Context: an optimization exercise on an open-source flow, tuned for small area and a short achievable clock period. The choices shown serve that exercise and are no tape-out recipe.
Only simulation tests tie the RTL to the original design; equivalence was not proved.
The series may have gaps, and a smaller design here may also do less where the tests do not look.

===== flow/design.v =====
module iir_filter(
    input clk,
    input rst,
    input signed [11:0] signal_i,
    output signed [11:0] signal_o
    );
reg [11:0] y0, y1, y2, y3, y4;    
reg [11:0] x1, x2, x3, x4, x5;    
reg [20:0] q, r;
wire ws_1, ws_2;
iir_fa u_ws_1 (.a(x1[1]), .b(x1[8]), .c(y0[0]), .s(ws_1), .co(ws_2));
wire ws_3, ws_4;
iir_fa u_ws_3 (.a(x1[2]), .b(x1[9]), .c(y0[1]), .s(ws_3), .co(ws_4));
wire ws_5, ws_6;
iir_fa u_ws_5 (.a(x1[3]), .b(x1[10]), .c(y0[2]), .s(ws_5), .co(ws_6));
wire ws_7, ws_8;
iir_fa u_ws_7 (.a(x1[4]), .b(x1[11]), .c(y0[3]), .s(ws_7), .co(ws_8));
wire ws_9, ws_10;
iir_fa u_ws_9 (.a(x1[5]), .b(y0[4]), .c(y0[8]), .s(ws_9), .co(ws_10));
wire ws_11, ws_12;
iir_fa u_ws_11 (.a(x1[6]), .b(y0[5]), .c(y0[9]), .s(ws_11), .co(ws_12));
wire ws_13, ws_14;
iir_fa u_ws_13 (.a(x1[7]), .b(y0[6]), .c(y0[10]), .s(ws_13), .co(ws_14));
wire ws_15, ws_16;
iir_fa u_ws_15 (.a(x1[8]), .b(y0[7]), .c(y0[11]), .s(ws_15), .co(ws_16));
wire ws_17, ws_18;
iir_fa u_ws_17 (.a(x1[0]), .b(x1[7]), .c(y0[3]), .s(ws_17), .co(ws_18));
wire ws_19, ws_20;
iir_fa u_ws_19 (.a(y0[4]), .b(q[8]), .c(ws_1), .s(ws_19), .co(ws_20));
wire ws_21, ws_22;
iir_fa u_ws_21 (.a(y0[5]), .b(q[9]), .c(ws_2), .s(ws_21), .co(ws_22));
wire ws_23, ws_24;
iir_fa u_ws_23 (.a(y0[6]), .b(q[10]), .c(ws_4), .s(ws_23), .co(ws_24));
wire ws_25, ws_26;
iir_fa u_ws_25 (.a(y0[7]), .b(q[11]), .c(ws_6), .s(ws_25), .co(ws_26));
wire ws_27, ws_28;
iir_fa u_ws_27 (.a(q[12]), .b(ws_8), .c(ws_9), .s(ws_27), .co(ws_28));
wire ws_29, ws_30;
iir_fa u_ws_29 (.a(q[13]), .b(ws_10), .c(ws_11), .s(ws_29), .co(ws_30));
wire ws_31, ws_32;
iir_fa u_ws_31 (.a(q[14]), .b(ws_12), .c(ws_13), .s(ws_31), .co(ws_32));
wire ws_33, ws_34;
iir_fa u_ws_33 (.a(q[15]), .b(ws_14), .c(ws_15), .s(ws_33), .co(ws_34));
wire ws_35, ws_36;
iir_fa u_ws_35 (.a(x1[9]), .b(y0[8]), .c(q[16]), .s(ws_35), .co(ws_36));
wire ws_37, ws_38;
iir_fa u_ws_37 (.a(x1[10]), .b(y0[9]), .c(q[17]), .s(ws_37), .co(ws_38));
wire ws_39, ws_40;
iir_fa u_ws_39 (.a(x1[11]), .b(y0[10]), .c(q[18]), .s(ws_39), .co(ws_40));
wire ws_41, ws_42;
iir_fa u_ws_41 (.a(x1[4]), .b(y0[0]), .c(q[4]), .s(ws_41), .co(ws_42));
wire ws_43, ws_44;
iir_fa u_ws_43 (.a(x1[5]), .b(y0[1]), .c(q[5]), .s(ws_43), .co(ws_44));
wire ws_45, ws_46;
iir_fa u_ws_45 (.a(x1[6]), .b(y0[2]), .c(q[6]), .s(ws_45), .co(ws_46));
wire ws_47, ws_48;
assign ws_47 = q[7] ^ ws_17;
assign ws_48 = q[7] & ws_17;
wire ws_49, ws_50;
assign ws_49 = ws_18 ^ ws_19;
assign ws_50 = ws_18 & ws_19;
wire ws_51, ws_52;
iir_fa u_ws_51 (.a(ws_3), .b(ws_20), .c(ws_21), .s(ws_51), .co(ws_52));
wire ws_53, ws_54;
iir_fa u_ws_53 (.a(ws_5), .b(ws_22), .c(ws_23), .s(ws_53), .co(ws_54));
wire ws_55, ws_56;
iir_fa u_ws_55 (.a(ws_7), .b(ws_24), .c(ws_25), .s(ws_55), .co(ws_56));
wire ws_57, ws_58;
assign ws_57 = ws_26 ^ ws_27;
assign ws_58 = ws_26 & ws_27;
wire ws_59, ws_60;
assign ws_59 = ws_28 ^ ws_29;
assign ws_60 = ws_28 & ws_29;
wire ws_61, ws_62;
assign ws_61 = ws_30 ^ ws_31;
assign ws_62 = ws_30 & ws_31;
wire ws_63, ws_64;
assign ws_63 = ws_32 ^ ws_33;
assign ws_64 = ws_32 & ws_33;
wire ws_65, ws_66;
iir_fa u_ws_65 (.a(ws_16), .b(ws_34), .c(ws_35), .s(ws_65), .co(ws_66));
wire ws_67, ws_68;
assign ws_67 = ws_36 ^ ws_37;
assign ws_68 = ws_36 & ws_37;
wire ws_69, ws_70;
assign ws_69 = ws_38 ^ ws_39;
assign ws_70 = ws_38 & ws_39;
wire ws_71, ws_72;
iir_fa u_ws_71 (.a(y0[11]), .b(q[19]), .c(ws_40), .s(ws_71), .co(ws_72));
wire [20:0] w = {ws_72, ws_70, ws_68, ws_66, ws_64, ws_62, ws_60, ws_58, ws_56, ws_54, ws_52, ws_50, ws_48, ws_46, ws_44, ws_42, ws_41, x1[3], x1[2], x1[1], x1[0]} + {q[20], ws_71, ws_69, ws_67, ws_65, ws_63, ws_61, ws_59, ws_57, ws_55, ws_53, ws_51, ws_49, ws_47, ws_45, ws_43, 1'b0, q[3], q[2], q[1], q[0]};
wire ys_1, ys_2;
iir_fa u_ys_1 (.a(signal_i[0]), .b(signal_i[1]), .c(signal_i[3]), .s(ys_1), .co(ys_2));
wire ys_3, ys_4;
iir_fa u_ys_3 (.a(signal_i[1]), .b(signal_i[2]), .c(signal_i[4]), .s(ys_3), .co(ys_4));
wire ys_5, ys_6;
iir_fa u_ys_5 (.a(signal_i[2]), .b(signal_i[3]), .c(signal_i[5]), .s(ys_5), .co(ys_6));
wire ys_7, ys_8;
iir_fa u_ys_7 (.a(signal_i[3]), .b(signal_i[4]), .c(signal_i[6]), .s(ys_7), .co(ys_8));
wire ys_9, ys_10;
iir_fa u_ys_9 (.a(signal_i[4]), .b(signal_i[5]), .c(signal_i[7]), .s(ys_9), .co(ys_10));
wire ys_11, ys_12;
iir_fa u_ys_11 (.a(signal_i[5]), .b(signal_i[6]), .c(signal_i[8]), .s(ys_11), .co(ys_12));
wire ys_13, ys_14;
iir_fa u_ys_13 (.a(signal_i[6]), .b(signal_i[7]), .c(signal_i[9]), .s(ys_13), .co(ys_14));
wire ys_15, ys_16;
iir_fa u_ys_15 (.a(signal_i[7]), .b(signal_i[8]), .c(signal_i[10]), .s(ys_15), .co(ys_16));
wire ys_17, ys_18;
iir_fa u_ys_17 (.a(signal_i[8]), .b(signal_i[9]), .c(w[12]), .s(ys_17), .co(ys_18));
wire ys_19, ys_20;
iir_fa u_ys_19 (.a(signal_i[9]), .b(signal_i[10]), .c(w[13]), .s(ys_19), .co(ys_20));
wire ys_21, ys_22;
iir_fa u_ys_21 (.a(signal_i[10]), .b(w[14]), .c(~signal_i[11]), .s(ys_21), .co(ys_22));
wire ys_23, ys_24;
iir_fa u_ys_23 (.a(signal_i[0]), .b(signal_i[2]), .c(w[3]), .s(ys_23), .co(ys_24));
wire ys_25, ys_26;
assign ys_25 = w[4] ^ ys_1;
assign ys_26 = w[4] & ys_1;
wire ys_27, ys_28;
iir_fa u_ys_27 (.a(w[5]), .b(ys_2), .c(ys_3), .s(ys_27), .co(ys_28));
wire ys_29, ys_30;
iir_fa u_ys_29 (.a(w[6]), .b(ys_4), .c(ys_5), .s(ys_29), .co(ys_30));
wire ys_31, ys_32;
iir_fa u_ys_31 (.a(w[7]), .b(ys_6), .c(ys_7), .s(ys_31), .co(ys_32));
wire ys_33, ys_34;
iir_fa u_ys_33 (.a(w[8]), .b(ys_8), .c(ys_9), .s(ys_33), .co(ys_34));
wire ys_35, ys_36;
iir_fa u_ys_35 (.a(w[9]), .b(ys_10), .c(ys_11), .s(ys_35), .co(ys_36));
wire ys_37, ys_38;
iir_fa u_ys_37 (.a(w[10]), .b(ys_12), .c(ys_13), .s(ys_37), .co(ys_38));
wire ys_39, ys_40;
iir_fa u_ys_39 (.a(w[11]), .b(ys_14), .c(ys_15), .s(ys_39), .co(ys_40));
wire ys_41, ys_42;
iir_fa u_ys_41 (.a(~signal_i[11]), .b(ys_16), .c(ys_17), .s(ys_41), .co(ys_42));
wire ys_43, ys_44;
assign ys_43 = ys_18 ^ ys_19;
assign ys_44 = ys_18 & ys_19;
wire ys_45, ys_46;
assign ys_45 = ys_20 ^ ys_21;
assign ys_46 = ys_20 & ys_21;
wire ys_47, ys_48;
iir_fa u_ys_47 (.a(w[15]), .b(~signal_i[11]), .c(ys_22), .s(ys_47), .co(ys_48));
wire [20:0] ysum = {w[20], w[19], w[18], w[17], ys_48, ys_46, ys_44, ys_42, ys_40, ys_38, ys_36, ys_34, ys_32, ys_30, ys_28, ys_26, ys_24, ys_23, signal_i[1], signal_i[0], w[0]} + {1'b0, 1'b0, 1'b0, 1'b0, w[16], ys_47, ys_45, ys_43, ys_41, ys_39, ys_37, ys_35, ys_33, ys_31, ys_29, ys_27, ys_25, 1'b0, w[2], w[1], 1'b0};
wire qs_1, qs_2;
iir_fa u_qs_1 (.a(x1[0]), .b(y0[0]), .c(y0[1]), .s(qs_1), .co(qs_2));
wire qs_3, qs_4;
iir_fa u_qs_3 (.a(x1[1]), .b(y0[1]), .c(y0[2]), .s(qs_3), .co(qs_4));
wire qs_5, qs_6;
iir_fa u_qs_5 (.a(y0[7]), .b(y2[0]), .c(y2[1]), .s(qs_5), .co(qs_6));
wire qs_7, qs_8;
iir_fa u_qs_7 (.a(x1[0]), .b(x1[2]), .c(y0[2]), .s(qs_7), .co(qs_8));
wire qs_9, qs_10;
iir_fa u_qs_9 (.a(y0[3]), .b(y0[8]), .c(y1[0]), .s(qs_9), .co(qs_10));
wire qs_11, qs_12;
iir_fa u_qs_11 (.a(y2[1]), .b(y2[2]), .c(y2[8]), .s(qs_11), .co(qs_12));
wire qs_13, qs_14;
iir_fa u_qs_13 (.a(x1[1]), .b(x1[3]), .c(y0[0]), .s(qs_13), .co(qs_14));
wire qs_15, qs_16;
iir_fa u_qs_15 (.a(y0[3]), .b(y0[4]), .c(y0[9]), .s(qs_15), .co(qs_16));
wire qs_17, qs_18;
iir_fa u_qs_17 (.a(y1[1]), .b(y2[2]), .c(y2[3]), .s(qs_17), .co(qs_18));
wire qs_19, qs_20;
iir_fa u_qs_19 (.a(y2[9]), .b(y4[6]), .c(y4[7]), .s(qs_19), .co(qs_20));
wire qs_21, qs_22;
iir_fa u_qs_21 (.a(x1[2]), .b(x1[4]), .c(y0[1]), .s(qs_21), .co(qs_22));
wire qs_23, qs_24;
iir_fa u_qs_23 (.a(y0[4]), .b(y0[5]), .c(y0[10]), .s(qs_23), .co(qs_24));
wire qs_25, qs_26;
iir_fa u_qs_25 (.a(y1[2]), .b(y2[3]), .c(y2[4]), .s(qs_25), .co(qs_26));
wire qs_27, qs_28;
iir_fa u_qs_27 (.a(y2[10]), .b(y4[7]), .c(y4[8]), .s(qs_27), .co(qs_28));
wire qs_29, qs_30;
iir_fa u_qs_29 (.a(x1[8]), .b(y1[8]), .c(y1[9]), .s(qs_29), .co(qs_30));
wire qs_31, qs_32;
iir_fa u_qs_31 (.a(x1[3]), .b(x1[5]), .c(y0[2]), .s(qs_31), .co(qs_32));
wire qs_33, qs_34;
iir_fa u_qs_33 (.a(y0[5]), .b(y0[6]), .c(y0[11]), .s(qs_33), .co(qs_34));
wire qs_35, qs_36;
iir_fa u_qs_35 (.a(y1[3]), .b(y2[4]), .c(y2[5]), .s(qs_35), .co(qs_36));
wire qs_37, qs_38;
iir_fa u_qs_37 (.a(y2[11]), .b(y4[8]), .c(y4[9]), .s(qs_37), .co(qs_38));
wire qs_39, qs_40;
iir_fa u_qs_39 (.a(x1[9]), .b(y1[9]), .c(y1[10]), .s(qs_39), .co(qs_40));
wire qs_41, qs_42;
iir_fa u_qs_41 (.a(x1[4]), .b(x1[6]), .c(y0[3]), .s(qs_41), .co(qs_42));
wire qs_43, qs_44;
iir_fa u_qs_43 (.a(y0[6]), .b(y0[7]), .c(y1[4]), .s(qs_43), .co(qs_44));
wire qs_45, qs_46;
iir_fa u_qs_45 (.a(y2[5]), .b(y2[6]), .c(y4[9]), .s(qs_45), .co(qs_46));
wire qs_47, qs_48;
iir_fa u_qs_47 (.a(x1[10]), .b(y1[10]), .c(y1[11]), .s(qs_47), .co(qs_48));
wire qs_49, qs_50;
iir_fa u_qs_49 (.a(x1[5]), .b(x1[7]), .c(y0[4]), .s(qs_49), .co(qs_50));
wire qs_51, qs_52;
iir_fa u_qs_51 (.a(y0[7]), .b(y0[8]), .c(y1[5]), .s(qs_51), .co(qs_52));
wire qs_53, qs_54;
iir_fa u_qs_53 (.a(y2[6]), .b(y2[7]), .c(y4[10]), .s(qs_53), .co(qs_54));
wire qs_55, qs_56;
iir_fa u_qs_55 (.a(y0[3]), .b(y2[3]), .c(y4[0]), .s(qs_55), .co(qs_56));
wire qs_57, qs_58;
iir_fa u_qs_57 (.a(y0[4]), .b(y2[4]), .c(y4[1]), .s(qs_57), .co(qs_58));
wire qs_59, qs_60;
iir_fa u_qs_59 (.a(y0[0]), .b(y0[5]), .c(y2[5]), .s(qs_59), .co(qs_60));
wire qs_61, qs_62;
iir_fa u_qs_61 (.a(x1[3]), .b(y1[3]), .c(y1[4]), .s(qs_61), .co(qs_62));
wire qs_63, qs_64;
iir_fa u_qs_63 (.a(y0[6]), .b(y2[0]), .c(y2[6]), .s(qs_63), .co(qs_64));
wire qs_65, qs_66;
iir_fa u_qs_65 (.a(y4[3]), .b(y4[4]), .c(y4[6]), .s(qs_65), .co(qs_66));
wire qs_67, qs_68;
iir_fa u_qs_67 (.a(x1[4]), .b(y1[4]), .c(y1[5]), .s(qs_67), .co(qs_68));
wire qs_69, qs_70;
iir_fa u_qs_69 (.a(y2[7]), .b(y4[4]), .c(y4[5]), .s(qs_69), .co(qs_70));
wire qs_71, qs_72;
iir_fa u_qs_71 (.a(y4[7]), .b(r[7]), .c(qs_2), .s(qs_71), .co(qs_72));
wire qs_73, qs_74;
iir_fa u_qs_73 (.a(x1[5]), .b(y1[5]), .c(y1[6]), .s(qs_73), .co(qs_74));
wire qs_75, qs_76;
iir_fa u_qs_75 (.a(y4[5]), .b(y4[6]), .c(y4[8]), .s(qs_75), .co(qs_76));
wire qs_77, qs_78;
iir_fa u_qs_77 (.a(r[8]), .b(qs_4), .c(qs_6), .s(qs_77), .co(qs_78));
wire qs_79, qs_80;
iir_fa u_qs_79 (.a(x1[6]), .b(y1[6]), .c(y1[7]), .s(qs_79), .co(qs_80));
wire qs_81, qs_82;
iir_fa u_qs_81 (.a(qs_7), .b(qs_9), .c(qs_11), .s(qs_81), .co(qs_82));
wire qs_83, qs_84;
iir_fa u_qs_83 (.a(y4[9]), .b(r[9]), .c(qs_8), .s(qs_83), .co(qs_84));
wire qs_85, qs_86;
iir_fa u_qs_85 (.a(qs_10), .b(qs_12), .c(qs_13), .s(qs_85), .co(qs_86));
wire qs_87, qs_88;
iir_fa u_qs_87 (.a(x1[7]), .b(y1[7]), .c(y1[8]), .s(qs_87), .co(qs_88));
wire qs_89, qs_90;
iir_fa u_qs_89 (.a(qs_15), .b(qs_17), .c(qs_19), .s(qs_89), .co(qs_90));
wire qs_91, qs_92;
iir_fa u_qs_91 (.a(y4[10]), .b(r[10]), .c(qs_14), .s(qs_91), .co(qs_92));
wire qs_93, qs_94;
iir_fa u_qs_93 (.a(qs_16), .b(qs_18), .c(qs_20), .s(qs_93), .co(qs_94));
wire qs_95, qs_96;
iir_fa u_qs_95 (.a(qs_21), .b(qs_23), .c(qs_25), .s(qs_95), .co(qs_96));
wire qs_97, qs_98;
iir_fa u_qs_97 (.a(y2[8]), .b(~qs_27), .c(qs_29), .s(qs_97), .co(qs_98));
wire qs_99, qs_100;
iir_fa u_qs_99 (.a(y4[11]), .b(r[11]), .c(qs_22), .s(qs_99), .co(qs_100));
wire qs_101, qs_102;
iir_fa u_qs_101 (.a(qs_24), .b(qs_26), .c(qs_28), .s(qs_101), .co(qs_102));
wire qs_103, qs_104;
iir_fa u_qs_103 (.a(qs_31), .b(qs_33), .c(qs_35), .s(qs_103), .co(qs_104));
wire qs_105, qs_106;
iir_fa u_qs_105 (.a(y2[9]), .b(qs_30), .c(qs_39), .s(qs_105), .co(qs_106));
wire qs_107, qs_108;
iir_fa u_qs_107 (.a(y4[10]), .b(r[12]), .c(qs_32), .s(qs_107), .co(qs_108));
wire qs_109, qs_110;
iir_fa u_qs_109 (.a(qs_34), .b(qs_36), .c(qs_38), .s(qs_109), .co(qs_110));
wire qs_111, qs_112;
iir_fa u_qs_111 (.a(y2[10]), .b(qs_40), .c(qs_47), .s(qs_111), .co(qs_112));
wire qs_113, qs_114;
iir_fa u_qs_113 (.a(qs_41), .b(qs_43), .c(qs_45), .s(qs_113), .co(qs_114));
wire qs_115, qs_116;
iir_fa u_qs_115 (.a(y4[11]), .b(r[13]), .c(qs_42), .s(qs_115), .co(qs_116));
wire qs_117, qs_118;
iir_fa u_qs_117 (.a(qs_44), .b(qs_46), .c(qs_49), .s(qs_117), .co(qs_118));
wire qs_119, qs_120;
iir_fa u_qs_119 (.a(x1[11]), .b(y1[11]), .c(y2[11]), .s(qs_119), .co(qs_120));
wire qs_121, qs_122;
iir_fa u_qs_121 (.a(qs_51), .b(qs_53), .c(~qs_48), .s(qs_121), .co(qs_122));
wire qs_123, qs_124;
iir_fa u_qs_123 (.a(x1[6]), .b(x1[8]), .c(y0[5]), .s(qs_123), .co(qs_124));
wire qs_125, qs_126;
iir_fa u_qs_125 (.a(y0[8]), .b(y0[9]), .c(y1[6]), .s(qs_125), .co(qs_126));
wire qs_127, qs_128;
iir_fa u_qs_127 (.a(y2[7]), .b(y2[8]), .c(y4[11]), .s(qs_127), .co(qs_128));
wire qs_129, qs_130;
iir_fa u_qs_129 (.a(r[14]), .b(qs_50), .c(qs_52), .s(qs_129), .co(qs_130));
wire qs_131, qs_132;
iir_fa u_qs_131 (.a(x1[7]), .b(x1[9]), .c(y0[6]), .s(qs_131), .co(qs_132));
wire qs_133, qs_134;
iir_fa u_qs_133 (.a(y0[9]), .b(y0[10]), .c(y1[7]), .s(qs_133), .co(qs_134));
wire qs_135, qs_136;
iir_fa u_qs_135 (.a(x1[8]), .b(x1[10]), .c(y0[7]), .s(qs_135), .co(qs_136));
wire qs_137, qs_138;
iir_fa u_qs_137 (.a(y0[2]), .b(y2[2]), .c(y4[0]), .s(qs_137), .co(qs_138));
wire qs_139, qs_140;
iir_fa u_qs_139 (.a(x1[0]), .b(y1[0]), .c(y1[1]), .s(qs_139), .co(qs_140));
wire qs_141, qs_142;
iir_fa u_qs_141 (.a(x1[1]), .b(y1[1]), .c(y1[2]), .s(qs_141), .co(qs_142));
wire qs_143, qs_144;
iir_fa u_qs_143 (.a(y4[1]), .b(y4[3]), .c(r[3]), .s(qs_143), .co(qs_144));
wire qs_145, qs_146;
iir_fa u_qs_145 (.a(y4[2]), .b(y4[4]), .c(r[4]), .s(qs_145), .co(qs_146));
wire qs_147, qs_148;
iir_fa u_qs_147 (.a(x1[2]), .b(y1[2]), .c(y1[3]), .s(qs_147), .co(qs_148));
wire qs_149, qs_150;
iir_fa u_qs_149 (.a(~y2[2]), .b(qs_56), .c(qs_57), .s(qs_149), .co(qs_150));
wire qs_151, qs_152;
iir_fa u_qs_151 (.a(y4[2]), .b(y4[3]), .c(y4[5]), .s(qs_151), .co(qs_152));
wire qs_153, qs_154;
iir_fa u_qs_153 (.a(r[5]), .b(qs_58), .c(qs_59), .s(qs_153), .co(qs_154));
wire qs_155, qs_156;
assign qs_155 = y2[3] ^ qs_61;
assign qs_156 = y2[3] | qs_61;
wire qs_157, qs_158;
iir_fa u_qs_157 (.a(r[6]), .b(qs_1), .c(qs_60), .s(qs_157), .co(qs_158));
wire qs_159, qs_160;
iir_fa u_qs_159 (.a(y2[4]), .b(qs_62), .c(qs_67), .s(qs_159), .co(qs_160));
wire qs_161, qs_162;
assign qs_161 = qs_63 ^ qs_65;
assign qs_162 = qs_63 & qs_65;
wire qs_163, qs_164;
iir_fa u_qs_163 (.a(qs_3), .b(qs_5), .c(qs_64), .s(qs_163), .co(qs_164));
wire qs_165, qs_166;
iir_fa u_qs_165 (.a(y2[5]), .b(qs_68), .c(qs_73), .s(qs_165), .co(qs_166));
wire qs_167, qs_168;
iir_fa u_qs_167 (.a(qs_66), .b(qs_69), .c(qs_71), .s(qs_167), .co(qs_168));
wire qs_169, qs_170;
iir_fa u_qs_169 (.a(qs_70), .b(qs_72), .c(qs_75), .s(qs_169), .co(qs_170));
wire qs_171, qs_172;
iir_fa u_qs_171 (.a(y2[6]), .b(qs_74), .c(qs_79), .s(qs_171), .co(qs_172));
wire qs_173, qs_174;
assign qs_173 = qs_77 ^ qs_81;
assign qs_174 = qs_77 & qs_81;
wire qs_175, qs_176;
iir_fa u_qs_175 (.a(qs_76), .b(qs_78), .c(qs_82), .s(qs_175), .co(qs_176));
wire qs_177, qs_178;
iir_fa u_qs_177 (.a(y2[7]), .b(qs_80), .c(qs_87), .s(qs_177), .co(qs_178));
wire qs_179, qs_180;
iir_fa u_qs_179 (.a(qs_83), .b(qs_85), .c(qs_89), .s(qs_179), .co(qs_180));
wire qs_181, qs_182;
iir_fa u_qs_181 (.a(qs_84), .b(qs_86), .c(qs_90), .s(qs_181), .co(qs_182));
wire qs_183, qs_184;
iir_fa u_qs_183 (.a(qs_91), .b(qs_93), .c(qs_95), .s(qs_183), .co(qs_184));
wire qs_185, qs_186;
assign qs_185 = qs_88 ^ qs_97;
assign qs_186 = qs_88 | qs_97;
wire qs_187, qs_188;
iir_fa u_qs_187 (.a(qs_37), .b(qs_92), .c(qs_94), .s(qs_187), .co(qs_188));
wire qs_189, qs_190;
iir_fa u_qs_189 (.a(qs_96), .b(qs_99), .c(qs_101), .s(qs_189), .co(qs_190));
wire qs_191, qs_192;
iir_fa u_qs_191 (.a(~qs_103), .b(qs_98), .c(qs_105), .s(qs_191), .co(qs_192));
wire qs_193, qs_194;
iir_fa u_qs_193 (.a(qs_100), .b(qs_102), .c(qs_104), .s(qs_193), .co(qs_194));
wire qs_195, qs_196;
iir_fa u_qs_195 (.a(qs_107), .b(qs_109), .c(qs_113), .s(qs_195), .co(qs_196));
wire qs_197, qs_198;
assign qs_197 = qs_106 ^ qs_111;
assign qs_198 = qs_106 | qs_111;
wire qs_199, qs_200;
iir_fa u_qs_199 (.a(qs_108), .b(qs_110), .c(qs_114), .s(qs_199), .co(qs_200));
wire qs_201, qs_202;
iir_fa u_qs_201 (.a(qs_115), .b(qs_117), .c(qs_121), .s(qs_201), .co(qs_202));
wire qs_203, qs_204;
assign qs_203 = qs_112 ^ qs_119;
assign qs_204 = qs_112 | qs_119;
wire qs_205, qs_206;
iir_fa u_qs_205 (.a(qs_54), .b(qs_116), .c(qs_118), .s(qs_205), .co(qs_206));
wire qs_207, qs_208;
iir_fa u_qs_207 (.a(qs_122), .b(qs_123), .c(qs_125), .s(qs_207), .co(qs_208));
wire qs_209, qs_210;
iir_fa u_qs_209 (.a(qs_127), .b(qs_129), .c(~qs_120), .s(qs_209), .co(qs_210));
wire qs_211, qs_212;
iir_fa u_qs_211 (.a(y2[8]), .b(y2[9]), .c(r[15]), .s(qs_211), .co(qs_212));
wire qs_213, qs_214;
iir_fa u_qs_213 (.a(qs_124), .b(qs_126), .c(qs_128), .s(qs_213), .co(qs_214));
wire qs_215, qs_216;
iir_fa u_qs_215 (.a(qs_130), .b(qs_131), .c(qs_133), .s(qs_215), .co(qs_216));
wire qs_217, qs_218;
iir_fa u_qs_217 (.a(y0[10]), .b(y0[11]), .c(y1[8]), .s(qs_217), .co(qs_218));
wire qs_219, qs_220;
iir_fa u_qs_219 (.a(y2[9]), .b(y2[10]), .c(r[16]), .s(qs_219), .co(qs_220));
wire qs_221, qs_222;
iir_fa u_qs_221 (.a(qs_132), .b(qs_134), .c(qs_135), .s(qs_221), .co(qs_222));
wire qs_223, qs_224;
iir_fa u_qs_223 (.a(x1[9]), .b(x1[11]), .c(y0[8]), .s(qs_223), .co(qs_224));
wire qs_225, qs_226;
iir_fa u_qs_225 (.a(y0[11]), .b(y1[9]), .c(y2[10]), .s(qs_225), .co(qs_226));
wire qs_227, qs_228;
iir_fa u_qs_227 (.a(y2[11]), .b(r[17]), .c(qs_136), .s(qs_227), .co(qs_228));
wire qs_229, qs_230;
iir_fa u_qs_229 (.a(x1[10]), .b(y0[9]), .c(y1[10]), .s(qs_229), .co(qs_230));
wire qs_231, qs_232;
iir_fa u_qs_231 (.a(y0[1]), .b(y2[1]), .c(y4[1]), .s(qs_231), .co(qs_232));
wire qs_233, qs_234;
iir_fa u_qs_233 (.a(y4[2]), .b(r[2]), .c(qs_137), .s(qs_233), .co(qs_234));
wire qs_235, qs_236;
iir_fa u_qs_235 (.a(y2[1]), .b(qs_140), .c(qs_141), .s(qs_235), .co(qs_236));
wire qs_237, qs_238;
iir_fa u_qs_237 (.a(qs_55), .b(qs_138), .c(qs_143), .s(qs_237), .co(qs_238));
wire qs_239, qs_240;
iir_fa u_qs_239 (.a(qs_144), .b(qs_145), .c(qs_149), .s(qs_239), .co(qs_240));
wire qs_241, qs_242;
assign qs_241 = qs_142 ^ qs_147;
assign qs_242 = qs_142 | qs_147;
wire qs_243, qs_244;
iir_fa u_qs_243 (.a(qs_146), .b(qs_150), .c(qs_151), .s(qs_243), .co(qs_244));
wire qs_245, qs_246;
iir_fa u_qs_245 (.a(qs_153), .b(qs_155), .c(~qs_148), .s(qs_245), .co(qs_246));
wire qs_247, qs_248;
iir_fa u_qs_247 (.a(qs_152), .b(qs_154), .c(qs_157), .s(qs_247), .co(qs_248));
wire qs_249, qs_250;
iir_fa u_qs_249 (.a(~qs_161), .b(qs_156), .c(qs_159), .s(qs_249), .co(qs_250));
wire qs_251, qs_252;
iir_fa u_qs_251 (.a(qs_158), .b(qs_162), .c(qs_163), .s(qs_251), .co(qs_252));
wire qs_253, qs_254;
iir_fa u_qs_253 (.a(~qs_167), .b(qs_160), .c(qs_165), .s(qs_253), .co(qs_254));
wire qs_255, qs_256;
iir_fa u_qs_255 (.a(qs_164), .b(qs_168), .c(qs_169), .s(qs_255), .co(qs_256));
wire qs_257, qs_258;
iir_fa u_qs_257 (.a(~qs_173), .b(qs_166), .c(qs_171), .s(qs_257), .co(qs_258));
wire qs_259, qs_260;
iir_fa u_qs_259 (.a(qs_170), .b(qs_174), .c(qs_175), .s(qs_259), .co(qs_260));
wire qs_261, qs_262;
iir_fa u_qs_261 (.a(~qs_179), .b(qs_172), .c(qs_177), .s(qs_261), .co(qs_262));
wire qs_263, qs_264;
iir_fa u_qs_263 (.a(qs_176), .b(qs_180), .c(qs_181), .s(qs_263), .co(qs_264));
wire qs_265, qs_266;
iir_fa u_qs_265 (.a(qs_183), .b(qs_185), .c(~qs_178), .s(qs_265), .co(qs_266));
wire qs_267, qs_268;
iir_fa u_qs_267 (.a(qs_182), .b(qs_184), .c(qs_187), .s(qs_267), .co(qs_268));
wire qs_269, qs_270;
iir_fa u_qs_269 (.a(~qs_189), .b(qs_186), .c(qs_191), .s(qs_269), .co(qs_270));
wire qs_271, qs_272;
iir_fa u_qs_271 (.a(qs_188), .b(qs_190), .c(qs_193), .s(qs_271), .co(qs_272));
wire qs_273, qs_274;
iir_fa u_qs_273 (.a(qs_195), .b(qs_197), .c(~qs_192), .s(qs_273), .co(qs_274));
wire qs_275, qs_276;
iir_fa u_qs_275 (.a(qs_194), .b(qs_196), .c(qs_199), .s(qs_275), .co(qs_276));
wire qs_277, qs_278;
iir_fa u_qs_277 (.a(qs_201), .b(qs_203), .c(~qs_198), .s(qs_277), .co(qs_278));
wire qs_279, qs_280;
iir_fa u_qs_279 (.a(qs_200), .b(qs_202), .c(qs_205), .s(qs_279), .co(qs_280));
wire qs_281, qs_282;
iir_fa u_qs_281 (.a(qs_207), .b(qs_209), .c(~qs_204), .s(qs_281), .co(qs_282));
wire qs_283, qs_284;
iir_fa u_qs_283 (.a(qs_206), .b(qs_208), .c(qs_210), .s(qs_283), .co(qs_284));
wire qs_285, qs_286;
iir_fa u_qs_285 (.a(qs_211), .b(qs_213), .c(qs_215), .s(qs_285), .co(qs_286));
wire qs_287, qs_288;
iir_fa u_qs_287 (.a(qs_212), .b(qs_214), .c(qs_216), .s(qs_287), .co(qs_288));
wire qs_289, qs_290;
iir_fa u_qs_289 (.a(qs_217), .b(qs_219), .c(qs_221), .s(qs_289), .co(qs_290));
wire qs_291, qs_292;
iir_fa u_qs_291 (.a(qs_218), .b(qs_220), .c(qs_222), .s(qs_291), .co(qs_292));
wire qs_293, qs_294;
iir_fa u_qs_293 (.a(qs_223), .b(qs_225), .c(qs_227), .s(qs_293), .co(qs_294));
wire qs_295, qs_296;
iir_fa u_qs_295 (.a(y2[11]), .b(r[18]), .c(qs_224), .s(qs_295), .co(qs_296));
wire qs_297, qs_298;
iir_fa u_qs_297 (.a(qs_226), .b(qs_228), .c(qs_229), .s(qs_297), .co(qs_298));
wire qs_299, qs_300;
iir_fa u_qs_299 (.a(x1[11]), .b(y0[10]), .c(y1[11]), .s(qs_299), .co(qs_300));
wire qs_301, qs_302;
assign qs_301 = r[19] ^ qs_230;
assign qs_302 = r[19] & qs_230;
wire qs_303, qs_304;
iir_fa u_qs_303 (.a(y0[0]), .b(y2[0]), .c(y4[0]), .s(qs_303), .co(qs_304));
wire qs_305, qs_306;
iir_fa u_qs_305 (.a(r[1]), .b(~y1[0]), .c(qs_231), .s(qs_305), .co(qs_306));
wire qs_307, qs_308;
iir_fa u_qs_307 (.a(y2[0]), .b(qs_139), .c(~qs_232), .s(qs_307), .co(qs_308));
wire qs_309, qs_310;
iir_fa u_qs_309 (.a(qs_234), .b(qs_237), .c(~qs_235), .s(qs_309), .co(qs_310));
wire qs_311, qs_312;
iir_fa u_qs_311 (.a(qs_238), .b(qs_239), .c(qs_241), .s(qs_311), .co(qs_312));
wire qs_313, qs_314;
iir_fa u_qs_313 (.a(qs_240), .b(qs_243), .c(qs_245), .s(qs_313), .co(qs_314));
wire qs_315, qs_316;
iir_fa u_qs_315 (.a(qs_244), .b(qs_246), .c(qs_247), .s(qs_315), .co(qs_316));
wire qs_317, qs_318;
iir_fa u_qs_317 (.a(qs_248), .b(qs_251), .c(~qs_250), .s(qs_317), .co(qs_318));
wire qs_319, qs_320;
iir_fa u_qs_319 (.a(qs_252), .b(qs_255), .c(~qs_254), .s(qs_319), .co(qs_320));
wire qs_321, qs_322;
iir_fa u_qs_321 (.a(qs_256), .b(qs_259), .c(~qs_258), .s(qs_321), .co(qs_322));
wire qs_323, qs_324;
iir_fa u_qs_323 (.a(qs_260), .b(qs_263), .c(qs_265), .s(qs_323), .co(qs_324));
wire qs_325, qs_326;
iir_fa u_qs_325 (.a(qs_264), .b(qs_266), .c(qs_267), .s(qs_325), .co(qs_326));
wire qs_327, qs_328;
iir_fa u_qs_327 (.a(qs_268), .b(qs_271), .c(qs_273), .s(qs_327), .co(qs_328));
wire qs_329, qs_330;
iir_fa u_qs_329 (.a(qs_272), .b(qs_274), .c(qs_275), .s(qs_329), .co(qs_330));
wire qs_331, qs_332;
iir_fa u_qs_331 (.a(qs_276), .b(qs_278), .c(qs_279), .s(qs_331), .co(qs_332));
wire qs_333, qs_334;
iir_fa u_qs_333 (.a(qs_280), .b(qs_282), .c(qs_283), .s(qs_333), .co(qs_334));
wire qs_335, qs_336;
iir_fa u_qs_335 (.a(qs_284), .b(qs_286), .c(qs_287), .s(qs_335), .co(qs_336));
wire qs_337, qs_338;
iir_fa u_qs_337 (.a(qs_288), .b(qs_290), .c(qs_291), .s(qs_337), .co(qs_338));
wire qs_339, qs_340;
iir_fa u_qs_339 (.a(qs_292), .b(qs_294), .c(qs_295), .s(qs_339), .co(qs_340));
wire qs_341, qs_342;
iir_fa u_qs_341 (.a(qs_296), .b(qs_298), .c(qs_299), .s(qs_341), .co(qs_342));
wire qs_343, qs_344;
iir_fa u_qs_343 (.a(y0[11]), .b(r[20]), .c(qs_300), .s(qs_343), .co(qs_344));
wire qs_345, qs_346;
iir_fa u_qs_345 (.a(qs_233), .b(qs_306), .c(~qs_307), .s(qs_345), .co(qs_346));
wire qs_347, qs_348;
assign qs_347 = qs_309 ^ ~qs_308;
assign qs_348 = qs_309 & ~qs_308;
wire qs_349, qs_350;
iir_fa u_qs_349 (.a(~qs_236), .b(qs_310), .c(qs_311), .s(qs_349), .co(qs_350));
wire qs_351, qs_352;
iir_fa u_qs_351 (.a(~qs_242), .b(qs_312), .c(qs_313), .s(qs_351), .co(qs_352));
wire qs_353, qs_354;
iir_fa u_qs_353 (.a(~qs_249), .b(qs_314), .c(qs_315), .s(qs_353), .co(qs_354));
wire qs_355, qs_356;
iir_fa u_qs_355 (.a(~qs_253), .b(qs_316), .c(qs_317), .s(qs_355), .co(qs_356));
wire qs_357, qs_358;
iir_fa u_qs_357 (.a(~qs_257), .b(qs_318), .c(qs_319), .s(qs_357), .co(qs_358));
wire qs_359, qs_360;
iir_fa u_qs_359 (.a(~qs_261), .b(qs_320), .c(qs_321), .s(qs_359), .co(qs_360));
wire qs_361, qs_362;
iir_fa u_qs_361 (.a(~qs_262), .b(qs_322), .c(qs_323), .s(qs_361), .co(qs_362));
wire qs_363, qs_364;
iir_fa u_qs_363 (.a(~qs_269), .b(qs_324), .c(qs_325), .s(qs_363), .co(qs_364));
wire qs_365, qs_366;
iir_fa u_qs_365 (.a(~qs_270), .b(qs_326), .c(qs_327), .s(qs_365), .co(qs_366));
wire qs_367, qs_368;
iir_fa u_qs_367 (.a(qs_277), .b(qs_328), .c(qs_329), .s(qs_367), .co(qs_368));
wire qs_369, qs_370;
iir_fa u_qs_369 (.a(qs_281), .b(qs_330), .c(qs_331), .s(qs_369), .co(qs_370));
wire qs_371, qs_372;
iir_fa u_qs_371 (.a(qs_285), .b(qs_332), .c(qs_333), .s(qs_371), .co(qs_372));
wire qs_373, qs_374;
iir_fa u_qs_373 (.a(qs_289), .b(qs_334), .c(qs_335), .s(qs_373), .co(qs_374));
wire qs_375, qs_376;
iir_fa u_qs_375 (.a(qs_293), .b(qs_336), .c(qs_337), .s(qs_375), .co(qs_376));
wire qs_377, qs_378;
iir_fa u_qs_377 (.a(qs_297), .b(qs_338), .c(qs_339), .s(qs_377), .co(qs_378));
wire qs_379, qs_380;
iir_fa u_qs_379 (.a(qs_301), .b(qs_340), .c(qs_341), .s(qs_379), .co(qs_380));
wire qs_381, qs_382;
iir_fa u_qs_381 (.a(qs_302), .b(qs_342), .c(qs_343), .s(qs_381), .co(qs_382));
wire [20:0] qn = {qs_380, qs_378, qs_376, qs_374, qs_372, qs_370, qs_368, qs_366, qs_364, qs_362, qs_360, qs_358, qs_356, qs_354, qs_352, qs_350, qs_348, qs_346, qs_345, qs_304, r[0]} + {qs_381, qs_379, qs_377, qs_375, qs_373, qs_371, qs_369, qs_367, qs_365, qs_363, qs_361, qs_359, qs_357, qs_355, qs_353, qs_351, qs_349, qs_347, 1'b0, qs_305, qs_303};
wire rs_1, rs_2;
iir_fa u_rs_1 (.a(x4[5]), .b(x5[1]), .c(x5[2]), .s(rs_1), .co(rs_2));
wire rs_3, rs_4;
iir_fa u_rs_3 (.a(x3[0]), .b(x4[6]), .c(x5[2]), .s(rs_3), .co(rs_4));
wire rs_5, rs_6;
iir_fa u_rs_5 (.a(x3[1]), .b(x4[0]), .c(x4[7]), .s(rs_5), .co(rs_6));
wire rs_7, rs_8;
iir_fa u_rs_7 (.a(x5[3]), .b(x5[4]), .c(x5[6]), .s(rs_7), .co(rs_8));
wire rs_9, rs_10;
iir_fa u_rs_9 (.a(x3[0]), .b(x3[2]), .c(x4[1]), .s(rs_9), .co(rs_10));
wire rs_11, rs_12;
iir_fa u_rs_11 (.a(x4[8]), .b(x5[4]), .c(x5[5]), .s(rs_11), .co(rs_12));
wire rs_13, rs_14;
iir_fa u_rs_13 (.a(x1[3]), .b(x1[7]), .c(x2[3]), .s(rs_13), .co(rs_14));
wire rs_15, rs_16;
iir_fa u_rs_15 (.a(x1[0]), .b(x2[0]), .c(x3[1]), .s(rs_15), .co(rs_16));
wire rs_17, rs_18;
iir_fa u_rs_17 (.a(x3[3]), .b(x4[2]), .c(x4[9]), .s(rs_17), .co(rs_18));
wire rs_19, rs_20;
iir_fa u_rs_19 (.a(x5[5]), .b(x5[6]), .c(x5[8]), .s(rs_19), .co(rs_20));
wire rs_21, rs_22;
iir_fa u_rs_21 (.a(x1[4]), .b(x1[8]), .c(x2[4]), .s(rs_21), .co(rs_22));
wire rs_23, rs_24;
iir_fa u_rs_23 (.a(x1[1]), .b(x2[1]), .c(x3[2]), .s(rs_23), .co(rs_24));
wire rs_25, rs_26;
iir_fa u_rs_25 (.a(x3[4]), .b(x4[3]), .c(x4[10]), .s(rs_25), .co(rs_26));
wire rs_27, rs_28;
iir_fa u_rs_27 (.a(x5[6]), .b(x5[7]), .c(x5[9]), .s(rs_27), .co(rs_28));
wire rs_29, rs_30;
iir_fa u_rs_29 (.a(x1[5]), .b(x1[9]), .c(x2[5]), .s(rs_29), .co(rs_30));
wire rs_31, rs_32;
iir_fa u_rs_31 (.a(y2[5]), .b(y2[6]), .c(y2[10]), .s(rs_31), .co(rs_32));
wire rs_33, rs_34;
iir_fa u_rs_33 (.a(x1[2]), .b(x2[2]), .c(x3[3]), .s(rs_33), .co(rs_34));
wire rs_35, rs_36;
iir_fa u_rs_35 (.a(x3[5]), .b(x4[4]), .c(x4[11]), .s(rs_35), .co(rs_36));
wire rs_37, rs_38;
iir_fa u_rs_37 (.a(x5[7]), .b(x5[8]), .c(x5[10]), .s(rs_37), .co(rs_38));
wire rs_39, rs_40;
iir_fa u_rs_39 (.a(x1[6]), .b(x1[10]), .c(x2[6]), .s(rs_39), .co(rs_40));
wire rs_41, rs_42;
iir_fa u_rs_41 (.a(y2[6]), .b(y2[7]), .c(y2[11]), .s(rs_41), .co(rs_42));
wire rs_43, rs_44;
assign rs_43 = x2[10] ^ x3[9];
assign rs_44 = x2[10] & x3[9];
wire rs_45, rs_46;
iir_fa u_rs_45 (.a(x1[3]), .b(x2[3]), .c(x3[4]), .s(rs_45), .co(rs_46));
wire rs_47, rs_48;
iir_fa u_rs_47 (.a(x3[6]), .b(x4[5]), .c(x5[8]), .s(rs_47), .co(rs_48));
wire rs_49, rs_50;
iir_fa u_rs_49 (.a(x1[7]), .b(x1[11]), .c(x2[7]), .s(rs_49), .co(rs_50));
wire rs_51, rs_52;
iir_fa u_rs_51 (.a(x5[9]), .b(x5[11]), .c(y2[7]), .s(rs_51), .co(rs_52));
wire rs_53, rs_54;
assign rs_53 = x2[11] ^ x3[10];
assign rs_54 = x2[11] & x3[10];
wire rs_55, rs_56;
iir_fa u_rs_55 (.a(x1[4]), .b(x2[4]), .c(x3[5]), .s(rs_55), .co(rs_56));
wire rs_57, rs_58;
iir_fa u_rs_57 (.a(x3[7]), .b(x4[6]), .c(x5[9]), .s(rs_57), .co(rs_58));
wire rs_59, rs_60;
iir_fa u_rs_59 (.a(x4[4]), .b(x5[0]), .c(x5[1]), .s(rs_59), .co(rs_60));
wire rs_61, rs_62;
iir_fa u_rs_61 (.a(x5[4]), .b(y2[0]), .c(y2[1]), .s(rs_61), .co(rs_62));
wire rs_63, rs_64;
iir_fa u_rs_63 (.a(x1[0]), .b(x1[4]), .c(x2[0]), .s(rs_63), .co(rs_64));
wire rs_65, rs_66;
iir_fa u_rs_65 (.a(x5[3]), .b(x5[5]), .c(y2[1]), .s(rs_65), .co(rs_66));
wire rs_67, rs_68;
iir_fa u_rs_67 (.a(x1[1]), .b(x1[5]), .c(x2[1]), .s(rs_67), .co(rs_68));
wire rs_69, rs_70;
iir_fa u_rs_69 (.a(y2[2]), .b(y2[6]), .c(y4[6]), .s(rs_69), .co(rs_70));
wire rs_71, rs_72;
iir_fa u_rs_71 (.a(y2[2]), .b(y2[3]), .c(y2[7]), .s(rs_71), .co(rs_72));
wire rs_73, rs_74;
iir_fa u_rs_73 (.a(x1[2]), .b(x1[6]), .c(x2[2]), .s(rs_73), .co(rs_74));
wire rs_75, rs_76;
iir_fa u_rs_75 (.a(y4[7]), .b(rs_4), .c(rs_5), .s(rs_75), .co(rs_76));
wire rs_77, rs_78;
assign rs_77 = x2[6] ^ x3[5];
assign rs_78 = x2[6] & x3[5];
wire rs_79, rs_80;
iir_fa u_rs_79 (.a(x5[7]), .b(y2[3]), .c(y2[4]), .s(rs_79), .co(rs_80));
wire rs_81, rs_82;
iir_fa u_rs_81 (.a(y2[8]), .b(y4[8]), .c(rs_6), .s(rs_81), .co(rs_82));
wire rs_83, rs_84;
iir_fa u_rs_83 (.a(x2[7]), .b(x3[6]), .c(rs_13), .s(rs_83), .co(rs_84));
wire rs_85, rs_86;
iir_fa u_rs_85 (.a(rs_8), .b(rs_9), .c(rs_11), .s(rs_85), .co(rs_86));
wire rs_87, rs_88;
iir_fa u_rs_87 (.a(y2[4]), .b(y2[5]), .c(y2[9]), .s(rs_87), .co(rs_88));
wire rs_89, rs_90;
iir_fa u_rs_89 (.a(y4[9]), .b(rs_10), .c(rs_12), .s(rs_89), .co(rs_90));
wire rs_91, rs_92;
iir_fa u_rs_91 (.a(x2[8]), .b(x3[7]), .c(rs_14), .s(rs_91), .co(rs_92));
wire rs_93, rs_94;
iir_fa u_rs_93 (.a(rs_15), .b(rs_17), .c(rs_19), .s(rs_93), .co(rs_94));
wire rs_95, rs_96;
iir_fa u_rs_95 (.a(y4[10]), .b(rs_16), .c(rs_18), .s(rs_95), .co(rs_96));
wire rs_97, rs_98;
iir_fa u_rs_97 (.a(rs_20), .b(rs_23), .c(rs_25), .s(rs_97), .co(rs_98));
wire rs_99, rs_100;
iir_fa u_rs_99 (.a(x2[9]), .b(x3[8]), .c(rs_22), .s(rs_99), .co(rs_100));
wire rs_101, rs_102;
assign rs_101 = rs_27 ^ rs_31;
assign rs_102 = rs_27 | rs_31;
wire rs_103, rs_104;
iir_fa u_rs_103 (.a(y4[11]), .b(rs_24), .c(rs_26), .s(rs_103), .co(rs_104));
wire rs_105, rs_106;
iir_fa u_rs_105 (.a(rs_28), .b(rs_32), .c(rs_33), .s(rs_105), .co(rs_106));
wire rs_107, rs_108;
iir_fa u_rs_107 (.a(rs_30), .b(rs_39), .c(rs_43), .s(rs_107), .co(rs_108));
wire rs_109, rs_110;
iir_fa u_rs_109 (.a(rs_35), .b(rs_37), .c(rs_41), .s(rs_109), .co(rs_110));
wire rs_111, rs_112;
iir_fa u_rs_111 (.a(y2[8]), .b(rs_34), .c(rs_36), .s(rs_111), .co(rs_112));
wire rs_113, rs_114;
iir_fa u_rs_113 (.a(rs_38), .b(rs_42), .c(rs_45), .s(rs_113), .co(rs_114));
wire rs_115, rs_116;
iir_fa u_rs_115 (.a(rs_40), .b(rs_44), .c(rs_49), .s(rs_115), .co(rs_116));
wire rs_117, rs_118;
iir_fa u_rs_117 (.a(rs_47), .b(rs_51), .c(~rs_53), .s(rs_117), .co(rs_118));
wire rs_119, rs_120;
iir_fa u_rs_119 (.a(x5[10]), .b(y2[8]), .c(y2[9]), .s(rs_119), .co(rs_120));
wire rs_121, rs_122;
iir_fa u_rs_121 (.a(x1[8]), .b(x2[8]), .c(x3[11]), .s(rs_121), .co(rs_122));
wire rs_123, rs_124;
iir_fa u_rs_123 (.a(rs_46), .b(rs_48), .c(rs_52), .s(rs_123), .co(rs_124));
wire rs_125, rs_126;
iir_fa u_rs_125 (.a(rs_55), .b(rs_57), .c(~rs_50), .s(rs_125), .co(rs_126));
wire rs_127, rs_128;
iir_fa u_rs_127 (.a(x1[5]), .b(x2[5]), .c(x3[6]), .s(rs_127), .co(rs_128));
wire rs_129, rs_130;
iir_fa u_rs_129 (.a(x3[8]), .b(x4[7]), .c(x5[10]), .s(rs_129), .co(rs_130));
wire rs_131, rs_132;
iir_fa u_rs_131 (.a(x5[11]), .b(y2[9]), .c(y2[10]), .s(rs_131), .co(rs_132));
wire rs_133, rs_134;
iir_fa u_rs_133 (.a(x1[9]), .b(x2[9]), .c(~rs_56), .s(rs_133), .co(rs_134));
wire rs_135, rs_136;
iir_fa u_rs_135 (.a(x1[6]), .b(x2[6]), .c(x3[7]), .s(rs_135), .co(rs_136));
wire rs_137, rs_138;
iir_fa u_rs_137 (.a(x3[9]), .b(x4[8]), .c(x5[11]), .s(rs_137), .co(rs_138));
wire rs_139, rs_140;
iir_fa u_rs_139 (.a(y2[10]), .b(y2[11]), .c(~x1[10]), .s(rs_139), .co(rs_140));
wire rs_141, rs_142;
iir_fa u_rs_141 (.a(x1[7]), .b(x2[7]), .c(x3[8]), .s(rs_141), .co(rs_142));
wire rs_143, rs_144;
iir_fa u_rs_143 (.a(x4[2]), .b(x5[1]), .c(y2[2]), .s(rs_143), .co(rs_144));
wire rs_145, rs_146;
iir_fa u_rs_145 (.a(x4[3]), .b(x5[0]), .c(x5[2]), .s(rs_145), .co(rs_146));
wire rs_147, rs_148;
iir_fa u_rs_147 (.a(x1[2]), .b(x2[2]), .c(x3[1]), .s(rs_147), .co(rs_148));
wire rs_149, rs_150;
iir_fa u_rs_149 (.a(x5[3]), .b(y2[0]), .c(y2[4]), .s(rs_149), .co(rs_150));
wire rs_151, rs_152;
iir_fa u_rs_151 (.a(x1[3]), .b(x2[3]), .c(x3[2]), .s(rs_151), .co(rs_152));
wire rs_153, rs_154;
assign rs_153 = y4[4] ^ rs_59;
assign rs_154 = y4[4] | rs_59;
wire rs_155, rs_156;
iir_fa u_rs_155 (.a(y2[5]), .b(y4[5]), .c(rs_1), .s(rs_155), .co(rs_156));
wire rs_157, rs_158;
iir_fa u_rs_157 (.a(x2[4]), .b(x3[3]), .c(rs_63), .s(rs_157), .co(rs_158));
wire rs_159, rs_160;
assign rs_159 = rs_60 ^ rs_61;
assign rs_160 = rs_60 | rs_61;
wire rs_161, rs_162;
iir_fa u_rs_161 (.a(rs_2), .b(rs_3), .c(rs_62), .s(rs_161), .co(rs_162));
wire rs_163, rs_164;
iir_fa u_rs_163 (.a(x2[5]), .b(x3[4]), .c(rs_64), .s(rs_163), .co(rs_164));
wire rs_165, rs_166;
iir_fa u_rs_165 (.a(rs_65), .b(rs_69), .c(~rs_67), .s(rs_165), .co(rs_166));
wire rs_167, rs_168;
iir_fa u_rs_167 (.a(rs_7), .b(rs_66), .c(rs_70), .s(rs_167), .co(rs_168));
wire rs_169, rs_170;
iir_fa u_rs_169 (.a(rs_68), .b(rs_73), .c(rs_77), .s(rs_169), .co(rs_170));
wire rs_171, rs_172;
assign rs_171 = rs_71 ^ rs_75;
assign rs_172 = rs_71 & rs_75;
wire rs_173, rs_174;
iir_fa u_rs_173 (.a(rs_72), .b(rs_76), .c(rs_79), .s(rs_173), .co(rs_174));
wire rs_175, rs_176;
iir_fa u_rs_175 (.a(rs_74), .b(rs_78), .c(rs_83), .s(rs_175), .co(rs_176));
wire rs_177, rs_178;
assign rs_177 = rs_81 ^ rs_85;
assign rs_178 = rs_81 | rs_85;
wire rs_179, rs_180;
iir_fa u_rs_179 (.a(rs_80), .b(rs_82), .c(rs_86), .s(rs_179), .co(rs_180));
wire rs_181, rs_182;
iir_fa u_rs_181 (.a(rs_21), .b(rs_84), .c(rs_91), .s(rs_181), .co(rs_182));
wire rs_183, rs_184;
iir_fa u_rs_183 (.a(rs_87), .b(rs_89), .c(rs_93), .s(rs_183), .co(rs_184));
wire rs_185, rs_186;
iir_fa u_rs_185 (.a(rs_88), .b(rs_90), .c(rs_94), .s(rs_185), .co(rs_186));
wire rs_187, rs_188;
iir_fa u_rs_187 (.a(rs_29), .b(rs_92), .c(rs_99), .s(rs_187), .co(rs_188));
wire rs_189, rs_190;
iir_fa u_rs_189 (.a(rs_95), .b(rs_97), .c(~rs_101), .s(rs_189), .co(rs_190));
wire rs_191, rs_192;
iir_fa u_rs_191 (.a(rs_96), .b(rs_98), .c(rs_102), .s(rs_191), .co(rs_192));
wire rs_193, rs_194;
iir_fa u_rs_193 (.a(rs_103), .b(rs_105), .c(rs_109), .s(rs_193), .co(rs_194));
wire rs_195, rs_196;
assign rs_195 = rs_100 ^ rs_107;
assign rs_196 = rs_100 | rs_107;
wire rs_197, rs_198;
iir_fa u_rs_197 (.a(rs_104), .b(rs_106), .c(rs_110), .s(rs_197), .co(rs_198));
wire rs_199, rs_200;
iir_fa u_rs_199 (.a(rs_111), .b(rs_113), .c(rs_117), .s(rs_199), .co(rs_200));
wire rs_201, rs_202;
assign rs_201 = rs_108 ^ rs_115;
assign rs_202 = rs_108 | rs_115;
wire rs_203, rs_204;
iir_fa u_rs_203 (.a(rs_112), .b(rs_114), .c(rs_118), .s(rs_203), .co(rs_204));
wire rs_205, rs_206;
iir_fa u_rs_205 (.a(rs_54), .b(rs_116), .c(rs_121), .s(rs_205), .co(rs_206));
wire rs_207, rs_208;
iir_fa u_rs_207 (.a(rs_119), .b(rs_123), .c(rs_125), .s(rs_207), .co(rs_208));
wire rs_209, rs_210;
iir_fa u_rs_209 (.a(rs_58), .b(rs_120), .c(rs_124), .s(rs_209), .co(rs_210));
wire rs_211, rs_212;
iir_fa u_rs_211 (.a(rs_126), .b(rs_127), .c(rs_129), .s(rs_211), .co(rs_212));
wire rs_213, rs_214;
iir_fa u_rs_213 (.a(~rs_131), .b(rs_122), .c(rs_133), .s(rs_213), .co(rs_214));
wire rs_215, rs_216;
iir_fa u_rs_215 (.a(rs_128), .b(rs_130), .c(rs_132), .s(rs_215), .co(rs_216));
wire rs_217, rs_218;
iir_fa u_rs_217 (.a(rs_135), .b(rs_137), .c(rs_139), .s(rs_217), .co(rs_218));
wire rs_219, rs_220;
assign rs_219 = x2[10] ^ rs_134;
assign rs_220 = x2[10] | rs_134;
wire rs_221, rs_222;
iir_fa u_rs_221 (.a(x3[10]), .b(x4[9]), .c(y2[11]), .s(rs_221), .co(rs_222));
wire rs_223, rs_224;
iir_fa u_rs_223 (.a(rs_136), .b(rs_138), .c(rs_140), .s(rs_223), .co(rs_224));
wire rs_225, rs_226;
iir_fa u_rs_225 (.a(x1[11]), .b(x2[11]), .c(~rs_141), .s(rs_225), .co(rs_226));
wire rs_227, rs_228;
iir_fa u_rs_227 (.a(x1[8]), .b(x2[8]), .c(x3[9]), .s(rs_227), .co(rs_228));
wire rs_229, rs_230;
iir_fa u_rs_229 (.a(x3[11]), .b(x4[10]), .c(rs_142), .s(rs_229), .co(rs_230));
wire rs_231, rs_232;
iir_fa u_rs_231 (.a(x1[9]), .b(x2[9]), .c(x3[10]), .s(rs_231), .co(rs_232));
wire rs_233, rs_234;
iir_fa u_rs_233 (.a(x4[1]), .b(x5[0]), .c(y2[1]), .s(rs_233), .co(rs_234));
wire rs_235, rs_236;
iir_fa u_rs_235 (.a(x1[1]), .b(x2[1]), .c(x3[0]), .s(rs_235), .co(rs_236));
wire rs_237, rs_238;
assign rs_237 = y4[2] ^ rs_143;
assign rs_238 = y4[2] | rs_143;
wire rs_239, rs_240;
iir_fa u_rs_239 (.a(y2[3]), .b(y4[3]), .c(rs_144), .s(rs_239), .co(rs_240));
wire rs_241, rs_242;
assign rs_241 = rs_145 ^ rs_147;
assign rs_242 = rs_145 | ~rs_147;
wire rs_243, rs_244;
iir_fa u_rs_243 (.a(rs_148), .b(rs_151), .c(rs_153), .s(rs_243), .co(rs_244));
wire rs_245, rs_246;
assign rs_245 = rs_146 ^ rs_149;
assign rs_246 = rs_146 & rs_149;
wire rs_247, rs_248;
iir_fa u_rs_247 (.a(rs_152), .b(rs_157), .c(rs_159), .s(rs_247), .co(rs_248));
wire rs_249, rs_250;
iir_fa u_rs_249 (.a(rs_150), .b(rs_154), .c(rs_155), .s(rs_249), .co(rs_250));
wire rs_251, rs_252;
iir_fa u_rs_251 (.a(rs_156), .b(rs_160), .c(rs_161), .s(rs_251), .co(rs_252));
wire rs_253, rs_254;
iir_fa u_rs_253 (.a(~rs_165), .b(rs_158), .c(rs_163), .s(rs_253), .co(rs_254));
wire rs_255, rs_256;
iir_fa u_rs_255 (.a(rs_162), .b(rs_166), .c(rs_167), .s(rs_255), .co(rs_256));
wire rs_257, rs_258;
iir_fa u_rs_257 (.a(~rs_171), .b(rs_164), .c(rs_169), .s(rs_257), .co(rs_258));
wire rs_259, rs_260;
iir_fa u_rs_259 (.a(rs_170), .b(rs_175), .c(rs_177), .s(rs_259), .co(rs_260));
wire rs_261, rs_262;
iir_fa u_rs_261 (.a(rs_168), .b(rs_172), .c(rs_173), .s(rs_261), .co(rs_262));
wire rs_263, rs_264;
iir_fa u_rs_263 (.a(rs_174), .b(rs_178), .c(rs_179), .s(rs_263), .co(rs_264));
wire rs_265, rs_266;
iir_fa u_rs_265 (.a(~rs_183), .b(rs_176), .c(rs_181), .s(rs_265), .co(rs_266));
wire rs_267, rs_268;
iir_fa u_rs_267 (.a(rs_180), .b(rs_184), .c(rs_185), .s(rs_267), .co(rs_268));
wire rs_269, rs_270;
iir_fa u_rs_269 (.a(~rs_189), .b(rs_182), .c(rs_187), .s(rs_269), .co(rs_270));
wire rs_271, rs_272;
iir_fa u_rs_271 (.a(rs_186), .b(rs_190), .c(rs_191), .s(rs_271), .co(rs_272));
wire rs_273, rs_274;
iir_fa u_rs_273 (.a(rs_193), .b(rs_195), .c(~rs_188), .s(rs_273), .co(rs_274));
wire rs_275, rs_276;
iir_fa u_rs_275 (.a(rs_192), .b(rs_194), .c(rs_197), .s(rs_275), .co(rs_276));
wire rs_277, rs_278;
iir_fa u_rs_277 (.a(rs_199), .b(rs_201), .c(~rs_196), .s(rs_277), .co(rs_278));
wire rs_279, rs_280;
iir_fa u_rs_279 (.a(rs_198), .b(rs_200), .c(rs_203), .s(rs_279), .co(rs_280));
wire rs_281, rs_282;
iir_fa u_rs_281 (.a(~rs_207), .b(rs_202), .c(rs_205), .s(rs_281), .co(rs_282));
wire rs_283, rs_284;
iir_fa u_rs_283 (.a(rs_204), .b(rs_208), .c(rs_209), .s(rs_283), .co(rs_284));
wire rs_285, rs_286;
iir_fa u_rs_285 (.a(~rs_211), .b(rs_206), .c(rs_213), .s(rs_285), .co(rs_286));
wire rs_287, rs_288;
iir_fa u_rs_287 (.a(rs_210), .b(rs_212), .c(rs_215), .s(rs_287), .co(rs_288));
wire rs_289, rs_290;
iir_fa u_rs_289 (.a(rs_217), .b(rs_219), .c(~rs_214), .s(rs_289), .co(rs_290));
wire rs_291, rs_292;
iir_fa u_rs_291 (.a(rs_216), .b(rs_218), .c(rs_221), .s(rs_291), .co(rs_292));
wire rs_293, rs_294;
iir_fa u_rs_293 (.a(~rs_223), .b(rs_220), .c(rs_225), .s(rs_293), .co(rs_294));
wire rs_295, rs_296;
iir_fa u_rs_295 (.a(rs_222), .b(rs_224), .c(rs_227), .s(rs_295), .co(rs_296));
wire rs_297, rs_298;
assign rs_297 = rs_229 ^ ~rs_226;
assign rs_298 = rs_229 & ~rs_226;
wire rs_299, rs_300;
iir_fa u_rs_299 (.a(x4[11]), .b(rs_228), .c(rs_230), .s(rs_299), .co(rs_300));
wire rs_301, rs_302;
iir_fa u_rs_301 (.a(x1[10]), .b(x2[10]), .c(x3[11]), .s(rs_301), .co(rs_302));
wire rs_303, rs_304;
iir_fa u_rs_303 (.a(rs_231), .b(rs_296), .c(rs_298), .s(rs_303), .co(rs_304));
wire rs_305, rs_306;
iir_fa u_rs_305 (.a(x4[0]), .b(y2[0]), .c(y4[0]), .s(rs_305), .co(rs_306));
wire rs_307, rs_308;
iir_fa u_rs_307 (.a(~y4[1]), .b(x1[0]), .c(x2[0]), .s(rs_307), .co(rs_308));
wire rs_309, rs_310;
iir_fa u_rs_309 (.a(~rs_234), .b(rs_235), .c(rs_237), .s(rs_309), .co(rs_310));
wire rs_311, rs_312;
iir_fa u_rs_311 (.a(rs_238), .b(rs_239), .c(rs_241), .s(rs_311), .co(rs_312));
wire rs_313, rs_314;
iir_fa u_rs_313 (.a(rs_240), .b(rs_242), .c(rs_245), .s(rs_313), .co(rs_314));
wire rs_315, rs_316;
iir_fa u_rs_315 (.a(rs_246), .b(rs_249), .c(~rs_244), .s(rs_315), .co(rs_316));
wire rs_317, rs_318;
iir_fa u_rs_317 (.a(rs_250), .b(rs_251), .c(~rs_248), .s(rs_317), .co(rs_318));
wire rs_319, rs_320;
iir_fa u_rs_319 (.a(rs_252), .b(rs_255), .c(~rs_254), .s(rs_319), .co(rs_320));
wire rs_321, rs_322;
iir_fa u_rs_321 (.a(rs_256), .b(rs_261), .c(~rs_258), .s(rs_321), .co(rs_322));
wire rs_323, rs_324;
iir_fa u_rs_323 (.a(rs_262), .b(rs_263), .c(~rs_260), .s(rs_323), .co(rs_324));
wire rs_325, rs_326;
iir_fa u_rs_325 (.a(rs_264), .b(rs_267), .c(~rs_266), .s(rs_325), .co(rs_326));
wire rs_327, rs_328;
iir_fa u_rs_327 (.a(rs_268), .b(rs_271), .c(rs_273), .s(rs_327), .co(rs_328));
wire rs_329, rs_330;
iir_fa u_rs_329 (.a(rs_272), .b(rs_274), .c(rs_275), .s(rs_329), .co(rs_330));
wire rs_331, rs_332;
iir_fa u_rs_331 (.a(rs_276), .b(rs_278), .c(rs_279), .s(rs_331), .co(rs_332));
wire rs_333, rs_334;
iir_fa u_rs_333 (.a(rs_280), .b(rs_283), .c(~rs_282), .s(rs_333), .co(rs_334));
wire rs_335, rs_336;
iir_fa u_rs_335 (.a(rs_284), .b(rs_287), .c(rs_289), .s(rs_335), .co(rs_336));
wire rs_337, rs_338;
iir_fa u_rs_337 (.a(rs_288), .b(rs_290), .c(rs_291), .s(rs_337), .co(rs_338));
wire rs_339, rs_340;
iir_fa u_rs_339 (.a(rs_292), .b(rs_295), .c(rs_297), .s(rs_339), .co(rs_340));
wire rs_341, rs_342;
assign rs_341 = rs_299 ^ rs_303;
assign rs_342 = rs_299 | rs_303;
wire rs_343, rs_344;
iir_fa u_rs_343 (.a(rs_232), .b(rs_300), .c(rs_301), .s(rs_343), .co(rs_344));
wire rs_345, rs_346;
iir_fa u_rs_345 (.a(x1[11]), .b(x2[11]), .c(rs_302), .s(rs_345), .co(rs_346));
wire rs_347, rs_348;
iir_fa u_rs_347 (.a(rs_233), .b(rs_306), .c(~rs_307), .s(rs_347), .co(rs_348));
wire rs_349, rs_350;
assign rs_349 = rs_308 ^ rs_309;
assign rs_350 = rs_308 | rs_309;
wire rs_351, rs_352;
iir_fa u_rs_351 (.a(rs_236), .b(~rs_311), .c(rs_310), .s(rs_351), .co(rs_352));
wire rs_353, rs_354;
iir_fa u_rs_353 (.a(~rs_243), .b(rs_312), .c(rs_313), .s(rs_353), .co(rs_354));
wire rs_355, rs_356;
iir_fa u_rs_355 (.a(~rs_247), .b(rs_314), .c(rs_315), .s(rs_355), .co(rs_356));
wire rs_357, rs_358;
iir_fa u_rs_357 (.a(~rs_253), .b(rs_316), .c(rs_317), .s(rs_357), .co(rs_358));
wire rs_359, rs_360;
iir_fa u_rs_359 (.a(~rs_257), .b(rs_318), .c(rs_319), .s(rs_359), .co(rs_360));
wire rs_361, rs_362;
iir_fa u_rs_361 (.a(~rs_259), .b(rs_320), .c(rs_321), .s(rs_361), .co(rs_362));
wire rs_363, rs_364;
iir_fa u_rs_363 (.a(~rs_265), .b(rs_322), .c(rs_323), .s(rs_363), .co(rs_364));
wire rs_365, rs_366;
iir_fa u_rs_365 (.a(~rs_269), .b(rs_324), .c(rs_325), .s(rs_365), .co(rs_366));
wire rs_367, rs_368;
iir_fa u_rs_367 (.a(~rs_270), .b(rs_326), .c(rs_327), .s(rs_367), .co(rs_368));
wire rs_369, rs_370;
iir_fa u_rs_369 (.a(rs_277), .b(rs_328), .c(rs_329), .s(rs_369), .co(rs_370));
wire rs_371, rs_372;
iir_fa u_rs_371 (.a(~rs_281), .b(rs_330), .c(rs_331), .s(rs_371), .co(rs_372));
wire rs_373, rs_374;
iir_fa u_rs_373 (.a(~rs_285), .b(rs_332), .c(rs_333), .s(rs_373), .co(rs_374));
wire rs_375, rs_376;
iir_fa u_rs_375 (.a(~rs_286), .b(rs_334), .c(rs_335), .s(rs_375), .co(rs_376));
wire rs_377, rs_378;
iir_fa u_rs_377 (.a(~rs_293), .b(rs_336), .c(rs_337), .s(rs_377), .co(rs_378));
wire rs_379, rs_380;
iir_fa u_rs_379 (.a(~rs_294), .b(rs_338), .c(rs_339), .s(rs_379), .co(rs_380));
wire rs_381, rs_382;
assign rs_381 = rs_340 ^ ~rs_341;
assign rs_382 = rs_340 & ~rs_341;
wire rs_383, rs_384;
iir_fa u_rs_383 (.a(rs_304), .b(rs_342), .c(rs_343), .s(rs_383), .co(rs_384));
wire rs_385, rs_386;
assign rs_385 = rs_344 ^ rs_345;
assign rs_386 = rs_344 | rs_345;
wire [20:0] rn = {rs_384, rs_382, rs_380, rs_378, rs_376, rs_374, rs_372, rs_370, rs_368, rs_366, rs_364, rs_362, rs_360, rs_358, rs_356, rs_354, ~rs_352, ~rs_350, rs_348, rs_347, rs_305} + {~rs_385, rs_383, rs_381, rs_379, rs_377, rs_375, rs_373, rs_371, rs_369, rs_367, rs_365, rs_363, rs_361, rs_359, rs_357, rs_355, rs_353, ~rs_351, rs_349, 1'b0, 1'b1};
always @(posedge clk or posedge rst) begin
    if (rst) begin
        y0 <= 12'h7ff; y1 <= 12'h7ff; y2 <= 12'h7ff; y3 <= 12'h7ff; y4 <= 12'h7ff;
        x1 <= 12'h800; x2 <= 12'h800; x3 <= 12'h800; x4 <= 12'h800; x5 <= 12'h800;
        q <= 21'h12a910; r <= 21'h6c543;
    end else begin
        y0 <= {ysum[20], ~ysum[19:9]}; y1 <= y0; y2 <= y1; y3 <= y2; y4 <= y3;
        x1 <= {~signal_i[11], signal_i[10:0]}; x2 <= x1; x3 <= x2; x4 <= x3; x5 <= x4;
        q <= qn; r <= rn;
    end
end
assign signal_o = {y0[11], ~y0[10:0]};
endmodule
module iir_fa(input a, input b, input c, output s, output co);
assign s = a ^ b ^ c;
assign co = (a & b) | (c & (a ^ b));
endmodule

===== flow/run.sh =====
#!/bin/bash
# synth_recipe.tcl (not shown) runs the flow's synth.tcl, then flattens the netlist and writes it again
# the make line also repeats each setting of config.mk as NAME=value (left out here)
make -C /OpenROAD-flow-scripts/flow DESIGN_CONFIG=/design/flow/config.mk WORK_HOME=/design/flow/orfs CLKGATE_MAP_FILE= SYNTH_SCRIPT=/design/flow/synth_recipe.tcl finish

===== flow/config.mk =====
export PLATFORM = sky130hd
export DESIGN_NAME = iir_filter
export DESIGN_NICKNAME = iir_filter
export VERILOG_FILES = /design/flow/design.v
export SDC_FILE = /design/flow/constraint.sdc
export NUM_CORES = 4
export LEC_CHECK = 0
export CAP_MARGIN = 20
export CORE_MARGIN = 2
export CORE_UTILIZATION = 40
export PLACE_DENSITY = 0.6
export SLEW_MARGIN = 20
export SYNTH_HIERARCHICAL = 1

===== flow/constraint.sdc =====
create_clock -name core_clock -period 14.5 [get_ports {clk}]
set_input_delay 2.9000 -clock core_clock [delete_from_list [all_inputs] [get_ports {clk}]]
set_output_delay 2.9000 -clock core_clock [all_outputs]
set_load 0.01 [all_outputs]

==> out/results.tsv, run 1 <==
stage	metric	value	unit
outcome	status	timing/DRC/antenna clean	
setup_path	R2R Setup Slk	8.51	ns
grt	GR Util met1	26.4	%
final_layout	Multi-In Gates	823	
yosys	Synth Cell Area	16300	um^2
floorplanning	floorplan row count	73	
setup_path	worst path required time	14.83	ns
route	Max Used Layer	met4	
route	met3 routed WL	2170	um
sta	final setup TNS	0	ns
grt	busiest grt layer	met2	
clock_network	Root Driver	clkbuf_16	
yosys	largest family of logic cells by synthesized area	adder cells	
clock_network	Clock transition at path regs	0.08	ns
yosys	sequential cell area fraction in the yosys report	25.4	%
setup_path	R2R cell count	20	
final_layout	most common cell after layout, fill and taps aside	fa_1	
yosys	Synth Area in XOR/XNOR	3.38	%
place	GPL Wtd Cong	0.891	
final_layout	Filler cells	3587	
min_path	Hold Path Sink	y4[5]	
sta	max-slew violations	0	
min_path	HP Class	flop to flop	
sta	time the worst path needs with I/O delays and setup	6.32	ns
route	DRT Pass-1 Iters	4	
floorplanning	die area	42400	um^2
grt	largest net degree at the start of global routing	105	
final_layout	clock network area share	3.39	%
sta	fin crit share	43.6	%
yosys	#FFs+latches synth	162	
floorplanning	Ports	26	
final_layout	Data buffer area share	1.82	%
grt	gr ovfl total	0	
route	Post-DRT Antenna Nets	0	
yosys	Compound-Gate Fraction of Synth Area	6.09	%
final_layout	Sequential Area	4150	um^2
clock_network	hold buffer count at cts	0	
setup_path	CP Max Fanout	4	
final_layout	largest registers	q: 21 flops, r: 21 flops	
final_layout	layout cells sized above 1	11.4	%
floorplanning	tapcell count	525	
yosys	syn_nets	1662	
route	Post-route DRC	0	
sta	count of final setup violators	0	
grt	GR Util met3	4.87	%
final_layout	area of the multi-input gates	11600	um^2
floorplanning	Initial Util	40.8	%
final_layout	CLK BUF	17	
clock_network	CTS sink count	162	
final_layout	Seq cells	162	
final_layout	commonest non-fill, non-tap cells in the layout	fa_1 (407), inv_1 (146), ha_1 (108)	
place	Placed Instances	1692	
grt	vias in the first global route	10100	
setup_path	arrival time at the worst endpoint	6.66	ns
sta	RSZ-0062 raised after global routing	false	
setup_path	crit start category	input port	
final_layout	Seq/total area	23.2	%
[run 1: per-module statistics from Yosys, one instance, submodules excluded]
module | cells inside | cell area [um^2]
iir_filter | 728 | 8210
iir_fa | 1 | 20.0
[run 1: cell usage after synthesis, drive strengths merged, types with 3 or more instances]
cell type / number / area share [%]
nand2b: 5 / 0.19
a21o: 21 / 0.97
nor2: 35 / 0.81
a311oi: 3 / 0.16
fa: 407 / 50
nor3: 8 / 0.28
o31ai: 3 / 0.25
o21ai: 19 / 0.67
inv: 147 / 3.4
a21oi: 39 / 1.3
nand3: 6 / 0.18
a21boi: 4 / 0.18
xnor2: 38 / 2.0
nor2b: 10 / 0.43
o211ai: 4 / 0.25
dfstp: 76 / 12
ha: 108 / 8.3
o21a: 12 / 0.55
a31oi: 6 / 0.23
o21bai: 7 / 0.32
or3: 5 / 0.19
xor2: 25 / 1.3
and2: 5 / 0.19
nand2: 19 / 0.44
dfrtp: 86 / 13
and3: 7 / 0.27
nand4: 3 / 0.12
[run 1: through the flow]
| stage | worst slack [ns] | utilization (%) | instance area [um^2] | hold WS (ns) |
|---|---|---|---|---|
| final | 8.18 | 44.7 | 17900 | 0.346 |
| after global routing | 8.00 | 44.7 | 17900 | 0.343 |
| after CTS | 8.20 | 44.7 | 17900 | 0.346 |
| after detailed placement | 7.70 | 43.2 | 17300 | 0.336 |
| after global placement | 7.78 | 43.2 | 17300 | 0.332 |
| after floorplan | 7.35 | - | 16300 | 0.331 |
[run 1: critical path: stages]
cell	delay (ns)
clkdlybuf4s50_1	0.55
fa_1	0.61
fa_1	0.43
ha_1	0.32
and2_1	0.20
a221o_1	0.35
and2_0	0.16
a31oi_1	0.24
a21oi_1	0.18
a41o_1	0.30
o21ai_2	0.21
nor3_2	0.07
xor2_1	0.14
[run 1: how the worst max path moves through the flow]
stage                      startpoint     end
after CTS                 signal_i[5]  y0[11]
final                     signal_i[5]  y0[11]
after global placement    signal_i[5]  y0[11]
after global routing      signal_i[5]  y0[11]
after detailed placement  signal_i[5]  y0[11]
after floorplan                   rst    q[0]
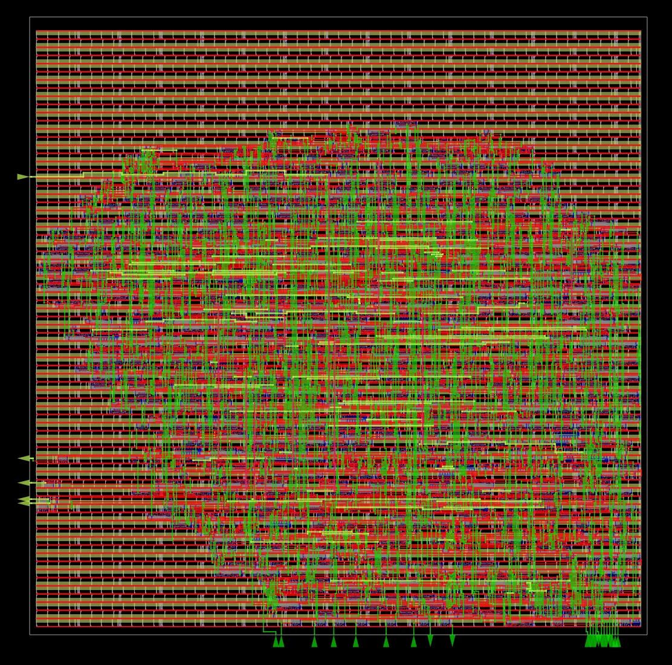
Figure 1: run 1, the routed nets.
via count: 8623
final WL: 35000 um
Wirelength per Cell: 20.3 um

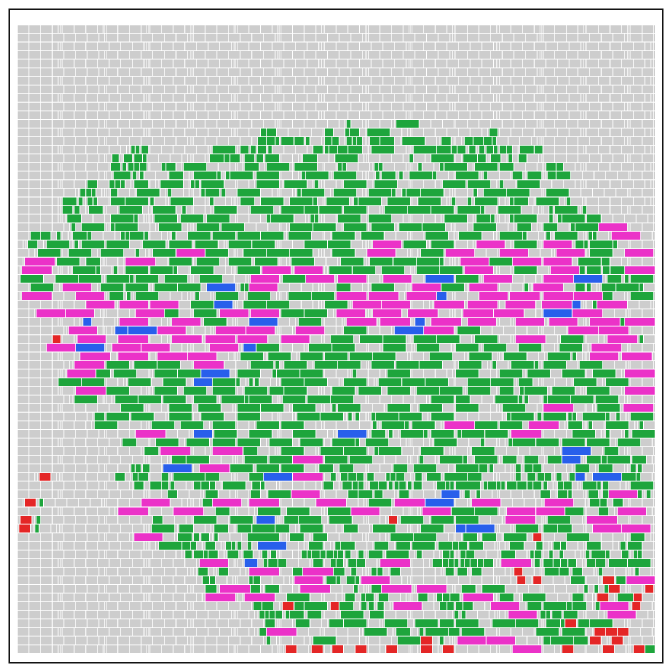
Figure 2: run 1, placed cells, one colour a class.
Fill, decap, tap and diode cells in grey.
Key: magenta = flops [cells 162, share of their area 24%]; red = other buffers and delay cells [cells 35, share of their area 1.9%]; green = combinational and other logic [cells 970, share of their area 71%]; blue = clock drivers and dummy loads [cells 32, share of their area 3.5%]

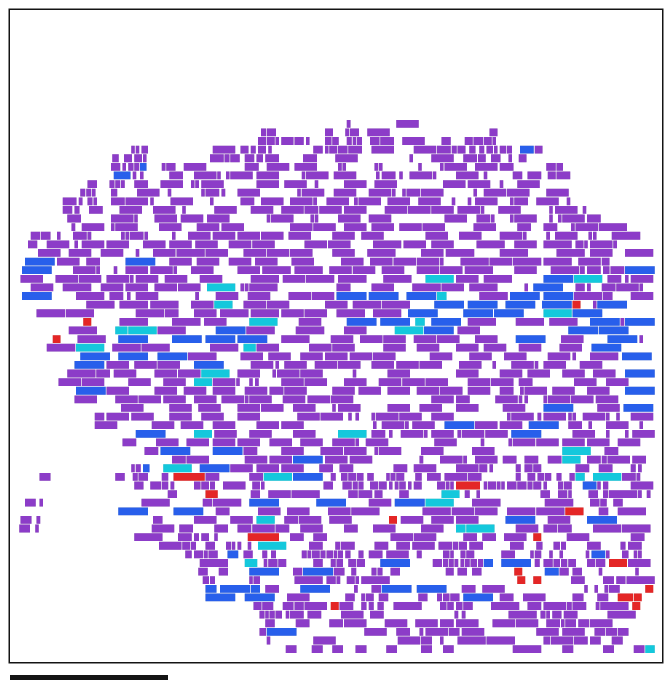
Figure 3: run 1, cells by drive strength.
The bar under the picture is 50 um long.
Key: cyan = _6 and larger [cells 31, most used clkbuf_16]; blue = _2 cells [cells 87, most used dfstp_2]; red = _3 and _4 cells [cells 19, most used buf_4]; purple = _0 and _1 cells [cells 1062, most used fa_1]
Final WS setup: 8.18 ns
cell area after layout: 17900 um^2
bufs w/o clock: 35
Area growth, synth to finish: 9.73%

==> run 1 -> run 2 <==
--- a/flow/config.mk
+++ b/flow/config.mk
@@ -8,6 +8,7 @@
 export CAP_MARGIN = 20
 export CORE_MARGIN = 2
 export CORE_UTILIZATION = 40
+export CTS_BUF_LIST = sky130_fd_sc_hd__clkbuf_4 sky130_fd_sc_hd__clkbuf_8
 export PLACE_DENSITY = 0.6
 export SLEW_MARGIN = 20
 export SYNTH_HIERARCHICAL = 1
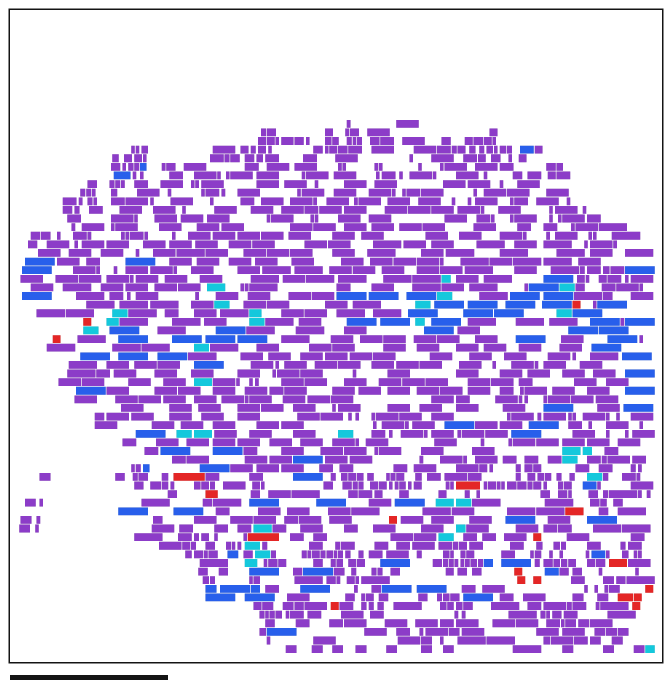
Figure 4: run 2, cells by drive strength.
The bar under the picture is 50 um long.
Key: purple = _0 and _1 cells [cells 1062, most used fa_1]; red = _3 and _4 cells [cells 19, most used buf_4]; blue = _2 cells [cells 87, most used dfstp_2]; cyan = _6 and larger [cells 31, most used clkbuf_8]
Final WS setup: 8.22 ns
cell area after layout: 17700 um^2
Area growth, synth to finish: 8.55%

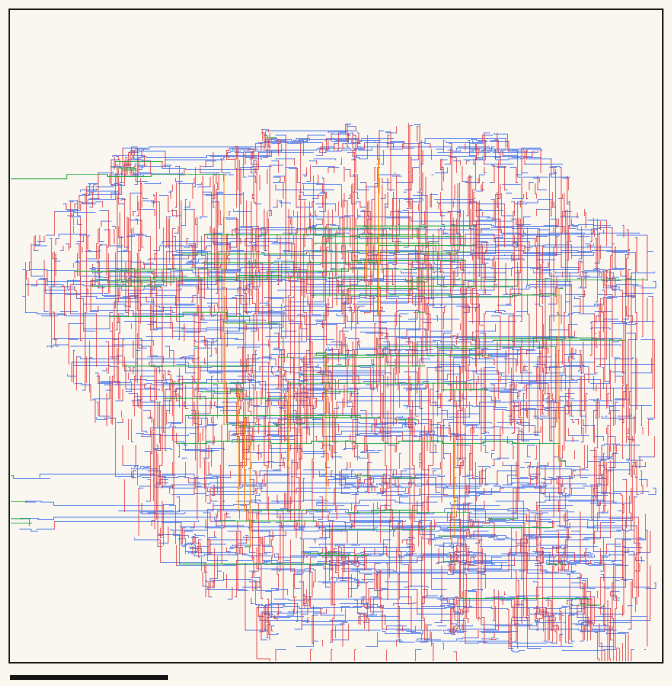
Figure 5: run 2, metal layers overlaid.
The bar under the picture is 50 um long.
Key: green = metal 3 [wire length 2240 um]; red = metal 2 [wire length 17100 um]; orange = metal 4 [wire length 437 um]; blue = metal 1 [wire length 15000 um]

==> run 2 against run 1 <==
Net effect: first-iteration DRC count is 0.44% higher; final cell count stayed put; count of clock-buffer cells in the layout stayed put; final area is 1.1% lower; critical path type unchanged; global-route usage is 0.10 points lower; core utilization is 0.48 points lower.
==> out/results.tsv, run 2 <==
stage	metric	value	unit	change
floorplanning	floorplan row count	73		unchanged
floorplanning	Die Ht	206	um	
final_layout	largest registers	q: 21 flops, r: 21 flops		
setup_path	Crit. Startpoint	signal_i[5]		
final_layout	commonest non-fill, non-tap cells in the layout	fa_1 (407), inv_1 (146), ha_1 (108)		
min_path	HP Class	flop to flop		
setup_path	R2R Setup Slk	8.48	ns	-0.03 ns
route	Wirelength per Cell	20.2	um	-0.52%
setup_path	crit end category	flop		
clock_network	hold buffer count at cts	0		unchanged
yosys	top post-synthesis cells by area	fa_1 (50%), dfrtp_1 (13%), dfstp_2 (12%)		
yosys	Synth top area share	49.9	%	unchanged
grt	gr ovfl total	0		unchanged
sta	Final Skew	0.0196	ns	
setup_path	reg2reg end	y0[11]		
place	Final HPWL DP	28800	um	
place	Port Buffers	25		
clock_network	Root Driver	clkbuf_8		
sta	count of final setup violators	0		unchanged
run	Max Cap Viol	0		
yosys	EDFF count, synth	0		
yosys	Synth Instances	1133		
setup_path	CP Max Fanout	4		unchanged
sta	time the worst path needs with I/O delays and setup	6.28	ns	-0.0464 ns
final_layout	layout cells sized above 1	11.4	%	unchanged
yosys	Synth top cells by count	fa_1 (407), inv_1 (147), ha_1 (108)		
clock_network	setup repair bufs after CTS	0		
clock_network	total CTS buffers	17		
setup_path	R2R cell count	20		unchanged
yosys	syn_nets	1662		unchanged
yosys	sequential cell area fraction in the yosys report	25.4	%	unchanged
sta	max-slew violations	0		unchanged
yosys	Synth Cell Area	16300	um^2	unchanged
grt	first-pass GRT wire length	57800	um	
final_layout	area of the multi-input gates	11600	um^2	unchanged
final_layout	Sequential Area	4150	um^2	unchanged
route	Post-route DRC	0		unchanged
setup_path	arrival time at the worst endpoint	6.66	ns	about the same
yosys	cell accounting for the most synthesized area	fa_1		
grt	initial antenna violation count	0		
yosys	Synth cell types	61		
yosys	most common cell in the netlist	fa_1		
route	via/cell ratio	5.02		
sta	RSZ-0062 raised after global routing	false		
yosys	Synth async-reset ratio	100	%	
floorplanning	die area	42400	um^2	unchanged
clock_network	Clock H-tree levels	4		
sta	fin crit share	43.3	%	-0.32 points
sta	Slew Limit Headroom	35.1	%	
grt	vias in the first global route	10000		-0.78%
route	final WL	34800	um	-0.52%
final_layout	diode count	0		
setup_path	Crit Path Class	input port to flop		
grt	GRT Total Usage	18.8	%	
final_layout	Filler cells	3607		+0.56%
route	via count	8652		+0.34%
setup_path	Worst Setup EP	y0[11]		
floorplanning	die width	206	um	
clock_network	CTS sink count	162		unchanged
route	Initial DRC Count	457		
outcome	status	timing/DRC/antenna clean		
yosys	#FFs+latches synth	162		unchanged
sta	final setup TNS	0	ns	unchanged
floorplanning	Initial Util	40.8	%	unchanged
grt	largest net degree at the start of global routing	105		unchanged
clock_network	Clock transition at path regs	0.11	ns	+0.03 ns
place	GPL Wtd Cong	0.891		unchanged
floorplanning	Ports	26		unchanged
final_layout	most common cell after layout, fill and taps aside	fa_1		
clock_network	worst skew pair latency	0.50	ns	
setup_path	worst path required time	14.88	ns	+0.05 ns
route	Post-DRT Antenna Nets	0		unchanged
route	DRT Pass-1 Iters	4		unchanged
yosys	Syn Area/Cell	14.4	um^2	
sta	final hold viol count	0		
setup_path	crit start category	input port		
run 2: cell counts after synthesis:
No cell type changed its count.
run 2: metal layers:
metal / vias to the layer above / routed length, um / global-route usage, %
li1: 3729 / - / -
met5: - / 0 / 0
met4: 0 / 437 / 3.85
met3: 28 / 2240 / 4.71
met2: 187 / 17100 / 29.9
met1: 4708 / 15000 / 26.4
run 2: through the flow:
| stage | instances | setup WS [ns] | instance area [um^2] | util, % | hold slack [ns] |
|---|---|---|---|---|---|
| final | 1724 | 8.22 | 17700 | 44.3 | 0.341 |
| after global placement | 1692 | 7.78 | 17300 | 43.2 | 0.332 |
| after detailed placement | 1692 | 7.70 | 17300 | 43.2 | 0.336 |
| after CTS | 1724 | 8.26 | 17700 | 44.3 | 0.342 |
| after global routing | 1724 | 8.06 | 17700 | 44.3 | 0.339 |
| after floorplan | 1133 | 7.35 | 16300 | - | 0.331 |
run 2: critical path, cell delays in order:
cell and delay [ns]:
clkdlybuf4s50_1 0.55, fa_1 0.61, fa_1 0.43, ha_1 0.32
and2_1 0.20, a221o_1 0.35, and2_0 0.16, a31oi_1 0.24
a21oi_1 0.18, a41o_1 0.30, o21ai_2 0.21, nor3_2 0.07
xor2_1 0.14
run 2: kinds of logic (layout without fill, tap and decap cells):
family          count (synthesis)  after routing  share of synthesized area, %
fa+ha+maj                     515            515                          58.2
flops                         162            162                          25.4
buf+inv                       148            214                          3.43
compound gates                135            135                          6.09
simple gates                  110            110                          3.44
xor+xnor                       63             63                          3.38
run 2: layout make-up:
class	instances	area share (%)
multi-input combinational	823	65.5
sequential	162	23.4
inverter	147	3.14
clock inverter	15	1.02
clock buffer	17	1.32
timing repair buffer	35	1.84
tap	525	3.71
run 2: worst min path at each step:
stage	start	to	cells past startpoint
after global routing	y3[5]	y4[5]	0
after global placement	y3[11]	y4[11]	0
after detailed placement	y3[11]	y4[11]	0
after floorplan	y3[11]	y4[11]	0
final	y3[5]	y4[5]	0
after CTS	y3[5]	y4[5]	0
==> run 2 -> run 3 <==
--- a/flow/config.mk
+++ b/flow/config.mk
@@ -7,8 +7,8 @@
 export LEC_CHECK = 0
 export CAP_MARGIN = 20
 export CORE_MARGIN = 2
-export CORE_UTILIZATION = 40
+export CORE_UTILIZATION = 60
 export CTS_BUF_LIST = sky130_fd_sc_hd__clkbuf_4 sky130_fd_sc_hd__clkbuf_8
-export PLACE_DENSITY = 0.6
+export PLACE_DENSITY = 0.8
 export SLEW_MARGIN = 20
 export SYNTH_HIERARCHICAL = 1
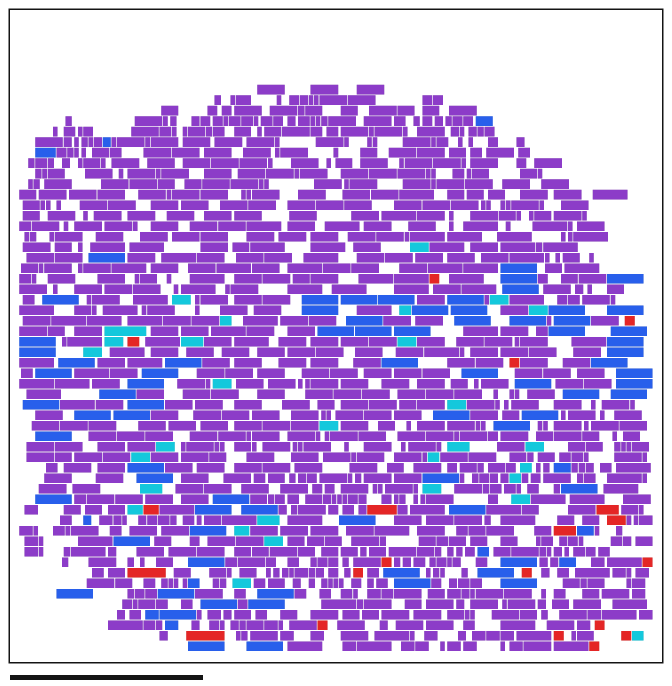
Figure 6: run 3, cells by drive strength.
The bar under the picture is 50 um long.
Key: blue = _2 cells [cells 87, most used dfstp_2]; red = _3 and _4 cells [cells 20, most used buf_4]; purple = _0 and _1 cells [cells 1062, most used fa_1]; cyan = _6 and larger [cells 30, most used clkbuf_8]

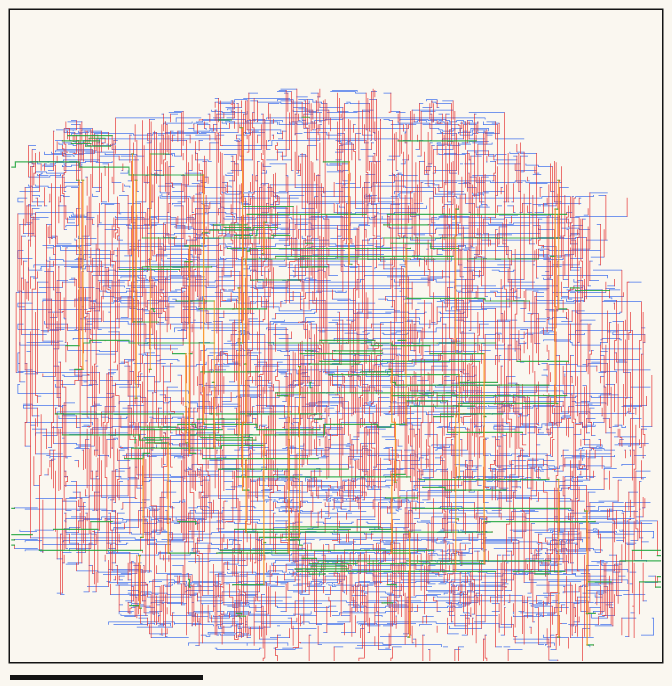
Figure 7: run 3, metal layers overlaid.
The bar under the picture is 50 um long.
Key: blue = metal 1 [wire length 13800 um]; red = metal 2 [wire length 18800 um]; green = metal 3 [wire length 2320 um]; orange = metal 4 [wire length 1270 um]
via count: 9039
GRT Total Usage: 28.9%
final WL: 36200 um

==> run 3 against run 2 <==
Net effect: critical endpoint unchanged; register-to-register slack worse by 0.19 ns; final area is 1.3% lower.
==> out/results.tsv, run 3 <==
stage	metric	value	unit	change
outcome	status	timing/DRC/antenna clean		
route	Post-route DRC	0		unchanged
route	Post-DRT Antenna Nets	0		unchanged
floorplanning	Initial Util	60.9	%	+20 points
sta	time the worst path needs with I/O delays and setup	6.34	ns	+0.0648 ns
setup_path	worst path required time	14.87	ns	about the same
route	Initial DRC Count	664		+45%
floorplanning	die area	28500	um^2	-33%
setup_path	crit start category	input port		
min_path	HP Class	flop to flop		
sta	final setup TNS	0	ns	unchanged
yosys	most common cell in the netlist	fa_1		
route	Wirelength per Cell	23.5	um	+17%
floorplanning	Ports	26		unchanged
final_layout	largest registers	q: 21 flops, r: 21 flops		
setup_path	CP top delay family	adder cells		
sta	RSZ-0062 raised after global routing	false		
yosys	syn_nets	1662		unchanged
final_layout	Filler cells	1835		-49%
grt	initial antenna violation count	0		unchanged
place	Post-Place Worst Slack	7.69	ns	-0.0168 ns
yosys	Synth async-reset ratio	100	%	unchanged
sta	final hold viol count	0		unchanged
yosys	#FFs+latches synth	162		unchanged
setup_path	Crit Path Class	input port to flop		
setup_path	slowest CP cell	fa_1		
clock_network	worst skew pair latency	0.49	ns	about the same
setup_path	crit end category	flop		
grt	gr ovfl total	0		unchanged
yosys	top post-synthesis cells by area	fa_1 (50%), dfrtp_1 (13%), dfstp_2 (12%)		
clock_network	Clock H-tree levels	4		unchanged
setup_path	critical path depth in cells	13		unchanged
grt	vias in the first global route	10800		+7.4%
sta	Final Hold Slack	0.347	ns	+0.00626 ns
yosys	cell accounting for the most synthesized area	fa_1		
sta	Final Skew	0.0286	ns	+0.00900 ns
setup_path	crit-path cells	clkdlybuf4s50_1, fa_1, fa_1, ha_1, and2_1, a221o_1, and2_0, a31oi_1, a21oi_1, a41o_1, o21ai_2, nor3_2, xor2_1		
place	Final HPWL DP	29500	um	+2.4%
setup_path	reg2reg end	y0[11]		
place	Port Buffers	25		unchanged
place	GPL Wtd Cong	0.951		+6.7%
setup_path	Buf+Inv Stages, Crit Path	1		unchanged
setup_path	Crit. Startpoint	signal_i[5]		
setup_path	arrival time at the worst endpoint	6.71	ns	+0.05 ns
setup_path	R2R Setup Slk	8.29	ns	-0.19 ns
clock_network	Root Driver	clkbuf_8		
setup_path	CP Max Fanout	4		unchanged
setup_path	Crit path largest cell delay	0.60	ns	about the same
floorplanning	Die Ht	169	um	-18%
final_layout	Area growth, synth to finish	7.16	%	
final_layout	commonest non-fill, non-tap cells in the layout	fa_1 (407), inv_1 (146), ha_1 (108)		
run	Max Cap Viol	0		unchanged
yosys	Syn Area/Cell	14.4	um^2	unchanged
grt	largest net degree at the start of global routing	87		-17%
yosys	Synth Cell Area	16300	um^2	unchanged
yosys	Synth top area share	49.9	%	unchanged
yosys	Synth cell types	61		unchanged
sta	count of final setup violators	0		unchanged
route	DRT Pass-1 Iters	4		unchanged
setup_path	R2R cell count	19		-5.0%
yosys	EDFF count, synth	0		unchanged
clock_network	setup repair bufs after CTS	0		unchanged
clock_network	total CTS buffers	17		unchanged
grt	first-pass GRT wire length	59700	um	+3.3%
sta	Final WS setup	8.16	ns	-0.0648 ns
final_layout	most common cell after layout, fill and taps aside	fa_1		
clock_network	hold buffer count at cts	0		unchanged
sta	max-slew violations	0		unchanged
setup_path	Worst Setup EP	y0[11]		
yosys	Synth top cells by count	fa_1 (407), inv_1 (147), ha_1 (108)		
setup_path	cell mode on critical path	fa_1		
[run 3: area by class of cell]
type	instances	area [um^2]	area share, %
flip-flops and latches	162	4150	23.7
clock inverters	15	185	1.06
repair buffers	35	325	1.86
multi-input cells	823	11600	66.4
clock buffers	17	234	1.34
inverters	147	557	3.18
well taps	341	427	2.44
[run 3: layer usage]
layer  up-vias  global-route usage (%)  part of all wire (%)
met5         -                       0                     0
met4         0                    10.8                   3.5
met3        82                    5.70                   6.4
met2       312                    47.9                    52
met1      4909                    38.4                    38
li1       3736                       -                     -
[run 3: worst reg2reg max path, stage by stage (launching register included)]
cell	delay [ns]
dfrtp_1	0.91
fa_1	0.56
fa_1	0.40
fa_1	0.41
ha_1	0.36
a21oi_1	0.27
nand2_1	0.13
o21a_1	0.25
a21oi_1	0.23
xnor2_1	0.18
fa_1	0.46
fa_1	0.44
ha_1	0.36
o21a_1	0.14
nor2_1	0.04
a21oi_1	0.29
a41o_1	0.29
o21ai_2	0.11
nor3_2	0.16
xor2_1	0.17
[run 3: worst min path at each step]
stage                      start  depth (start not counted)     end  slack (ns)
after floorplan           y3[11]                          0  y4[11]        0.33
after global placement    y3[11]                          0  y4[11]        0.33
after detailed placement  y3[11]                          0  y4[11]        0.34
after CTS                  y3[3]                          0   y4[3]        0.35
after global routing       y3[3]                          0   y4[3]        0.35
final                      y3[3]                          0   y4[3]        0.35
[run 3: stage by stage]
| step | instance area (um^2) | utilization [%] | cells |
|---|---|---|---|
| 2_1_floorplan | 16300 | - | 1133 |
| 3_3_place_gp | 17100 | 63.7 | 1508 |
| 3_5_place_dp | 17100 | 63.7 | 1508 |
| 4_1_cts | 17500 | 65.2 | 1540 |
| 5_1_grt | 17500 | 65.2 | 1540 |
| 6_report | 17500 | 65.2 | 1540 |
[run 3: cell families after synthesis]
family / synth area share, %
adders and majority gates: 58.2
DFF: 25.4
buffers and inverters: 3.43
AOI/OAI and AO/OA: 6.09
and+or+nand+nor: 3.44
xor gates and xnor gates: 3.38
Figure 8. The routed nets (run 3).
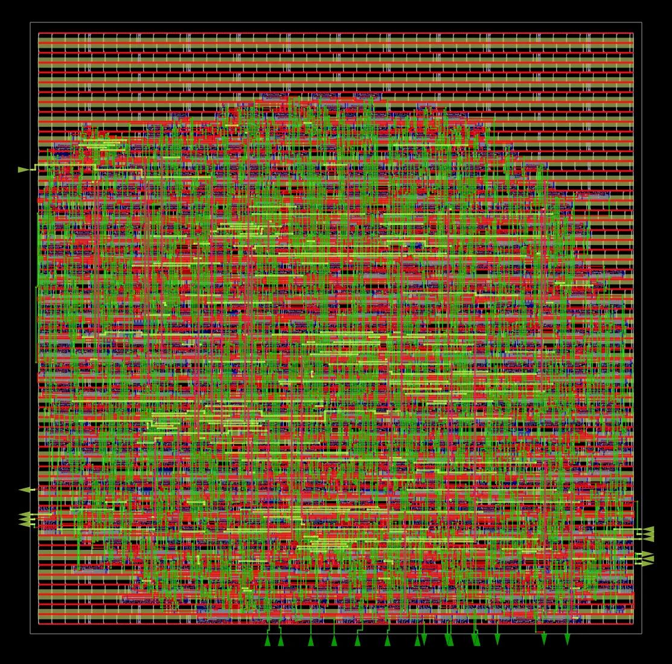

==> run 3 -> run 4 <==
==> flow/config.mk (replaced) <==
export PLATFORM = sky130hd
export DESIGN_NAME = iir_filter
export DESIGN_NICKNAME = iir_filter
export VERILOG_FILES = /design/flow/design.v
export SDC_FILE = /design/flow/constraint.sdc
export NUM_CORES = 4
export LEC_CHECK = 0
export CAP_MARGIN = 0
export CORE_MARGIN = 2
export CORE_UTILIZATION = 40
export CTS_BUF_LIST = sky130_fd_sc_hd__clkbuf_4 sky130_fd_sc_hd__clkbuf_8
export PLACE_DENSITY = 0.6
export SLEW_MARGIN = 0
export SYNTH_HIERARCHICAL = 1
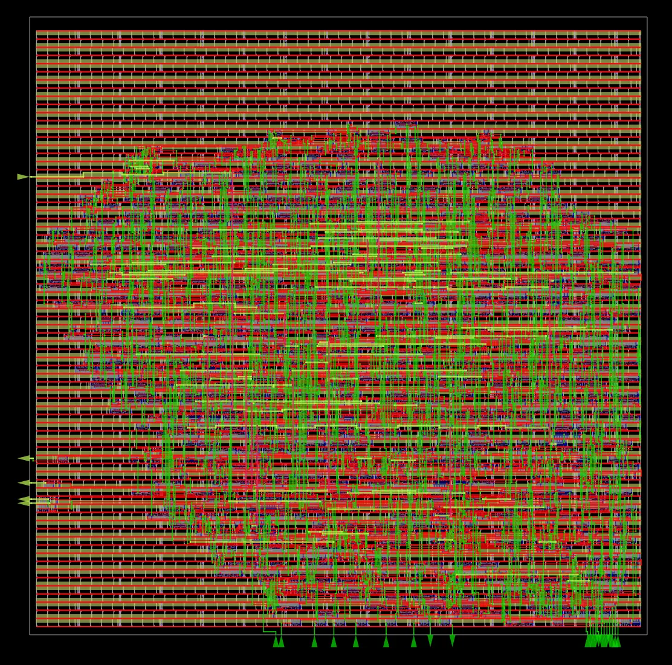
Figure 9: run 4, the routed nets.
final WL: 34800 um
via count: 8652
Wirelength per Cell: 20.2 um
met3 routed WL: 2240 um

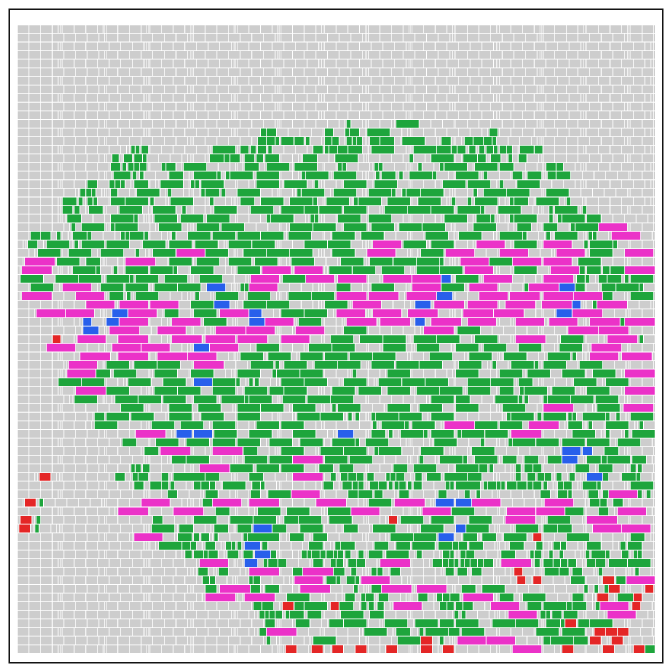
Figure 10: run 4, placed cells, one colour a class.
Fill, decap, tap and diode cells in grey.
Key: red = other buffers and delay cells [cells 35, share of their area 1.9%]; green = combinational and other logic [cells 970, share of their area 71%]; blue = clock drivers and dummy loads [cells 32, share of their area 2.4%]; magenta = flops [cells 162, share of their area 24%]
Seq/total area: 23.4%
Core Util, Final: 44.3%

==> run 4 against run 3 <==
Net effect: first-iteration DRC count decreased by 31%; area after synthesis unchanged; fmax up 1.0%; die area increased by 49%; critical path type unchanged.
==> out/results.tsv, run 4 <==
stage	metric	value	unit	change
outcome	status	timing/DRC/antenna clean		
yosys	Synth async-reset ratio	100	%	unchanged
final_layout	Sequential Area	4150	um^2	unchanged
yosys	#FFs+latches synth	162		unchanged
clock_network	setup repair bufs after CTS	0		unchanged
floorplanning	Initial Util	40.8	%	-20 points
yosys	cell accounting for the most synthesized area	fa_1		
run	Max Cap Viol	0		unchanged
place	Placed Instances	1692		+12%
final_layout	Post-Layout Cell Count	1724		+12%
clock_network	total CTS buffers	17		unchanged
grt	largest net degree at the start of global routing	105		+21%
sta	count of final setup violators	0		unchanged
setup_path	R2R cell count	20		+1
yosys	EDFF count, synth	0		unchanged
setup_path	crit end category	flop		
final_layout	cell area after layout	17700	um^2	+1.3%
clock_network	hold buffer count at cts	0		unchanged
final_layout	largest registers	q: 21 flops, r: 21 flops		
route	DRT Pass-1 Iters	4		unchanged
grt	first-pass GRT wire length	57800	um	-3.2%
setup_path	reg2reg end	y0[11]		
yosys	most common cell in the netlist	fa_1		
yosys	Ys Warns	7		
yosys	Syn Area/Cell	14.4	um^2	unchanged
floorplanning	Ports	26		unchanged
floorplanning	die area	42400	um^2	+49%
sta	Peak Freq	0.159	GHz	
route	Post-DRT Antenna Nets	0		unchanged
setup_path	crit start category	input port		
sta	RSZ-0062 raised after global routing	false		
yosys	syn_nets	1662		unchanged
final_layout	Area growth, synth to finish	8.55	%	
yosys	Synth top area share	49.9	%	unchanged
clock_network	worst skew pair latency	0.50	ns	about the same
yosys	Synth Cell Area	16300	um^2	unchanged
sta	Final Skew	0.0196	ns	-0.00900 ns
grt	vias in the first global route	10000		-6.9%
route	Initial DRC Count	457		-31%
clock_network	Clock H-tree levels	4		unchanged
grt	gr ovfl total	0		unchanged
sta	max-slew violations	0		unchanged
place	GPL Wtd Cong	0.891		-6.3%
place	Final HPWL DP	28800	um	-2.3%
setup_path	worst path required time	14.88	ns	about the same
grt	GRT Total Usage	18.8	%	-10 points
min_path	hold_sp	y3[5]		
grt	initial antenna violation count	0		unchanged
yosys	Synth cell types	61		unchanged
yosys	Synth top cells by count	fa_1 (407), inv_1 (147), ha_1 (108)		
clock_network	Root Driver	clkbuf_8		
sta	final hold viol count	0		unchanged
min_path	Hold Path Sink	y4[5]		
setup_path	R2R Setup Slk	8.48	ns	+0.19 ns
final_layout	area of the multi-input gates	11600	um^2	unchanged
route	Post-route DRC	0		unchanged
yosys	top post-synthesis cells by area	fa_1 (50%), dfrtp_1 (13%), dfstp_2 (12%)		
final_layout	Filler cells	3607		+97%
place	placed instance area	17300	um^2	+1.3%
floorplanning	Die Ht	206	um	+22%
place	Port Buffers	25		unchanged
final_layout	most common cell after layout, fill and taps aside	fa_1		
sta	final setup TNS	0	ns	unchanged
min_path	HP Class	flop to flop		
setup_path	arrival time at the worst endpoint	6.66	ns	-0.05 ns
setup_path	Crit Path Class	input port to flop		
sta	time the worst path needs with I/O delays and setup	6.28	ns	-0.0648 ns
min_path	Hold Crit Depth	0		unchanged
final_layout	commonest non-fill, non-tap cells in the layout	fa_1 (407), inv_1 (146), ha_1 (108)		
setup_path	CP Max Fanout	4		unchanged
-- run 4: cell count changes in the layout (fill, tap and decap cells not counted), sizes merged --
cell,delta
bufinv,-1
clkinv,+1
-- run 4: worst max-delay path: stages --
cell and delay (ns):
clkdlybuf4s50_1 0.55, fa_1 0.61, fa_1 0.43, ha_1 0.32
and2_1 0.20, a221o_1 0.35, and2_0 0.16, a31oi_1 0.24
a21oi_1 0.18, a41o_1 0.30, o21ai_2 0.21, nor3_2 0.07
xor2_1 0.14
-- run 4: through the flow --
step	setup slack [ns]	hold WS (ns)
6_report	8.22	0.341
5_1_grt	8.06	0.339
4_1_cts	8.26	0.342
3_5_place_dp	7.70	0.336
3_3_place_gp	7.78	0.332
2_1_floorplan	7.35	0.331
-- run 4: cells by family (layout without fill, tap and decap cells) --
family                   Yosys count  count (layout)  synth area share [%]
AO/OA/AOI/OAI                    135             135                  6.09
XOR/XNOR                          63              63                  3.38
AND/OR/NAND/NOR                  110             110                  3.44
flip-flops                       162             162                  25.4
adder cells (fa/ha/maj)          515             515                  58.2
buffers and inverters            148             214                  3.43
-- run 4: cell type report --
type                       count  share of cell area [%]
clock buffer                  17                    1.32
clock inverter                15                    1.02
inverter                     147                    3.14
multi-input combinational    823                    65.5
sequential                   162                    23.4
tap                          525                    3.71
timing repair buffer          35                    1.84
-- run 4: worst max path at each step --
stage                     start  endpoint  slack (ns)  cells past startpoint
floorplan                   rst      q[0]        7.35                      1
global placement    signal_i[5]    y0[11]        7.78                     13
detailed placement  signal_i[5]    y0[11]        7.70                     13
CTS                 signal_i[5]    y0[11]        8.26                     13
global route              x1[9]    y0[11]        8.06                     19
finish              signal_i[5]    y0[11]        8.22                     13
-- run 4: modules after synthesis, one instance, submodules excluded --
module	times used	flops+latches	cells inside	area [um^2]
iir_fa	405	0	1	20.0
iir_filter	1	162	728	8210
-- run 4: layer usage --
metal	share of wire, %	global-route usage, %
met2	49	29.9
met4	1.3	3.85
met3	6.4	4.71
met5	0	0
met1	43	26.4
==> run 4 -> run 5 <==
--- a/flow/config.mk
+++ b/flow/config.mk
@@ -5,10 +5,12 @@
 export SDC_FILE = /design/flow/constraint.sdc
 export NUM_CORES = 4
 export LEC_CHECK = 0
-export CAP_MARGIN = 0
+export CAP_MARGIN = 20
 export CORE_MARGIN = 2
 export CORE_UTILIZATION = 40
 export CTS_BUF_LIST = sky130_fd_sc_hd__clkbuf_4 sky130_fd_sc_hd__clkbuf_8
+export CTS_CLUSTER_DIAMETER = 150
+export CTS_CLUSTER_SIZE = 40
 export PLACE_DENSITY = 0.6
-export SLEW_MARGIN = 0
+export SLEW_MARGIN = 20
 export SYNTH_HIERARCHICAL = 1
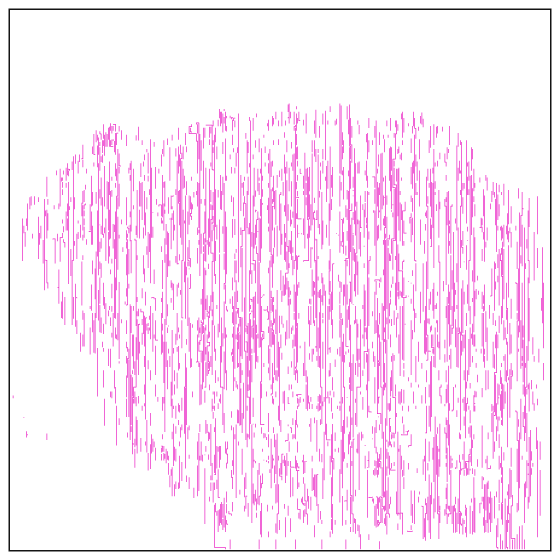
Figure 11: run 5, the metal 2 layer.
The longest straight run is 64.3 um. 1510 nets have wire on it. The layer holds 49% of the routed length. The wires run mostly vertical.
met2 usage: 29.9%

==> run 5 against run 4 <==
Net effect: wire length unchanged; count of clock-buffer cells in the layout is the same; final area stayed put; area after synthesis is the same; hold slack stayed put; final cell count is the same; global-route usage unchanged; critical endpoint unchanged; largest cell class unchanged.
==> out/results.tsv, run 5 <==
stage	metric	value	unit	change
min_path	Hold Crit Depth	0		unchanged
final_layout	Post-Layout Cell Count	1724		unchanged
yosys	Synth Cell Area	16300	um^2	unchanged
clock_network	hold buffer count at cts	0		unchanged
final_layout	Area growth, synth to finish	8.55	%	unchanged
route	via count	8652		unchanged
sta	Final Skew	0.0196	ns	unchanged
yosys	#FFs+latches synth	162		unchanged
route	met2 WL	17100	um	unchanged
clock_network	post-cts repair resize count	0		
yosys	most common cell in the netlist	fa_1		
floorplanning	Die Ht	206	um	unchanged
route	Post-DRT Antenna Nets	0		unchanged
run	Max Cap Viol	0		unchanged
sta	count of final setup violators	0		unchanged
sta	final setup TNS	0	ns	unchanged
setup_path	Crit Path Class	input port to flop		
setup_path	crit end category	flop		
final_layout	commonest non-fill, non-tap cells in the layout	fa_1 (407), inv_1 (146), ha_1 (108)		
yosys	Synth cell types	61		unchanged
route	Max Used Layer	met4		
final_layout	Net count, final	1715		
place	Final HPWL DP	28800	um	unchanged
grt	first-pass GRT wire length	57800	um	unchanged
sta	time the worst path needs with I/O delays and setup	6.28	ns	unchanged
yosys	Synth async-reset ratio	100	%	unchanged
route	DRT Pass-1 Iters	4		unchanged
min_path	HP Class	flop to flop		
yosys	top post-synthesis cells by area	fa_1 (50%), dfrtp_1 (13%), dfstp_2 (12%)		
yosys	Synth top cells by count	fa_1 (407), inv_1 (147), ha_1 (108)		
place	Placed Instances	1692		unchanged
grt	gr ovfl total	0		unchanged
setup_path	arrival time at the worst endpoint	6.66	ns	about the same
yosys	EDFF count, synth	0		unchanged
floorplanning	die width	206	um	
clock_network	setup repair bufs after CTS	0		unchanged
setup_path	crit start category	input port		
floorplanning	die area	42400	um^2	unchanged
clock_network	CTS sink count	162		
final_layout	cell area after layout	17700	um^2	unchanged
clock_network	total CTS buffers	17		unchanged
min_path	hold_sp	y3[5]		
route	Initial DRC Count	457		unchanged
clock_network	Root Driver	clkbuf_8		
yosys	syn_nets	1662		unchanged
min_path	Hold Path Sink	y4[5]		
grt	GRT Total Usage	18.8	%	unchanged
sta	fin crit share	43.3	%	
setup_path	worst path required time	14.88	ns	about the same
grt	largest net degree at the start of global routing	105		unchanged
setup_path	CP Max Fanout	4		unchanged
sta	Slew Limit Headroom	35.1	%	
floorplanning	floorplan row count	73		
setup_path	Reg-to-Reg Start	x1[9]		
route	Wirelength per Cell	20.2	um	unchanged
clock_network	Clock transition at path regs	0.11	ns	
yosys	cell accounting for the most synthesized area	fa_1		
final_layout	diode count	0		
place	GPL Wtd Cong	0.891		unchanged
yosys	Synth top area share	49.9	%	unchanged
grt	initial antenna violation count	0		unchanged
grt	vias in the first global route	10000		unchanged
route	via/cell ratio	5.02		
route	final WL	34800	um	unchanged
route	Post-route DRC	0		unchanged
sta	Peak Freq	0.159	GHz	unchanged
setup_path	reg2reg end	y0[11]		
clock_network	CTS tree	done		
final_layout	Filler cells	3607		unchanged
final_layout	most common cell after layout, fill and taps aside	fa_1		
route	WL met1	15000	um	unchanged
yosys	Syn Area/Cell	14.4	um^2	unchanged
clock_network	Clock H-tree levels	4		unchanged
sta	final hold viol count	0		unchanged
floorplanning	Initial Util	40.8	%	unchanged
clock_network	worst skew pair latency	0.50	ns	about the same
floorplanning	Ports	26		unchanged
place	Port Buffers	25		unchanged
sta	RSZ-0062 raised after global routing	false		
floorplanning	Core Area	40000	um^2	
final_layout	layout cells sized above 1	11.4	%	
setup_path	R2R cell count	20		unchanged
outcome	status	timing/DRC/antenna clean		
final_layout	largest registers	q: 21 flops, r: 21 flops		
yosys	Ys Warns	7		unchanged
place	placed instance area	17300	um^2	unchanged
sta	max-slew violations	0		unchanged
setup_path	R2R Setup Slk	8.48	ns	about the same
route	met3 routed WL	2240	um	unchanged
yosys	Synth Instances	1133		
run 5: cell counts in the layout (fill, tap and decap cells not counted):
Identical to the previous run, type by type.
run 5: cells by family (layout without fill, tap and decap cells):
| family | count (synthesis) | count (layout) | share of synthesized area, % |
|---|---|---|---|
| DFF | 162 | 162 | 25.4 |
| buffers and inverters | 148 | 214 | 3.43 |
| xor gates and xnor gates | 63 | 63 | 3.38 |
| and+or+nand+nor | 110 | 110 | 3.44 |
| adders and majority gates | 515 | 515 | 58.2 |
| AOI/OAI and AO/OA | 135 | 135 | 6.09 |
run 5: metrics by stage:
stage,utilization (%),hold slack (ns),setup slack (ns)
global placement,43.2,0.332,7.78
global route,44.3,0.339,8.06
detailed placement,43.2,0.336,7.70
floorplan,-,0.331,7.35
CTS,44.3,0.342,8.26
finish,44.3,0.341,8.22
run 5: per-layer routing:
layer | track usage, % | vias to the layer above
met5 | 0 | -
met4 | 3.85 | 0
met3 | 4.71 | 28
met2 | 29.9 | 187
met1 | 26.4 | 4708
li1 | - | 3729
run 5: critical path, stage by stage:
cell and delay, ns:
clkdlybuf4s50_1 0.55, fa_1 0.61, fa_1 0.43, ha_1 0.32, and2_1 0.20, a221o_1 0.35
and2_0 0.16, a31oi_1 0.24, a21oi_1 0.18, a41o_1 0.30, o21ai_2 0.21, nor3_2 0.07
xor2_1 0.14
run 5: worst max path at each step:
stage | start | end | cells after the start
global placement | signal_i[5] | y0[11] | 13
global route | x1[9] | y0[11] | 19
floorplan | rst | q[0] | 1
detailed placement | signal_i[5] | y0[11] | 13
CTS | signal_i[5] | y0[11] | 13
finish | signal_i[5] | y0[11] | 13
run 5: final cells by class:
type	instances	area (um^2)	share of cell area, %
flip-flops and latches	162	4150	23.4
clock buffers	17	234	1.32
inverters	147	557	3.14
multi-input cells	823	11600	65.5
clock inverters	15	181	1.02
repair buffers	35	325	1.84
well taps	525	657	3.71
run 5: per-module statistics from Yosys (local to each module, per instance):
| module | times used | flops+latches | cells inside |
|---|---|---|---|
| iir_filter | 1 | 162 | 728 |
| iir_fa | 405 | 0 | 1 |
==> run 5 -> run 6 <==
--- a/flow/design.v
+++ b/flow/design.v
@@ -942,13 +942,14 @@
     if (rst) begin
         y0 <= 12'h7ff; y1 <= 12'h7ff; y2 <= 12'h7ff; y3 <= 12'h7ff; y4 <= 12'h7ff;
         x1 <= 12'h800; x2 <= 12'h800; x3 <= 12'h800; x4 <= 12'h800; x5 <= 12'h800;
-        q <= 21'h12a910; r <= 21'h6c543;
+        q <= 21'h12a910;
     end else begin
         y0 <= {ysum[20], ~ysum[19:9]}; y1 <= y0; y2 <= y1; y3 <= y2; y4 <= y3;
         x1 <= {~signal_i[11], signal_i[10:0]}; x2 <= x1; x3 <= x2; x4 <= x3; x5 <= x4;
-        q <= qn; r <= rn;
+        q <= qn;
     end
 end
+always @(posedge clk) r <= rn;
 assign signal_o = {y0[11], ~y0[10:0]};
 endmodule
 module iir_fa(input a, input b, input c, output s, output co);
--- a/flow/config.mk
+++ b/flow/config.mk
@@ -9,8 +9,6 @@
 export CORE_MARGIN = 2
 export CORE_UTILIZATION = 40
 export CTS_BUF_LIST = sky130_fd_sc_hd__clkbuf_4 sky130_fd_sc_hd__clkbuf_8
-export CTS_CLUSTER_DIAMETER = 150
-export CTS_CLUSTER_SIZE = 40
 export PLACE_DENSITY = 0.6
 export SLEW_MARGIN = 20
 export SYNTH_HIERARCHICAL = 1
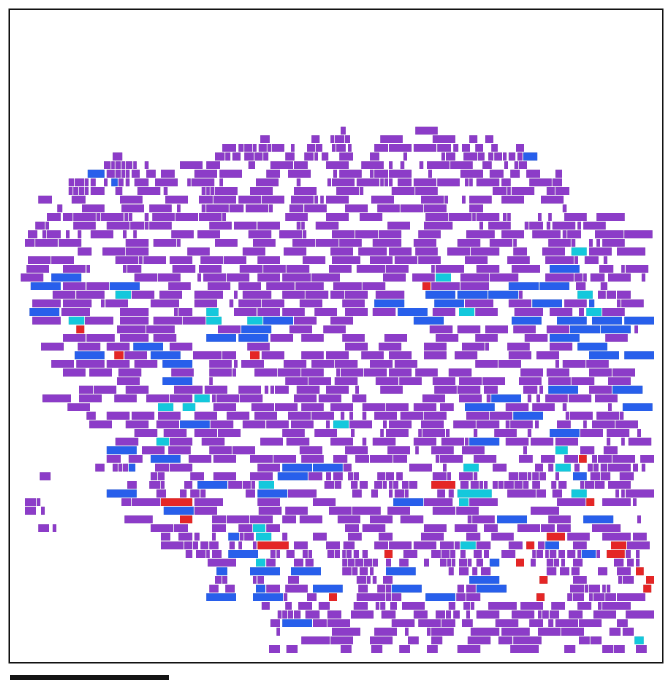
Figure 12: run 6, cells by drive strength.
The bar under the picture is 50 um long.
Key: red = _3 and _4 cells [cells 22, most used buf_4]; cyan = _6 and larger [cells 27, most used clkbuf_8]; purple = _0 and _1 cells [cells 1071, most used fa_1]; blue = _2 cells [cells 79, most used dfstp_2]

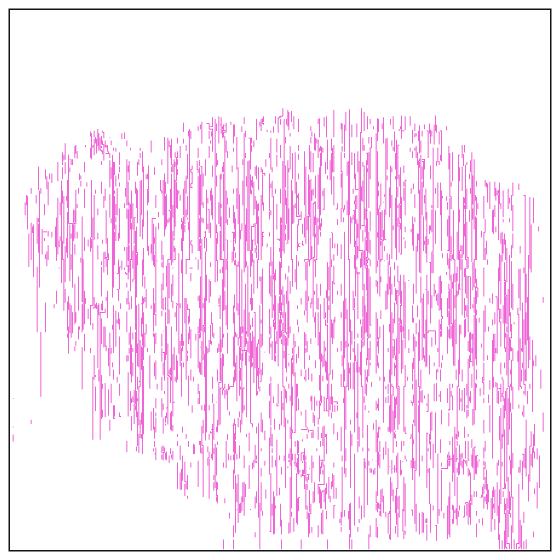
Figure 13: run 6, the metal 2 layer.
1485 nets have wire on it. The longest straight run is 71.7 um. The layer carries 17100 um of wire. The layer holds 49% of the routed length. The wires run mostly vertical.

==> run 6 against run 5 <==
Net effect: still clean; wire length rose by 0.17%; fmax is 0.21% higher; hold slack got worse by 0.0016 ns; final cell count is the same; synthesized cell count is the same; global-route usage rose by 0.074 points; first-iteration DRC count shrank 4.4%; register-to-register slack got worse by 0.06 ns; final area fell by 0.76%; die area is 0.70% lower; core utilization is 0.14 points lower; critical endpoint unchanged; largest cell class unchanged.
==> out/results.tsv, run 6 <==
stage	metric	value	unit	change
outcome	status	timing/DRC/antenna clean		
yosys	Ys Warns	7		unchanged
setup_path	Crit path largest cell delay	0.60	ns	about the same
sta	fin crit share	43.2	%	-0.089 points
grt	GRT Total Usage	18.9	%	+0.074 points
clock_network	setup repair bufs after CTS	0		unchanged
grt	gr ovfl total	0		unchanged
yosys	Synth Instances	1133		unchanged
final_layout	layout cells sized above 1	10.7	%	-0.75 points
floorplanning	Ports	26		unchanged
setup_path	Crit. Startpoint	signal_i[5]		
run	Max Cap Viol	0		unchanged
route	final WL	34900	um	+0.17%
setup_path	CP Max Fanout	4		unchanged
route	Wirelength per Cell	20.2	um	+0.17%
sta	Slew Limit Headroom	35.5	%	+0.37 points
yosys	EDFF count, synth	0		unchanged
grt	largest net degree at the start of global routing	82		-22%
sta	count of final setup violators	0		unchanged
sta	final setup TNS	0	ns	unchanged
final_layout	Sequential Area	4030	um^2	-2.8%
route	Post-route DRC	0		unchanged
yosys	#FFs+latches synth	162		unchanged
clock_network	CTS tree	done		
route	via count	8571		-0.94%
yosys	Most used DFF post-synth	dfrtp_1		
yosys	top post-synthesis cells by area	fa_1 (50%), dfrtp_1 (11%), dfstp_2 (11%)		
sta	time the worst path needs with I/O delays and setup	6.26	ns	-0.0130 ns
yosys	cell accounting for the most synthesized area	fa_1		
sta	Worst-Margin Slew	0.961	ns	
sta	final hold viol count	0		unchanged
setup_path	CP top delay family	adder cells		
sta	RSZ-0062 raised after global routing	false		
yosys	Synth top cells by count	fa_1 (407), inv_1 (147), ha_1 (108)		
setup_path	crit start category	input port		
setup_path	Reg-to-Reg Start	x1[9]		
setup_path	cell mode on critical path	fa_1		
clock_network	Clock H-tree levels	4		unchanged
final_layout	Area growth, synth to finish	8.50	%	about the same
yosys	most common cell in the netlist	fa_1		
floorplanning	Initial Util	40.7	%	-0.11 points
place	Final HPWL DP	28800	um	about the same
min_path	hold_sp	y3[6]		
setup_path	crit-path cells	clkdlybuf4s50_1, fa_1, fa_1, ha_1, and2_1, a221o_1, and2_0, a31oi_1, a21oi_1, a41o_1, o21ai_2, nor3_2, xor2_1		
route	Initial DRC Count	437		-4.4%
sta	Final Skew	0.0199	ns	+0.000272 ns
yosys	Synth cell types	62		+1.6%
setup_path	R2R cell count	19		-5.0%
final_layout	Net count, final	1715		unchanged
route	DRT Pass-1 Iters	7		+3
setup_path	R2R Setup Slk	8.42	ns	-0.06 ns
yosys	Synth top area share	50.3	%	+0.36 points
floorplanning	Core Area	39800	um^2	-0.46%
setup_path	arrival time at the worst endpoint	6.64	ns	-0.02 ns
clock_network	CTS max path bufs	2		
yosys	Synth Cell Area	16200	um^2	-0.71%
floorplanning	die area	42100	um^2	-0.70%
final_layout	Core Util, Final	44.1	%	-0.14 points
clock_network	Root Driver	clkbuf_8		
clock_network	Clock transition at path regs	0.11	ns	about the same
setup_path	reg2reg end	y0[11]		
floorplanning	Die Ht	205	um	-0.35%
place	GPL Wtd Cong	0.883		-0.92%
final_layout	most common cell after layout, fill and taps aside	fa_1		
place	Port Buffers	25		unchanged
setup_path	worst path required time	14.87	ns	about the same
grt	vias in the first global route	10000		-0.090%
floorplanning	floorplan row count	73		unchanged
clock_network	CTS sink count	162		unchanged
grt	first-pass GRT wire length	58100	um	+0.42%
route	Post-DRT Antenna Nets	0		unchanged
setup_path	critical path depth in cells	13		unchanged
min_path	Hold Crit Depth	0		unchanged
final_layout	Filler cells	3627		+0.55%
grt	initial antenna violation count	0		unchanged
setup_path	Crit Path Class	input port to flop		
clock_network	post-cts repair resize count	0		unchanged
setup_path	Buf+Inv Stages, Crit Path	1		unchanged
route	via/cell ratio	4.97		-0.94%
final_layout	diode count	0		unchanged
yosys	syn_nets	1662		unchanged
clock_network	hold buffer count at cts	0		unchanged
yosys	Synth async-reset ratio	87.0	%	-13 points
sta	max-slew violations	0		unchanged
sta	Peak Freq	0.160	GHz	+0.21%
setup_path	Worst Setup EP	y0[11]		
yosys	sequential cell area fraction in the yosys report	24.9	%	
clock_network	total CTS buffers	17		unchanged
floorplanning	die width	205	um	-0.35%
setup_path	slowest CP cell	fa_1		
clock_network	worst skew pair latency	0.50	ns	about the same
setup_path	crit end category	flop		
final_layout	area of the multi-input gates	11600	um^2	unchanged
final_layout	commonest non-fill, non-tap cells in the layout	fa_1 (407), inv_1 (146), ha_1 (108)		
min_path	HP Class	flop to flop		
final_layout	largest registers	q: 21 flops, r: 21 flops		
yosys	Syn Area/Cell	14.3	um^2	-0.71%
## run 6: how the worst min path moves through the flow
| stage | to | slack, ns |
|---|---|---|
| 6_report | y4[6] | 0.34 |
| 5_1_grt | y4[6] | 0.35 |
| 4_1_cts | y4[6] | 0.35 |
| 3_5_place_dp | y4[8] | 0.35 |
| 3_3_place_gp | y4[11] | 0.33 |
| 2_1_floorplan | y4[11] | 0.33 |
## run 6: cell families after synthesis
logic type,share of synthesized area (%)
buffers and inverters,3.45
AND/OR/NAND/NOR,3.46
AO/OA/AOI/OAI,6.13
flip-flops,24.9
adder cells (fa/ha/maj),58.6
XOR/XNOR,3.41
## run 6: routing by layer
| metal | share of wire [%] | wire length, um | global-route usage (%) |
|---|---|---|---|
| met5 | 0 | 0 | 0 |
| met4 | 1.3 | 457 | 3.88 |
| met3 | 4.1 | 1440 | 3.69 |
| met2 | 49 | 17100 | 30.3 |
| met1 | 46 | 15900 | 27.0 |
## run 6: cell type report
type                    instances  area share (%)
flip-flops and latches        162            22.9
clock inverters                13           0.805
multi-input cells             823            66.0
well taps                     525            3.74
clock buffers                  19            1.45
inverters                     147            3.17
repair buffers                 35            1.85
## run 6: worst register-to-register path: stages, from the launching register on
cell and delay, ns:
dfrtp_1 0.71, fa_1 0.57, fa_1 0.50, fa_1 0.41
ha_1 0.35, a21oi_1 0.27, nand2_1 0.12, o21a_1 0.23
a21oi_1 0.24, xnor2_1 0.17, fa_1 0.46, fa_1 0.45
ha_1 0.34, o21a_1 0.14, nor2_1 0.03, a21oi_1 0.29
a41o_1 0.28, o21ai_2 0.10, nor3_2 0.16, xor2_1 0.17
## run 6: per-module statistics from Yosys, one instance, submodules excluded
module	flip-flops and latches	times used	cells	cell area, um^2
iir_filter	162	1	728	8090
iir_fa	0	405	1	20.0
## run 6: per-stage QoR
stage | instance area (um^2) | hold WS (ns) | worst slack (ns) | instances
2_1_floorplan | 16200 | 0.331 | 7.93 | 1133
3_5_place_dp | 17200 | 0.347 | 7.70 | 1692
6_report | 17600 | 0.339 | 8.24 | 1724
5_1_grt | 17600 | 0.348 | 8.07 | 1724
3_3_place_gp | 17200 | 0.333 | 7.80 | 1692
4_1_cts | 17600 | 0.351 | 8.24 | 1724
==> run 6 -> run 7 <==
--- a/flow/config.mk
+++ b/flow/config.mk
@@ -5,6 +5,7 @@
 export SDC_FILE = /design/flow/constraint.sdc
 export NUM_CORES = 4
 export LEC_CHECK = 0
+export ABC_AREA = 1
 export CAP_MARGIN = 20
 export CORE_MARGIN = 2
 export CORE_UTILIZATION = 40
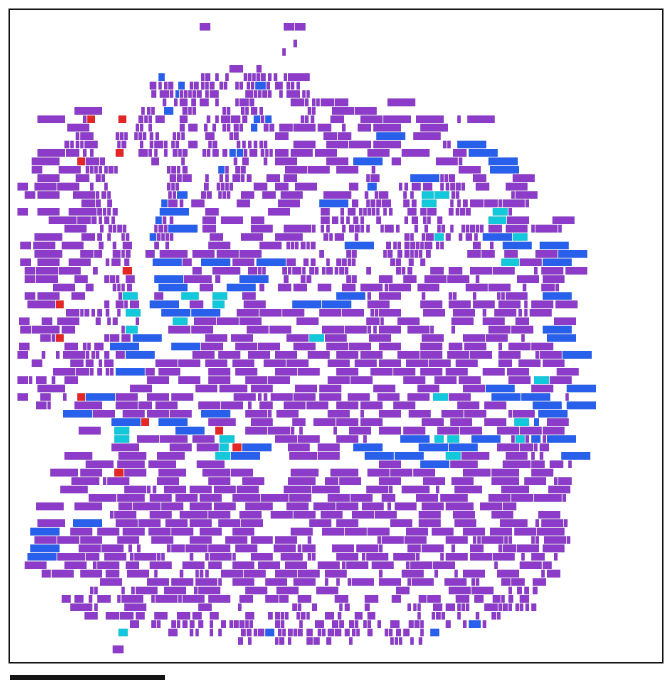
Figure 14: run 7, cells by drive strength.
The bar under the picture is 50 um long.
Key: red = _3 and _4 cells [cells 12, most used buf_4]; blue = _2 cells [cells 88, most used dfstp_2]; cyan = _6 and larger [cells 29, most used clkbuf_8]; purple = _0 and _1 cells [cells 1370, most used fa_1]

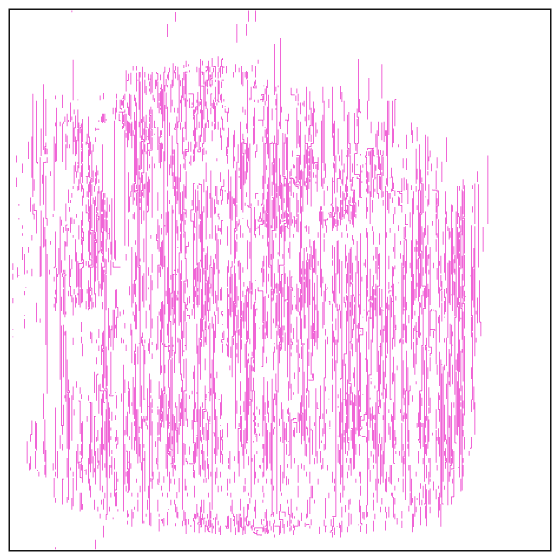
Figure 15: run 7, the metal 2 layer.
The layer holds 46% of the routed length. The wires run mostly vertical. The longest straight run is 74.5 um. 1764 nets have wire on it. The layer carries 20.1 mm of wire.

==> run 7 against run 6 <==
Net effect: still clean on timing, DRC and antenna; final area up 5.1%; final cell count grew 18%; global-route usage grew 2.8 points; core utilization shrank 0.18 points; die area up 5.5%; non-clock buffer count decreased by 1; clock skew decreased by 0.0011 ns; wire length increased by 25%; first-iteration DRC count up 92%; critical endpoint is now r[16]; highest routed layer unchanged.
==> out/results.tsv, run 7 <==
stage	metric	value	unit	change
setup_path	cell mode on critical path	fa_1		
clock_network	CTS sink count	162		unchanged
grt	GRT Total Usage	21.7	%	+2.8 points
grt	first-pass GRT wire length	69900	um	+20%
sta	final hold viol count	0		unchanged
yosys	cell accounting for the most synthesized area	fa_1		
grt	largest net degree at the start of global routing	80		-2.4%
route	via count	10600		+23%
yosys	Synth async-reset ratio	87.0	%	unchanged
clock_network	Clock H-tree levels	4		unchanged
floorplanning	Ports	26		unchanged
route	DRT Pass-1 Iters	8		+1
sta	Peak Freq	0.171	GHz	+7.0%
final_layout	Net count, final	2015		+17%
grt	gr ovfl total	0		unchanged
yosys	Synth cell types	35		-44%
yosys	sequential cell area fraction in the yosys report	23.6	%	-1.3 points
final_layout	most common cell after layout, fill and taps aside	fa_1		
grt	vias in the first global route	11900		+19%
floorplanning	Core Area	42000	um^2	+5.6%
clock_network	Root Driver	clkbuf_8		
clock_network	post-cts repair resize count	0		unchanged
floorplanning	Die Ht	211	um	+2.7%
yosys	Ys Warns	7		unchanged
run	Max Cap Viol	0		unchanged
final_layout	Sequential Area	4030	um^2	unchanged
outcome	status	timing/DRC/antenna clean		
final_layout	largest registers	q: 21 flops, r: 21 flops		
final_layout	cell area after layout	18500	um^2	+5.1%
min_path	HP Class	flop to flop		
yosys	EDFF count, synth	0		unchanged
setup_path	crit-path cells	fa_1, fa_1, inv_1, ha_1, fa_1, fa_1, fa_1, ha_1, a21oi_1, o21ai_0, nor2_1, o21ai_1, nand2_1, nand2_1, xor2_1		
final_layout	commonest non-fill, non-tap cells in the layout	fa_1 (407), inv_1 (214), nand2_1 (198)		
setup_path	Crit Path Class	flop to flop		
final_layout	Area growth, synth to finish	8.06	%	
yosys	Synth top cells by count	fa_1 (407), inv_1 (215), nand2_1 (198)		
route	final WL	43700	um	+25%
setup_path	Reg-to-Reg Start	x1[6]		
place	placed instance area	18100	um^2	+5.3%
place	Final HPWL DP	36900	um	+28%
route	Post-DRT Antenna Nets	0		unchanged
sta	RSZ-0062 raised after global routing	false		
floorplanning	floorplan row count	75		+2.7%
min_path	hold_sp	y3[1]		
place	GPL Wtd Cong	0.925		+4.7%
yosys	Synth Instances	1435		+27%
clock_network	setup repair bufs after CTS	0		unchanged
setup_path	crit end category	flop		
sta	final setup TNS	0	ns	unchanged
setup_path	worst path required time	14.87	ns	about the same
sta	time the worst path needs with I/O delays and setup	5.85	ns	-0.412 ns
clock_network	total CTS buffers	17		unchanged
final_layout	Filler cells	3925		+8.2%
yosys	Most used DFF post-synth	dfrtp_1		
route	Initial DRC Count	840		+92%
final_layout	diode count	0		unchanged
setup_path	crit start category	flop		
grt	initial antenna violation count	0		unchanged
clock_network	Clock transition at path regs	0.11	ns	about the same
final_layout	area of the multi-input gates	12200	um^2	+5.5%
floorplanning	die width	211	um	+2.7%
clock_network	CTS tree	done		
clock_network	CTS max path bufs	2		unchanged
place	Port Buffers	25		unchanged
floorplanning	Initial Util	40.7	%	about the same
yosys	most common cell in the netlist	fa_1		
floorplanning	die area	44400	um^2	+5.5%
final_layout	Post-Layout Cell Count	2038		+18%
sta	Final Hold Slack	0.359	ns	+0.0193 ns
yosys	Syn Area/Cell	11.9	um^2	-17%
yosys	#FFs+latches synth	162		unchanged
yosys	top post-synthesis cells by area	fa_1 (48%), dfrtp_1 (11%), dfstp_2 (10%)		
sta	fin crit share	40.4	%	-2.8 points
setup_path	Crit. Startpoint	x1[6]		
final_layout	layout cells sized above 1	8.61	%	-2.1 points
place	Post-Place Worst Slack	8.46	ns	+0.760 ns
sta	max-slew violations	0		unchanged
route	via/cell ratio	5.19		+4.4%
sta	Worst-Margin Slew	1.07	ns	+0.109 ns
clock_network	hold buffer count at cts	0		unchanged
sta	Final Skew	0.0187	ns	-0.00113 ns
route	Wirelength per Cell	21.4	um	+6.0%
yosys	syn_nets	1964		+18%
setup_path	slowest CP cell	dfrtp_1		
yosys	Synth Cell Area	17100	um^2	+5.6%
route	Post-route DRC	0		unchanged
yosys	Synth top area share	47.7	%	-2.7 points
final_layout	Core Util, Final	44.0	%	-0.18 points
setup_path	arrival time at the worst endpoint	6.23	ns	-0.41 ns
[run 7: cells by family after synthesis]
kind of cell               synth area share, %
xor gates and xnor gates                  3.23
and+or+nand+nor                           8.28
AOI/OAI and AO/OA                         4.54
adders and majority gates                 55.6
buffers and inverters                     4.81
DFF                                       23.6
[run 7: final cells by class]
class / instances / share of cell area, %
multi-input combinational: 1055 / 66.3
clock buffer: 17 / 1.27
inverter: 216 / 4.41
timing repair buffer: 34 / 1.72
tap: 539 / 3.65
clock inverter: 15 / 0.867
sequential: 162 / 21.8
[run 7: critical path: cells and delay by family, from the launching register on]
kind / cells / cell delay [ns]
xor+xnor: 1 / 0.25
fa+ha+maj: 7 / 3.22
buf+inv: 1 / 0.05
simple gates: 3 / 0.32
compound gates: 3 / 0.85
flops: 1 / 1.04
[run 7: Yosys stat by module (local to each module, per instance)]
module	copies in the design	flip-flops and latches	cell area (um^2)
iir_filter	1	162	8990
iir_fa	405	0	20.0
[run 7: final timing paths]
check / endpoint / slack, ns / depth (start not counted)
min in group asynchronous: x5[10] / 2.91 / 2
worst min register to register: y4[1] / 0.36 / 0
worst max-delay path: r[16] / 8.65 / 15
worst min-delay path: y4[1] / 0.36 / 0
max in group asynchronous: q[0] / 10.28 / 3
worst max register to register: r[16] / 8.65 / 15
[run 7: metal layers]
layer / track usage, % / routed length (um) / vias to the layer above
met2: 33.2 / 20100 / 350
li1: - / - / 4569
met1: 30.2 / 19100 / 5590
met4: 6.75 / 1210 / 0
met5: 0 / 0 / -
met3: 5.90 / 3200 / 69
==> run 7 -> run 8 <==
--- a/flow/design.v
+++ b/flow/design.v
@@ -139,7 +139,310 @@
 assign ys_46 = ys_20 & ys_21;
 wire ys_47, ys_48;
 iir_fa u_ys_47 (.a(w[15]), .b(~signal_i[11]), .c(ys_22), .s(ys_47), .co(ys_48));
-wire [20:0] ysum = {w[20], w[19], w[18], w[17], ys_48, ys_46, ys_44, ys_42, ys_40, ys_38, ys_36, ys_34, ys_32, ys_30, ys_28, ys_26, ys_24, ys_23, signal_i[1], signal_i[0], w[0]} + {1'b0, 1'b0, 1'b0, 1'b0, w[16], ys_47, ys_45, ys_43, ys_41, ys_39, ys_37, ys_35, ys_33, ys_31, ys_29, ys_27, ys_25, 1'b0, w[2], w[1], 1'b0};
+wire ysum_c1, ysum_c2;
+assign ysum_c1 = signal_i[0] ^ w[1];
+assign ysum_c2 = signal_i[0] & w[1];
+wire ysum_c3, ysum_c4;
+assign ysum_c3 = signal_i[1] ^ w[2];
+assign ysum_c4 = signal_i[1] & w[2];
+wire ysum_c5, ysum_c6;
+assign ysum_c5 = ys_24 ^ ys_25;
+assign ysum_c6 = ys_24 & ys_25;
+wire ysum_c7, ysum_c8;
+assign ysum_c7 = ys_26 ^ ys_27;
+assign ysum_c8 = ys_26 & ys_27;
+wire ysum_c9, ysum_c10;
+assign ysum_c9 = ys_28 ^ ys_29;
+assign ysum_c10 = ys_28 & ys_29;
+wire ysum_c11, ysum_c12;
+assign ysum_c11 = ys_30 ^ ys_31;
+assign ysum_c12 = ys_30 & ys_31;
+wire ysum_c13, ysum_c14;
+assign ysum_c13 = ys_32 ^ ys_33;
+assign ysum_c14 = ys_32 & ys_33;
+wire ysum_c15, ysum_c16;
+assign ysum_c15 = ys_34 ^ ys_35;
+assign ysum_c16 = ys_34 & ys_35;
+wire ysum_c17, ysum_c18;
+assign ysum_c17 = ys_36 ^ ys_37;
+assign ysum_c18 = ys_36 & ys_37;
+wire ysum_c19, ysum_c20;
+assign ysum_c19 = ys_38 ^ ys_39;
+assign ysum_c20 = ys_38 & ys_39;
+wire ysum_c21, ysum_c22;
+assign ysum_c21 = ys_40 ^ ys_41;
+assign ysum_c22 = ys_40 & ys_41;
+wire ysum_c23, ysum_c24;
+assign ysum_c23 = ys_42 ^ ys_43;
+assign ysum_c24 = ys_42 & ys_43;
+wire ysum_c25, ysum_c26;
+assign ysum_c25 = ys_44 ^ ys_45;
+assign ysum_c26 = ys_44 & ys_45;
+wire ysum_c27, ysum_c28;
+assign ysum_c27 = ys_46 ^ ys_47;
+assign ysum_c28 = ys_46 & ys_47;
+wire ysum_c29, ysum_c30;
+assign ysum_c29 = ys_48 ^ w[16];
+assign ysum_c30 = ys_48 & w[16];
+wire ysum_c31;
+iir_gc u_ysum_c31 (.gh(ysum_c14), .ph(ysum_c13), .gl(ysum_c12), .g(ysum_c31));
+wire ysum_c32;
+assign ysum_c32 = ysum_c13 & ysum_c11;
+wire ysum_c33;
+iir_gc u_ysum_c33 (.gh(ysum_c10), .ph(ysum_c9), .gl(ysum_c8), .g(ysum_c33));
+wire ysum_c34;
+assign ysum_c34 = ysum_c9 & ysum_c7;
+wire ysum_c35;
+iir_gc u_ysum_c35 (.gh(ysum_c31), .ph(ysum_c32), .gl(ysum_c33), .g(ysum_c35));
+wire ysum_c36;
+assign ysum_c36 = ysum_c32 & ysum_c34;
+wire ysum_c37;
+assign ysum_c37 = ysum_c5 & ys_23;
+wire ysum_c38;
+iir_gc u_ysum_c38 (.gh(ysum_c4), .ph(ysum_c3), .gl(ysum_c2), .g(ysum_c38));
+wire ysum_c39;
+assign ysum_c39 = ysum_c3 & ysum_c1;
+wire ysum_c40;
+iir_gc u_ysum_c40 (.gh(ysum_c6), .ph(ysum_c37), .gl(ysum_c38), .g(ysum_c40));
+wire ysum_c41;
+assign ysum_c41 = ysum_c37 & ysum_c39;
+wire ysum_c42;
+iir_gc u_ysum_c42 (.gh(ysum_c35), .ph(ysum_c36), .gl(ysum_c40), .g(ysum_c42));
+wire ysum_c43;
+assign ysum_c43 = ysum_c36 & ysum_c41;
+wire ysum_c44;
+iir_gc u_ysum_c44 (.gh(ysum_c16), .ph(ysum_c15), .gl(ysum_c14), .g(ysum_c44));
+wire ysum_c45;
+assign ysum_c45 = ysum_c15 & ysum_c13;
+wire ysum_c46;
+iir_gc u_ysum_c46 (.gh(ysum_c12), .ph(ysum_c11), .gl(ysum_c10), .g(ysum_c46));
+wire ysum_c47;
+assign ysum_c47 = ysum_c11 & ysum_c9;
+wire ysum_c48;
+iir_gc u_ysum_c48 (.gh(ysum_c44), .ph(ysum_c45), .gl(ysum_c46), .g(ysum_c48));
+wire ysum_c49;
+assign ysum_c49 = ysum_c45 & ysum_c47;
+wire ysum_c50;
+iir_gc u_ysum_c50 (.gh(ysum_c8), .ph(ysum_c7), .gl(ysum_c6), .g(ysum_c50));
+wire ysum_c51;
+assign ysum_c51 = ysum_c7 & ysum_c5;
+wire ysum_c52;
+assign ysum_c52 = ys_23 & ysum_c4;
+wire ysum_c53;
+assign ysum_c53 = ys_23 & ysum_c3;
+wire ysum_c54;
+iir_gc u_ysum_c54 (.gh(ysum_c50), .ph(ysum_c51), .gl(ysum_c52), .g(ysum_c54));
+wire ysum_c55;
+assign ysum_c55 = ysum_c51 & ysum_c53;
+wire ysum_c56;
+iir_gc u_ysum_c56 (.gh(ysum_c48), .ph(ysum_c49), .gl(ysum_c54), .g(ysum_c56));
+wire ysum_c57;
+assign ysum_c57 = ysum_c49 & ysum_c55;
+wire ysum_c58;
+iir_gc u_ysum_c58 (.gh(ysum_c56), .ph(ysum_c57), .gl(ysum_c2), .g(ysum_c58));
+wire ysum_c59;
+iir_gc u_ysum_c59 (.gh(ysum_c18), .ph(ysum_c17), .gl(ysum_c16), .g(ysum_c59));
+wire ysum_c60;
+assign ysum_c60 = ysum_c17 & ysum_c15;
+wire ysum_c61;
+iir_gc u_ysum_c61 (.gh(ysum_c59), .ph(ysum_c60), .gl(ysum_c31), .g(ysum_c61));
+wire ysum_c62;
+assign ysum_c62 = ysum_c60 & ysum_c32;
+wire ysum_c63;
+iir_gc u_ysum_c63 (.gh(ysum_c33), .ph(ysum_c34), .gl(ysum_c6), .g(ysum_c63));
+wire ysum_c64;
+assign ysum_c64 = ysum_c34 & ysum_c37;
+wire ysum_c65;
+iir_gc u_ysum_c65 (.gh(ysum_c61), .ph(ysum_c62), .gl(ysum_c63), .g(ysum_c65));
+wire ysum_c66;
+assign ysum_c66 = ysum_c62 & ysum_c64;
+wire ysum_c67;
+iir_gc u_ysum_c67 (.gh(ysum_c65), .ph(ysum_c66), .gl(ysum_c38), .g(ysum_c67));
+wire ysum_c68;
+iir_gc u_ysum_c68 (.gh(ysum_c20), .ph(ysum_c19), .gl(ysum_c18), .g(ysum_c68));
+wire ysum_c69;
+assign ysum_c69 = ysum_c19 & ysum_c17;
+wire ysum_c70;
+iir_gc u_ysum_c70 (.gh(ysum_c68), .ph(ysum_c69), .gl(ysum_c44), .g(ysum_c70));
+wire ysum_c71;
+assign ysum_c71 = ysum_c69 & ysum_c45;
+wire ysum_c72;
+iir_gc u_ysum_c72 (.gh(ysum_c46), .ph(ysum_c47), .gl(ysum_c50), .g(ysum_c72));
+wire ysum_c73;
+assign ysum_c73 = ysum_c47 & ysum_c51;
+wire ysum_c74;
+iir_gc u_ysum_c74 (.gh(ysum_c70), .ph(ysum_c71), .gl(ysum_c72), .g(ysum_c74));
+wire ysum_c75;
+assign ysum_c75 = ysum_c71 & ysum_c73;
+wire ysum_c76;
+iir_gc u_ysum_c76 (.gh(ysum_c52), .ph(ysum_c53), .gl(ysum_c2), .g(ysum_c76));
+wire ysum_c77;
+iir_gc u_ysum_c77 (.gh(ysum_c74), .ph(ysum_c75), .gl(ysum_c76), .g(ysum_c77));
+wire ysum_c78;
+iir_gc u_ysum_c78 (.gh(ysum_c22), .ph(ysum_c21), .gl(ysum_c20), .g(ysum_c78));
+wire ysum_c79;
+assign ysum_c79 = ysum_c21 & ysum_c19;
+wire ysum_c80;
+iir_gc u_ysum_c80 (.gh(ysum_c78), .ph(ysum_c79), .gl(ysum_c59), .g(ysum_c80));
+wire ysum_c81;
+assign ysum_c81 = ysum_c79 & ysum_c60;
+wire ysum_c82;
+iir_gc u_ysum_c82 (.gh(ysum_c80), .ph(ysum_c81), .gl(ysum_c35), .g(ysum_c82));
+wire ysum_c83;
+assign ysum_c83 = ysum_c81 & ysum_c36;
+wire ysum_c84;
+iir_gc u_ysum_c84 (.gh(ysum_c82), .ph(ysum_c83), .gl(ysum_c40), .g(ysum_c84));
+wire ysum_c85;
+iir_gc u_ysum_c85 (.gh(ysum_c24), .ph(ysum_c23), .gl(ysum_c22), .g(ysum_c85));
+wire ysum_c86;
+assign ysum_c86 = ysum_c23 & ysum_c21;
+wire ysum_c87;
+iir_gc u_ysum_c87 (.gh(ysum_c85), .ph(ysum_c86), .gl(ysum_c68), .g(ysum_c87));
+wire ysum_c88;
+assign ysum_c88 = ysum_c86 & ysum_c69;
+wire ysum_c89;
+iir_gc u_ysum_c89 (.gh(ysum_c87), .ph(ysum_c88), .gl(ysum_c48), .g(ysum_c89));
+wire ysum_c90;
+assign ysum_c90 = ysum_c88 & ysum_c49;
+wire ysum_c91;
+iir_gc u_ysum_c91 (.gh(ysum_c54), .ph(ysum_c55), .gl(ysum_c2), .g(ysum_c91));
+wire ysum_c92;
+iir_gc u_ysum_c92 (.gh(ysum_c89), .ph(ysum_c90), .gl(ysum_c91), .g(ysum_c92));
+wire ysum_c93;
+iir_gc u_ysum_c93 (.gh(ysum_c26), .ph(ysum_c25), .gl(ysum_c24), .g(ysum_c93));
+wire ysum_c94;
+assign ysum_c94 = ysum_c25 & ysum_c23;
+wire ysum_c95;
+iir_gc u_ysum_c95 (.gh(ysum_c93), .ph(ysum_c94), .gl(ysum_c78), .g(ysum_c95));
+wire ysum_c96;
+assign ysum_c96 = ysum_c94 & ysum_c79;
+wire ysum_c97;
+iir_gc u_ysum_c97 (.gh(ysum_c95), .ph(ysum_c96), .gl(ysum_c61), .g(ysum_c97));
+wire ysum_c98;
+assign ysum_c98 = ysum_c96 & ysum_c62;
+wire ysum_c99;
+iir_gc u_ysum_c99 (.gh(ysum_c63), .ph(ysum_c64), .gl(ysum_c38), .g(ysum_c99));
+wire ysum_c100;
+iir_gc u_ysum_c100 (.gh(ysum_c97), .ph(ysum_c98), .gl(ysum_c99), .g(ysum_c100));
+wire ysum_c101;
+iir_gc u_ysum_c101 (.gh(ysum_c28), .ph(ysum_c27), .gl(ysum_c26), .g(ysum_c101));
+wire ysum_c102;
+assign ysum_c102 = ysum_c27 & ysum_c25;
+wire ysum_c103;
+iir_gc u_ysum_c103 (.gh(ysum_c101), .ph(ysum_c102), .gl(ysum_c85), .g(ysum_c103));
+wire ysum_c104;
+assign ysum_c104 = ysum_c102 & ysum_c86;
+wire ysum_c105;
+iir_gc u_ysum_c105 (.gh(ysum_c103), .ph(ysum_c104), .gl(ysum_c70), .g(ysum_c105));
+wire ysum_c106;
+assign ysum_c106 = ysum_c104 & ysum_c71;
+wire ysum_c107;
+iir_gc u_ysum_c107 (.gh(ysum_c72), .ph(ysum_c73), .gl(ysum_c76), .g(ysum_c107));
+wire ysum_c108;
+iir_gc u_ysum_c108 (.gh(ysum_c105), .ph(ysum_c106), .gl(ysum_c107), .g(ysum_c108));
+wire ysum_c109;
+iir_gc u_ysum_c109 (.gh(ysum_c30), .ph(ysum_c29), .gl(ysum_c28), .g(ysum_c109));
+wire ysum_c110;
+assign ysum_c110 = ysum_c29 & ysum_c27;
+wire ysum_c111;
+iir_gc u_ysum_c111 (.gh(ysum_c109), .ph(ysum_c110), .gl(ysum_c93), .g(ysum_c111));
+wire ysum_c112;
+assign ysum_c112 = ysum_c110 & ysum_c94;
+wire ysum_c113;
+iir_gc u_ysum_c113 (.gh(ysum_c111), .ph(ysum_c112), .gl(ysum_c80), .g(ysum_c113));
+wire ysum_c114;
+assign ysum_c114 = ysum_c112 & ysum_c81;
+wire ysum_c115;
+iir_gc u_ysum_c115 (.gh(ysum_c113), .ph(ysum_c114), .gl(ysum_c42), .g(ysum_c115));
+wire ysum_c116;
+assign ysum_c116 = ysum_c114 & ysum_c43;
+wire ysum_c117;
+assign ysum_c117 = w[17] & ysum_c30;
+wire ysum_c118;
+assign ysum_c118 = w[17] & ysum_c29;
+wire ysum_c119;
+iir_gc u_ysum_c119 (.gh(ysum_c117), .ph(ysum_c118), .gl(ysum_c101), .g(ysum_c119));
+wire ysum_c120;
+assign ysum_c120 = ysum_c118 & ysum_c102;
+wire ysum_c121;
+iir_gc u_ysum_c121 (.gh(ysum_c119), .ph(ysum_c120), .gl(ysum_c87), .g(ysum_c121));
+wire ysum_c122;
+assign ysum_c122 = ysum_c120 & ysum_c88;
+wire ysum_c123;
+iir_gc u_ysum_c123 (.gh(ysum_c121), .ph(ysum_c122), .gl(ysum_c56), .g(ysum_c123));
+wire ysum_c124;
+assign ysum_c124 = ysum_c122 & ysum_c57;
+wire ysum_c125;
+iir_gc u_ysum_c125 (.gh(ysum_c123), .ph(ysum_c124), .gl(ysum_c2), .g(ysum_c125));
+wire ysum_c126;
+assign ysum_c126 = w[18] & w[17];
+wire ysum_c127;
+assign ysum_c127 = ysum_c126 & ysum_c109;
+wire ysum_c128;
+assign ysum_c128 = ysum_c126 & ysum_c110;
+wire ysum_c129;
+iir_gc u_ysum_c129 (.gh(ysum_c127), .ph(ysum_c128), .gl(ysum_c95), .g(ysum_c129));
+wire ysum_c130;
+assign ysum_c130 = ysum_c128 & ysum_c96;
+wire ysum_c131;
+iir_gc u_ysum_c131 (.gh(ysum_c129), .ph(ysum_c130), .gl(ysum_c65), .g(ysum_c131));
+wire ysum_c132;
+assign ysum_c132 = ysum_c130 & ysum_c66;
+wire ysum_c133;
+iir_gc u_ysum_c133 (.gh(ysum_c131), .ph(ysum_c132), .gl(ysum_c38), .g(ysum_c133));
+wire ysum_c134;
+assign ysum_c134 = w[19] & w[18];
+wire ysum_c135;
+assign ysum_c135 = ysum_c134 & ysum_c117;
+wire ysum_c136;
+assign ysum_c136 = ysum_c134 & ysum_c118;
+wire ysum_c137;
+iir_gc u_ysum_c137 (.gh(ysum_c135), .ph(ysum_c136), .gl(ysum_c103), .g(ysum_c137));
+wire ysum_c138;
+assign ysum_c138 = ysum_c136 & ysum_c104;
+wire ysum_c139;
+iir_gc u_ysum_c139 (.gh(ysum_c137), .ph(ysum_c138), .gl(ysum_c74), .g(ysum_c139));
+wire ysum_c140;
+assign ysum_c140 = ysum_c138 & ysum_c75;
+wire ysum_c141;
+iir_gc u_ysum_c141 (.gh(ysum_c139), .ph(ysum_c140), .gl(ysum_c76), .g(ysum_c141));
+wire ysum_c142;
+iir_xn u_ysum_c142 (.a(ysum_c15), .b(ysum_c42), .y(ysum_c142));
+wire ysum_c143;
+iir_xn u_ysum_c143 (.a(ysum_c17), .b(ysum_c58), .y(ysum_c143));
+wire ysum_c144;
+iir_xn u_ysum_c144 (.a(ysum_c19), .b(ysum_c67), .y(ysum_c144));
+wire ysum_c145;
+iir_xn u_ysum_c145 (.a(ysum_c21), .b(ysum_c77), .y(ysum_c145));
+wire ysum_c146;
+iir_xn u_ysum_c146 (.a(ysum_c23), .b(ysum_c84), .y(ysum_c146));
+wire ysum_c147;
+iir_xn u_ysum_c147 (.a(ysum_c25), .b(ysum_c92), .y(ysum_c147));
+wire ysum_c148;
+iir_xn u_ysum_c148 (.a(ysum_c27), .b(ysum_c100), .y(ysum_c148));
+wire ysum_c149;
+iir_xn u_ysum_c149 (.a(ysum_c29), .b(ysum_c108), .y(ysum_c149));
+wire ysum_c150;
+iir_xn u_ysum_c150 (.a(w[17]), .b(ysum_c115), .y(ysum_c150));
+wire ysum_c151;
+iir_xn u_ysum_c151 (.a(w[18]), .b(ysum_c125), .y(ysum_c151));
+wire ysum_c152;
+iir_xn u_ysum_c152 (.a(w[19]), .b(ysum_c133), .y(ysum_c152));
+wire ysum_c153;
+iir_x2 u_ysum_c153 (.a(w[20]), .b(ysum_c141), .y(ysum_c153));
+wire [20:9] ysum;
+assign ysum[9] = ysum_c142;
+assign ysum[10] = ysum_c143;
+assign ysum[11] = ysum_c144;
+assign ysum[12] = ysum_c145;
+assign ysum[13] = ysum_c146;
+assign ysum[14] = ysum_c147;
+assign ysum[15] = ysum_c148;
+assign ysum[16] = ysum_c149;
+assign ysum[17] = ysum_c150;
+assign ysum[18] = ysum_c151;
+assign ysum[19] = ysum_c152;
+assign ysum[20] = ysum_c153;
 wire qs_1, qs_2;
 iir_fa u_qs_1 (.a(x1[0]), .b(y0[0]), .c(y0[1]), .s(qs_1), .co(qs_2));
 wire qs_3, qs_4;
@@ -942,16 +1245,24 @@
     if (rst) begin
         y0 <= 12'h7ff; y1 <= 12'h7ff; y2 <= 12'h7ff; y3 <= 12'h7ff; y4 <= 12'h7ff;
         x1 <= 12'h800; x2 <= 12'h800; x3 <= 12'h800; x4 <= 12'h800; x5 <= 12'h800;
-        q <= 21'h12a910;
+        q <= 21'h12a910; r <= 21'h6c543;
     end else begin
-        y0 <= {ysum[20], ~ysum[19:9]}; y1 <= y0; y2 <= y1; y3 <= y2; y4 <= y3;
+        y0 <= ysum[20:9]; y1 <= y0; y2 <= y1; y3 <= y2; y4 <= y3;
         x1 <= {~signal_i[11], signal_i[10:0]}; x2 <= x1; x3 <= x2; x4 <= x3; x5 <= x4;
-        q <= qn;
+        q <= qn; r <= rn;
     end
 end
-always @(posedge clk) r <= rn;
 assign signal_o = {y0[11], ~y0[10:0]};
 endmodule
+module iir_x2(input a, input b, output y);
+assign y = a ^ b;
+endmodule
+module iir_xn(input a, input b, output y);
+assign y = ~(a ^ b);
+endmodule
+module iir_gc(input gh, input ph, input gl, output g);
+assign g = gh | (ph & gl);
+endmodule
 module iir_fa(input a, input b, input c, output s, output co);
 assign s = a ^ b ^ c;
 assign co = (a & b) | (c & (a ^ b));
--- a/flow/config.mk
+++ b/flow/config.mk
@@ -5,7 +5,6 @@
 export SDC_FILE = /design/flow/constraint.sdc
 export NUM_CORES = 4
 export LEC_CHECK = 0
-export ABC_AREA = 1
 export CAP_MARGIN = 20
 export CORE_MARGIN = 2
 export CORE_UTILIZATION = 40
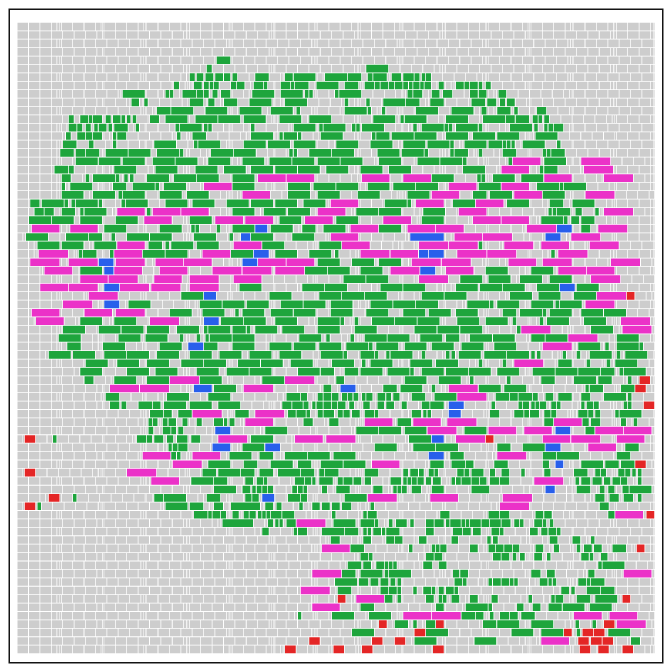
Figure 16: run 8, placed cells, one colour a class.
Fill, decap, tap and diode cells in grey.
Key: red = other buffers and delay cells [cells 34, share of their area 1.8%]; magenta = flops [cells 162, share of their area 23%]; green = combinational and other logic [cells 1106, share of their area 73%]; blue = clock drivers and dummy loads [cells 32, share of their area 2.4%]
cell area after layout: 18500 um^2
Core Area: 42000 um^2
floorplan row count: 75
Seq/total area: 22.4%

==> run 8 against run 7 <==
Net effect: first-iteration DRC count fell by 25%; synthesized cell count fell by 11%; register-to-register slack got worse by 0.27 ns; highest routed layer unchanged.
==> out/results.tsv, run 8 <==
stage	metric	value	unit	change
route	via/cell ratio	5.15		-0.80%
yosys	Synth cell types	55		+57%
clock_network	CTS tree	done		
final_layout	Net count, final	1850		-8.2%
min_path	hold_sp	y3[5]		
final_layout	Filler cells	3848		-2.0%
grt	first-pass GRT wire length	66500	um	-4.9%
yosys	Synth Cell Area	17100	um^2	about the same
clock_network	hold buffer count at cts	0		unchanged
route	Initial DRC Count	627		-25%
setup_path	Crit Path Class	flop to flop		
sta	Peak Freq	0.163	GHz	-4.5%
floorplanning	Die Ht	211	um	about the same
setup_path	worst path required time	14.86	ns	about the same
final_layout	Area growth, synth to finish	8.22	%	
final_layout	area of the multi-input gates	12300	um^2	+0.43%
sta	final setup TNS	0	ns	unchanged
setup_path	R2R Setup Slk	8.37	ns	-0.27 ns
yosys	syn_nets	1799		-8.4%
yosys	cell accounting for the most synthesized area	fa_1		
route	Post-route DRC	0		unchanged
yosys	Syn Area/Cell	13.5	um^2	+13%
floorplanning	Ports	26		unchanged
clock_network	Root Driver	clkbuf_8		
grt	vias in the first global route	11200		-5.9%
sta	max-slew violations	0		unchanged
final_layout	Sequential Area	4150	um^2	+2.9%
yosys	adder-cell share of the synthesized area	55.6	%	about the same
place	GPL Wtd Cong	0.889		-3.9%
min_path	Hold Crit Depth	0		unchanged
yosys	Compound-Gate Fraction of Synth Area	8.35	%	+3.8 points
sta	Final Skew	0.0179	ns	-0.000822 ns
clock_network	post-cts repair resize count	0		unchanged
floorplanning	die area	44400	um^2	about the same
place	Final HPWL DP	33200	um	-9.9%
yosys	Synth Instances	1270		-11%
yosys	sequential cell area fraction in the yosys report	24.3	%	+0.69 points
sta	final hold viol count	0		unchanged
route	via count	9644		-8.8%
setup_path	slowest CP cell	dfrtp_1		
setup_path	crit-path cells	fa_1, fa_1, fa_1, ha_1, a21oi_1, o211ai_1, o211a_1, o21a_1, nor2_1, xnor2_1, fa_1, fa_1, ha_1, and2_1, a21o_1, a21o_1, a21o_1, a21o_1, xor2_1		
sta	Final Hold Slack	0.358	ns	-0.000189 ns
yosys	post-synthesis mux area share	0.0586	%	+0.059 points
clock_network	Clock H-tree levels	4		unchanged
grt	gr ovfl total	0		unchanged
route	Post-DRT Antenna Nets	0		unchanged
yosys	largest family of logic cells by synthesized area	adder cells		
yosys	Synth top area share	47.7	%	about the same
place	Port Buffers	25		unchanged
min_path	HP Class	flop to flop		
setup_path	reg2reg end	y0[11]		
setup_path	arrival time at the worst endpoint	6.49	ns	+0.26 ns
final_layout	most common cell after layout, fill and taps aside	fa_1		
clock_network	Clock transition at path regs	0.11	ns	about the same
yosys	top post-synthesis cells by area	fa_1 (48%), dfrtp_1 (13%), dfstp_2 (12%)		
sta	time the worst path needs with I/O delays and setup	6.13	ns	+0.274 ns
final_layout	largest registers	q: 21 flops, r: 21 flops		
floorplanning	die width	211	um	about the same
clock_network	total CTS buffers	17		unchanged
run	Max Cap Viol	0		unchanged
yosys	most common cell in the netlist	fa_1		
yosys	Most used DFF post-synth	dfrtp_1		
clock_network	CTS max path bufs	2		unchanged
yosys	Synth Area in XOR/XNOR	3.39	%	+0.16 points
yosys	Post-Synth Simple-Gate Area	4.56	%	-3.7 points
yosys	Synth top cells by count	fa_1 (407), inv_1 (169), ha_1 (108)		
setup_path	cell mode on critical path	fa_1		
min_path	Hold Path Sink	y4[5]		
setup_path	crit start category	flop		
setup_path	R2R cell count	19		+4
final_layout	diode count	0		unchanged
final_layout	layout cells sized above 1	10.1	%	+1.5 points
yosys	Ys Warns	7		unchanged
outcome	status	timing/DRC/antenna clean		
clock_network	setup repair bufs after CTS	0		unchanged
final_layout	commonest non-fill, non-tap cells in the layout	fa_1 (407), inv_1 (168), ha_1 (108)		
clock_network	CTS sink count	162		unchanged
route	DRT Pass-1 Iters	5		-3
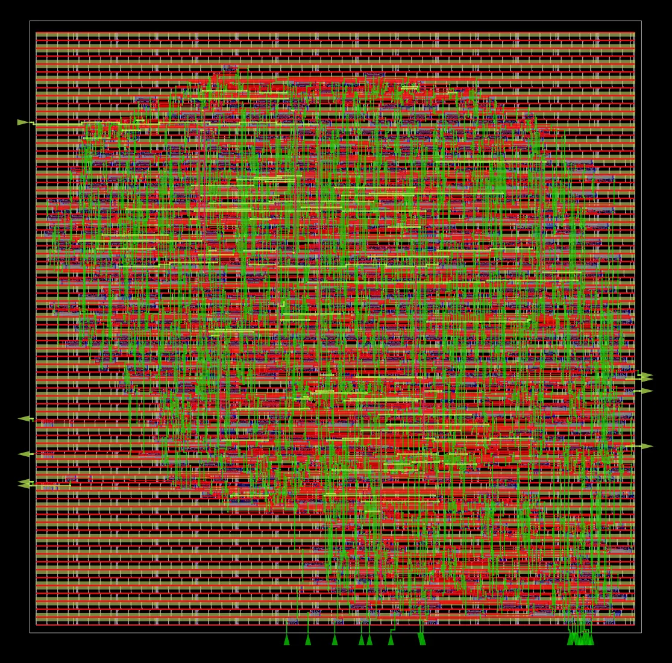
Figure 17: run 8, the routed nets.
GRT Total Usage: 20.5%
final WL: 40100 um
met3 routed WL: 1630 um

[run 8: layer usage]
metal	share of wire [%]	up-vias	global-route usage, %
met2	47	176	32.0
li1	-	4219	-
met3	4.1	24	3.48
met1	48	5225	30.5
met5	0	-	0
met4	1.1	0	3.76
[run 8: worst max path at each step]
stage                start     end  slack [ns]
2_1_floorplan          rst    q[0]        7.35
3_3_place_gp   signal_i[8]  y0[11]        8.43
6_report             x1[8]  y0[11]        8.37
4_1_cts              x1[8]  y0[11]        8.37
3_5_place_dp         x1[8]  y0[11]        8.38
5_1_grt              x1[8]  y0[11]        8.04
[run 8: metrics by stage]
stage / setup WS (ns) / util, %
2_1_floorplan: 7.35 / -
3_3_place_gp: 8.43 / 43.0
3_5_place_dp: 8.38 / 43.0
4_1_cts: 8.37 / 44.0
5_1_grt: 8.04 / 44.0
6_report: 8.37 / 44.0
[run 8: kinds of logic after synthesis]
group	count (synthesis)
xor+xnor	64
simple gates	152
compound gates	205
buf+inv	171
flops	162
mux	1
fa+ha+maj	515
[run 8: final cells by class]
class                      instances  area share, %
clock buffer                      19           1.41
multi-input combinational        937           66.5
inverter                         169           3.46
timing repair buffer              34           1.72
sequential                       162           22.4
tap                              539           3.65
clock inverter                    13          0.873
[run 8: critical path, delay by kind of cell (launching register included)]
family	cells	cell delay (ns)
simple gates	2	0.34
compound gates	8	1.47
fa+ha+maj	7	3.06
xor+xnor	2	0.26
flops	1	0.87
[run 8: Yosys stat by module (local to each module, per instance)]
module,flops+latches,cell area [um^2]
iir_filter,162,8450
iir_fa,0,20.0
iir_x2,0,8.76
iir_xn,0,8.76
iir_gc,0,7.51
## Run 9: large edit since run 8, in outline
flow/design.v: 1269 -> 965 lines; modules unchanged: 1
  iir_filter: edited, 1256 -> 961 lines
  removed: iir_x2, iir_xn, iir_gc
--- a/flow/config.mk
+++ b/flow/config.mk
@@ -6,4 +6,5 @@
 export NUM_CORES = 4
 export LEC_CHECK = 0
+export ABC_AREA = 1
 export CAP_MARGIN = 20
 export CORE_MARGIN = 2
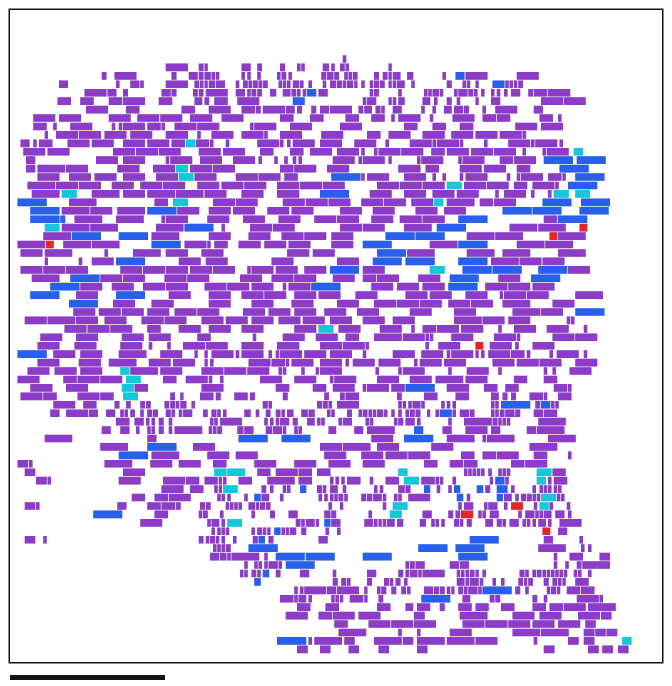
Figure 18: run 9, cells by drive strength.
The bar under the picture is 50 um long.
Key: blue = _2 cells [cells 89, most used dfstp_2]; cyan = _6 and larger [cells 30, most used clkbuf_8]; red = _3 and _4 cells [cells 7, most used buf_4]; purple = _0 and _1 cells [cells 1327, most used fa_1]

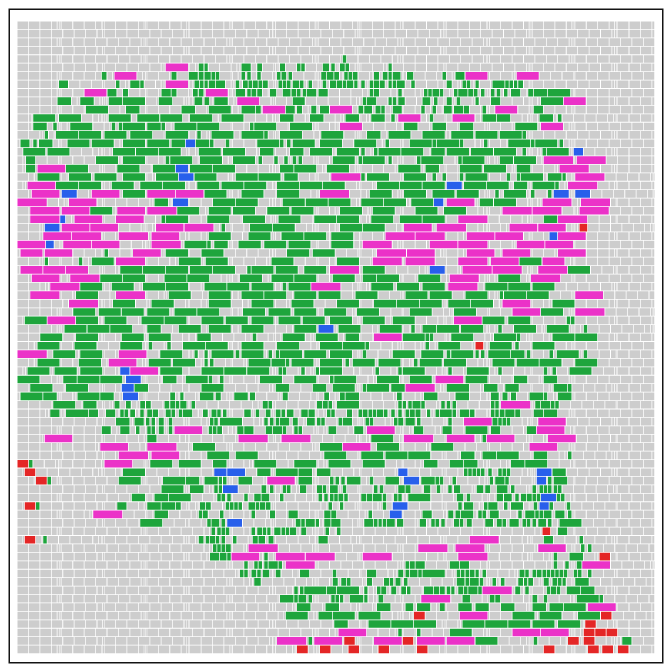
Figure 19: run 9, placed cells, one colour a class.
Fill, decap, tap and diode cells in grey.
Key: blue = clock drivers and dummy loads [cells 32, share of their area 2.1%]; green = combinational and other logic [cells 1231, share of their area 73%]; red = other buffers and delay cells [cells 28, share of their area 1.5%]; magenta = flops [cells 162, share of their area 23%]
Seq/total area: 22.0%
Core Util, Final: 43.7%
Core Area: 41900 um^2
cell area after layout: 18300 um^2

==> run 9 against run 8 <==
Net effect: sequential share of layout area shrank 0.44 points; clock skew up 0.0019 ns; highest routed layer unchanged; area after synthesis is 0.43% lower; global-route usage is 1.9 points higher; final cell count rose by 6.4%; first-iteration DRC count rose by 34%; non-clock buffer count shrank 6; flip-flop and latch count unchanged; register-to-register slack improved by 0.19 ns.
==> out/results.tsv, run 9 <==
stage	metric	value	unit	change
outcome	status	timing/DRC/antenna clean		
yosys	Syn Area/Cell	12.2	um^2	-9.4%
clock_network	Root Driver	clkbuf_8		
yosys	Synth top area share	47.8	%	+0.089 points
floorplanning	Die Ht	210	um	-0.21%
yosys	Most used DFF post-synth	dfrtp_1		
final_layout	largest registers	q: 21 flops, r: 21 flops		
clock_network	Clock transition at path regs	0.10	ns	about the same
sta	final setup TNS	0	ns	unchanged
place	Port Buffers	25		unchanged
clock_network	CTS sink count	162		unchanged
route	met3 routed WL	3570	um	+120%
route	final WL	44400	um	+11%
sta	final hold viol count	0		unchanged
clock_network	CTS tree	done		
route	via count	10300		+7.2%
place	Final HPWL DP	36300	um	+9.2%
sta	Final Skew	0.0198	ns	+0.00187 ns
route	Post-DRT Antenna Nets	0		unchanged
route	Post-route DRC	0		unchanged
run	Max Cap Viol	0		unchanged
clock_network	total CTS buffers	17		unchanged
yosys	Synth Cell Area	17000	um^2	-0.43%
grt	vias in the first global route	11500		+3.0%
floorplanning	die width	210	um	-0.21%
setup_path	arrival time at the worst endpoint	6.34	ns	-0.15 ns
sta	max-slew violations	0		unchanged
final_layout	most common cell after layout, fill and taps aside	fa_1		
route	DRT Pass-1 Iters	8		+3
final_layout	commonest non-fill, non-tap cells in the layout	fa_1 (406), inv_1 (192), nand2_1 (185)		
floorplanning	die area	44200	um^2	-0.43%
final_layout	layout cells sized above 1	8.67	%	-1.4 points
yosys	syn_nets	1927		+7.1%
clock_network	post-cts repair resize count	0		unchanged
route	Max Used Layer	met4		
final_layout	diode count	0		unchanged
yosys	Synth top cells by count	fa_1 (406), inv_1 (193), nand2_1 (185)		
min_path	HP Class	flop to flop		
setup_path	worst path required time	14.90	ns	+0.04 ns
setup_path	Crit Path Class	flop to flop		
clock_network	setup repair bufs after CTS	0		unchanged
sta	time the worst path needs with I/O delays and setup	5.94	ns	-0.190 ns
final_layout	Area growth, synth to finish	7.73	%	
floorplanning	floorplan row count	75		unchanged
yosys	Synth cell types	38		-31%
grt	GR Util met1	33.3	%	+2.8 points
route	via/cell ratio	5.19		+0.79%
yosys	cell accounting for the most synthesized area	fa_1		
final_layout	Net count, final	1972		+6.6%
[run 9: cell families after synthesis]
group | synth area share, %
AO/OA/AOI/OAI | 4.93
XOR/XNOR | 3.34
adder cells (fa/ha/maj) | 56.0
buffers and inverters | 4.33
flip-flops | 23.7
AND/OR/NAND/NOR | 7.71
[run 9: Yosys stat by module, one instance, submodules excluded]
module      times used  cell area, um^2
iir_filter           1             8930
iir_fa             404             20.0
[run 9: metrics by stage]
| step | hold WS (ns) | area, um^2 | setup slack (ns) | util [%] |
|---|---|---|---|---|
| after floorplan | 0.331 | 17000 | 7.93 | - |
| after global placement | 0.332 | 18000 | 8.37 | 42.8 |
| after detailed placement | 0.335 | 18000 | 8.37 | 42.8 |
| after CTS | 0.353 | 18300 | 8.73 | 43.7 |
| after global routing | 0.362 | 18300 | 8.40 | 43.7 |
| final | 0.351 | 18300 | 8.56 | 43.7 |
[run 9: worst max-delay path: stages, from the launching register on]
cell and delay, ns:
dfstp_2 0.77, fa_1 0.51, fa_1 0.56, fa_1 0.46
fa_1 0.57, fa_1 0.43, fa_1 0.44, ha_1 0.44
nand2_1 0.17, nor3_1 0.51, nand4_1 0.35, o2111ai_1 0.28
xor2_1 0.32
[run 9: final cells by class]
| class | count | area [um^2] |
|---|---|---|
| clock buffers | 18 | 241 |
| clock inverters | 14 | 135 |
| fillers | 3875 | 23600 |
| inverters | 193 | 729 |
| multi-input cells | 1038 | 12300 |
| flip-flops and latches | 162 | 4030 |
| well taps | 539 | 674 |
| repair buffers | 28 | 273 |
[run 9: worst paths after layout]
path / from / endpoint / slack (ns) / cells past startpoint
setup / recovery: y1[6] / r[18] / 8.56 / 12
hold / removal: y3[10] / y4[10] / 0.35 / 0
setup reg to reg: y1[6] / r[18] / 8.56 / 12
hold reg to reg: y3[10] / y4[10] / 0.35 / 0
max in group asynchronous: rst / x5[8] / 10.24 / 3
min in group asynchronous: rst / x1[3] / 2.84 / 2
==> run 10: too many edits to list; what changed since run 9 <==
flow/design.v: 965 -> 957 lines; modules unchanged: 1
  iir_filter: edited, 961 -> 953 lines
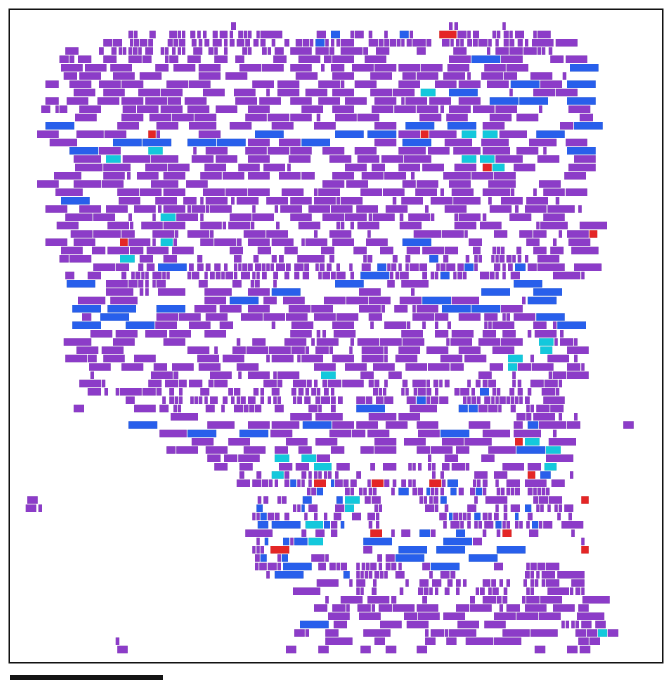
Figure 20: run 10, cells by drive strength.
The bar under the picture is 50 um long.
Key: blue = _2 cells [cells 111, most used dfstp_2]; red = _3 and _4 cells [cells 16]; cyan = _6 and larger [cells 28, most used clkbuf_8]; purple = _0 and _1 cells [cells 1390, most used fa_1]

==> run 10 against run 9 <==
Net effect: critical endpoint is now y0[11]; register-to-register slack improved by 0.20 ns; sequential share of layout area is 1.1 points lower; highest routed layer unchanged; hold slack worse by 0.013 ns; first-iteration DRC count fell by 6.1%; final cell count increased by 6.9%; critical path depth is 9 higher; synthesized cell count is 6.5% higher; core utilization grew 0.15 points; clock skew up 0.00061 ns.
==> out/results.tsv, run 10 <==
stage	metric	value	unit	change
final_layout	layout cells sized above 1	10.0	%	+1.4 points
yosys	most common cell in the netlist	fa_1		
grt	gr ovfl total	0		
floorplanning	floorplan row count	76		+1.3%
sta	final hold viol count	0		unchanged
route	Post-route DRC	0		unchanged
grt	GRT Total Usage	20.4	%	
yosys	Synth top cells by count	fa_1 (390), inv_1 (197), nand2_1 (179)		
setup_path	reg2reg end	y0[11]		
clock_network	CTS tree	done		
floorplanning	Initial Util	40.6	%	
place	Final HPWL DP	34200	um	-5.9%
yosys	Ys Warns	7		
sta	count of final setup violators	0		
clock_network	hold buffer count at cts	0		
yosys	Synth Cell Area	17500	um^2	+3.0%
setup_path	worst path required time	14.89	ns	about the same
setup_path	R2R cell count	21		+9
grt	largest net degree at the start of global routing	80		
min_path	HP Class	flop to flop		
floorplanning	Core Area	43200	um^2	+2.9%
yosys	top post-synthesis cells by area	fa_1 (45%), dfrtp_1 (10%), ha_1 (9.9%)		
grt	initial antenna violation count	0		
setup_path	CP top delay family	adder cells		
floorplanning	die area	45500	um^2	+3.0%
sta	Worst-Margin Slew	0.963	ns	
sta	max-slew violations	0		unchanged
sta	time the worst path needs with I/O delays and setup	5.74	ns	-0.199 ns
setup_path	slowest CP cell	dfrtp_1		
yosys	syn_nets	2028		+5.2%
setup_path	crit end category	flop		
clock_network	Clock H-tree levels	4		
yosys	Most used DFF post-synth	dfrtp_1		
clock_network	post-cts repair resize count	0		unchanged
outcome	status	timing/DRC/antenna clean		
final_layout	most common cell after layout, fill and taps aside	fa_1		
sta	final setup TNS	0	ns	unchanged
final_layout	Filler cells	4063		+4.9%
yosys	Syn Area/Cell	11.8	um^2	-3.2%
floorplanning	Die Ht	213	um	+1.5%
sta	Peak Freq	0.174	GHz	
place	Port Buffers	25		unchanged
route	Wirelength per Cell	19.8	um	
route	DRT Pass-1 Iters	8		unchanged
setup_path	CP Max Fanout	9		
clock_network	worst skew pair latency	0.51	ns	
yosys	Synth cell types	42		+11%
route	via/cell ratio	5.08		-2.1%
final_layout	diode count	0		unchanged
setup_path	arrival time at the worst endpoint	6.13	ns	-0.21 ns
setup_path	crit start category	flop		
route	Post-DRT Antenna Nets	0		unchanged
setup_path	Crit. Startpoint	x1[8]		
clock_network	CTS max path bufs	2		
run	Max Cap Viol	0		unchanged
final_layout	commonest non-fill, non-tap cells in the layout	fa_1 (390), inv_1 (196), nand2_1 (179)		
setup_path	Reg-to-Reg Start	x1[8]		
clock_network	Root Driver	clkbuf_8		
final_layout	largest registers	q: 21 flops, r: 21 flops, s: 21 flops		
clock_network	Clock transition at path regs	0.11	ns	about the same
final_layout	Net count, final	2075		+5.2%
setup_path	R2R Setup Slk	8.76	ns	+0.20 ns
route	Initial DRC Count	788		
yosys	#FFs+latches synth	159		
setup_path	Buf+Inv Stages, Crit Path	2		+2
setup_path	Crit Path Class	flop to flop		
sta	Final Skew	0.0204	ns	+0.000609 ns
final_layout	area of the multi-input gates	12800	um^2	+4.5%
setup_path	Crit path largest cell delay	0.95	ns	+0.18 ns
setup_path	critical path depth in cells	21		+9
grt	vias in the first global route	11300		-2.4%
sta	Slew Limit Headroom	35.8	%	
final_layout	Sequential Area	3960	um^2	-1.9%
grt	first-pass GRT wire length	67400	um	
yosys	cell accounting for the most synthesized area	fa_1		
yosys	Synth top area share	44.5	%	-3.2 points
setup_path	Worst Setup EP	y0[11]		
route	final WL	42200	um	-5.0%
clock_network	total CTS buffers	17		unchanged
yosys	Synth async-reset ratio	86.8	%	
sta	fin crit share	39.6	%	
clock_network	setup repair bufs after CTS	0		unchanged
yosys	EDFF count, synth	0		
final_layout	Area growth, synth to finish	8.00	%	
yosys	sequential cell area fraction in the yosys report	22.6	%	
floorplanning	die width	213	um	+1.5%
clock_network	CTS sink count	159		-1.9%
sta	RSZ-0062 raised after global routing	false		
floorplanning	Ports	26		
yosys	Synth Instances	1485		
place	GPL Wtd Cong	1.04		
setup_path	crit-path cells	fa_1, fa_1, fa_1, ha_1, nand2_2, nor2_2, inv_2, o21ai_1, a31oi_1, xnor2_1, fa_1, ha_1, nand2_1, nor4_1, nand2_1, nand2_2, inv_1, nor2_2, nand3_2, nand2_1, nand2_1		
sta	Final Hold Slack	0.338	ns	-0.0128 ns
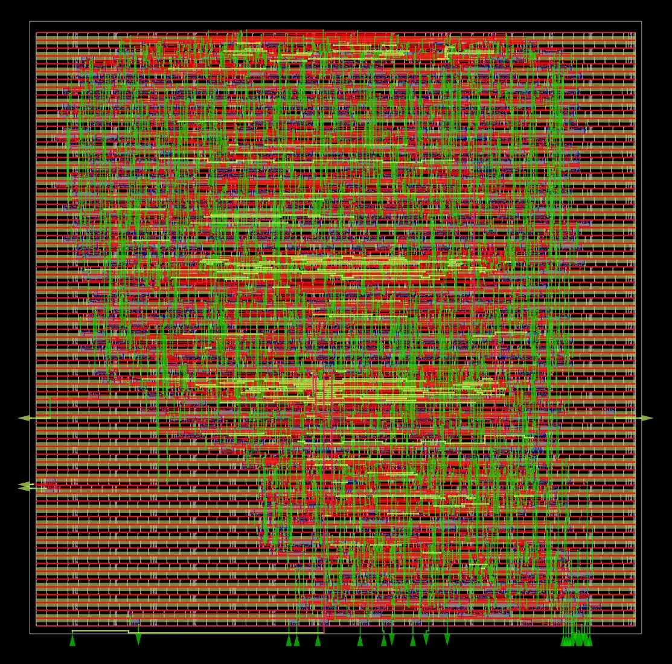
Figure 21: run 10, the routed nets.
met2 WL: 19500 um
via count: 10800

-- run 10: cell types whose count changed after synthesis, moves of 6 or more --
| cell | previous run | this run |
|---|---|---|
| xnor2_1 | 26 | 33 |
| a21oi_1 | 67 | 80 |
| xor2_1 | 39 | 47 |
| o21ai_2 | 1 | 8 |
| ha_1 | 112 | 139 |
| inv_2 | 0 | 7 |
| fa_1 | 406 | 390 |
| nand3_1 | 27 | 42 |
| nand2_1 | 185 | 179 |
-- run 10: cells by family after synthesis --
family / after synthesis / synth area share, %
flops: 159 / 22.6
fa+ha+maj: 529 / 54.5
xor+xnor: 80 / 4.00
buf+inv: 206 / 4.43
simple gates: 336 / 8.66
compound gates: 175 / 5.89
-- run 10: worst min path at each step --
stage | end | slack (ns) | from | depth (start not counted)
2_1_floorplan | x4[0] | 0.33 | x3[0] | 0
3_3_place_gp | x4[10] | 0.33 | x3[10] | 0
3_5_place_dp | x4[7] | 0.33 | x3[7] | 0
4_1_cts | x4[3] | 0.34 | x3[3] | 0
5_1_grt | x4[3] | 0.34 | x3[3] | 0
6_report | x4[3] | 0.34 | x3[3] | 0
-- run 10: final cells by class --
class | instances | area share (%)
multi-input combinational | 1120 | 67.6
tap | 585 | 3.87
timing repair buffer | 29 | 1.48
sequential | 159 | 20.9
clock buffer | 18 | 1.31
clock inverter | 14 | 0.767
inverter | 205 | 4.09
-- run 10: metal layers --
layer / wire [um] / GRT usage (%)
met4: 302 / 3.23
met5: 0 / 0
met3: 2620 / 4.69
met2: 19500 / 30.2
met1: 19800 / 31.1
-- run 10: per-stage QoR --
stage               setup WS, ns  util, %  cell area [um^2]  cells
floorplan                   8.01        -             17500   1485
global placement            8.52     42.9             18500   2098
detailed placement          8.48     42.9             18500   2098
CTS                         8.73     43.9             18900   2130
global route                8.37     43.9             18900   2130
finish                      8.76     43.9             18900   2130
==> run 10 -> run 11 <==
--- a/flow/design.v
+++ b/flow/design.v
@@ -7,67 +7,68 @@
 reg [11:0] y0, y1, y2, y3;    
 reg [11:0] x1, x2, x3, x4;    
 reg [20:0] q, r, s;
+reg [11:0] x1w;    
 wire ws_1, ws_2;
-iir_fa u_ws_1 (.a(x1[1]), .b(x1[8]), .c(y0[0]), .s(ws_1), .co(ws_2));
+iir_fa u_ws_1 (.a(y0[0]), .b(y0[4]), .c(q[8]), .s(ws_1), .co(ws_2));
 wire ws_3, ws_4;
-iir_fa u_ws_3 (.a(x1[2]), .b(x1[9]), .c(y0[1]), .s(ws_3), .co(ws_4));
+iir_fa u_ws_3 (.a(y0[1]), .b(y0[5]), .c(q[9]), .s(ws_3), .co(ws_4));
 wire ws_5, ws_6;
-iir_fa u_ws_5 (.a(x1[3]), .b(x1[10]), .c(y0[2]), .s(ws_5), .co(ws_6));
+iir_fa u_ws_5 (.a(y0[2]), .b(y0[6]), .c(q[10]), .s(ws_5), .co(ws_6));
 wire ws_7, ws_8;
-iir_fa u_ws_7 (.a(x1[4]), .b(x1[11]), .c(y0[3]), .s(ws_7), .co(ws_8));
+iir_fa u_ws_7 (.a(y0[3]), .b(y0[7]), .c(q[11]), .s(ws_7), .co(ws_8));
 wire ws_9, ws_10;
-iir_fa u_ws_9 (.a(x1[5]), .b(y0[4]), .c(y0[8]), .s(ws_9), .co(ws_10));
+iir_fa u_ws_9 (.a(y0[4]), .b(y0[8]), .c(q[12]), .s(ws_9), .co(ws_10));
 wire ws_11, ws_12;
-iir_fa u_ws_11 (.a(x1[6]), .b(y0[5]), .c(y0[9]), .s(ws_11), .co(ws_12));
+iir_fa u_ws_11 (.a(y0[5]), .b(y0[9]), .c(q[13]), .s(ws_11), .co(ws_12));
 wire ws_13, ws_14;
-iir_fa u_ws_13 (.a(x1[7]), .b(y0[6]), .c(y0[10]), .s(ws_13), .co(ws_14));
+iir_fa u_ws_13 (.a(y0[6]), .b(y0[10]), .c(q[14]), .s(ws_13), .co(ws_14));
 wire ws_15, ws_16;
-iir_fa u_ws_15 (.a(x1[8]), .b(y0[7]), .c(y0[11]), .s(ws_15), .co(ws_16));
+iir_fa u_ws_15 (.a(y0[7]), .b(y0[11]), .c(q[15]), .s(ws_15), .co(ws_16));
 wire ws_17, ws_18;
-iir_fa u_ws_17 (.a(x1[0]), .b(x1[7]), .c(y0[3]), .s(ws_17), .co(ws_18));
+iir_fa u_ws_17 (.a(y0[3]), .b(q[7]), .c(~x1w[0]), .s(ws_17), .co(ws_18));
 wire ws_19, ws_20;
-iir_fa u_ws_19 (.a(y0[4]), .b(q[8]), .c(ws_1), .s(ws_19), .co(ws_20));
+iir_fa u_ws_19 (.a(x1w[1]), .b(x1w[8]), .c(~ws_1), .s(ws_19), .co(ws_20));
 wire ws_21, ws_22;
-iir_fa u_ws_21 (.a(y0[5]), .b(q[9]), .c(ws_2), .s(ws_21), .co(ws_22));
+iir_fa u_ws_21 (.a(x1w[2]), .b(x1w[9]), .c(~ws_2), .s(ws_21), .co(ws_22));
 wire ws_23, ws_24;
-iir_fa u_ws_23 (.a(y0[6]), .b(q[10]), .c(ws_4), .s(ws_23), .co(ws_24));
+iir_fa u_ws_23 (.a(x1w[3]), .b(x1w[10]), .c(~ws_4), .s(ws_23), .co(ws_24));
 wire ws_25, ws_26;
-iir_fa u_ws_25 (.a(y0[7]), .b(q[11]), .c(ws_6), .s(ws_25), .co(ws_26));
+iir_fa u_ws_25 (.a(x1w[4]), .b(x1w[11]), .c(~ws_6), .s(ws_25), .co(ws_26));
 wire ws_27, ws_28;
-iir_fa u_ws_27 (.a(q[12]), .b(ws_8), .c(ws_9), .s(ws_27), .co(ws_28));
+iir_fa u_ws_27 (.a(~x1w[5]), .b(ws_8), .c(ws_9), .s(ws_27), .co(ws_28));
 wire ws_29, ws_30;
-iir_fa u_ws_29 (.a(q[13]), .b(ws_10), .c(ws_11), .s(ws_29), .co(ws_30));
+iir_fa u_ws_29 (.a(~x1w[6]), .b(ws_10), .c(ws_11), .s(ws_29), .co(ws_30));
 wire ws_31, ws_32;
-iir_fa u_ws_31 (.a(q[14]), .b(ws_12), .c(ws_13), .s(ws_31), .co(ws_32));
+iir_fa u_ws_31 (.a(~x1w[7]), .b(ws_12), .c(ws_13), .s(ws_31), .co(ws_32));
 wire ws_33, ws_34;
-iir_fa u_ws_33 (.a(q[15]), .b(ws_14), .c(ws_15), .s(ws_33), .co(ws_34));
+iir_fa u_ws_33 (.a(~x1w[8]), .b(ws_14), .c(ws_15), .s(ws_33), .co(ws_34));
 wire ws_35, ws_36;
-iir_fa u_ws_35 (.a(x1[9]), .b(y0[8]), .c(q[16]), .s(ws_35), .co(ws_36));
+iir_fa u_ws_35 (.a(y0[8]), .b(q[16]), .c(ws_16), .s(ws_35), .co(ws_36));
 wire ws_37, ws_38;
-iir_fa u_ws_37 (.a(x1[10]), .b(y0[9]), .c(q[17]), .s(ws_37), .co(ws_38));
+iir_fa u_ws_37 (.a(y0[9]), .b(q[17]), .c(~x1w[10]), .s(ws_37), .co(ws_38));
 wire ws_39, ws_40;
-iir_fa u_ws_39 (.a(x1[11]), .b(y0[10]), .c(q[18]), .s(ws_39), .co(ws_40));
+iir_fa u_ws_39 (.a(y0[10]), .b(q[18]), .c(~x1w[11]), .s(ws_39), .co(ws_40));
 wire ws_41, ws_42;
-iir_fa u_ws_41 (.a(x1[4]), .b(y0[0]), .c(q[4]), .s(ws_41), .co(ws_42));
+iir_fa u_ws_41 (.a(y0[0]), .b(q[4]), .c(~x1w[4]), .s(ws_41), .co(ws_42));
 wire ws_43, ws_44;
-iir_fa u_ws_43 (.a(x1[5]), .b(y0[1]), .c(q[5]), .s(ws_43), .co(ws_44));
+iir_fa u_ws_43 (.a(y0[1]), .b(q[5]), .c(~x1w[5]), .s(ws_43), .co(ws_44));
 wire ws_45, ws_46;
-iir_fa u_ws_45 (.a(x1[6]), .b(y0[2]), .c(q[6]), .s(ws_45), .co(ws_46));
+iir_fa u_ws_45 (.a(y0[2]), .b(q[6]), .c(~x1w[6]), .s(ws_45), .co(ws_46));
 wire ws_47, ws_48;
-assign ws_47 = q[7] ^ ws_17;
-assign ws_48 = q[7] & ws_17;
+assign ws_47 = ws_17 ^ ~x1w[7];
+assign ws_48 = ws_17 & ~x1w[7];
 wire ws_49, ws_50;
-assign ws_49 = ws_18 ^ ws_19;
-assign ws_50 = ws_18 & ws_19;
+assign ws_49 = ws_18 ^ ~ws_19;
+assign ws_50 = ws_18 & ~ws_19;
 wire ws_51, ws_52;
-iir_fa u_ws_51 (.a(ws_3), .b(ws_20), .c(ws_21), .s(ws_51), .co(ws_52));
+iir_fa u_ws_51 (.a(~ws_3), .b(ws_20), .c(ws_21), .s(ws_51), .co(ws_52));
 wire ws_53, ws_54;
-iir_fa u_ws_53 (.a(ws_5), .b(ws_22), .c(ws_23), .s(ws_53), .co(ws_54));
+iir_fa u_ws_53 (.a(~ws_5), .b(ws_22), .c(ws_23), .s(ws_53), .co(ws_54));
 wire ws_55, ws_56;
-iir_fa u_ws_55 (.a(ws_7), .b(ws_24), .c(ws_25), .s(ws_55), .co(ws_56));
+iir_fa u_ws_55 (.a(~ws_7), .b(ws_24), .c(ws_25), .s(ws_55), .co(ws_56));
 wire ws_57, ws_58;
-assign ws_57 = ws_26 ^ ws_27;
-assign ws_58 = ws_26 & ws_27;
+assign ws_57 = ws_27 ^ ~ws_26;
+assign ws_58 = ws_27 & ~ws_26;
 wire ws_59, ws_60;
 assign ws_59 = ws_28 ^ ws_29;
 assign ws_60 = ws_28 & ws_29;
@@ -78,7 +79,7 @@
 assign ws_63 = ws_32 ^ ws_33;
 assign ws_64 = ws_32 & ws_33;
 wire ws_65, ws_66;
-iir_fa u_ws_65 (.a(ws_16), .b(ws_34), .c(ws_35), .s(ws_65), .co(ws_66));
+iir_fa u_ws_65 (.a(~x1w[9]), .b(ws_34), .c(ws_35), .s(ws_65), .co(ws_66));
 wire ws_67, ws_68;
 assign ws_67 = ws_36 ^ ws_37;
 assign ws_68 = ws_36 & ws_37;
@@ -87,7 +88,7 @@
 assign ws_70 = ws_38 & ws_39;
 wire ws_71, ws_72;
 iir_fa u_ws_71 (.a(y0[11]), .b(q[19]), .c(ws_40), .s(ws_71), .co(ws_72));
-wire [20:0] w = {ws_72, ws_70, ws_68, ws_66, ws_64, ws_62, ws_60, ws_58, ws_56, ws_54, ws_52, ws_50, ws_48, ws_46, ws_44, ws_42, ws_41, x1[3], x1[2], x1[1], x1[0]} + {q[20], ws_71, ws_69, ws_67, ws_65, ws_63, ws_61, ws_59, ws_57, ws_55, ws_53, ws_51, ws_49, ws_47, ws_45, ws_43, 1'b0, q[3], q[2], q[1], q[0]};
+wire [20:0] w = {ws_72, ws_70, ws_68, ws_66, ws_64, ws_62, ws_60, ws_58, ~ws_56, ~ws_54, ~ws_52, ws_50, ws_48, ws_46, ws_44, ws_42, ws_41, q[3], q[2], q[1], q[0]} + {q[20], ws_71, ws_69, ws_67, ws_65, ws_63, ws_61, ws_59, ws_57, ~ws_55, ~ws_53, ~ws_51, ws_49, ws_47, ws_45, ws_43, 1'b0, ~x1w[3], ~x1w[2], ~x1w[1], ~x1w[0]};
 wire ys_1, ys_2;
 iir_fa u_ys_1 (.a(signal_i[0]), .b(signal_i[1]), .c(signal_i[3]), .s(ys_1), .co(ys_2));
 wire ys_3, ys_4;
@@ -940,11 +941,12 @@
 always @(posedge clk or posedge rst) begin
     if (rst) begin
         y0 <= 12'h7ff; y1 <= 12'h7ff; y2 <= 12'h7ff; y3 <= 12'h7ff;
-        x1 <= 12'h800; x2 <= 12'h800; x3 <= 12'h800; x4 <= 12'h800;
+        x1 <= 12'h800; x2 <= 12'h800; x3 <= 12'h800; x4 <= 12'h800; x1w <= 12'h7ff;
         q <= 21'h12a910; r <= 21'h1936b8;
     end else begin
         y0 <= {ysum[20], ~ysum[19:9]}; y1 <= y0; y2 <= y1; y3 <= y2;
         x1 <= {~signal_i[11], signal_i[10:0]}; x2 <= x1; x3 <= x2; x4 <= x3;
+        x1w <= {signal_i[11], ~signal_i[10:0]};
         q <= qn; r <= rn;
     end
 end
==> run 11 against run 10 <==
Net effect: register-to-register slack better by 0.21 ns; final area up 2.6%; synthesized cell count grew 5.7%; count of clock-buffer cells in the layout unchanged; clock skew decreased by 0.0068 ns; die area grew 2.7%; fmax is 1.6% higher; non-clock buffer count down 3; critical path type is now input port to flop.
==> out/results.tsv, run 11 <==
stage	metric	value	unit	change
outcome	status	timing/DRC/antenna clean		
route	final WL	45600	um	+8.1%
yosys	Synth cell types	38		-9.5%
sta	count of final setup violators	0		unchanged
floorplanning	Die Ht	216	um	+1.3%
setup_path	slowest CP cell	clkdlybuf4s50_1		
route	DRT Pass-1 Iters	5		-3
sta	max-slew violations	0		unchanged
grt	GR Util met3	4.56	%	-0.13 points
grt	busiest grt layer	met1		
sta	final setup TNS	0	ns	unchanged
route	Initial DRC Count	998		+27%
clock_network	CTS max path bufs	2		unchanged
final_layout	Sequential Area	4270	um^2	+7.9%
clock_network	total CTS buffers	17		unchanged
grt	gr ovfl total	0		unchanged
setup_path	crit start category	input port		
place	placed instance area	19000	um^2	+2.5%
clock_network	Clock H-tree levels	4		unchanged
setup_path	Worst Setup EP	y0[5]		
yosys	cell accounting for the most synthesized area	fa_1		
setup_path	Reg-to-Reg Start	y0[1]		
sta	fin crit share	38.9	%	-0.63 points
place	Final HPWL DP	37200	um	+8.9%
setup_path	cell mode on critical path	nand2_1		
grt	first-pass GRT wire length	71900	um	+6.7%
yosys	sequential cell area fraction in the yosys report	23.7	%	+1.1 points
yosys	most common cell in the netlist	fa_1		
min_path	HP Class	flop to flop		
final_layout	layout cells sized above 1	8.55	%	-1.5 points
setup_path	crit-path cells	clkdlybuf4s50_1, fa_1, fa_1, ha_1, inv_1, nor2_1, a21boi_0, o21ai_0, nand3_1, nand2_1, nand2_1, nand2_1, nand2_1, nand2_1		
sta	time the worst path needs with I/O delays and setup	5.65	ns	-0.0911 ns
yosys	Most used DFF post-synth	dfstp_2		
yosys	Syn Area/Cell	11.5	um^2	-2.8%
setup_path	reg2reg end	y0[9]		
final_layout	most common cell after layout, fill and taps aside	fa_1		
yosys	Synth async-reset ratio	87.7	%	+0.93 points
setup_path	Crit path largest cell delay	0.68	ns	-0.27 ns
yosys	Synth Cell Area	18000	um^2	+2.7%
min_path	Hold Crit Depth	0		unchanged
clock_network	CTS sink count	171		+7.5%
yosys	#FFs+latches synth	171		+7.5%
place	Port Buffers	25		unchanged
setup_path	crit end category	flop		
setup_path	R2R Setup Slk	8.97	ns	+0.21 ns
final_layout	largest registers	q: 21 flops, r: 21 flops, s: 21 flops		
sta	final hold viol count	0		unchanged
clock_network	setup repair bufs after CTS	0		unchanged
route	via count	11300		+4.9%
grt	vias in the first global route	12000		+6.7%
floorplanning	die width	216	um	+1.3%
setup_path	CP Max Fanout	5		-4
route	Wirelength per Cell	20.6	um	+3.8%
floorplanning	Core Area	44300	um^2	+2.7%
grt	GRT Total Usage	21.0	%	+0.65 points
clock_network	post-cts repair resize count	0		unchanged
setup_path	R2R cell count	21		unchanged
final_layout	commonest non-fill, non-tap cells in the layout	fa_1 (390), inv_1 (247), nand2_1 (222)		
route	Post-route DRC	0		unchanged
yosys	Synth top cells by count	fa_1 (390), inv_1 (248), nand2_1 (222)		
floorplanning	Ports	26		unchanged
place	GPL Wtd Cong	0.940		-9.8%
setup_path	Crit. Startpoint	signal_i[2]		
final_layout	Filler cells	4203		+3.4%
clock_network	CTS tree	done		
sta	Final Hold Slack	0.356	ns	+0.0182 ns
sta	Slew Limit Headroom	37.0	%	+1.2 points
yosys	Synth top area share	43.4	%	-1.2 points
sta	Worst-Margin Slew	0.944	ns	-0.0187 ns
sta	RSZ-0062 raised after global routing	false		
final_layout	area of the multi-input gates	12800	um^2	about the same
grt	met2 usage	30.9	%	+0.72 points
run	Max Cap Viol	0		unchanged
final_layout	diode count	0		unchanged
yosys	Synth Instances	1569		+5.7%
setup_path	worst path required time	14.98	ns	+0.09 ns
clock_network	worst skew pair latency	0.53	ns	+0.02 ns
yosys	top post-synthesis cells by area	fa_1 (43%), dfstp_2 (11%), dfrtp_1 (10%)		
route	via/cell ratio	5.12		+0.74%
yosys	Ys Warns	7		unchanged
floorplanning	Initial Util	40.6	%	about the same
grt	GR Util met1	31.5	%	+0.42 points
clock_network	hold buffer count at cts	0		unchanged
final_layout	Net count, final	2157		+4.0%
sta	Final Skew	0.0136	ns	-0.00684 ns
setup_path	Crit Path Class	input port to flop		
clock_network	Clock transition at path regs	0.10	ns	about the same
final_layout	Area growth, synth to finish	7.88	%	
floorplanning	die area	46700	um^2	+2.7%
setup_path	arrival time at the worst endpoint	6.12	ns	about the same
sta	Peak Freq	0.177	GHz	+1.6%
yosys	syn_nets	2113		+4.2%
route	Post-DRT Antenna Nets	0		unchanged
grt	largest net degree at the start of global routing	97		+21%
clock_network	Root Driver	clkbuf_8		
grt	initial antenna violation count	0		unchanged
yosys	EDFF count, synth	0		unchanged
==> run 11: cell types whose count changed in the layout (fill, tap and decap cells not counted), moves of 5 or more <==
| cell | delta |
|---|---|
| xnor2_1 | -5 |
| inv_2 | -7 |
| dfstp_2 | +11 |
| nor4_1 | +6 |
| o21bai_1 | -9 |
| nand2_1 | +43 |
| nand3_2 | -5 |
| inv_1 | +51 |
==> run 11: cell families after synthesis <==
| kind of cell | count (synthesis) | share of synthesized area, % |
|---|---|---|
| fa+ha+maj | 530 | 53.1 |
| flops | 171 | 23.7 |
| buf+inv | 249 | 5.21 |
| xor+xnor | 75 | 3.65 |
| simple gates | 372 | 8.86 |
| compound gates | 172 | 5.50 |
==> run 11: worst min-delay path by stage <==
stage | start | endpoint
final | x3[10] | x4[10]
after detailed placement | x3[10] | x4[10]
after global placement | x3[9] | x4[9]
after floorplan | x3[0] | x4[0]
after CTS | x3[3] | x4[3]
after global routing | x3[2] | x4[2]
==> run 11: layout make-up <==
cell class                      instances  share of cell area [%]
Tap cell                              592                    3.81
Clock inverter                         14                   0.902
Clock buffer                           18                    1.28
Multi-Input combinational cell       1149                    65.9
Sequential cell                       171                    22.0
Timing Repair Buffer                   26                    1.33
Inverter                              248                    4.82
==> run 11: metrics by stage <==
stage                     instances  util (%)  setup WS (ns)
after global routing           2218      43.8           8.66
after detailed placement       2186      42.9           8.32
final                          2218      43.8           8.85
after floorplan                1569         -           7.69
after global placement         2186      42.9           8.33
after CTS                      2218      43.8           8.90
==> run 11: layer usage <==
| layer | up-vias | routed length [um] |
|---|---|---|
| met1 | 5979 | 21400 |
| met2 | 312 | 20600 |
| li1 | 5025 | - |
| met5 | - | 0 |
| met3 | 33 | 2800 |
| met4 | 0 | 799 |
==> run 11: worst max-delay path: cells and delay by family <==
family | cells | cell delay (ns)
compound gates | 2 | 0.53
simple gates | 7 | 0.65
buf+inv | 2 | 0.73
fa+ha+maj | 3 | 1.31
==> run 11: per-module statistics from Yosys (local to each module, per instance) <==
| module | cells inside | times used | flops+latches |
|---|---|---|---|
| iir_fa | 1 | 386 | 0 |
| iir_filter | 1183 | 1 | 171 |
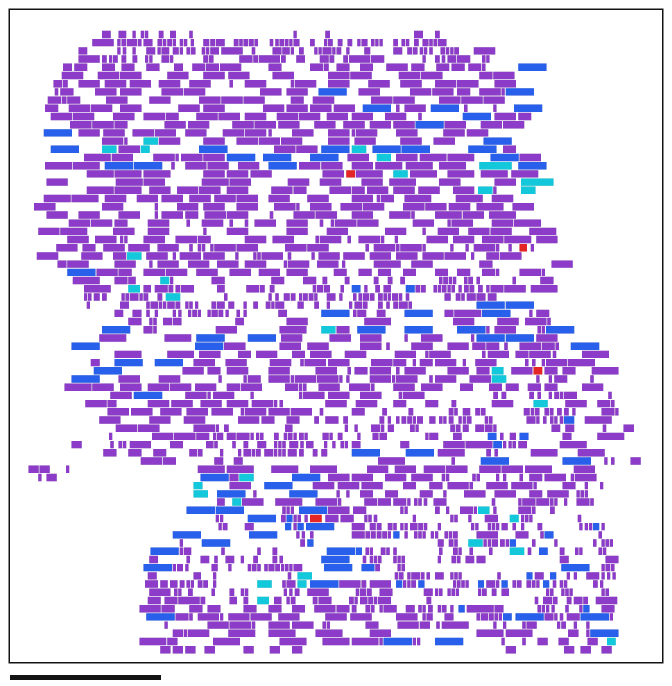
Figure 22: run 11, cells by drive strength.
The bar under the picture is 50 um long.
Key: cyan = _6 and larger [cells 31, most used clkbuf_8]; red = _3 and _4 cells [cells 4, most used clkinv_4]; purple = _0 and _1 cells [cells 1487, most used fa_1]; blue = _2 cells [cells 104, most used dfstp_2]

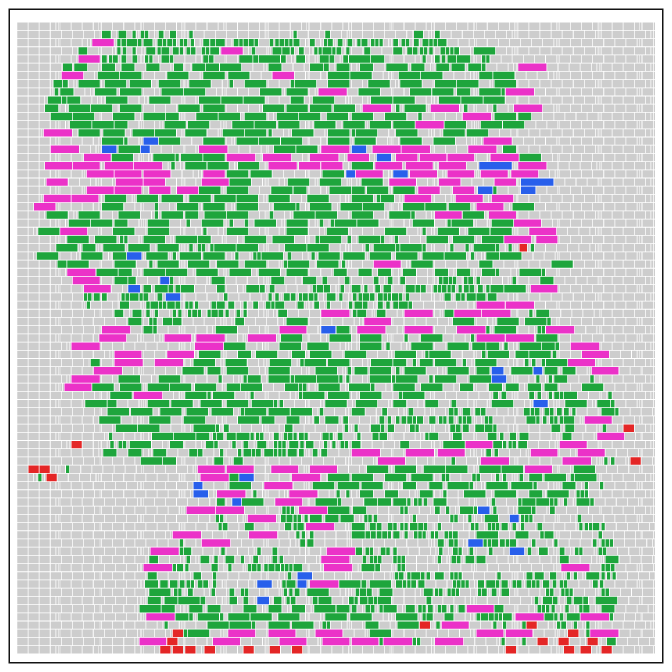
Figure 23: run 11, placed cells, one colour a class.
Fill, decap, tap and diode cells in grey.
Key: red = other buffers and delay cells [cells 26, share of their area 1.4%]; green = combinational and other logic [cells 1397, share of their area 74%]; magenta = flops [cells 171, share of their area 23%]; blue = clock drivers and dummy loads [cells 32, share of their area 2.3%]
floorplan row count: 77
Seq/total area: 22.0%
Core Util, Final: 43.8%
cell area after layout: 19400 um^2

## Run 12: large edit since run 11, in outline
flow/design.v: 959 -> 979 lines; modules unchanged: 1
  iir_filter: edited, 955 -> 975 lines
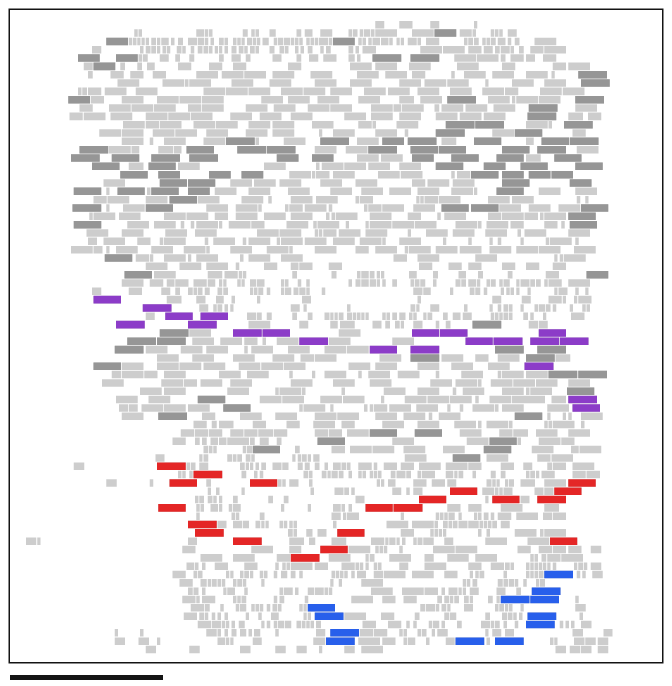
Figure 24: run 12, sequential cells grouped by signal name.
The bar under the picture is 50 um long. Other sequential cells in the stronger grey, the rest of the logic in the fainter grey.
Key: purple = r [flops 21]; blue = y0 [flops 12, where south-east]; red = q [flops 20]
Another 105 sequential cells are not coloured.
Seq/total area: 20.9%
Sequential Area: 3930 um^2

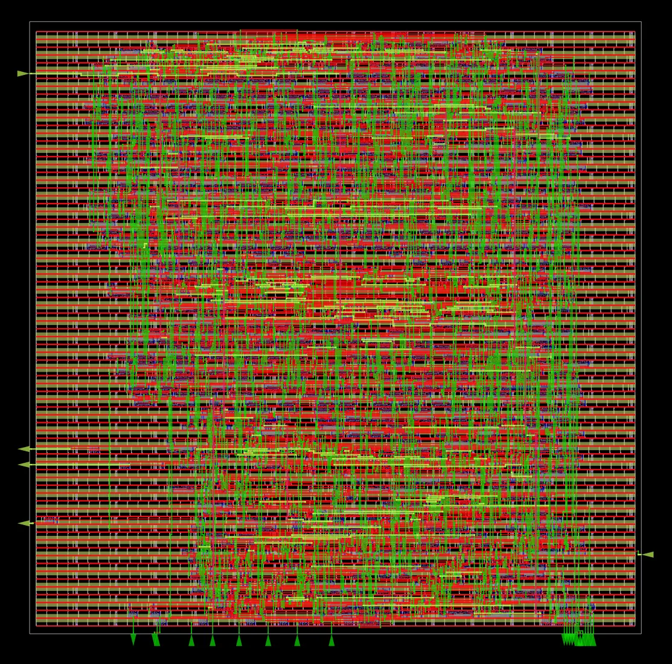
Figure 25: run 12, the routed nets.
final WL: 43800 um
via count: 11000
Wirelength per Cell: 20.4 um
met3 routed WL: 2890 um
GRT Total Usage: 21.4%

==> run 12 against run 11 <==
Net effect: die area is 3.0% lower; worst setup slack worse by 0.12 ns; synthesized cell count is 4.0% lower; critical endpoint is now q[19]; still clean; non-clock buffer count stayed put; critical path type is now flop to flop; highest routed layer unchanged.
==> out/results.tsv, run 12 <==
stage	metric	value	unit	change
yosys	Synth cell types	39		+2.6%
final_layout	commonest non-fill, non-tap cells in the layout	fa_1 (392), nand2_1 (224), inv_1 (186)		
yosys	Synth Cell Area	17500	um^2	-3.1%
clock_network	post-cts repair resize count	0		unchanged
clock_network	total CTS buffers	17		unchanged
clock_network	Clock transition at path regs	0.09	ns	about the same
route	via/cell ratio	5.13		+0.32%
min_path	HP Class	flop to flop		
floorplanning	Core Area	43100	um^2	-2.8%
setup_path	R2R Setup Slk	8.74	ns	-0.23 ns
setup_path	crit end category	flop		
sta	fin crit share	39.7	%	+0.81 points
grt	initial antenna violation count	0		unchanged
final_layout	Net count, final	2096		-2.8%
final_layout	diode count	0		unchanged
clock_network	worst skew pair latency	0.52	ns	about the same
floorplanning	die area	45300	um^2	-3.0%
clock_network	CTS sink count	158		-7.6%
setup_path	cell mode on critical path	fa_1		
setup_path	Buf+Inv Stages, Crit Path	0		-2
yosys	Ys Warns	7		unchanged
yosys	Synth Instances	1507		-4.0%
yosys	EDFF count, synth	0		unchanged
sta	count of final setup violators	0		unchanged
floorplanning	die width	213	um	-1.5%
grt	vias in the first global route	11500		-4.4%
yosys	top post-synthesis cells by area	fa_1 (45%), dfstp_2 (10%), dfrtp_1 (10%)		
final_layout	Post-Layout Cell Count	2149		-3.1%
floorplanning	Initial Util	40.5	%	-0.12 points
sta	time the worst path needs with I/O delays and setup	5.76	ns	+0.117 ns
setup_path	Crit path largest cell delay	0.80	ns	+0.12 ns
yosys	Most used DFF post-synth	dfrtp_1		
yosys	Synth top cells by count	fa_1 (392), nand2_1 (224), inv_1 (187)		
sta	final hold viol count	0		unchanged
clock_network	Root Driver	clkbuf_8		
floorplanning	Ports	26		unchanged
clock_network	Clock H-tree levels	4		unchanged
final_layout	layout cells sized above 1	7.93	%	-0.62 points
yosys	syn_nets	2052		-2.9%
route	DRT Pass-1 Iters	5		unchanged
clock_network	CTS tree	done		
setup_path	critical path depth in cells	14		unchanged
yosys	sequential cell area fraction in the yosys report	22.5	%	-1.2 points
min_path	Hold Crit Depth	0		unchanged
yosys	Synth async-reset ratio	86.7	%	-1.0 points
sta	max-slew violations	0		unchanged
final_layout	largest registers	r: 21 flops, s: 21 flops, q: 20 flops		
grt	gr ovfl total	0		unchanged
final_layout	Area growth, synth to finish	7.84	%	about the same
route	Post-DRT Antenna Nets	0		unchanged
grt	first-pass GRT wire length	70200	um	-2.3%
setup_path	worst path required time	14.90	ns	-0.08 ns
setup_path	CP Max Fanout	7		+2
sta	Worst-Margin Slew	0.851	ns	-0.0929 ns
place	Final HPWL DP	35100	um	-5.6%
run	Max Cap Viol	0		unchanged
setup_path	CP top delay family	adder cells		
sta	Slew Limit Headroom	43.2	%	+6.2 points
min_path	hold_sp	x3[7]		
yosys	Syn Area/Cell	11.6	um^2	+0.90%
setup_path	Reg-to-Reg Start	x1[4]		
place	Port Buffers	25		unchanged
sta	final setup TNS	0	ns	unchanged
min_path	Hold Path Sink	x4[7]		
clock_network	CTS max path bufs	2		unchanged
yosys	#FFs+latches synth	158		-7.6%
grt	largest net degree at the start of global routing	72		-26%
place	Placed Instances	2117		-3.2%
route	Initial DRC Count	893		-11%
setup_path	crit-path cells	fa_1, fa_1, fa_1, fa_1, fa_1, fa_1, fa_1, ha_1, a21oi_1, a21boi_0, nand2_1, nand2_1, nand3_1, xor2_1		
route	Post-route DRC	0		unchanged
yosys	most common cell in the netlist	fa_1		
yosys	Synth top area share	45.0	%	+1.6 points
floorplanning	Die Ht	213	um	-1.5%
place	GPL Wtd Cong	0.880		-6.3%
setup_path	reg2reg end	q[19]		
setup_path	crit start category	flop		
setup_path	R2R cell count	14		-33%
clock_network	hold buffer count at cts	0		unchanged
setup_path	slowest CP cell	dfrtp_1		
final_layout	Core Util, Final	43.7	%	-0.14 points
outcome	status	timing/DRC/antenna clean		
setup_path	arrival time at the worst endpoint	6.16	ns	+0.04 ns
sta	Final Skew	0.0136	ns	-0.00000460 ns
final_layout	Filler cells	4008		-4.6%
floorplanning	floorplan row count	76		-1.3%
clock_network	setup repair bufs after CTS	0		unchanged
final_layout	most common cell after layout, fill and taps aside	fa_1		
sta	RSZ-0062 raised after global routing	false		
setup_path	Crit Path Class	flop to flop		
sta	Peak Freq	0.174	GHz	-2.0%
yosys	cell accounting for the most synthesized area	fa_1		
## run 12: changes by cell type in the layout (fill, tap and decap cells not counted), sizes merged, moves of 4 or more
cell,before,now
dfstp,77,67
a21oi,87,83
o21ai,44,39
nor4,9,1
xnor2,28,24
o21bai,5,9
clkinvlp,0,4
nand4,16,10
nand3,41,51
nor2,63,81
inv,258,195
## run 12: area by class of cell
class / count / area, um^2 / area share [%]
Clock inverter: 11 / 111 / 0.592
Multi-Input combinational cell: 1156 / 12800 / 68.0
Inverter: 192 / 726 / 3.86
Clock buffer: 21 / 270 / 1.44
Timing Repair Buffer: 26 / 258 / 1.37
Sequential cell: 158 / 3930 / 20.9
Tap cell: 585 / 732 / 3.89
## run 12: cell families after synthesis
| family | count (synthesis) | synth area share, % |
|---|---|---|
| AND/OR/NAND/NOR | 390 | 9.33 |
| flip-flops | 158 | 22.5 |
| adder cells (fa/ha/maj) | 531 | 54.9 |
| buffers and inverters | 193 | 4.17 |
| AO/OA/AOI/OAI | 162 | 5.38 |
| XOR/XNOR | 73 | 3.66 |
## run 12: worst max-delay path by stage
| stage | from | to | slack, ns |
|---|---|---|---|
| after floorplan | rst | q[10] | 8.04 |
| after global routing | x1[4] | q[19] | 8.47 |
| after CTS | x1[4] | q[19] | 8.72 |
| after global placement | signal_i[4] | y0[11] | 8.33 |
| after detailed placement | signal_i[5] | y0[11] | 8.30 |
| final | x1[4] | q[19] | 8.74 |
## run 12: through the flow
| step | instance area [um^2] | hold WS, ns | worst slack [ns] |
|---|---|---|---|
| floorplan | 17500 | 0.331 | 8.04 |
| global placement | 18400 | 0.332 | 8.33 |
| detailed placement | 18400 | 0.335 | 8.30 |
| CTS | 18800 | 0.350 | 8.72 |
| global route | 18800 | 0.355 | 8.47 |
| finish | 18800 | 0.350 | 8.74 |
## run 12: metal layers
metal / GRT usage (%) / wire length [um]
met2: 31.0 / 19600
met4: 4.73 / 569
met1: 32.9 / 20700
met5: 0 / 0
met3: 4.69 / 2890
## Run 13: large edit since run 12, in outline
flow/design.v: 979 -> 985 lines; modules unchanged: 1
  iir_filter: edited, 975 -> 981 lines
==> run 13 against run 12 <==
Net effect: largest cell class unchanged; critical endpoint is now y0[10]; global-route usage up 0.50 points; hold slack better by 0.0078 ns; register-to-register slack better by 0.20 ns; still clean; non-clock buffer count unchanged.
==> out/results.tsv, run 13 <==
stage	metric	value	unit	change
outcome	status	timing/DRC/antenna clean		
floorplanning	Core Area	43300	um^2	+0.44%
yosys	cell accounting for the most synthesized area	fa_1		
setup_path	CP top delay family	adder cells		
yosys	Synth cell types	37		-5.1%
clock_network	Clock H-tree levels	4		unchanged
clock_network	hold buffer count at cts	0		unchanged
yosys	EDFF count, synth	0		unchanged
place	Final HPWL DP	39100	um	+11%
sta	count of final setup violators	0		unchanged
yosys	Ys Warns	7		unchanged
route	DRT Pass-1 Iters	5		unchanged
route	Initial DRC Count	744		-17%
setup_path	crit end category	flop		
setup_path	slowest CP cell	clkdlybuf4s50_1		
grt	gr ovfl total	0		unchanged
setup_path	worst path required time	14.96	ns	+0.06 ns
setup_path	arrival time at the worst endpoint	6.06	ns	-0.10 ns
floorplanning	floorplan row count	76		unchanged
setup_path	crit start category	input port		
sta	time the worst path needs with I/O delays and setup	5.60	ns	-0.166 ns
grt	vias in the first global route	12500		+8.7%
setup_path	crit-path cells	clkdlybuf4s50_1, fa_1, fa_1, ha_1, a21oi_1, o21ai_0, nand2_1, nand2_1, a21oi_1, nor2_2, nand2_1, nand3_1, nand2_1		
yosys	syn_nets	2093		+2.0%
sta	Peak Freq	0.179	GHz	+3.0%
clock_network	CTS sink count	158		unchanged
setup_path	cell mode on critical path	nand2_1		
clock_network	CTS tree	done		
yosys	#FFs+latches synth	158		unchanged
clock_network	Clock transition at path regs	0.10	ns	about the same
final_layout	layout cells sized above 1	7.44	%	-0.49 points
floorplanning	die area	45800	um^2	+0.97%
yosys	Synth Cell Area	17600	um^2	+0.98%
yosys	Synth async-reset ratio	86.7	%	unchanged
yosys	Syn Area/Cell	11.4	um^2	-1.4%
sta	Slew Limit Headroom	48.8	%	+5.6 points
run	Max Cap Viol	0		unchanged
setup_path	Crit Path Class	input port to flop		
final_layout	Filler cells	4102		+2.3%
sta	RSZ-0062 raised after global routing	false		
sta	max-slew violations	0		unchanged
sta	final hold viol count	0		unchanged
clock_network	total CTS buffers	17		unchanged
clock_network	CTS max path bufs	2		unchanged
yosys	Synth top cells by count	fa_1 (388), nand2_1 (223), inv_1 (217)		
route	via/cell ratio	5.14		about the same
sta	final setup TNS	0	ns	unchanged
min_path	HP Class	flop to flop		
clock_network	post-cts repair resize count	0		unchanged
final_layout	most common cell after layout, fill and taps aside	fa_1		
yosys	sequential cell area fraction in the yosys report	22.3	%	-0.23 points
final_layout	Net count, final	2136		+1.9%
setup_path	Buf+Inv Stages, Crit Path	1		+1
grt	initial antenna violation count	0		unchanged
place	GPL Wtd Cong	0.892		+1.3%
grt	largest net degree at the start of global routing	78		+8.3%
clock_network	worst skew pair latency	0.52	ns	about the same
clock_network	Root Driver	clkbuf_8		
final_layout	commonest non-fill, non-tap cells in the layout	fa_1 (388), nand2_1 (223), inv_1 (216)		
clock_network	setup repair bufs after CTS	0		unchanged
grt	first-pass GRT wire length	74800	um	+6.6%
floorplanning	Die Ht	214	um	+0.48%
floorplanning	Initial Util	40.7	%	+0.22 points
sta	Worst-Margin Slew	0.768	ns	-0.0837 ns
yosys	Synth Instances	1544		+2.5%
setup_path	Crit path largest cell delay	0.68	ns	-0.12 ns
route	Post-route DRC	0		unchanged
sta	Final Hold Slack	0.357	ns	+0.00785 ns
yosys	top post-synthesis cells by area	fa_1 (44%), ha_1 (10%), dfrtp_1 (10%)		
yosys	Most used DFF post-synth	dfrtp_1		
setup_path	CP Max Fanout	6		-1
route	Post-DRT Antenna Nets	0		unchanged
floorplanning	die width	214	um	+0.48%
yosys	most common cell in the netlist	fa_1		
sta	fin crit share	38.6	%	-1.1 points
sta	Final Skew	0.0159	ns	+0.00230 ns
final_layout	largest registers	r: 21 flops, s: 21 flops, q: 20 flops		
grt	GRT Total Usage	21.9	%	+0.50 points
place	Port Buffers	25		unchanged
floorplanning	Ports	26		unchanged
yosys	Synth top area share	44.1	%	-0.89 points
==> run 13: kinds of logic (layout without fill, tap and decap cells) <==
kind of cell | after synthesis | after routing | share of synthesized area (%)
compound gates | 170 | 170 | 5.42
xor+xnor | 81 | 81 | 4.02
fa+ha+maj | 535 | 535 | 54.5
buf+inv | 220 | 276 | 4.71
flops | 158 | 158 | 22.3
other cells | 0 | 1 | 0
simple gates | 380 | 380 | 9.04
==> run 13: area by class of cell <==
| class | count | area (um^2) | area share (%) |
|---|---|---|---|
| multi-input cells | 1166 | 12900 | 67.6 |
| clock buffers | 19 | 262 | 1.37 |
| repair buffers | 26 | 258 | 1.35 |
| diodes | 1 | 2.50 | 0.0132 |
| flip-flops and latches | 158 | 3930 | 20.7 |
| inverters | 218 | 823 | 4.33 |
| clock inverters | 13 | 150 | 0.789 |
| well taps | 585 | 732 | 3.85 |
==> run 13: metal layers <==
layer  up-vias  global-route usage [%]  part of all wire [%]
met2       264                    36.6                    50
met1      5948                    30.1                    44
met3        48                    3.31                   4.5
met4         0                    5.57                   2.0
met5         -                       0                     0
li1       4969                       -                     -
==> run 13: worst paths after layout <==
path                       slack [ns]     end  depth (start not counted)         from
setup / recovery                 8.90  y0[10]                         13  signal_i[8]
hold / removal                   0.36   x4[9]                          0        x3[9]
setup reg to reg                 8.94  y0[11]                         20        y0[6]
hold reg to reg                  0.36   x4[9]                          0        x3[9]
max in group asynchronous       10.33   x4[8]                          3          rst
min in group asynchronous        2.91    q[5]                          2          rst
==> run 13: per-stage QoR <==
step                      instance area (um^2)  instances  setup WS, ns  util (%)
final                                    19000       2186          8.90      44.0
after global routing                     19000       2185          8.54      44.0
after CTS                                19000       2185          8.94      44.0
after detailed placement                 18600       2153          8.37      43.0
after global placement                   18600       2153          8.41      43.0
after floorplan                          17600       1544          8.04         -
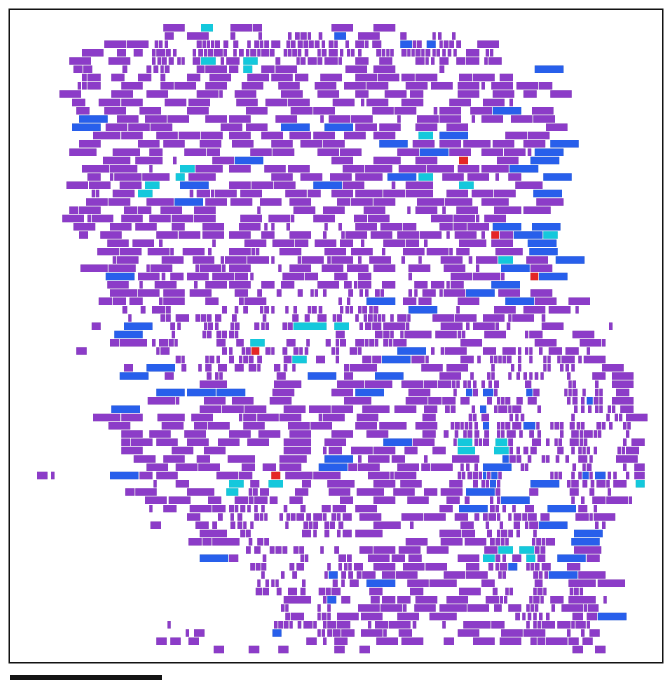
Figure 26: run 13, cells by drive strength.
The bar under the picture is 50 um long.
Key: purple = _0 and _1 cells [cells 1481, most used fa_1]; cyan = _6 and larger [cells 29, most used clkbuf_8]; red = _3 and _4 cells [cells 5]; blue = _2 cells [cells 85, most used dfstp_2]
bufs w/o clock: 26
Area growth, synth to finish: 7.92%
cell area after layout: 19000 um^2
Final WS setup: 8.90 ns

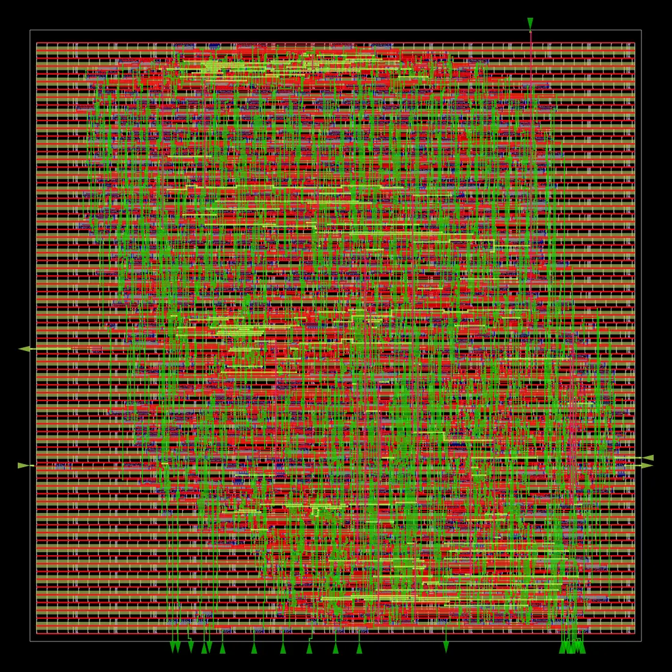
Figure 27: run 13, the routed nets.
Wirelength per Cell: 21.2 um
via count: 11200
met2 WL: 23000 um
final WL: 46400 um
met3 routed WL: 2090 um

==> run 14: too many edits to list; what changed since run 13 <==
flow/design.v: 985 -> 985 lines; modules unchanged: 1
  iir_filter: edited, 981 -> 981 lines
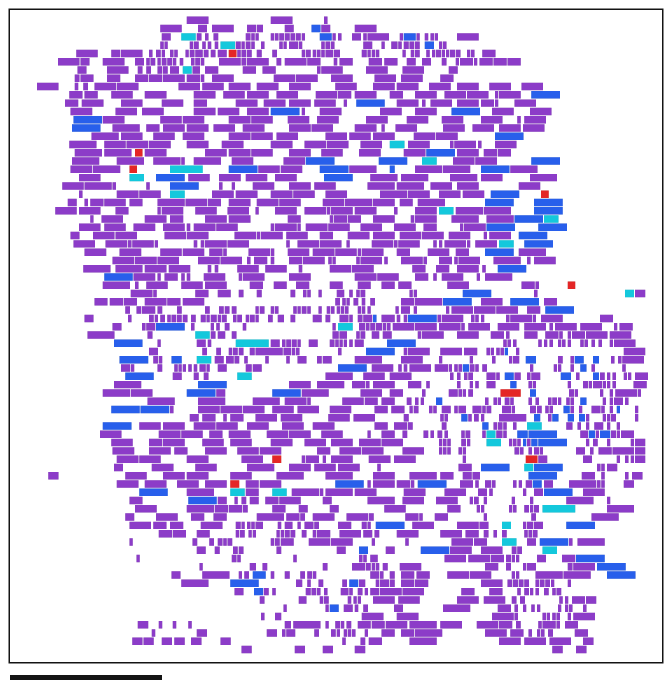
Figure 28: run 14, cells by drive strength.
The bar under the picture is 50 um long.
Key: cyan = _6 and larger [cells 27, most used clkbuf_8]; purple = _0 and _1 cells [cells 1458, most used fa_1]; red = _3 and _4 cells [cells 9]; blue = _2 cells [cells 104, most used dfstp_2]

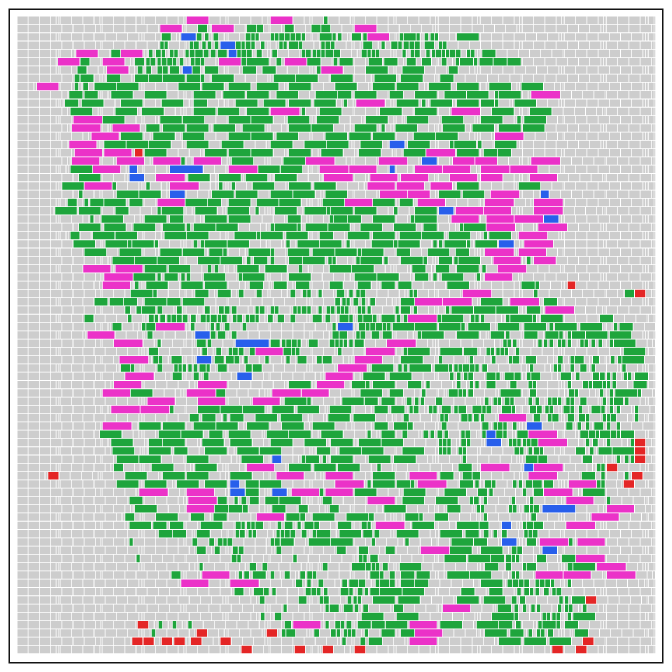
Figure 29: run 14, placed cells, one colour a class.
Fill, decap, tap and diode cells in grey.
Key: green = combinational and other logic [cells 1381, share of their area 75%]; red = other buffers and delay cells [cells 27, share of their area 1.4%]; blue = clock drivers and dummy loads [cells 32, share of their area 2.4%]; magenta = flops [cells 158, share of their area 21%]
Seq/total area: 20.6%
Core Area: 43900 um^2
Core Util, Final: 43.5%
cell area after layout: 19100 um^2

==> run 14 against run 13 <==
Net effect: still clean on timing, DRC and antenna; sequential share of layout area fell by 0.087 points; final cell count rose by 0.18%; hold slack got worse by 0.0022 ns; area after synthesis rose by 0.26%; core utilization fell by 0.48 points; largest cell class unchanged; worst setup slack got worse by 0.11 ns; fmax fell by 1.9%; critical path depth fell by 4; global-route usage rose by 0.16 points; register-to-register slack improved by 0.18 ns.
==> out/results.tsv, run 14 <==
stage	metric	value	unit	change
outcome	status	timing/DRC/antenna clean		
place	GPL Wtd Cong	0.929		+4.1%
sta	Peak Freq	0.175	GHz	-1.9%
final_layout	commonest non-fill, non-tap cells in the layout	fa_1 (388), nand2_1 (218), inv_1 (207)		
sta	final setup TNS	0	ns	unchanged
min_path	HP Class	flop to flop		
sta	Final Hold Slack	0.355	ns	-0.00220 ns
yosys	Synth async-reset ratio	86.7	%	unchanged
route	Post-route DRC	0		unchanged
floorplanning	Initial Util	40.2	%	-0.51 points
sta	final hold viol count	0		unchanged
route	via count	11200		-0.49%
grt	first-pass GRT wire length	74800	um	about the same
setup_path	CP top delay family	adder cells		
grt	GRT Total Usage	22.1	%	+0.16 points
final_layout	diode count	0		-1
route	Wirelength per Cell	21.4	um	+1.0%
route	via/cell ratio	5.10		-0.67%
setup_path	slowest CP cell	clkdlybuf4s50_1		
clock_network	worst skew pair latency	0.52	ns	about the same
yosys	syn_nets	2090		-0.14%
run	Max Cap Viol	0		unchanged
floorplanning	die width	214	um	+0.13%
yosys	top post-synthesis cells by area	fa_1 (44%), ha_1 (10%), dfrtp_1 (10%)		
clock_network	post-cts repair resize count	0		unchanged
sta	Final Skew	0.0175	ns	+0.00164 ns
yosys	Synth Instances	1541		-0.19%
route	final WL	47000	um	+1.2%
yosys	EDFF count, synth	0		unchanged
setup_path	Crit path largest cell delay	0.75	ns	+0.07 ns
setup_path	Buf+Inv Stages, Crit Path	1		unchanged
clock_network	hold buffer count at cts	0		unchanged
yosys	sequential cell area fraction in the yosys report	22.2	%	-0.058 points
floorplanning	Ports	26		unchanged
clock_network	Clock H-tree levels	4		unchanged
grt	largest net degree at the start of global routing	76		-2.6%
final_layout	layout cells sized above 1	8.76	%	+1.3 points
sta	fin crit share	39.4	%	+0.76 points
setup_path	Crit Path Class	input port to flop		
setup_path	cell mode on critical path	fa_1		
grt	initial antenna violation count	0		unchanged
yosys	#FFs+latches synth	158		unchanged
route	Initial DRC Count	733		-1.5%
setup_path	crit end category	flop		
setup_path	crit start category	input port		
place	Port Buffers	25		unchanged
yosys	Synth cell types	40		+8.1%
setup_path	crit-path cells	clkdlybuf4s50_1, fa_1, fa_1, ha_1, nand2_1, nor3_1, nand4_1, nand3_1, xor2_1		
clock_network	CTS sink count	158		unchanged
yosys	most common cell in the netlist	fa_1		
final_layout	Post-Layout Cell Count	2190		+0.18%
grt	gr ovfl total	0		unchanged
route	DRT Pass-1 Iters	7		+2
final_layout	Area growth, synth to finish	8.09	%	
floorplanning	Die Ht	214	um	+0.13%
sta	Worst-Margin Slew	0.880	ns	+0.112 ns
sta	count of final setup violators	0		unchanged
final_layout	Net count, final	2134		-0.094%
clock_network	CTS max path bufs	2		unchanged
sta	time the worst path needs with I/O delays and setup	5.71	ns	+0.111 ns
sta	RSZ-0062 raised after global routing	false		
setup_path	worst path required time	14.93	ns	-0.03 ns
place	Placed Instances	2158		+0.23%
setup_path	arrival time at the worst endpoint	6.14	ns	+0.08 ns
clock_network	total CTS buffers	17		unchanged
grt	vias in the first global route	12200		-2.7%
setup_path	CP Max Fanout	6		unchanged
yosys	Ys Warns	7		unchanged
final_layout	most common cell after layout, fill and taps aside	fa_1		
yosys	cell accounting for the most synthesized area	fa_1		
clock_network	Clock transition at path regs	0.09	ns	about the same
floorplanning	die area	45900	um^2	+0.26%
final_layout	largest registers	r: 21 flops, s: 21 flops, q: 20 flops		
yosys	Syn Area/Cell	11.5	um^2	+0.46%
place	Final HPWL DP	39300	um	+0.60%
clock_network	CTS tree	done		
sta	Slew Limit Headroom	41.4	%	-7.5 points
clock_network	Root Driver	clkbuf_8		
yosys	Synth top cells by count	fa_1 (388), nand2_1 (218), inv_1 (208)		
sta	max-slew violations	0		unchanged
yosys	Synth Cell Area	17700	um^2	+0.26%
yosys	Synth top area share	44.0	%	-0.12 points
clock_network	setup repair bufs after CTS	0		unchanged
yosys	Most used DFF post-synth	dfrtp_1		
route	Post-DRT Antenna Nets	0		unchanged
floorplanning	floorplan row count	77		+1.3%
run 14: cell families (layout without fill, tap and decap cells):
group	after synthesis	count (layout)	share of synthesized area, %
xor gates and xnor gates	82	82	4.06
adders and majority gates	535	535	54.4
AOI/OAI and AO/OA	171	171	5.50
and+or+nand+nor	381	381	9.26
buffers and inverters	214	271	4.57
DFF	158	158	22.2
run 14: metal layers:
| layer | up-vias | GRT usage, % | part of all wire [%] |
|---|---|---|---|
| li1 | 4971 | - | - |
| met1 | 5888 | 30.9 | 44 |
| met2 | 278 | 36.5 | 50 |
| met3 | 37 | 3.18 | 4.5 |
| met4 | 0 | 5.30 | 1.6 |
| met5 | - | 0 | 0 |
run 14: layout make-up:
class / count / area (um^2)
inverter: 212 / 801
multi-input combinational: 1169 / 12900
clock buffer: 21 / 277
tap: 592 / 741
clock inverter: 11 / 155
sequential: 158 / 3930
fill: 4220 / 24800
timing repair buffer: 27 / 265
run 14: final timing paths:
path | slack [ns] | start | end | cells past startpoint
min in group asynchronous | 2.87 | rst | q[1] | 2
hold / removal | 0.36 | x3[0] | x4[0] | 0
setup reg to reg | 9.12 | x1[4] | q[19] | 12
max in group asynchronous | 10.30 | rst | q[10] | 3
hold reg to reg | 0.36 | x3[0] | x4[0] | 0
setup / recovery | 8.79 | signal_i[4] | q[19] | 9
run 14: metrics by stage:
step	setup slack, ns	util [%]	cell area [um^2]
after floorplan	8.04	-	17700
after global placement	8.27	42.5	18700
after detailed placement	8.31	42.5	18700
after CTS	8.86	43.5	19100
after global routing	8.68	43.5	19100
final	8.79	43.5	19100
run 14: Yosys stat by module (local to each module, per instance):
module,cells,times used,cell area [um^2],flip-flops and latches
iir_fa,1,385,20.0,0
iir_filter,1156,1,9960,158

==> notes/layouts.md <==
Pictures saved along the way, in no particular order.

Placed cells, one colour a class.
Fill, decap, tap and diode cells in grey.
shot_01.png
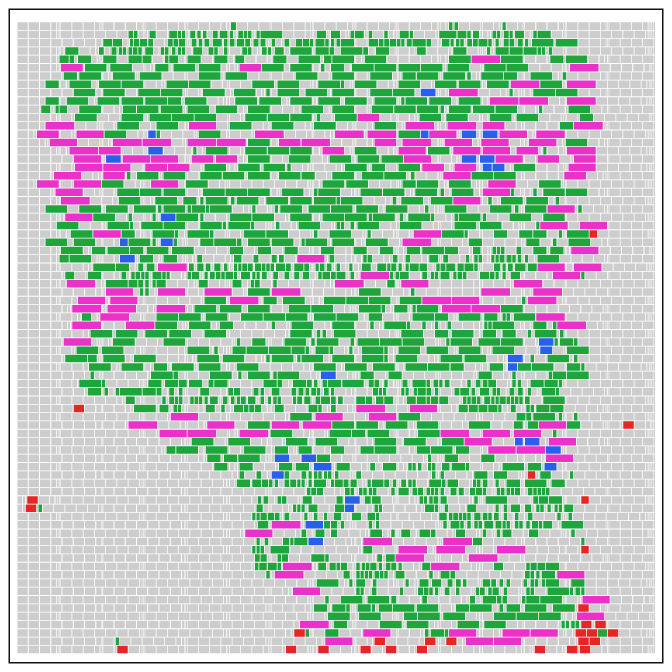
shot_02.png
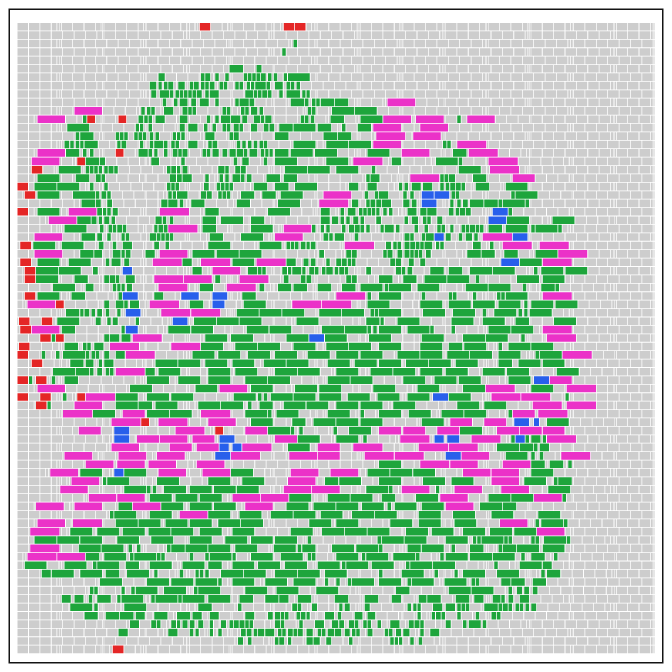
shot_03.png
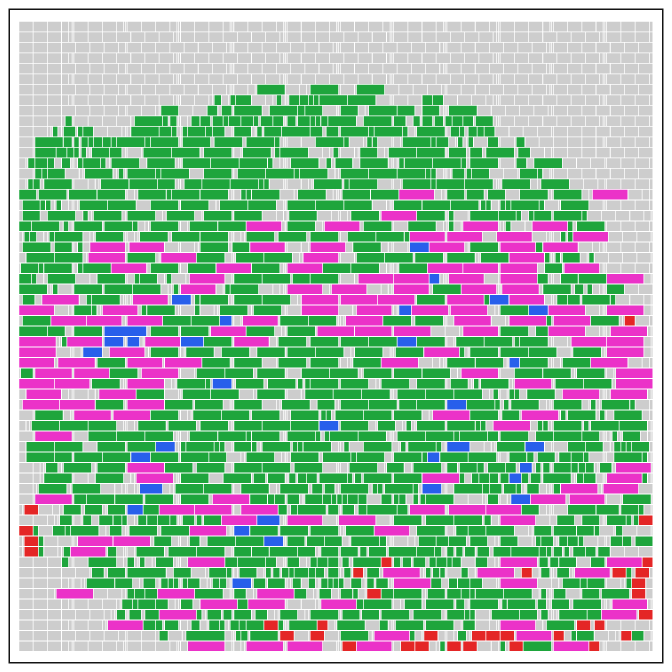
shot_04.png
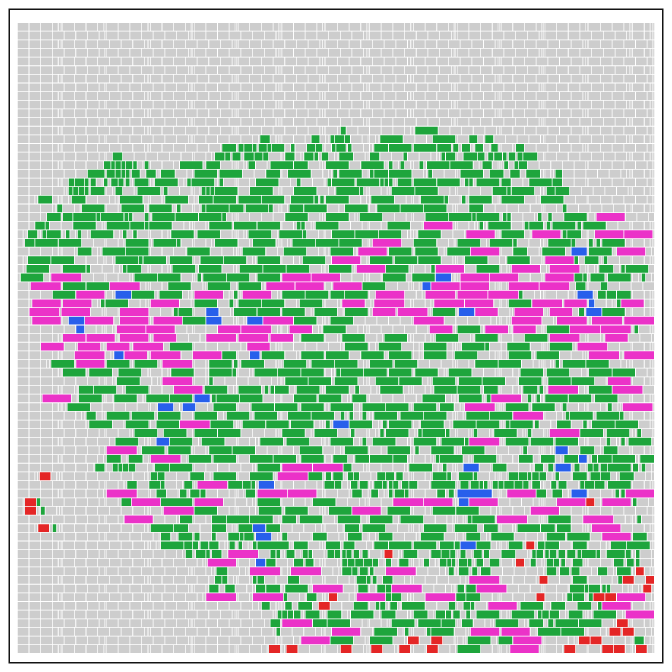
shot_01.png comes from run 10.
shot_03.png comes from run 3.
shot_02.png comes from run 7.
shot_04.png comes from run 6.
The one with the highest utilization is shot_03.png.


## Gallery

The routed nets.
(a)
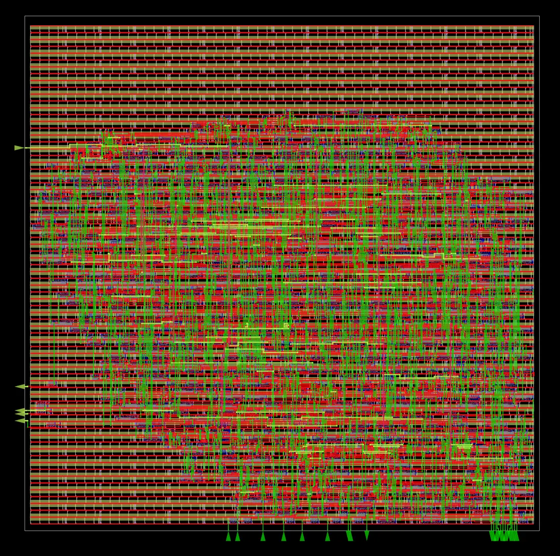
(b)
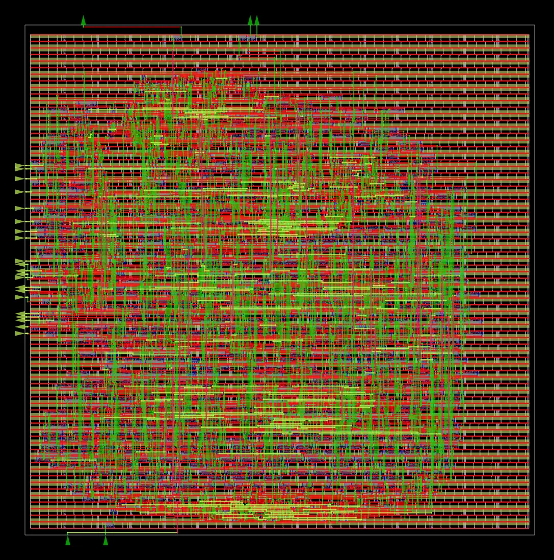
(c)
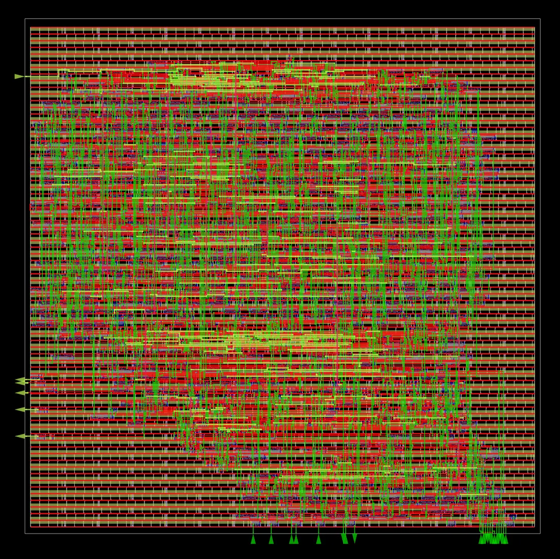
(d)
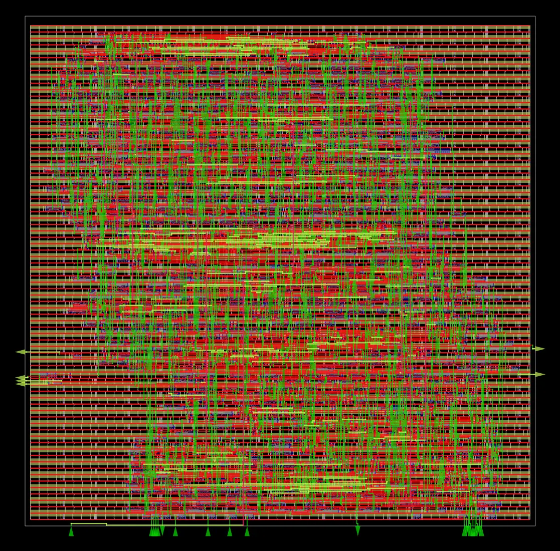
For run 9, see (c).
For run 7, see (b).
For run 11, see (d).
For run 6, see (a).

[what the ideal ports hide]
The results above use ideal ports. As a check the final layouts listed here were re-extracted and re-timed, cells and wires unchanged. Step 1 sets driving cells, clkbuf_16 on the clock port and buf_2 on the other inputs (assumed; they add their load-dependent delay and slew). Step 2 also shifts input and output timing later by t, the mid clock arrival at the registers, as if the neighbouring blocks saw the same clock. a / b / c = ideal ports / drivers / drivers and shift; a / b = the first two.
run	t, ns	setup WS [ns]	clock arrival spread, ns	worst register clock-pin slew, ns	pins driven straight from the clock port
run 1	0.502	8.176 / 8.211 / 7.709	0.012 / 0.012	0.08 / 0.08	1
run 2	0.536	8.223 / 8.253 / 7.717	0.027 / 0.027	0.11 / 0.11	1
run 3	0.526	8.158 / 8.184 / 7.658	0.029 / 0.029	0.12 / 0.12	1
run 4	0.536	8.223 / 8.253 / 7.717	0.027 / 0.027	0.11 / 0.11	1
run 5	0.536	8.223 / 8.253 / 7.717	0.027 / 0.027	0.11 / 0.11	1
run 6	0.543	8.236 / 8.266 / 7.723	0.021 / 0.020	0.11 / 0.11	1
run 7	0.520	8.647 / 8.647 / 8.501	0.024 / 0.024	0.11 / 0.11	1
run 8	0.538	8.373 / 8.373 / 8.373	0.018 / 0.018	0.11 / 0.11	1
run 9	0.569	8.564 / 8.564 / 8.357	0.020 / 0.020	0.11 / 0.11	1
run 10	0.540	8.763 / 8.763 / 8.454	0.023 / 0.023	0.11 / 0.11	1
run 11	0.571	8.854 / 8.861 / 8.290	0.014 / 0.014	0.11 / 0.11	1
run 12	0.559	8.737 / 8.737 / 8.274	0.015 / 0.015	0.09 / 0.09	1
run 13	0.569	8.902 / 8.935 / 8.366	0.016 / 0.016	0.10 / 0.10	1
run 14	0.564	8.792 / 8.818 / 8.254	0.017 / 0.018	0.10 / 0.10	1
After both steps every run listed still meets setup and hold. For run 11, which loses most, drivers alone change the setup slack by +0.007 ns; drivers and shift together by -0.564 ns.
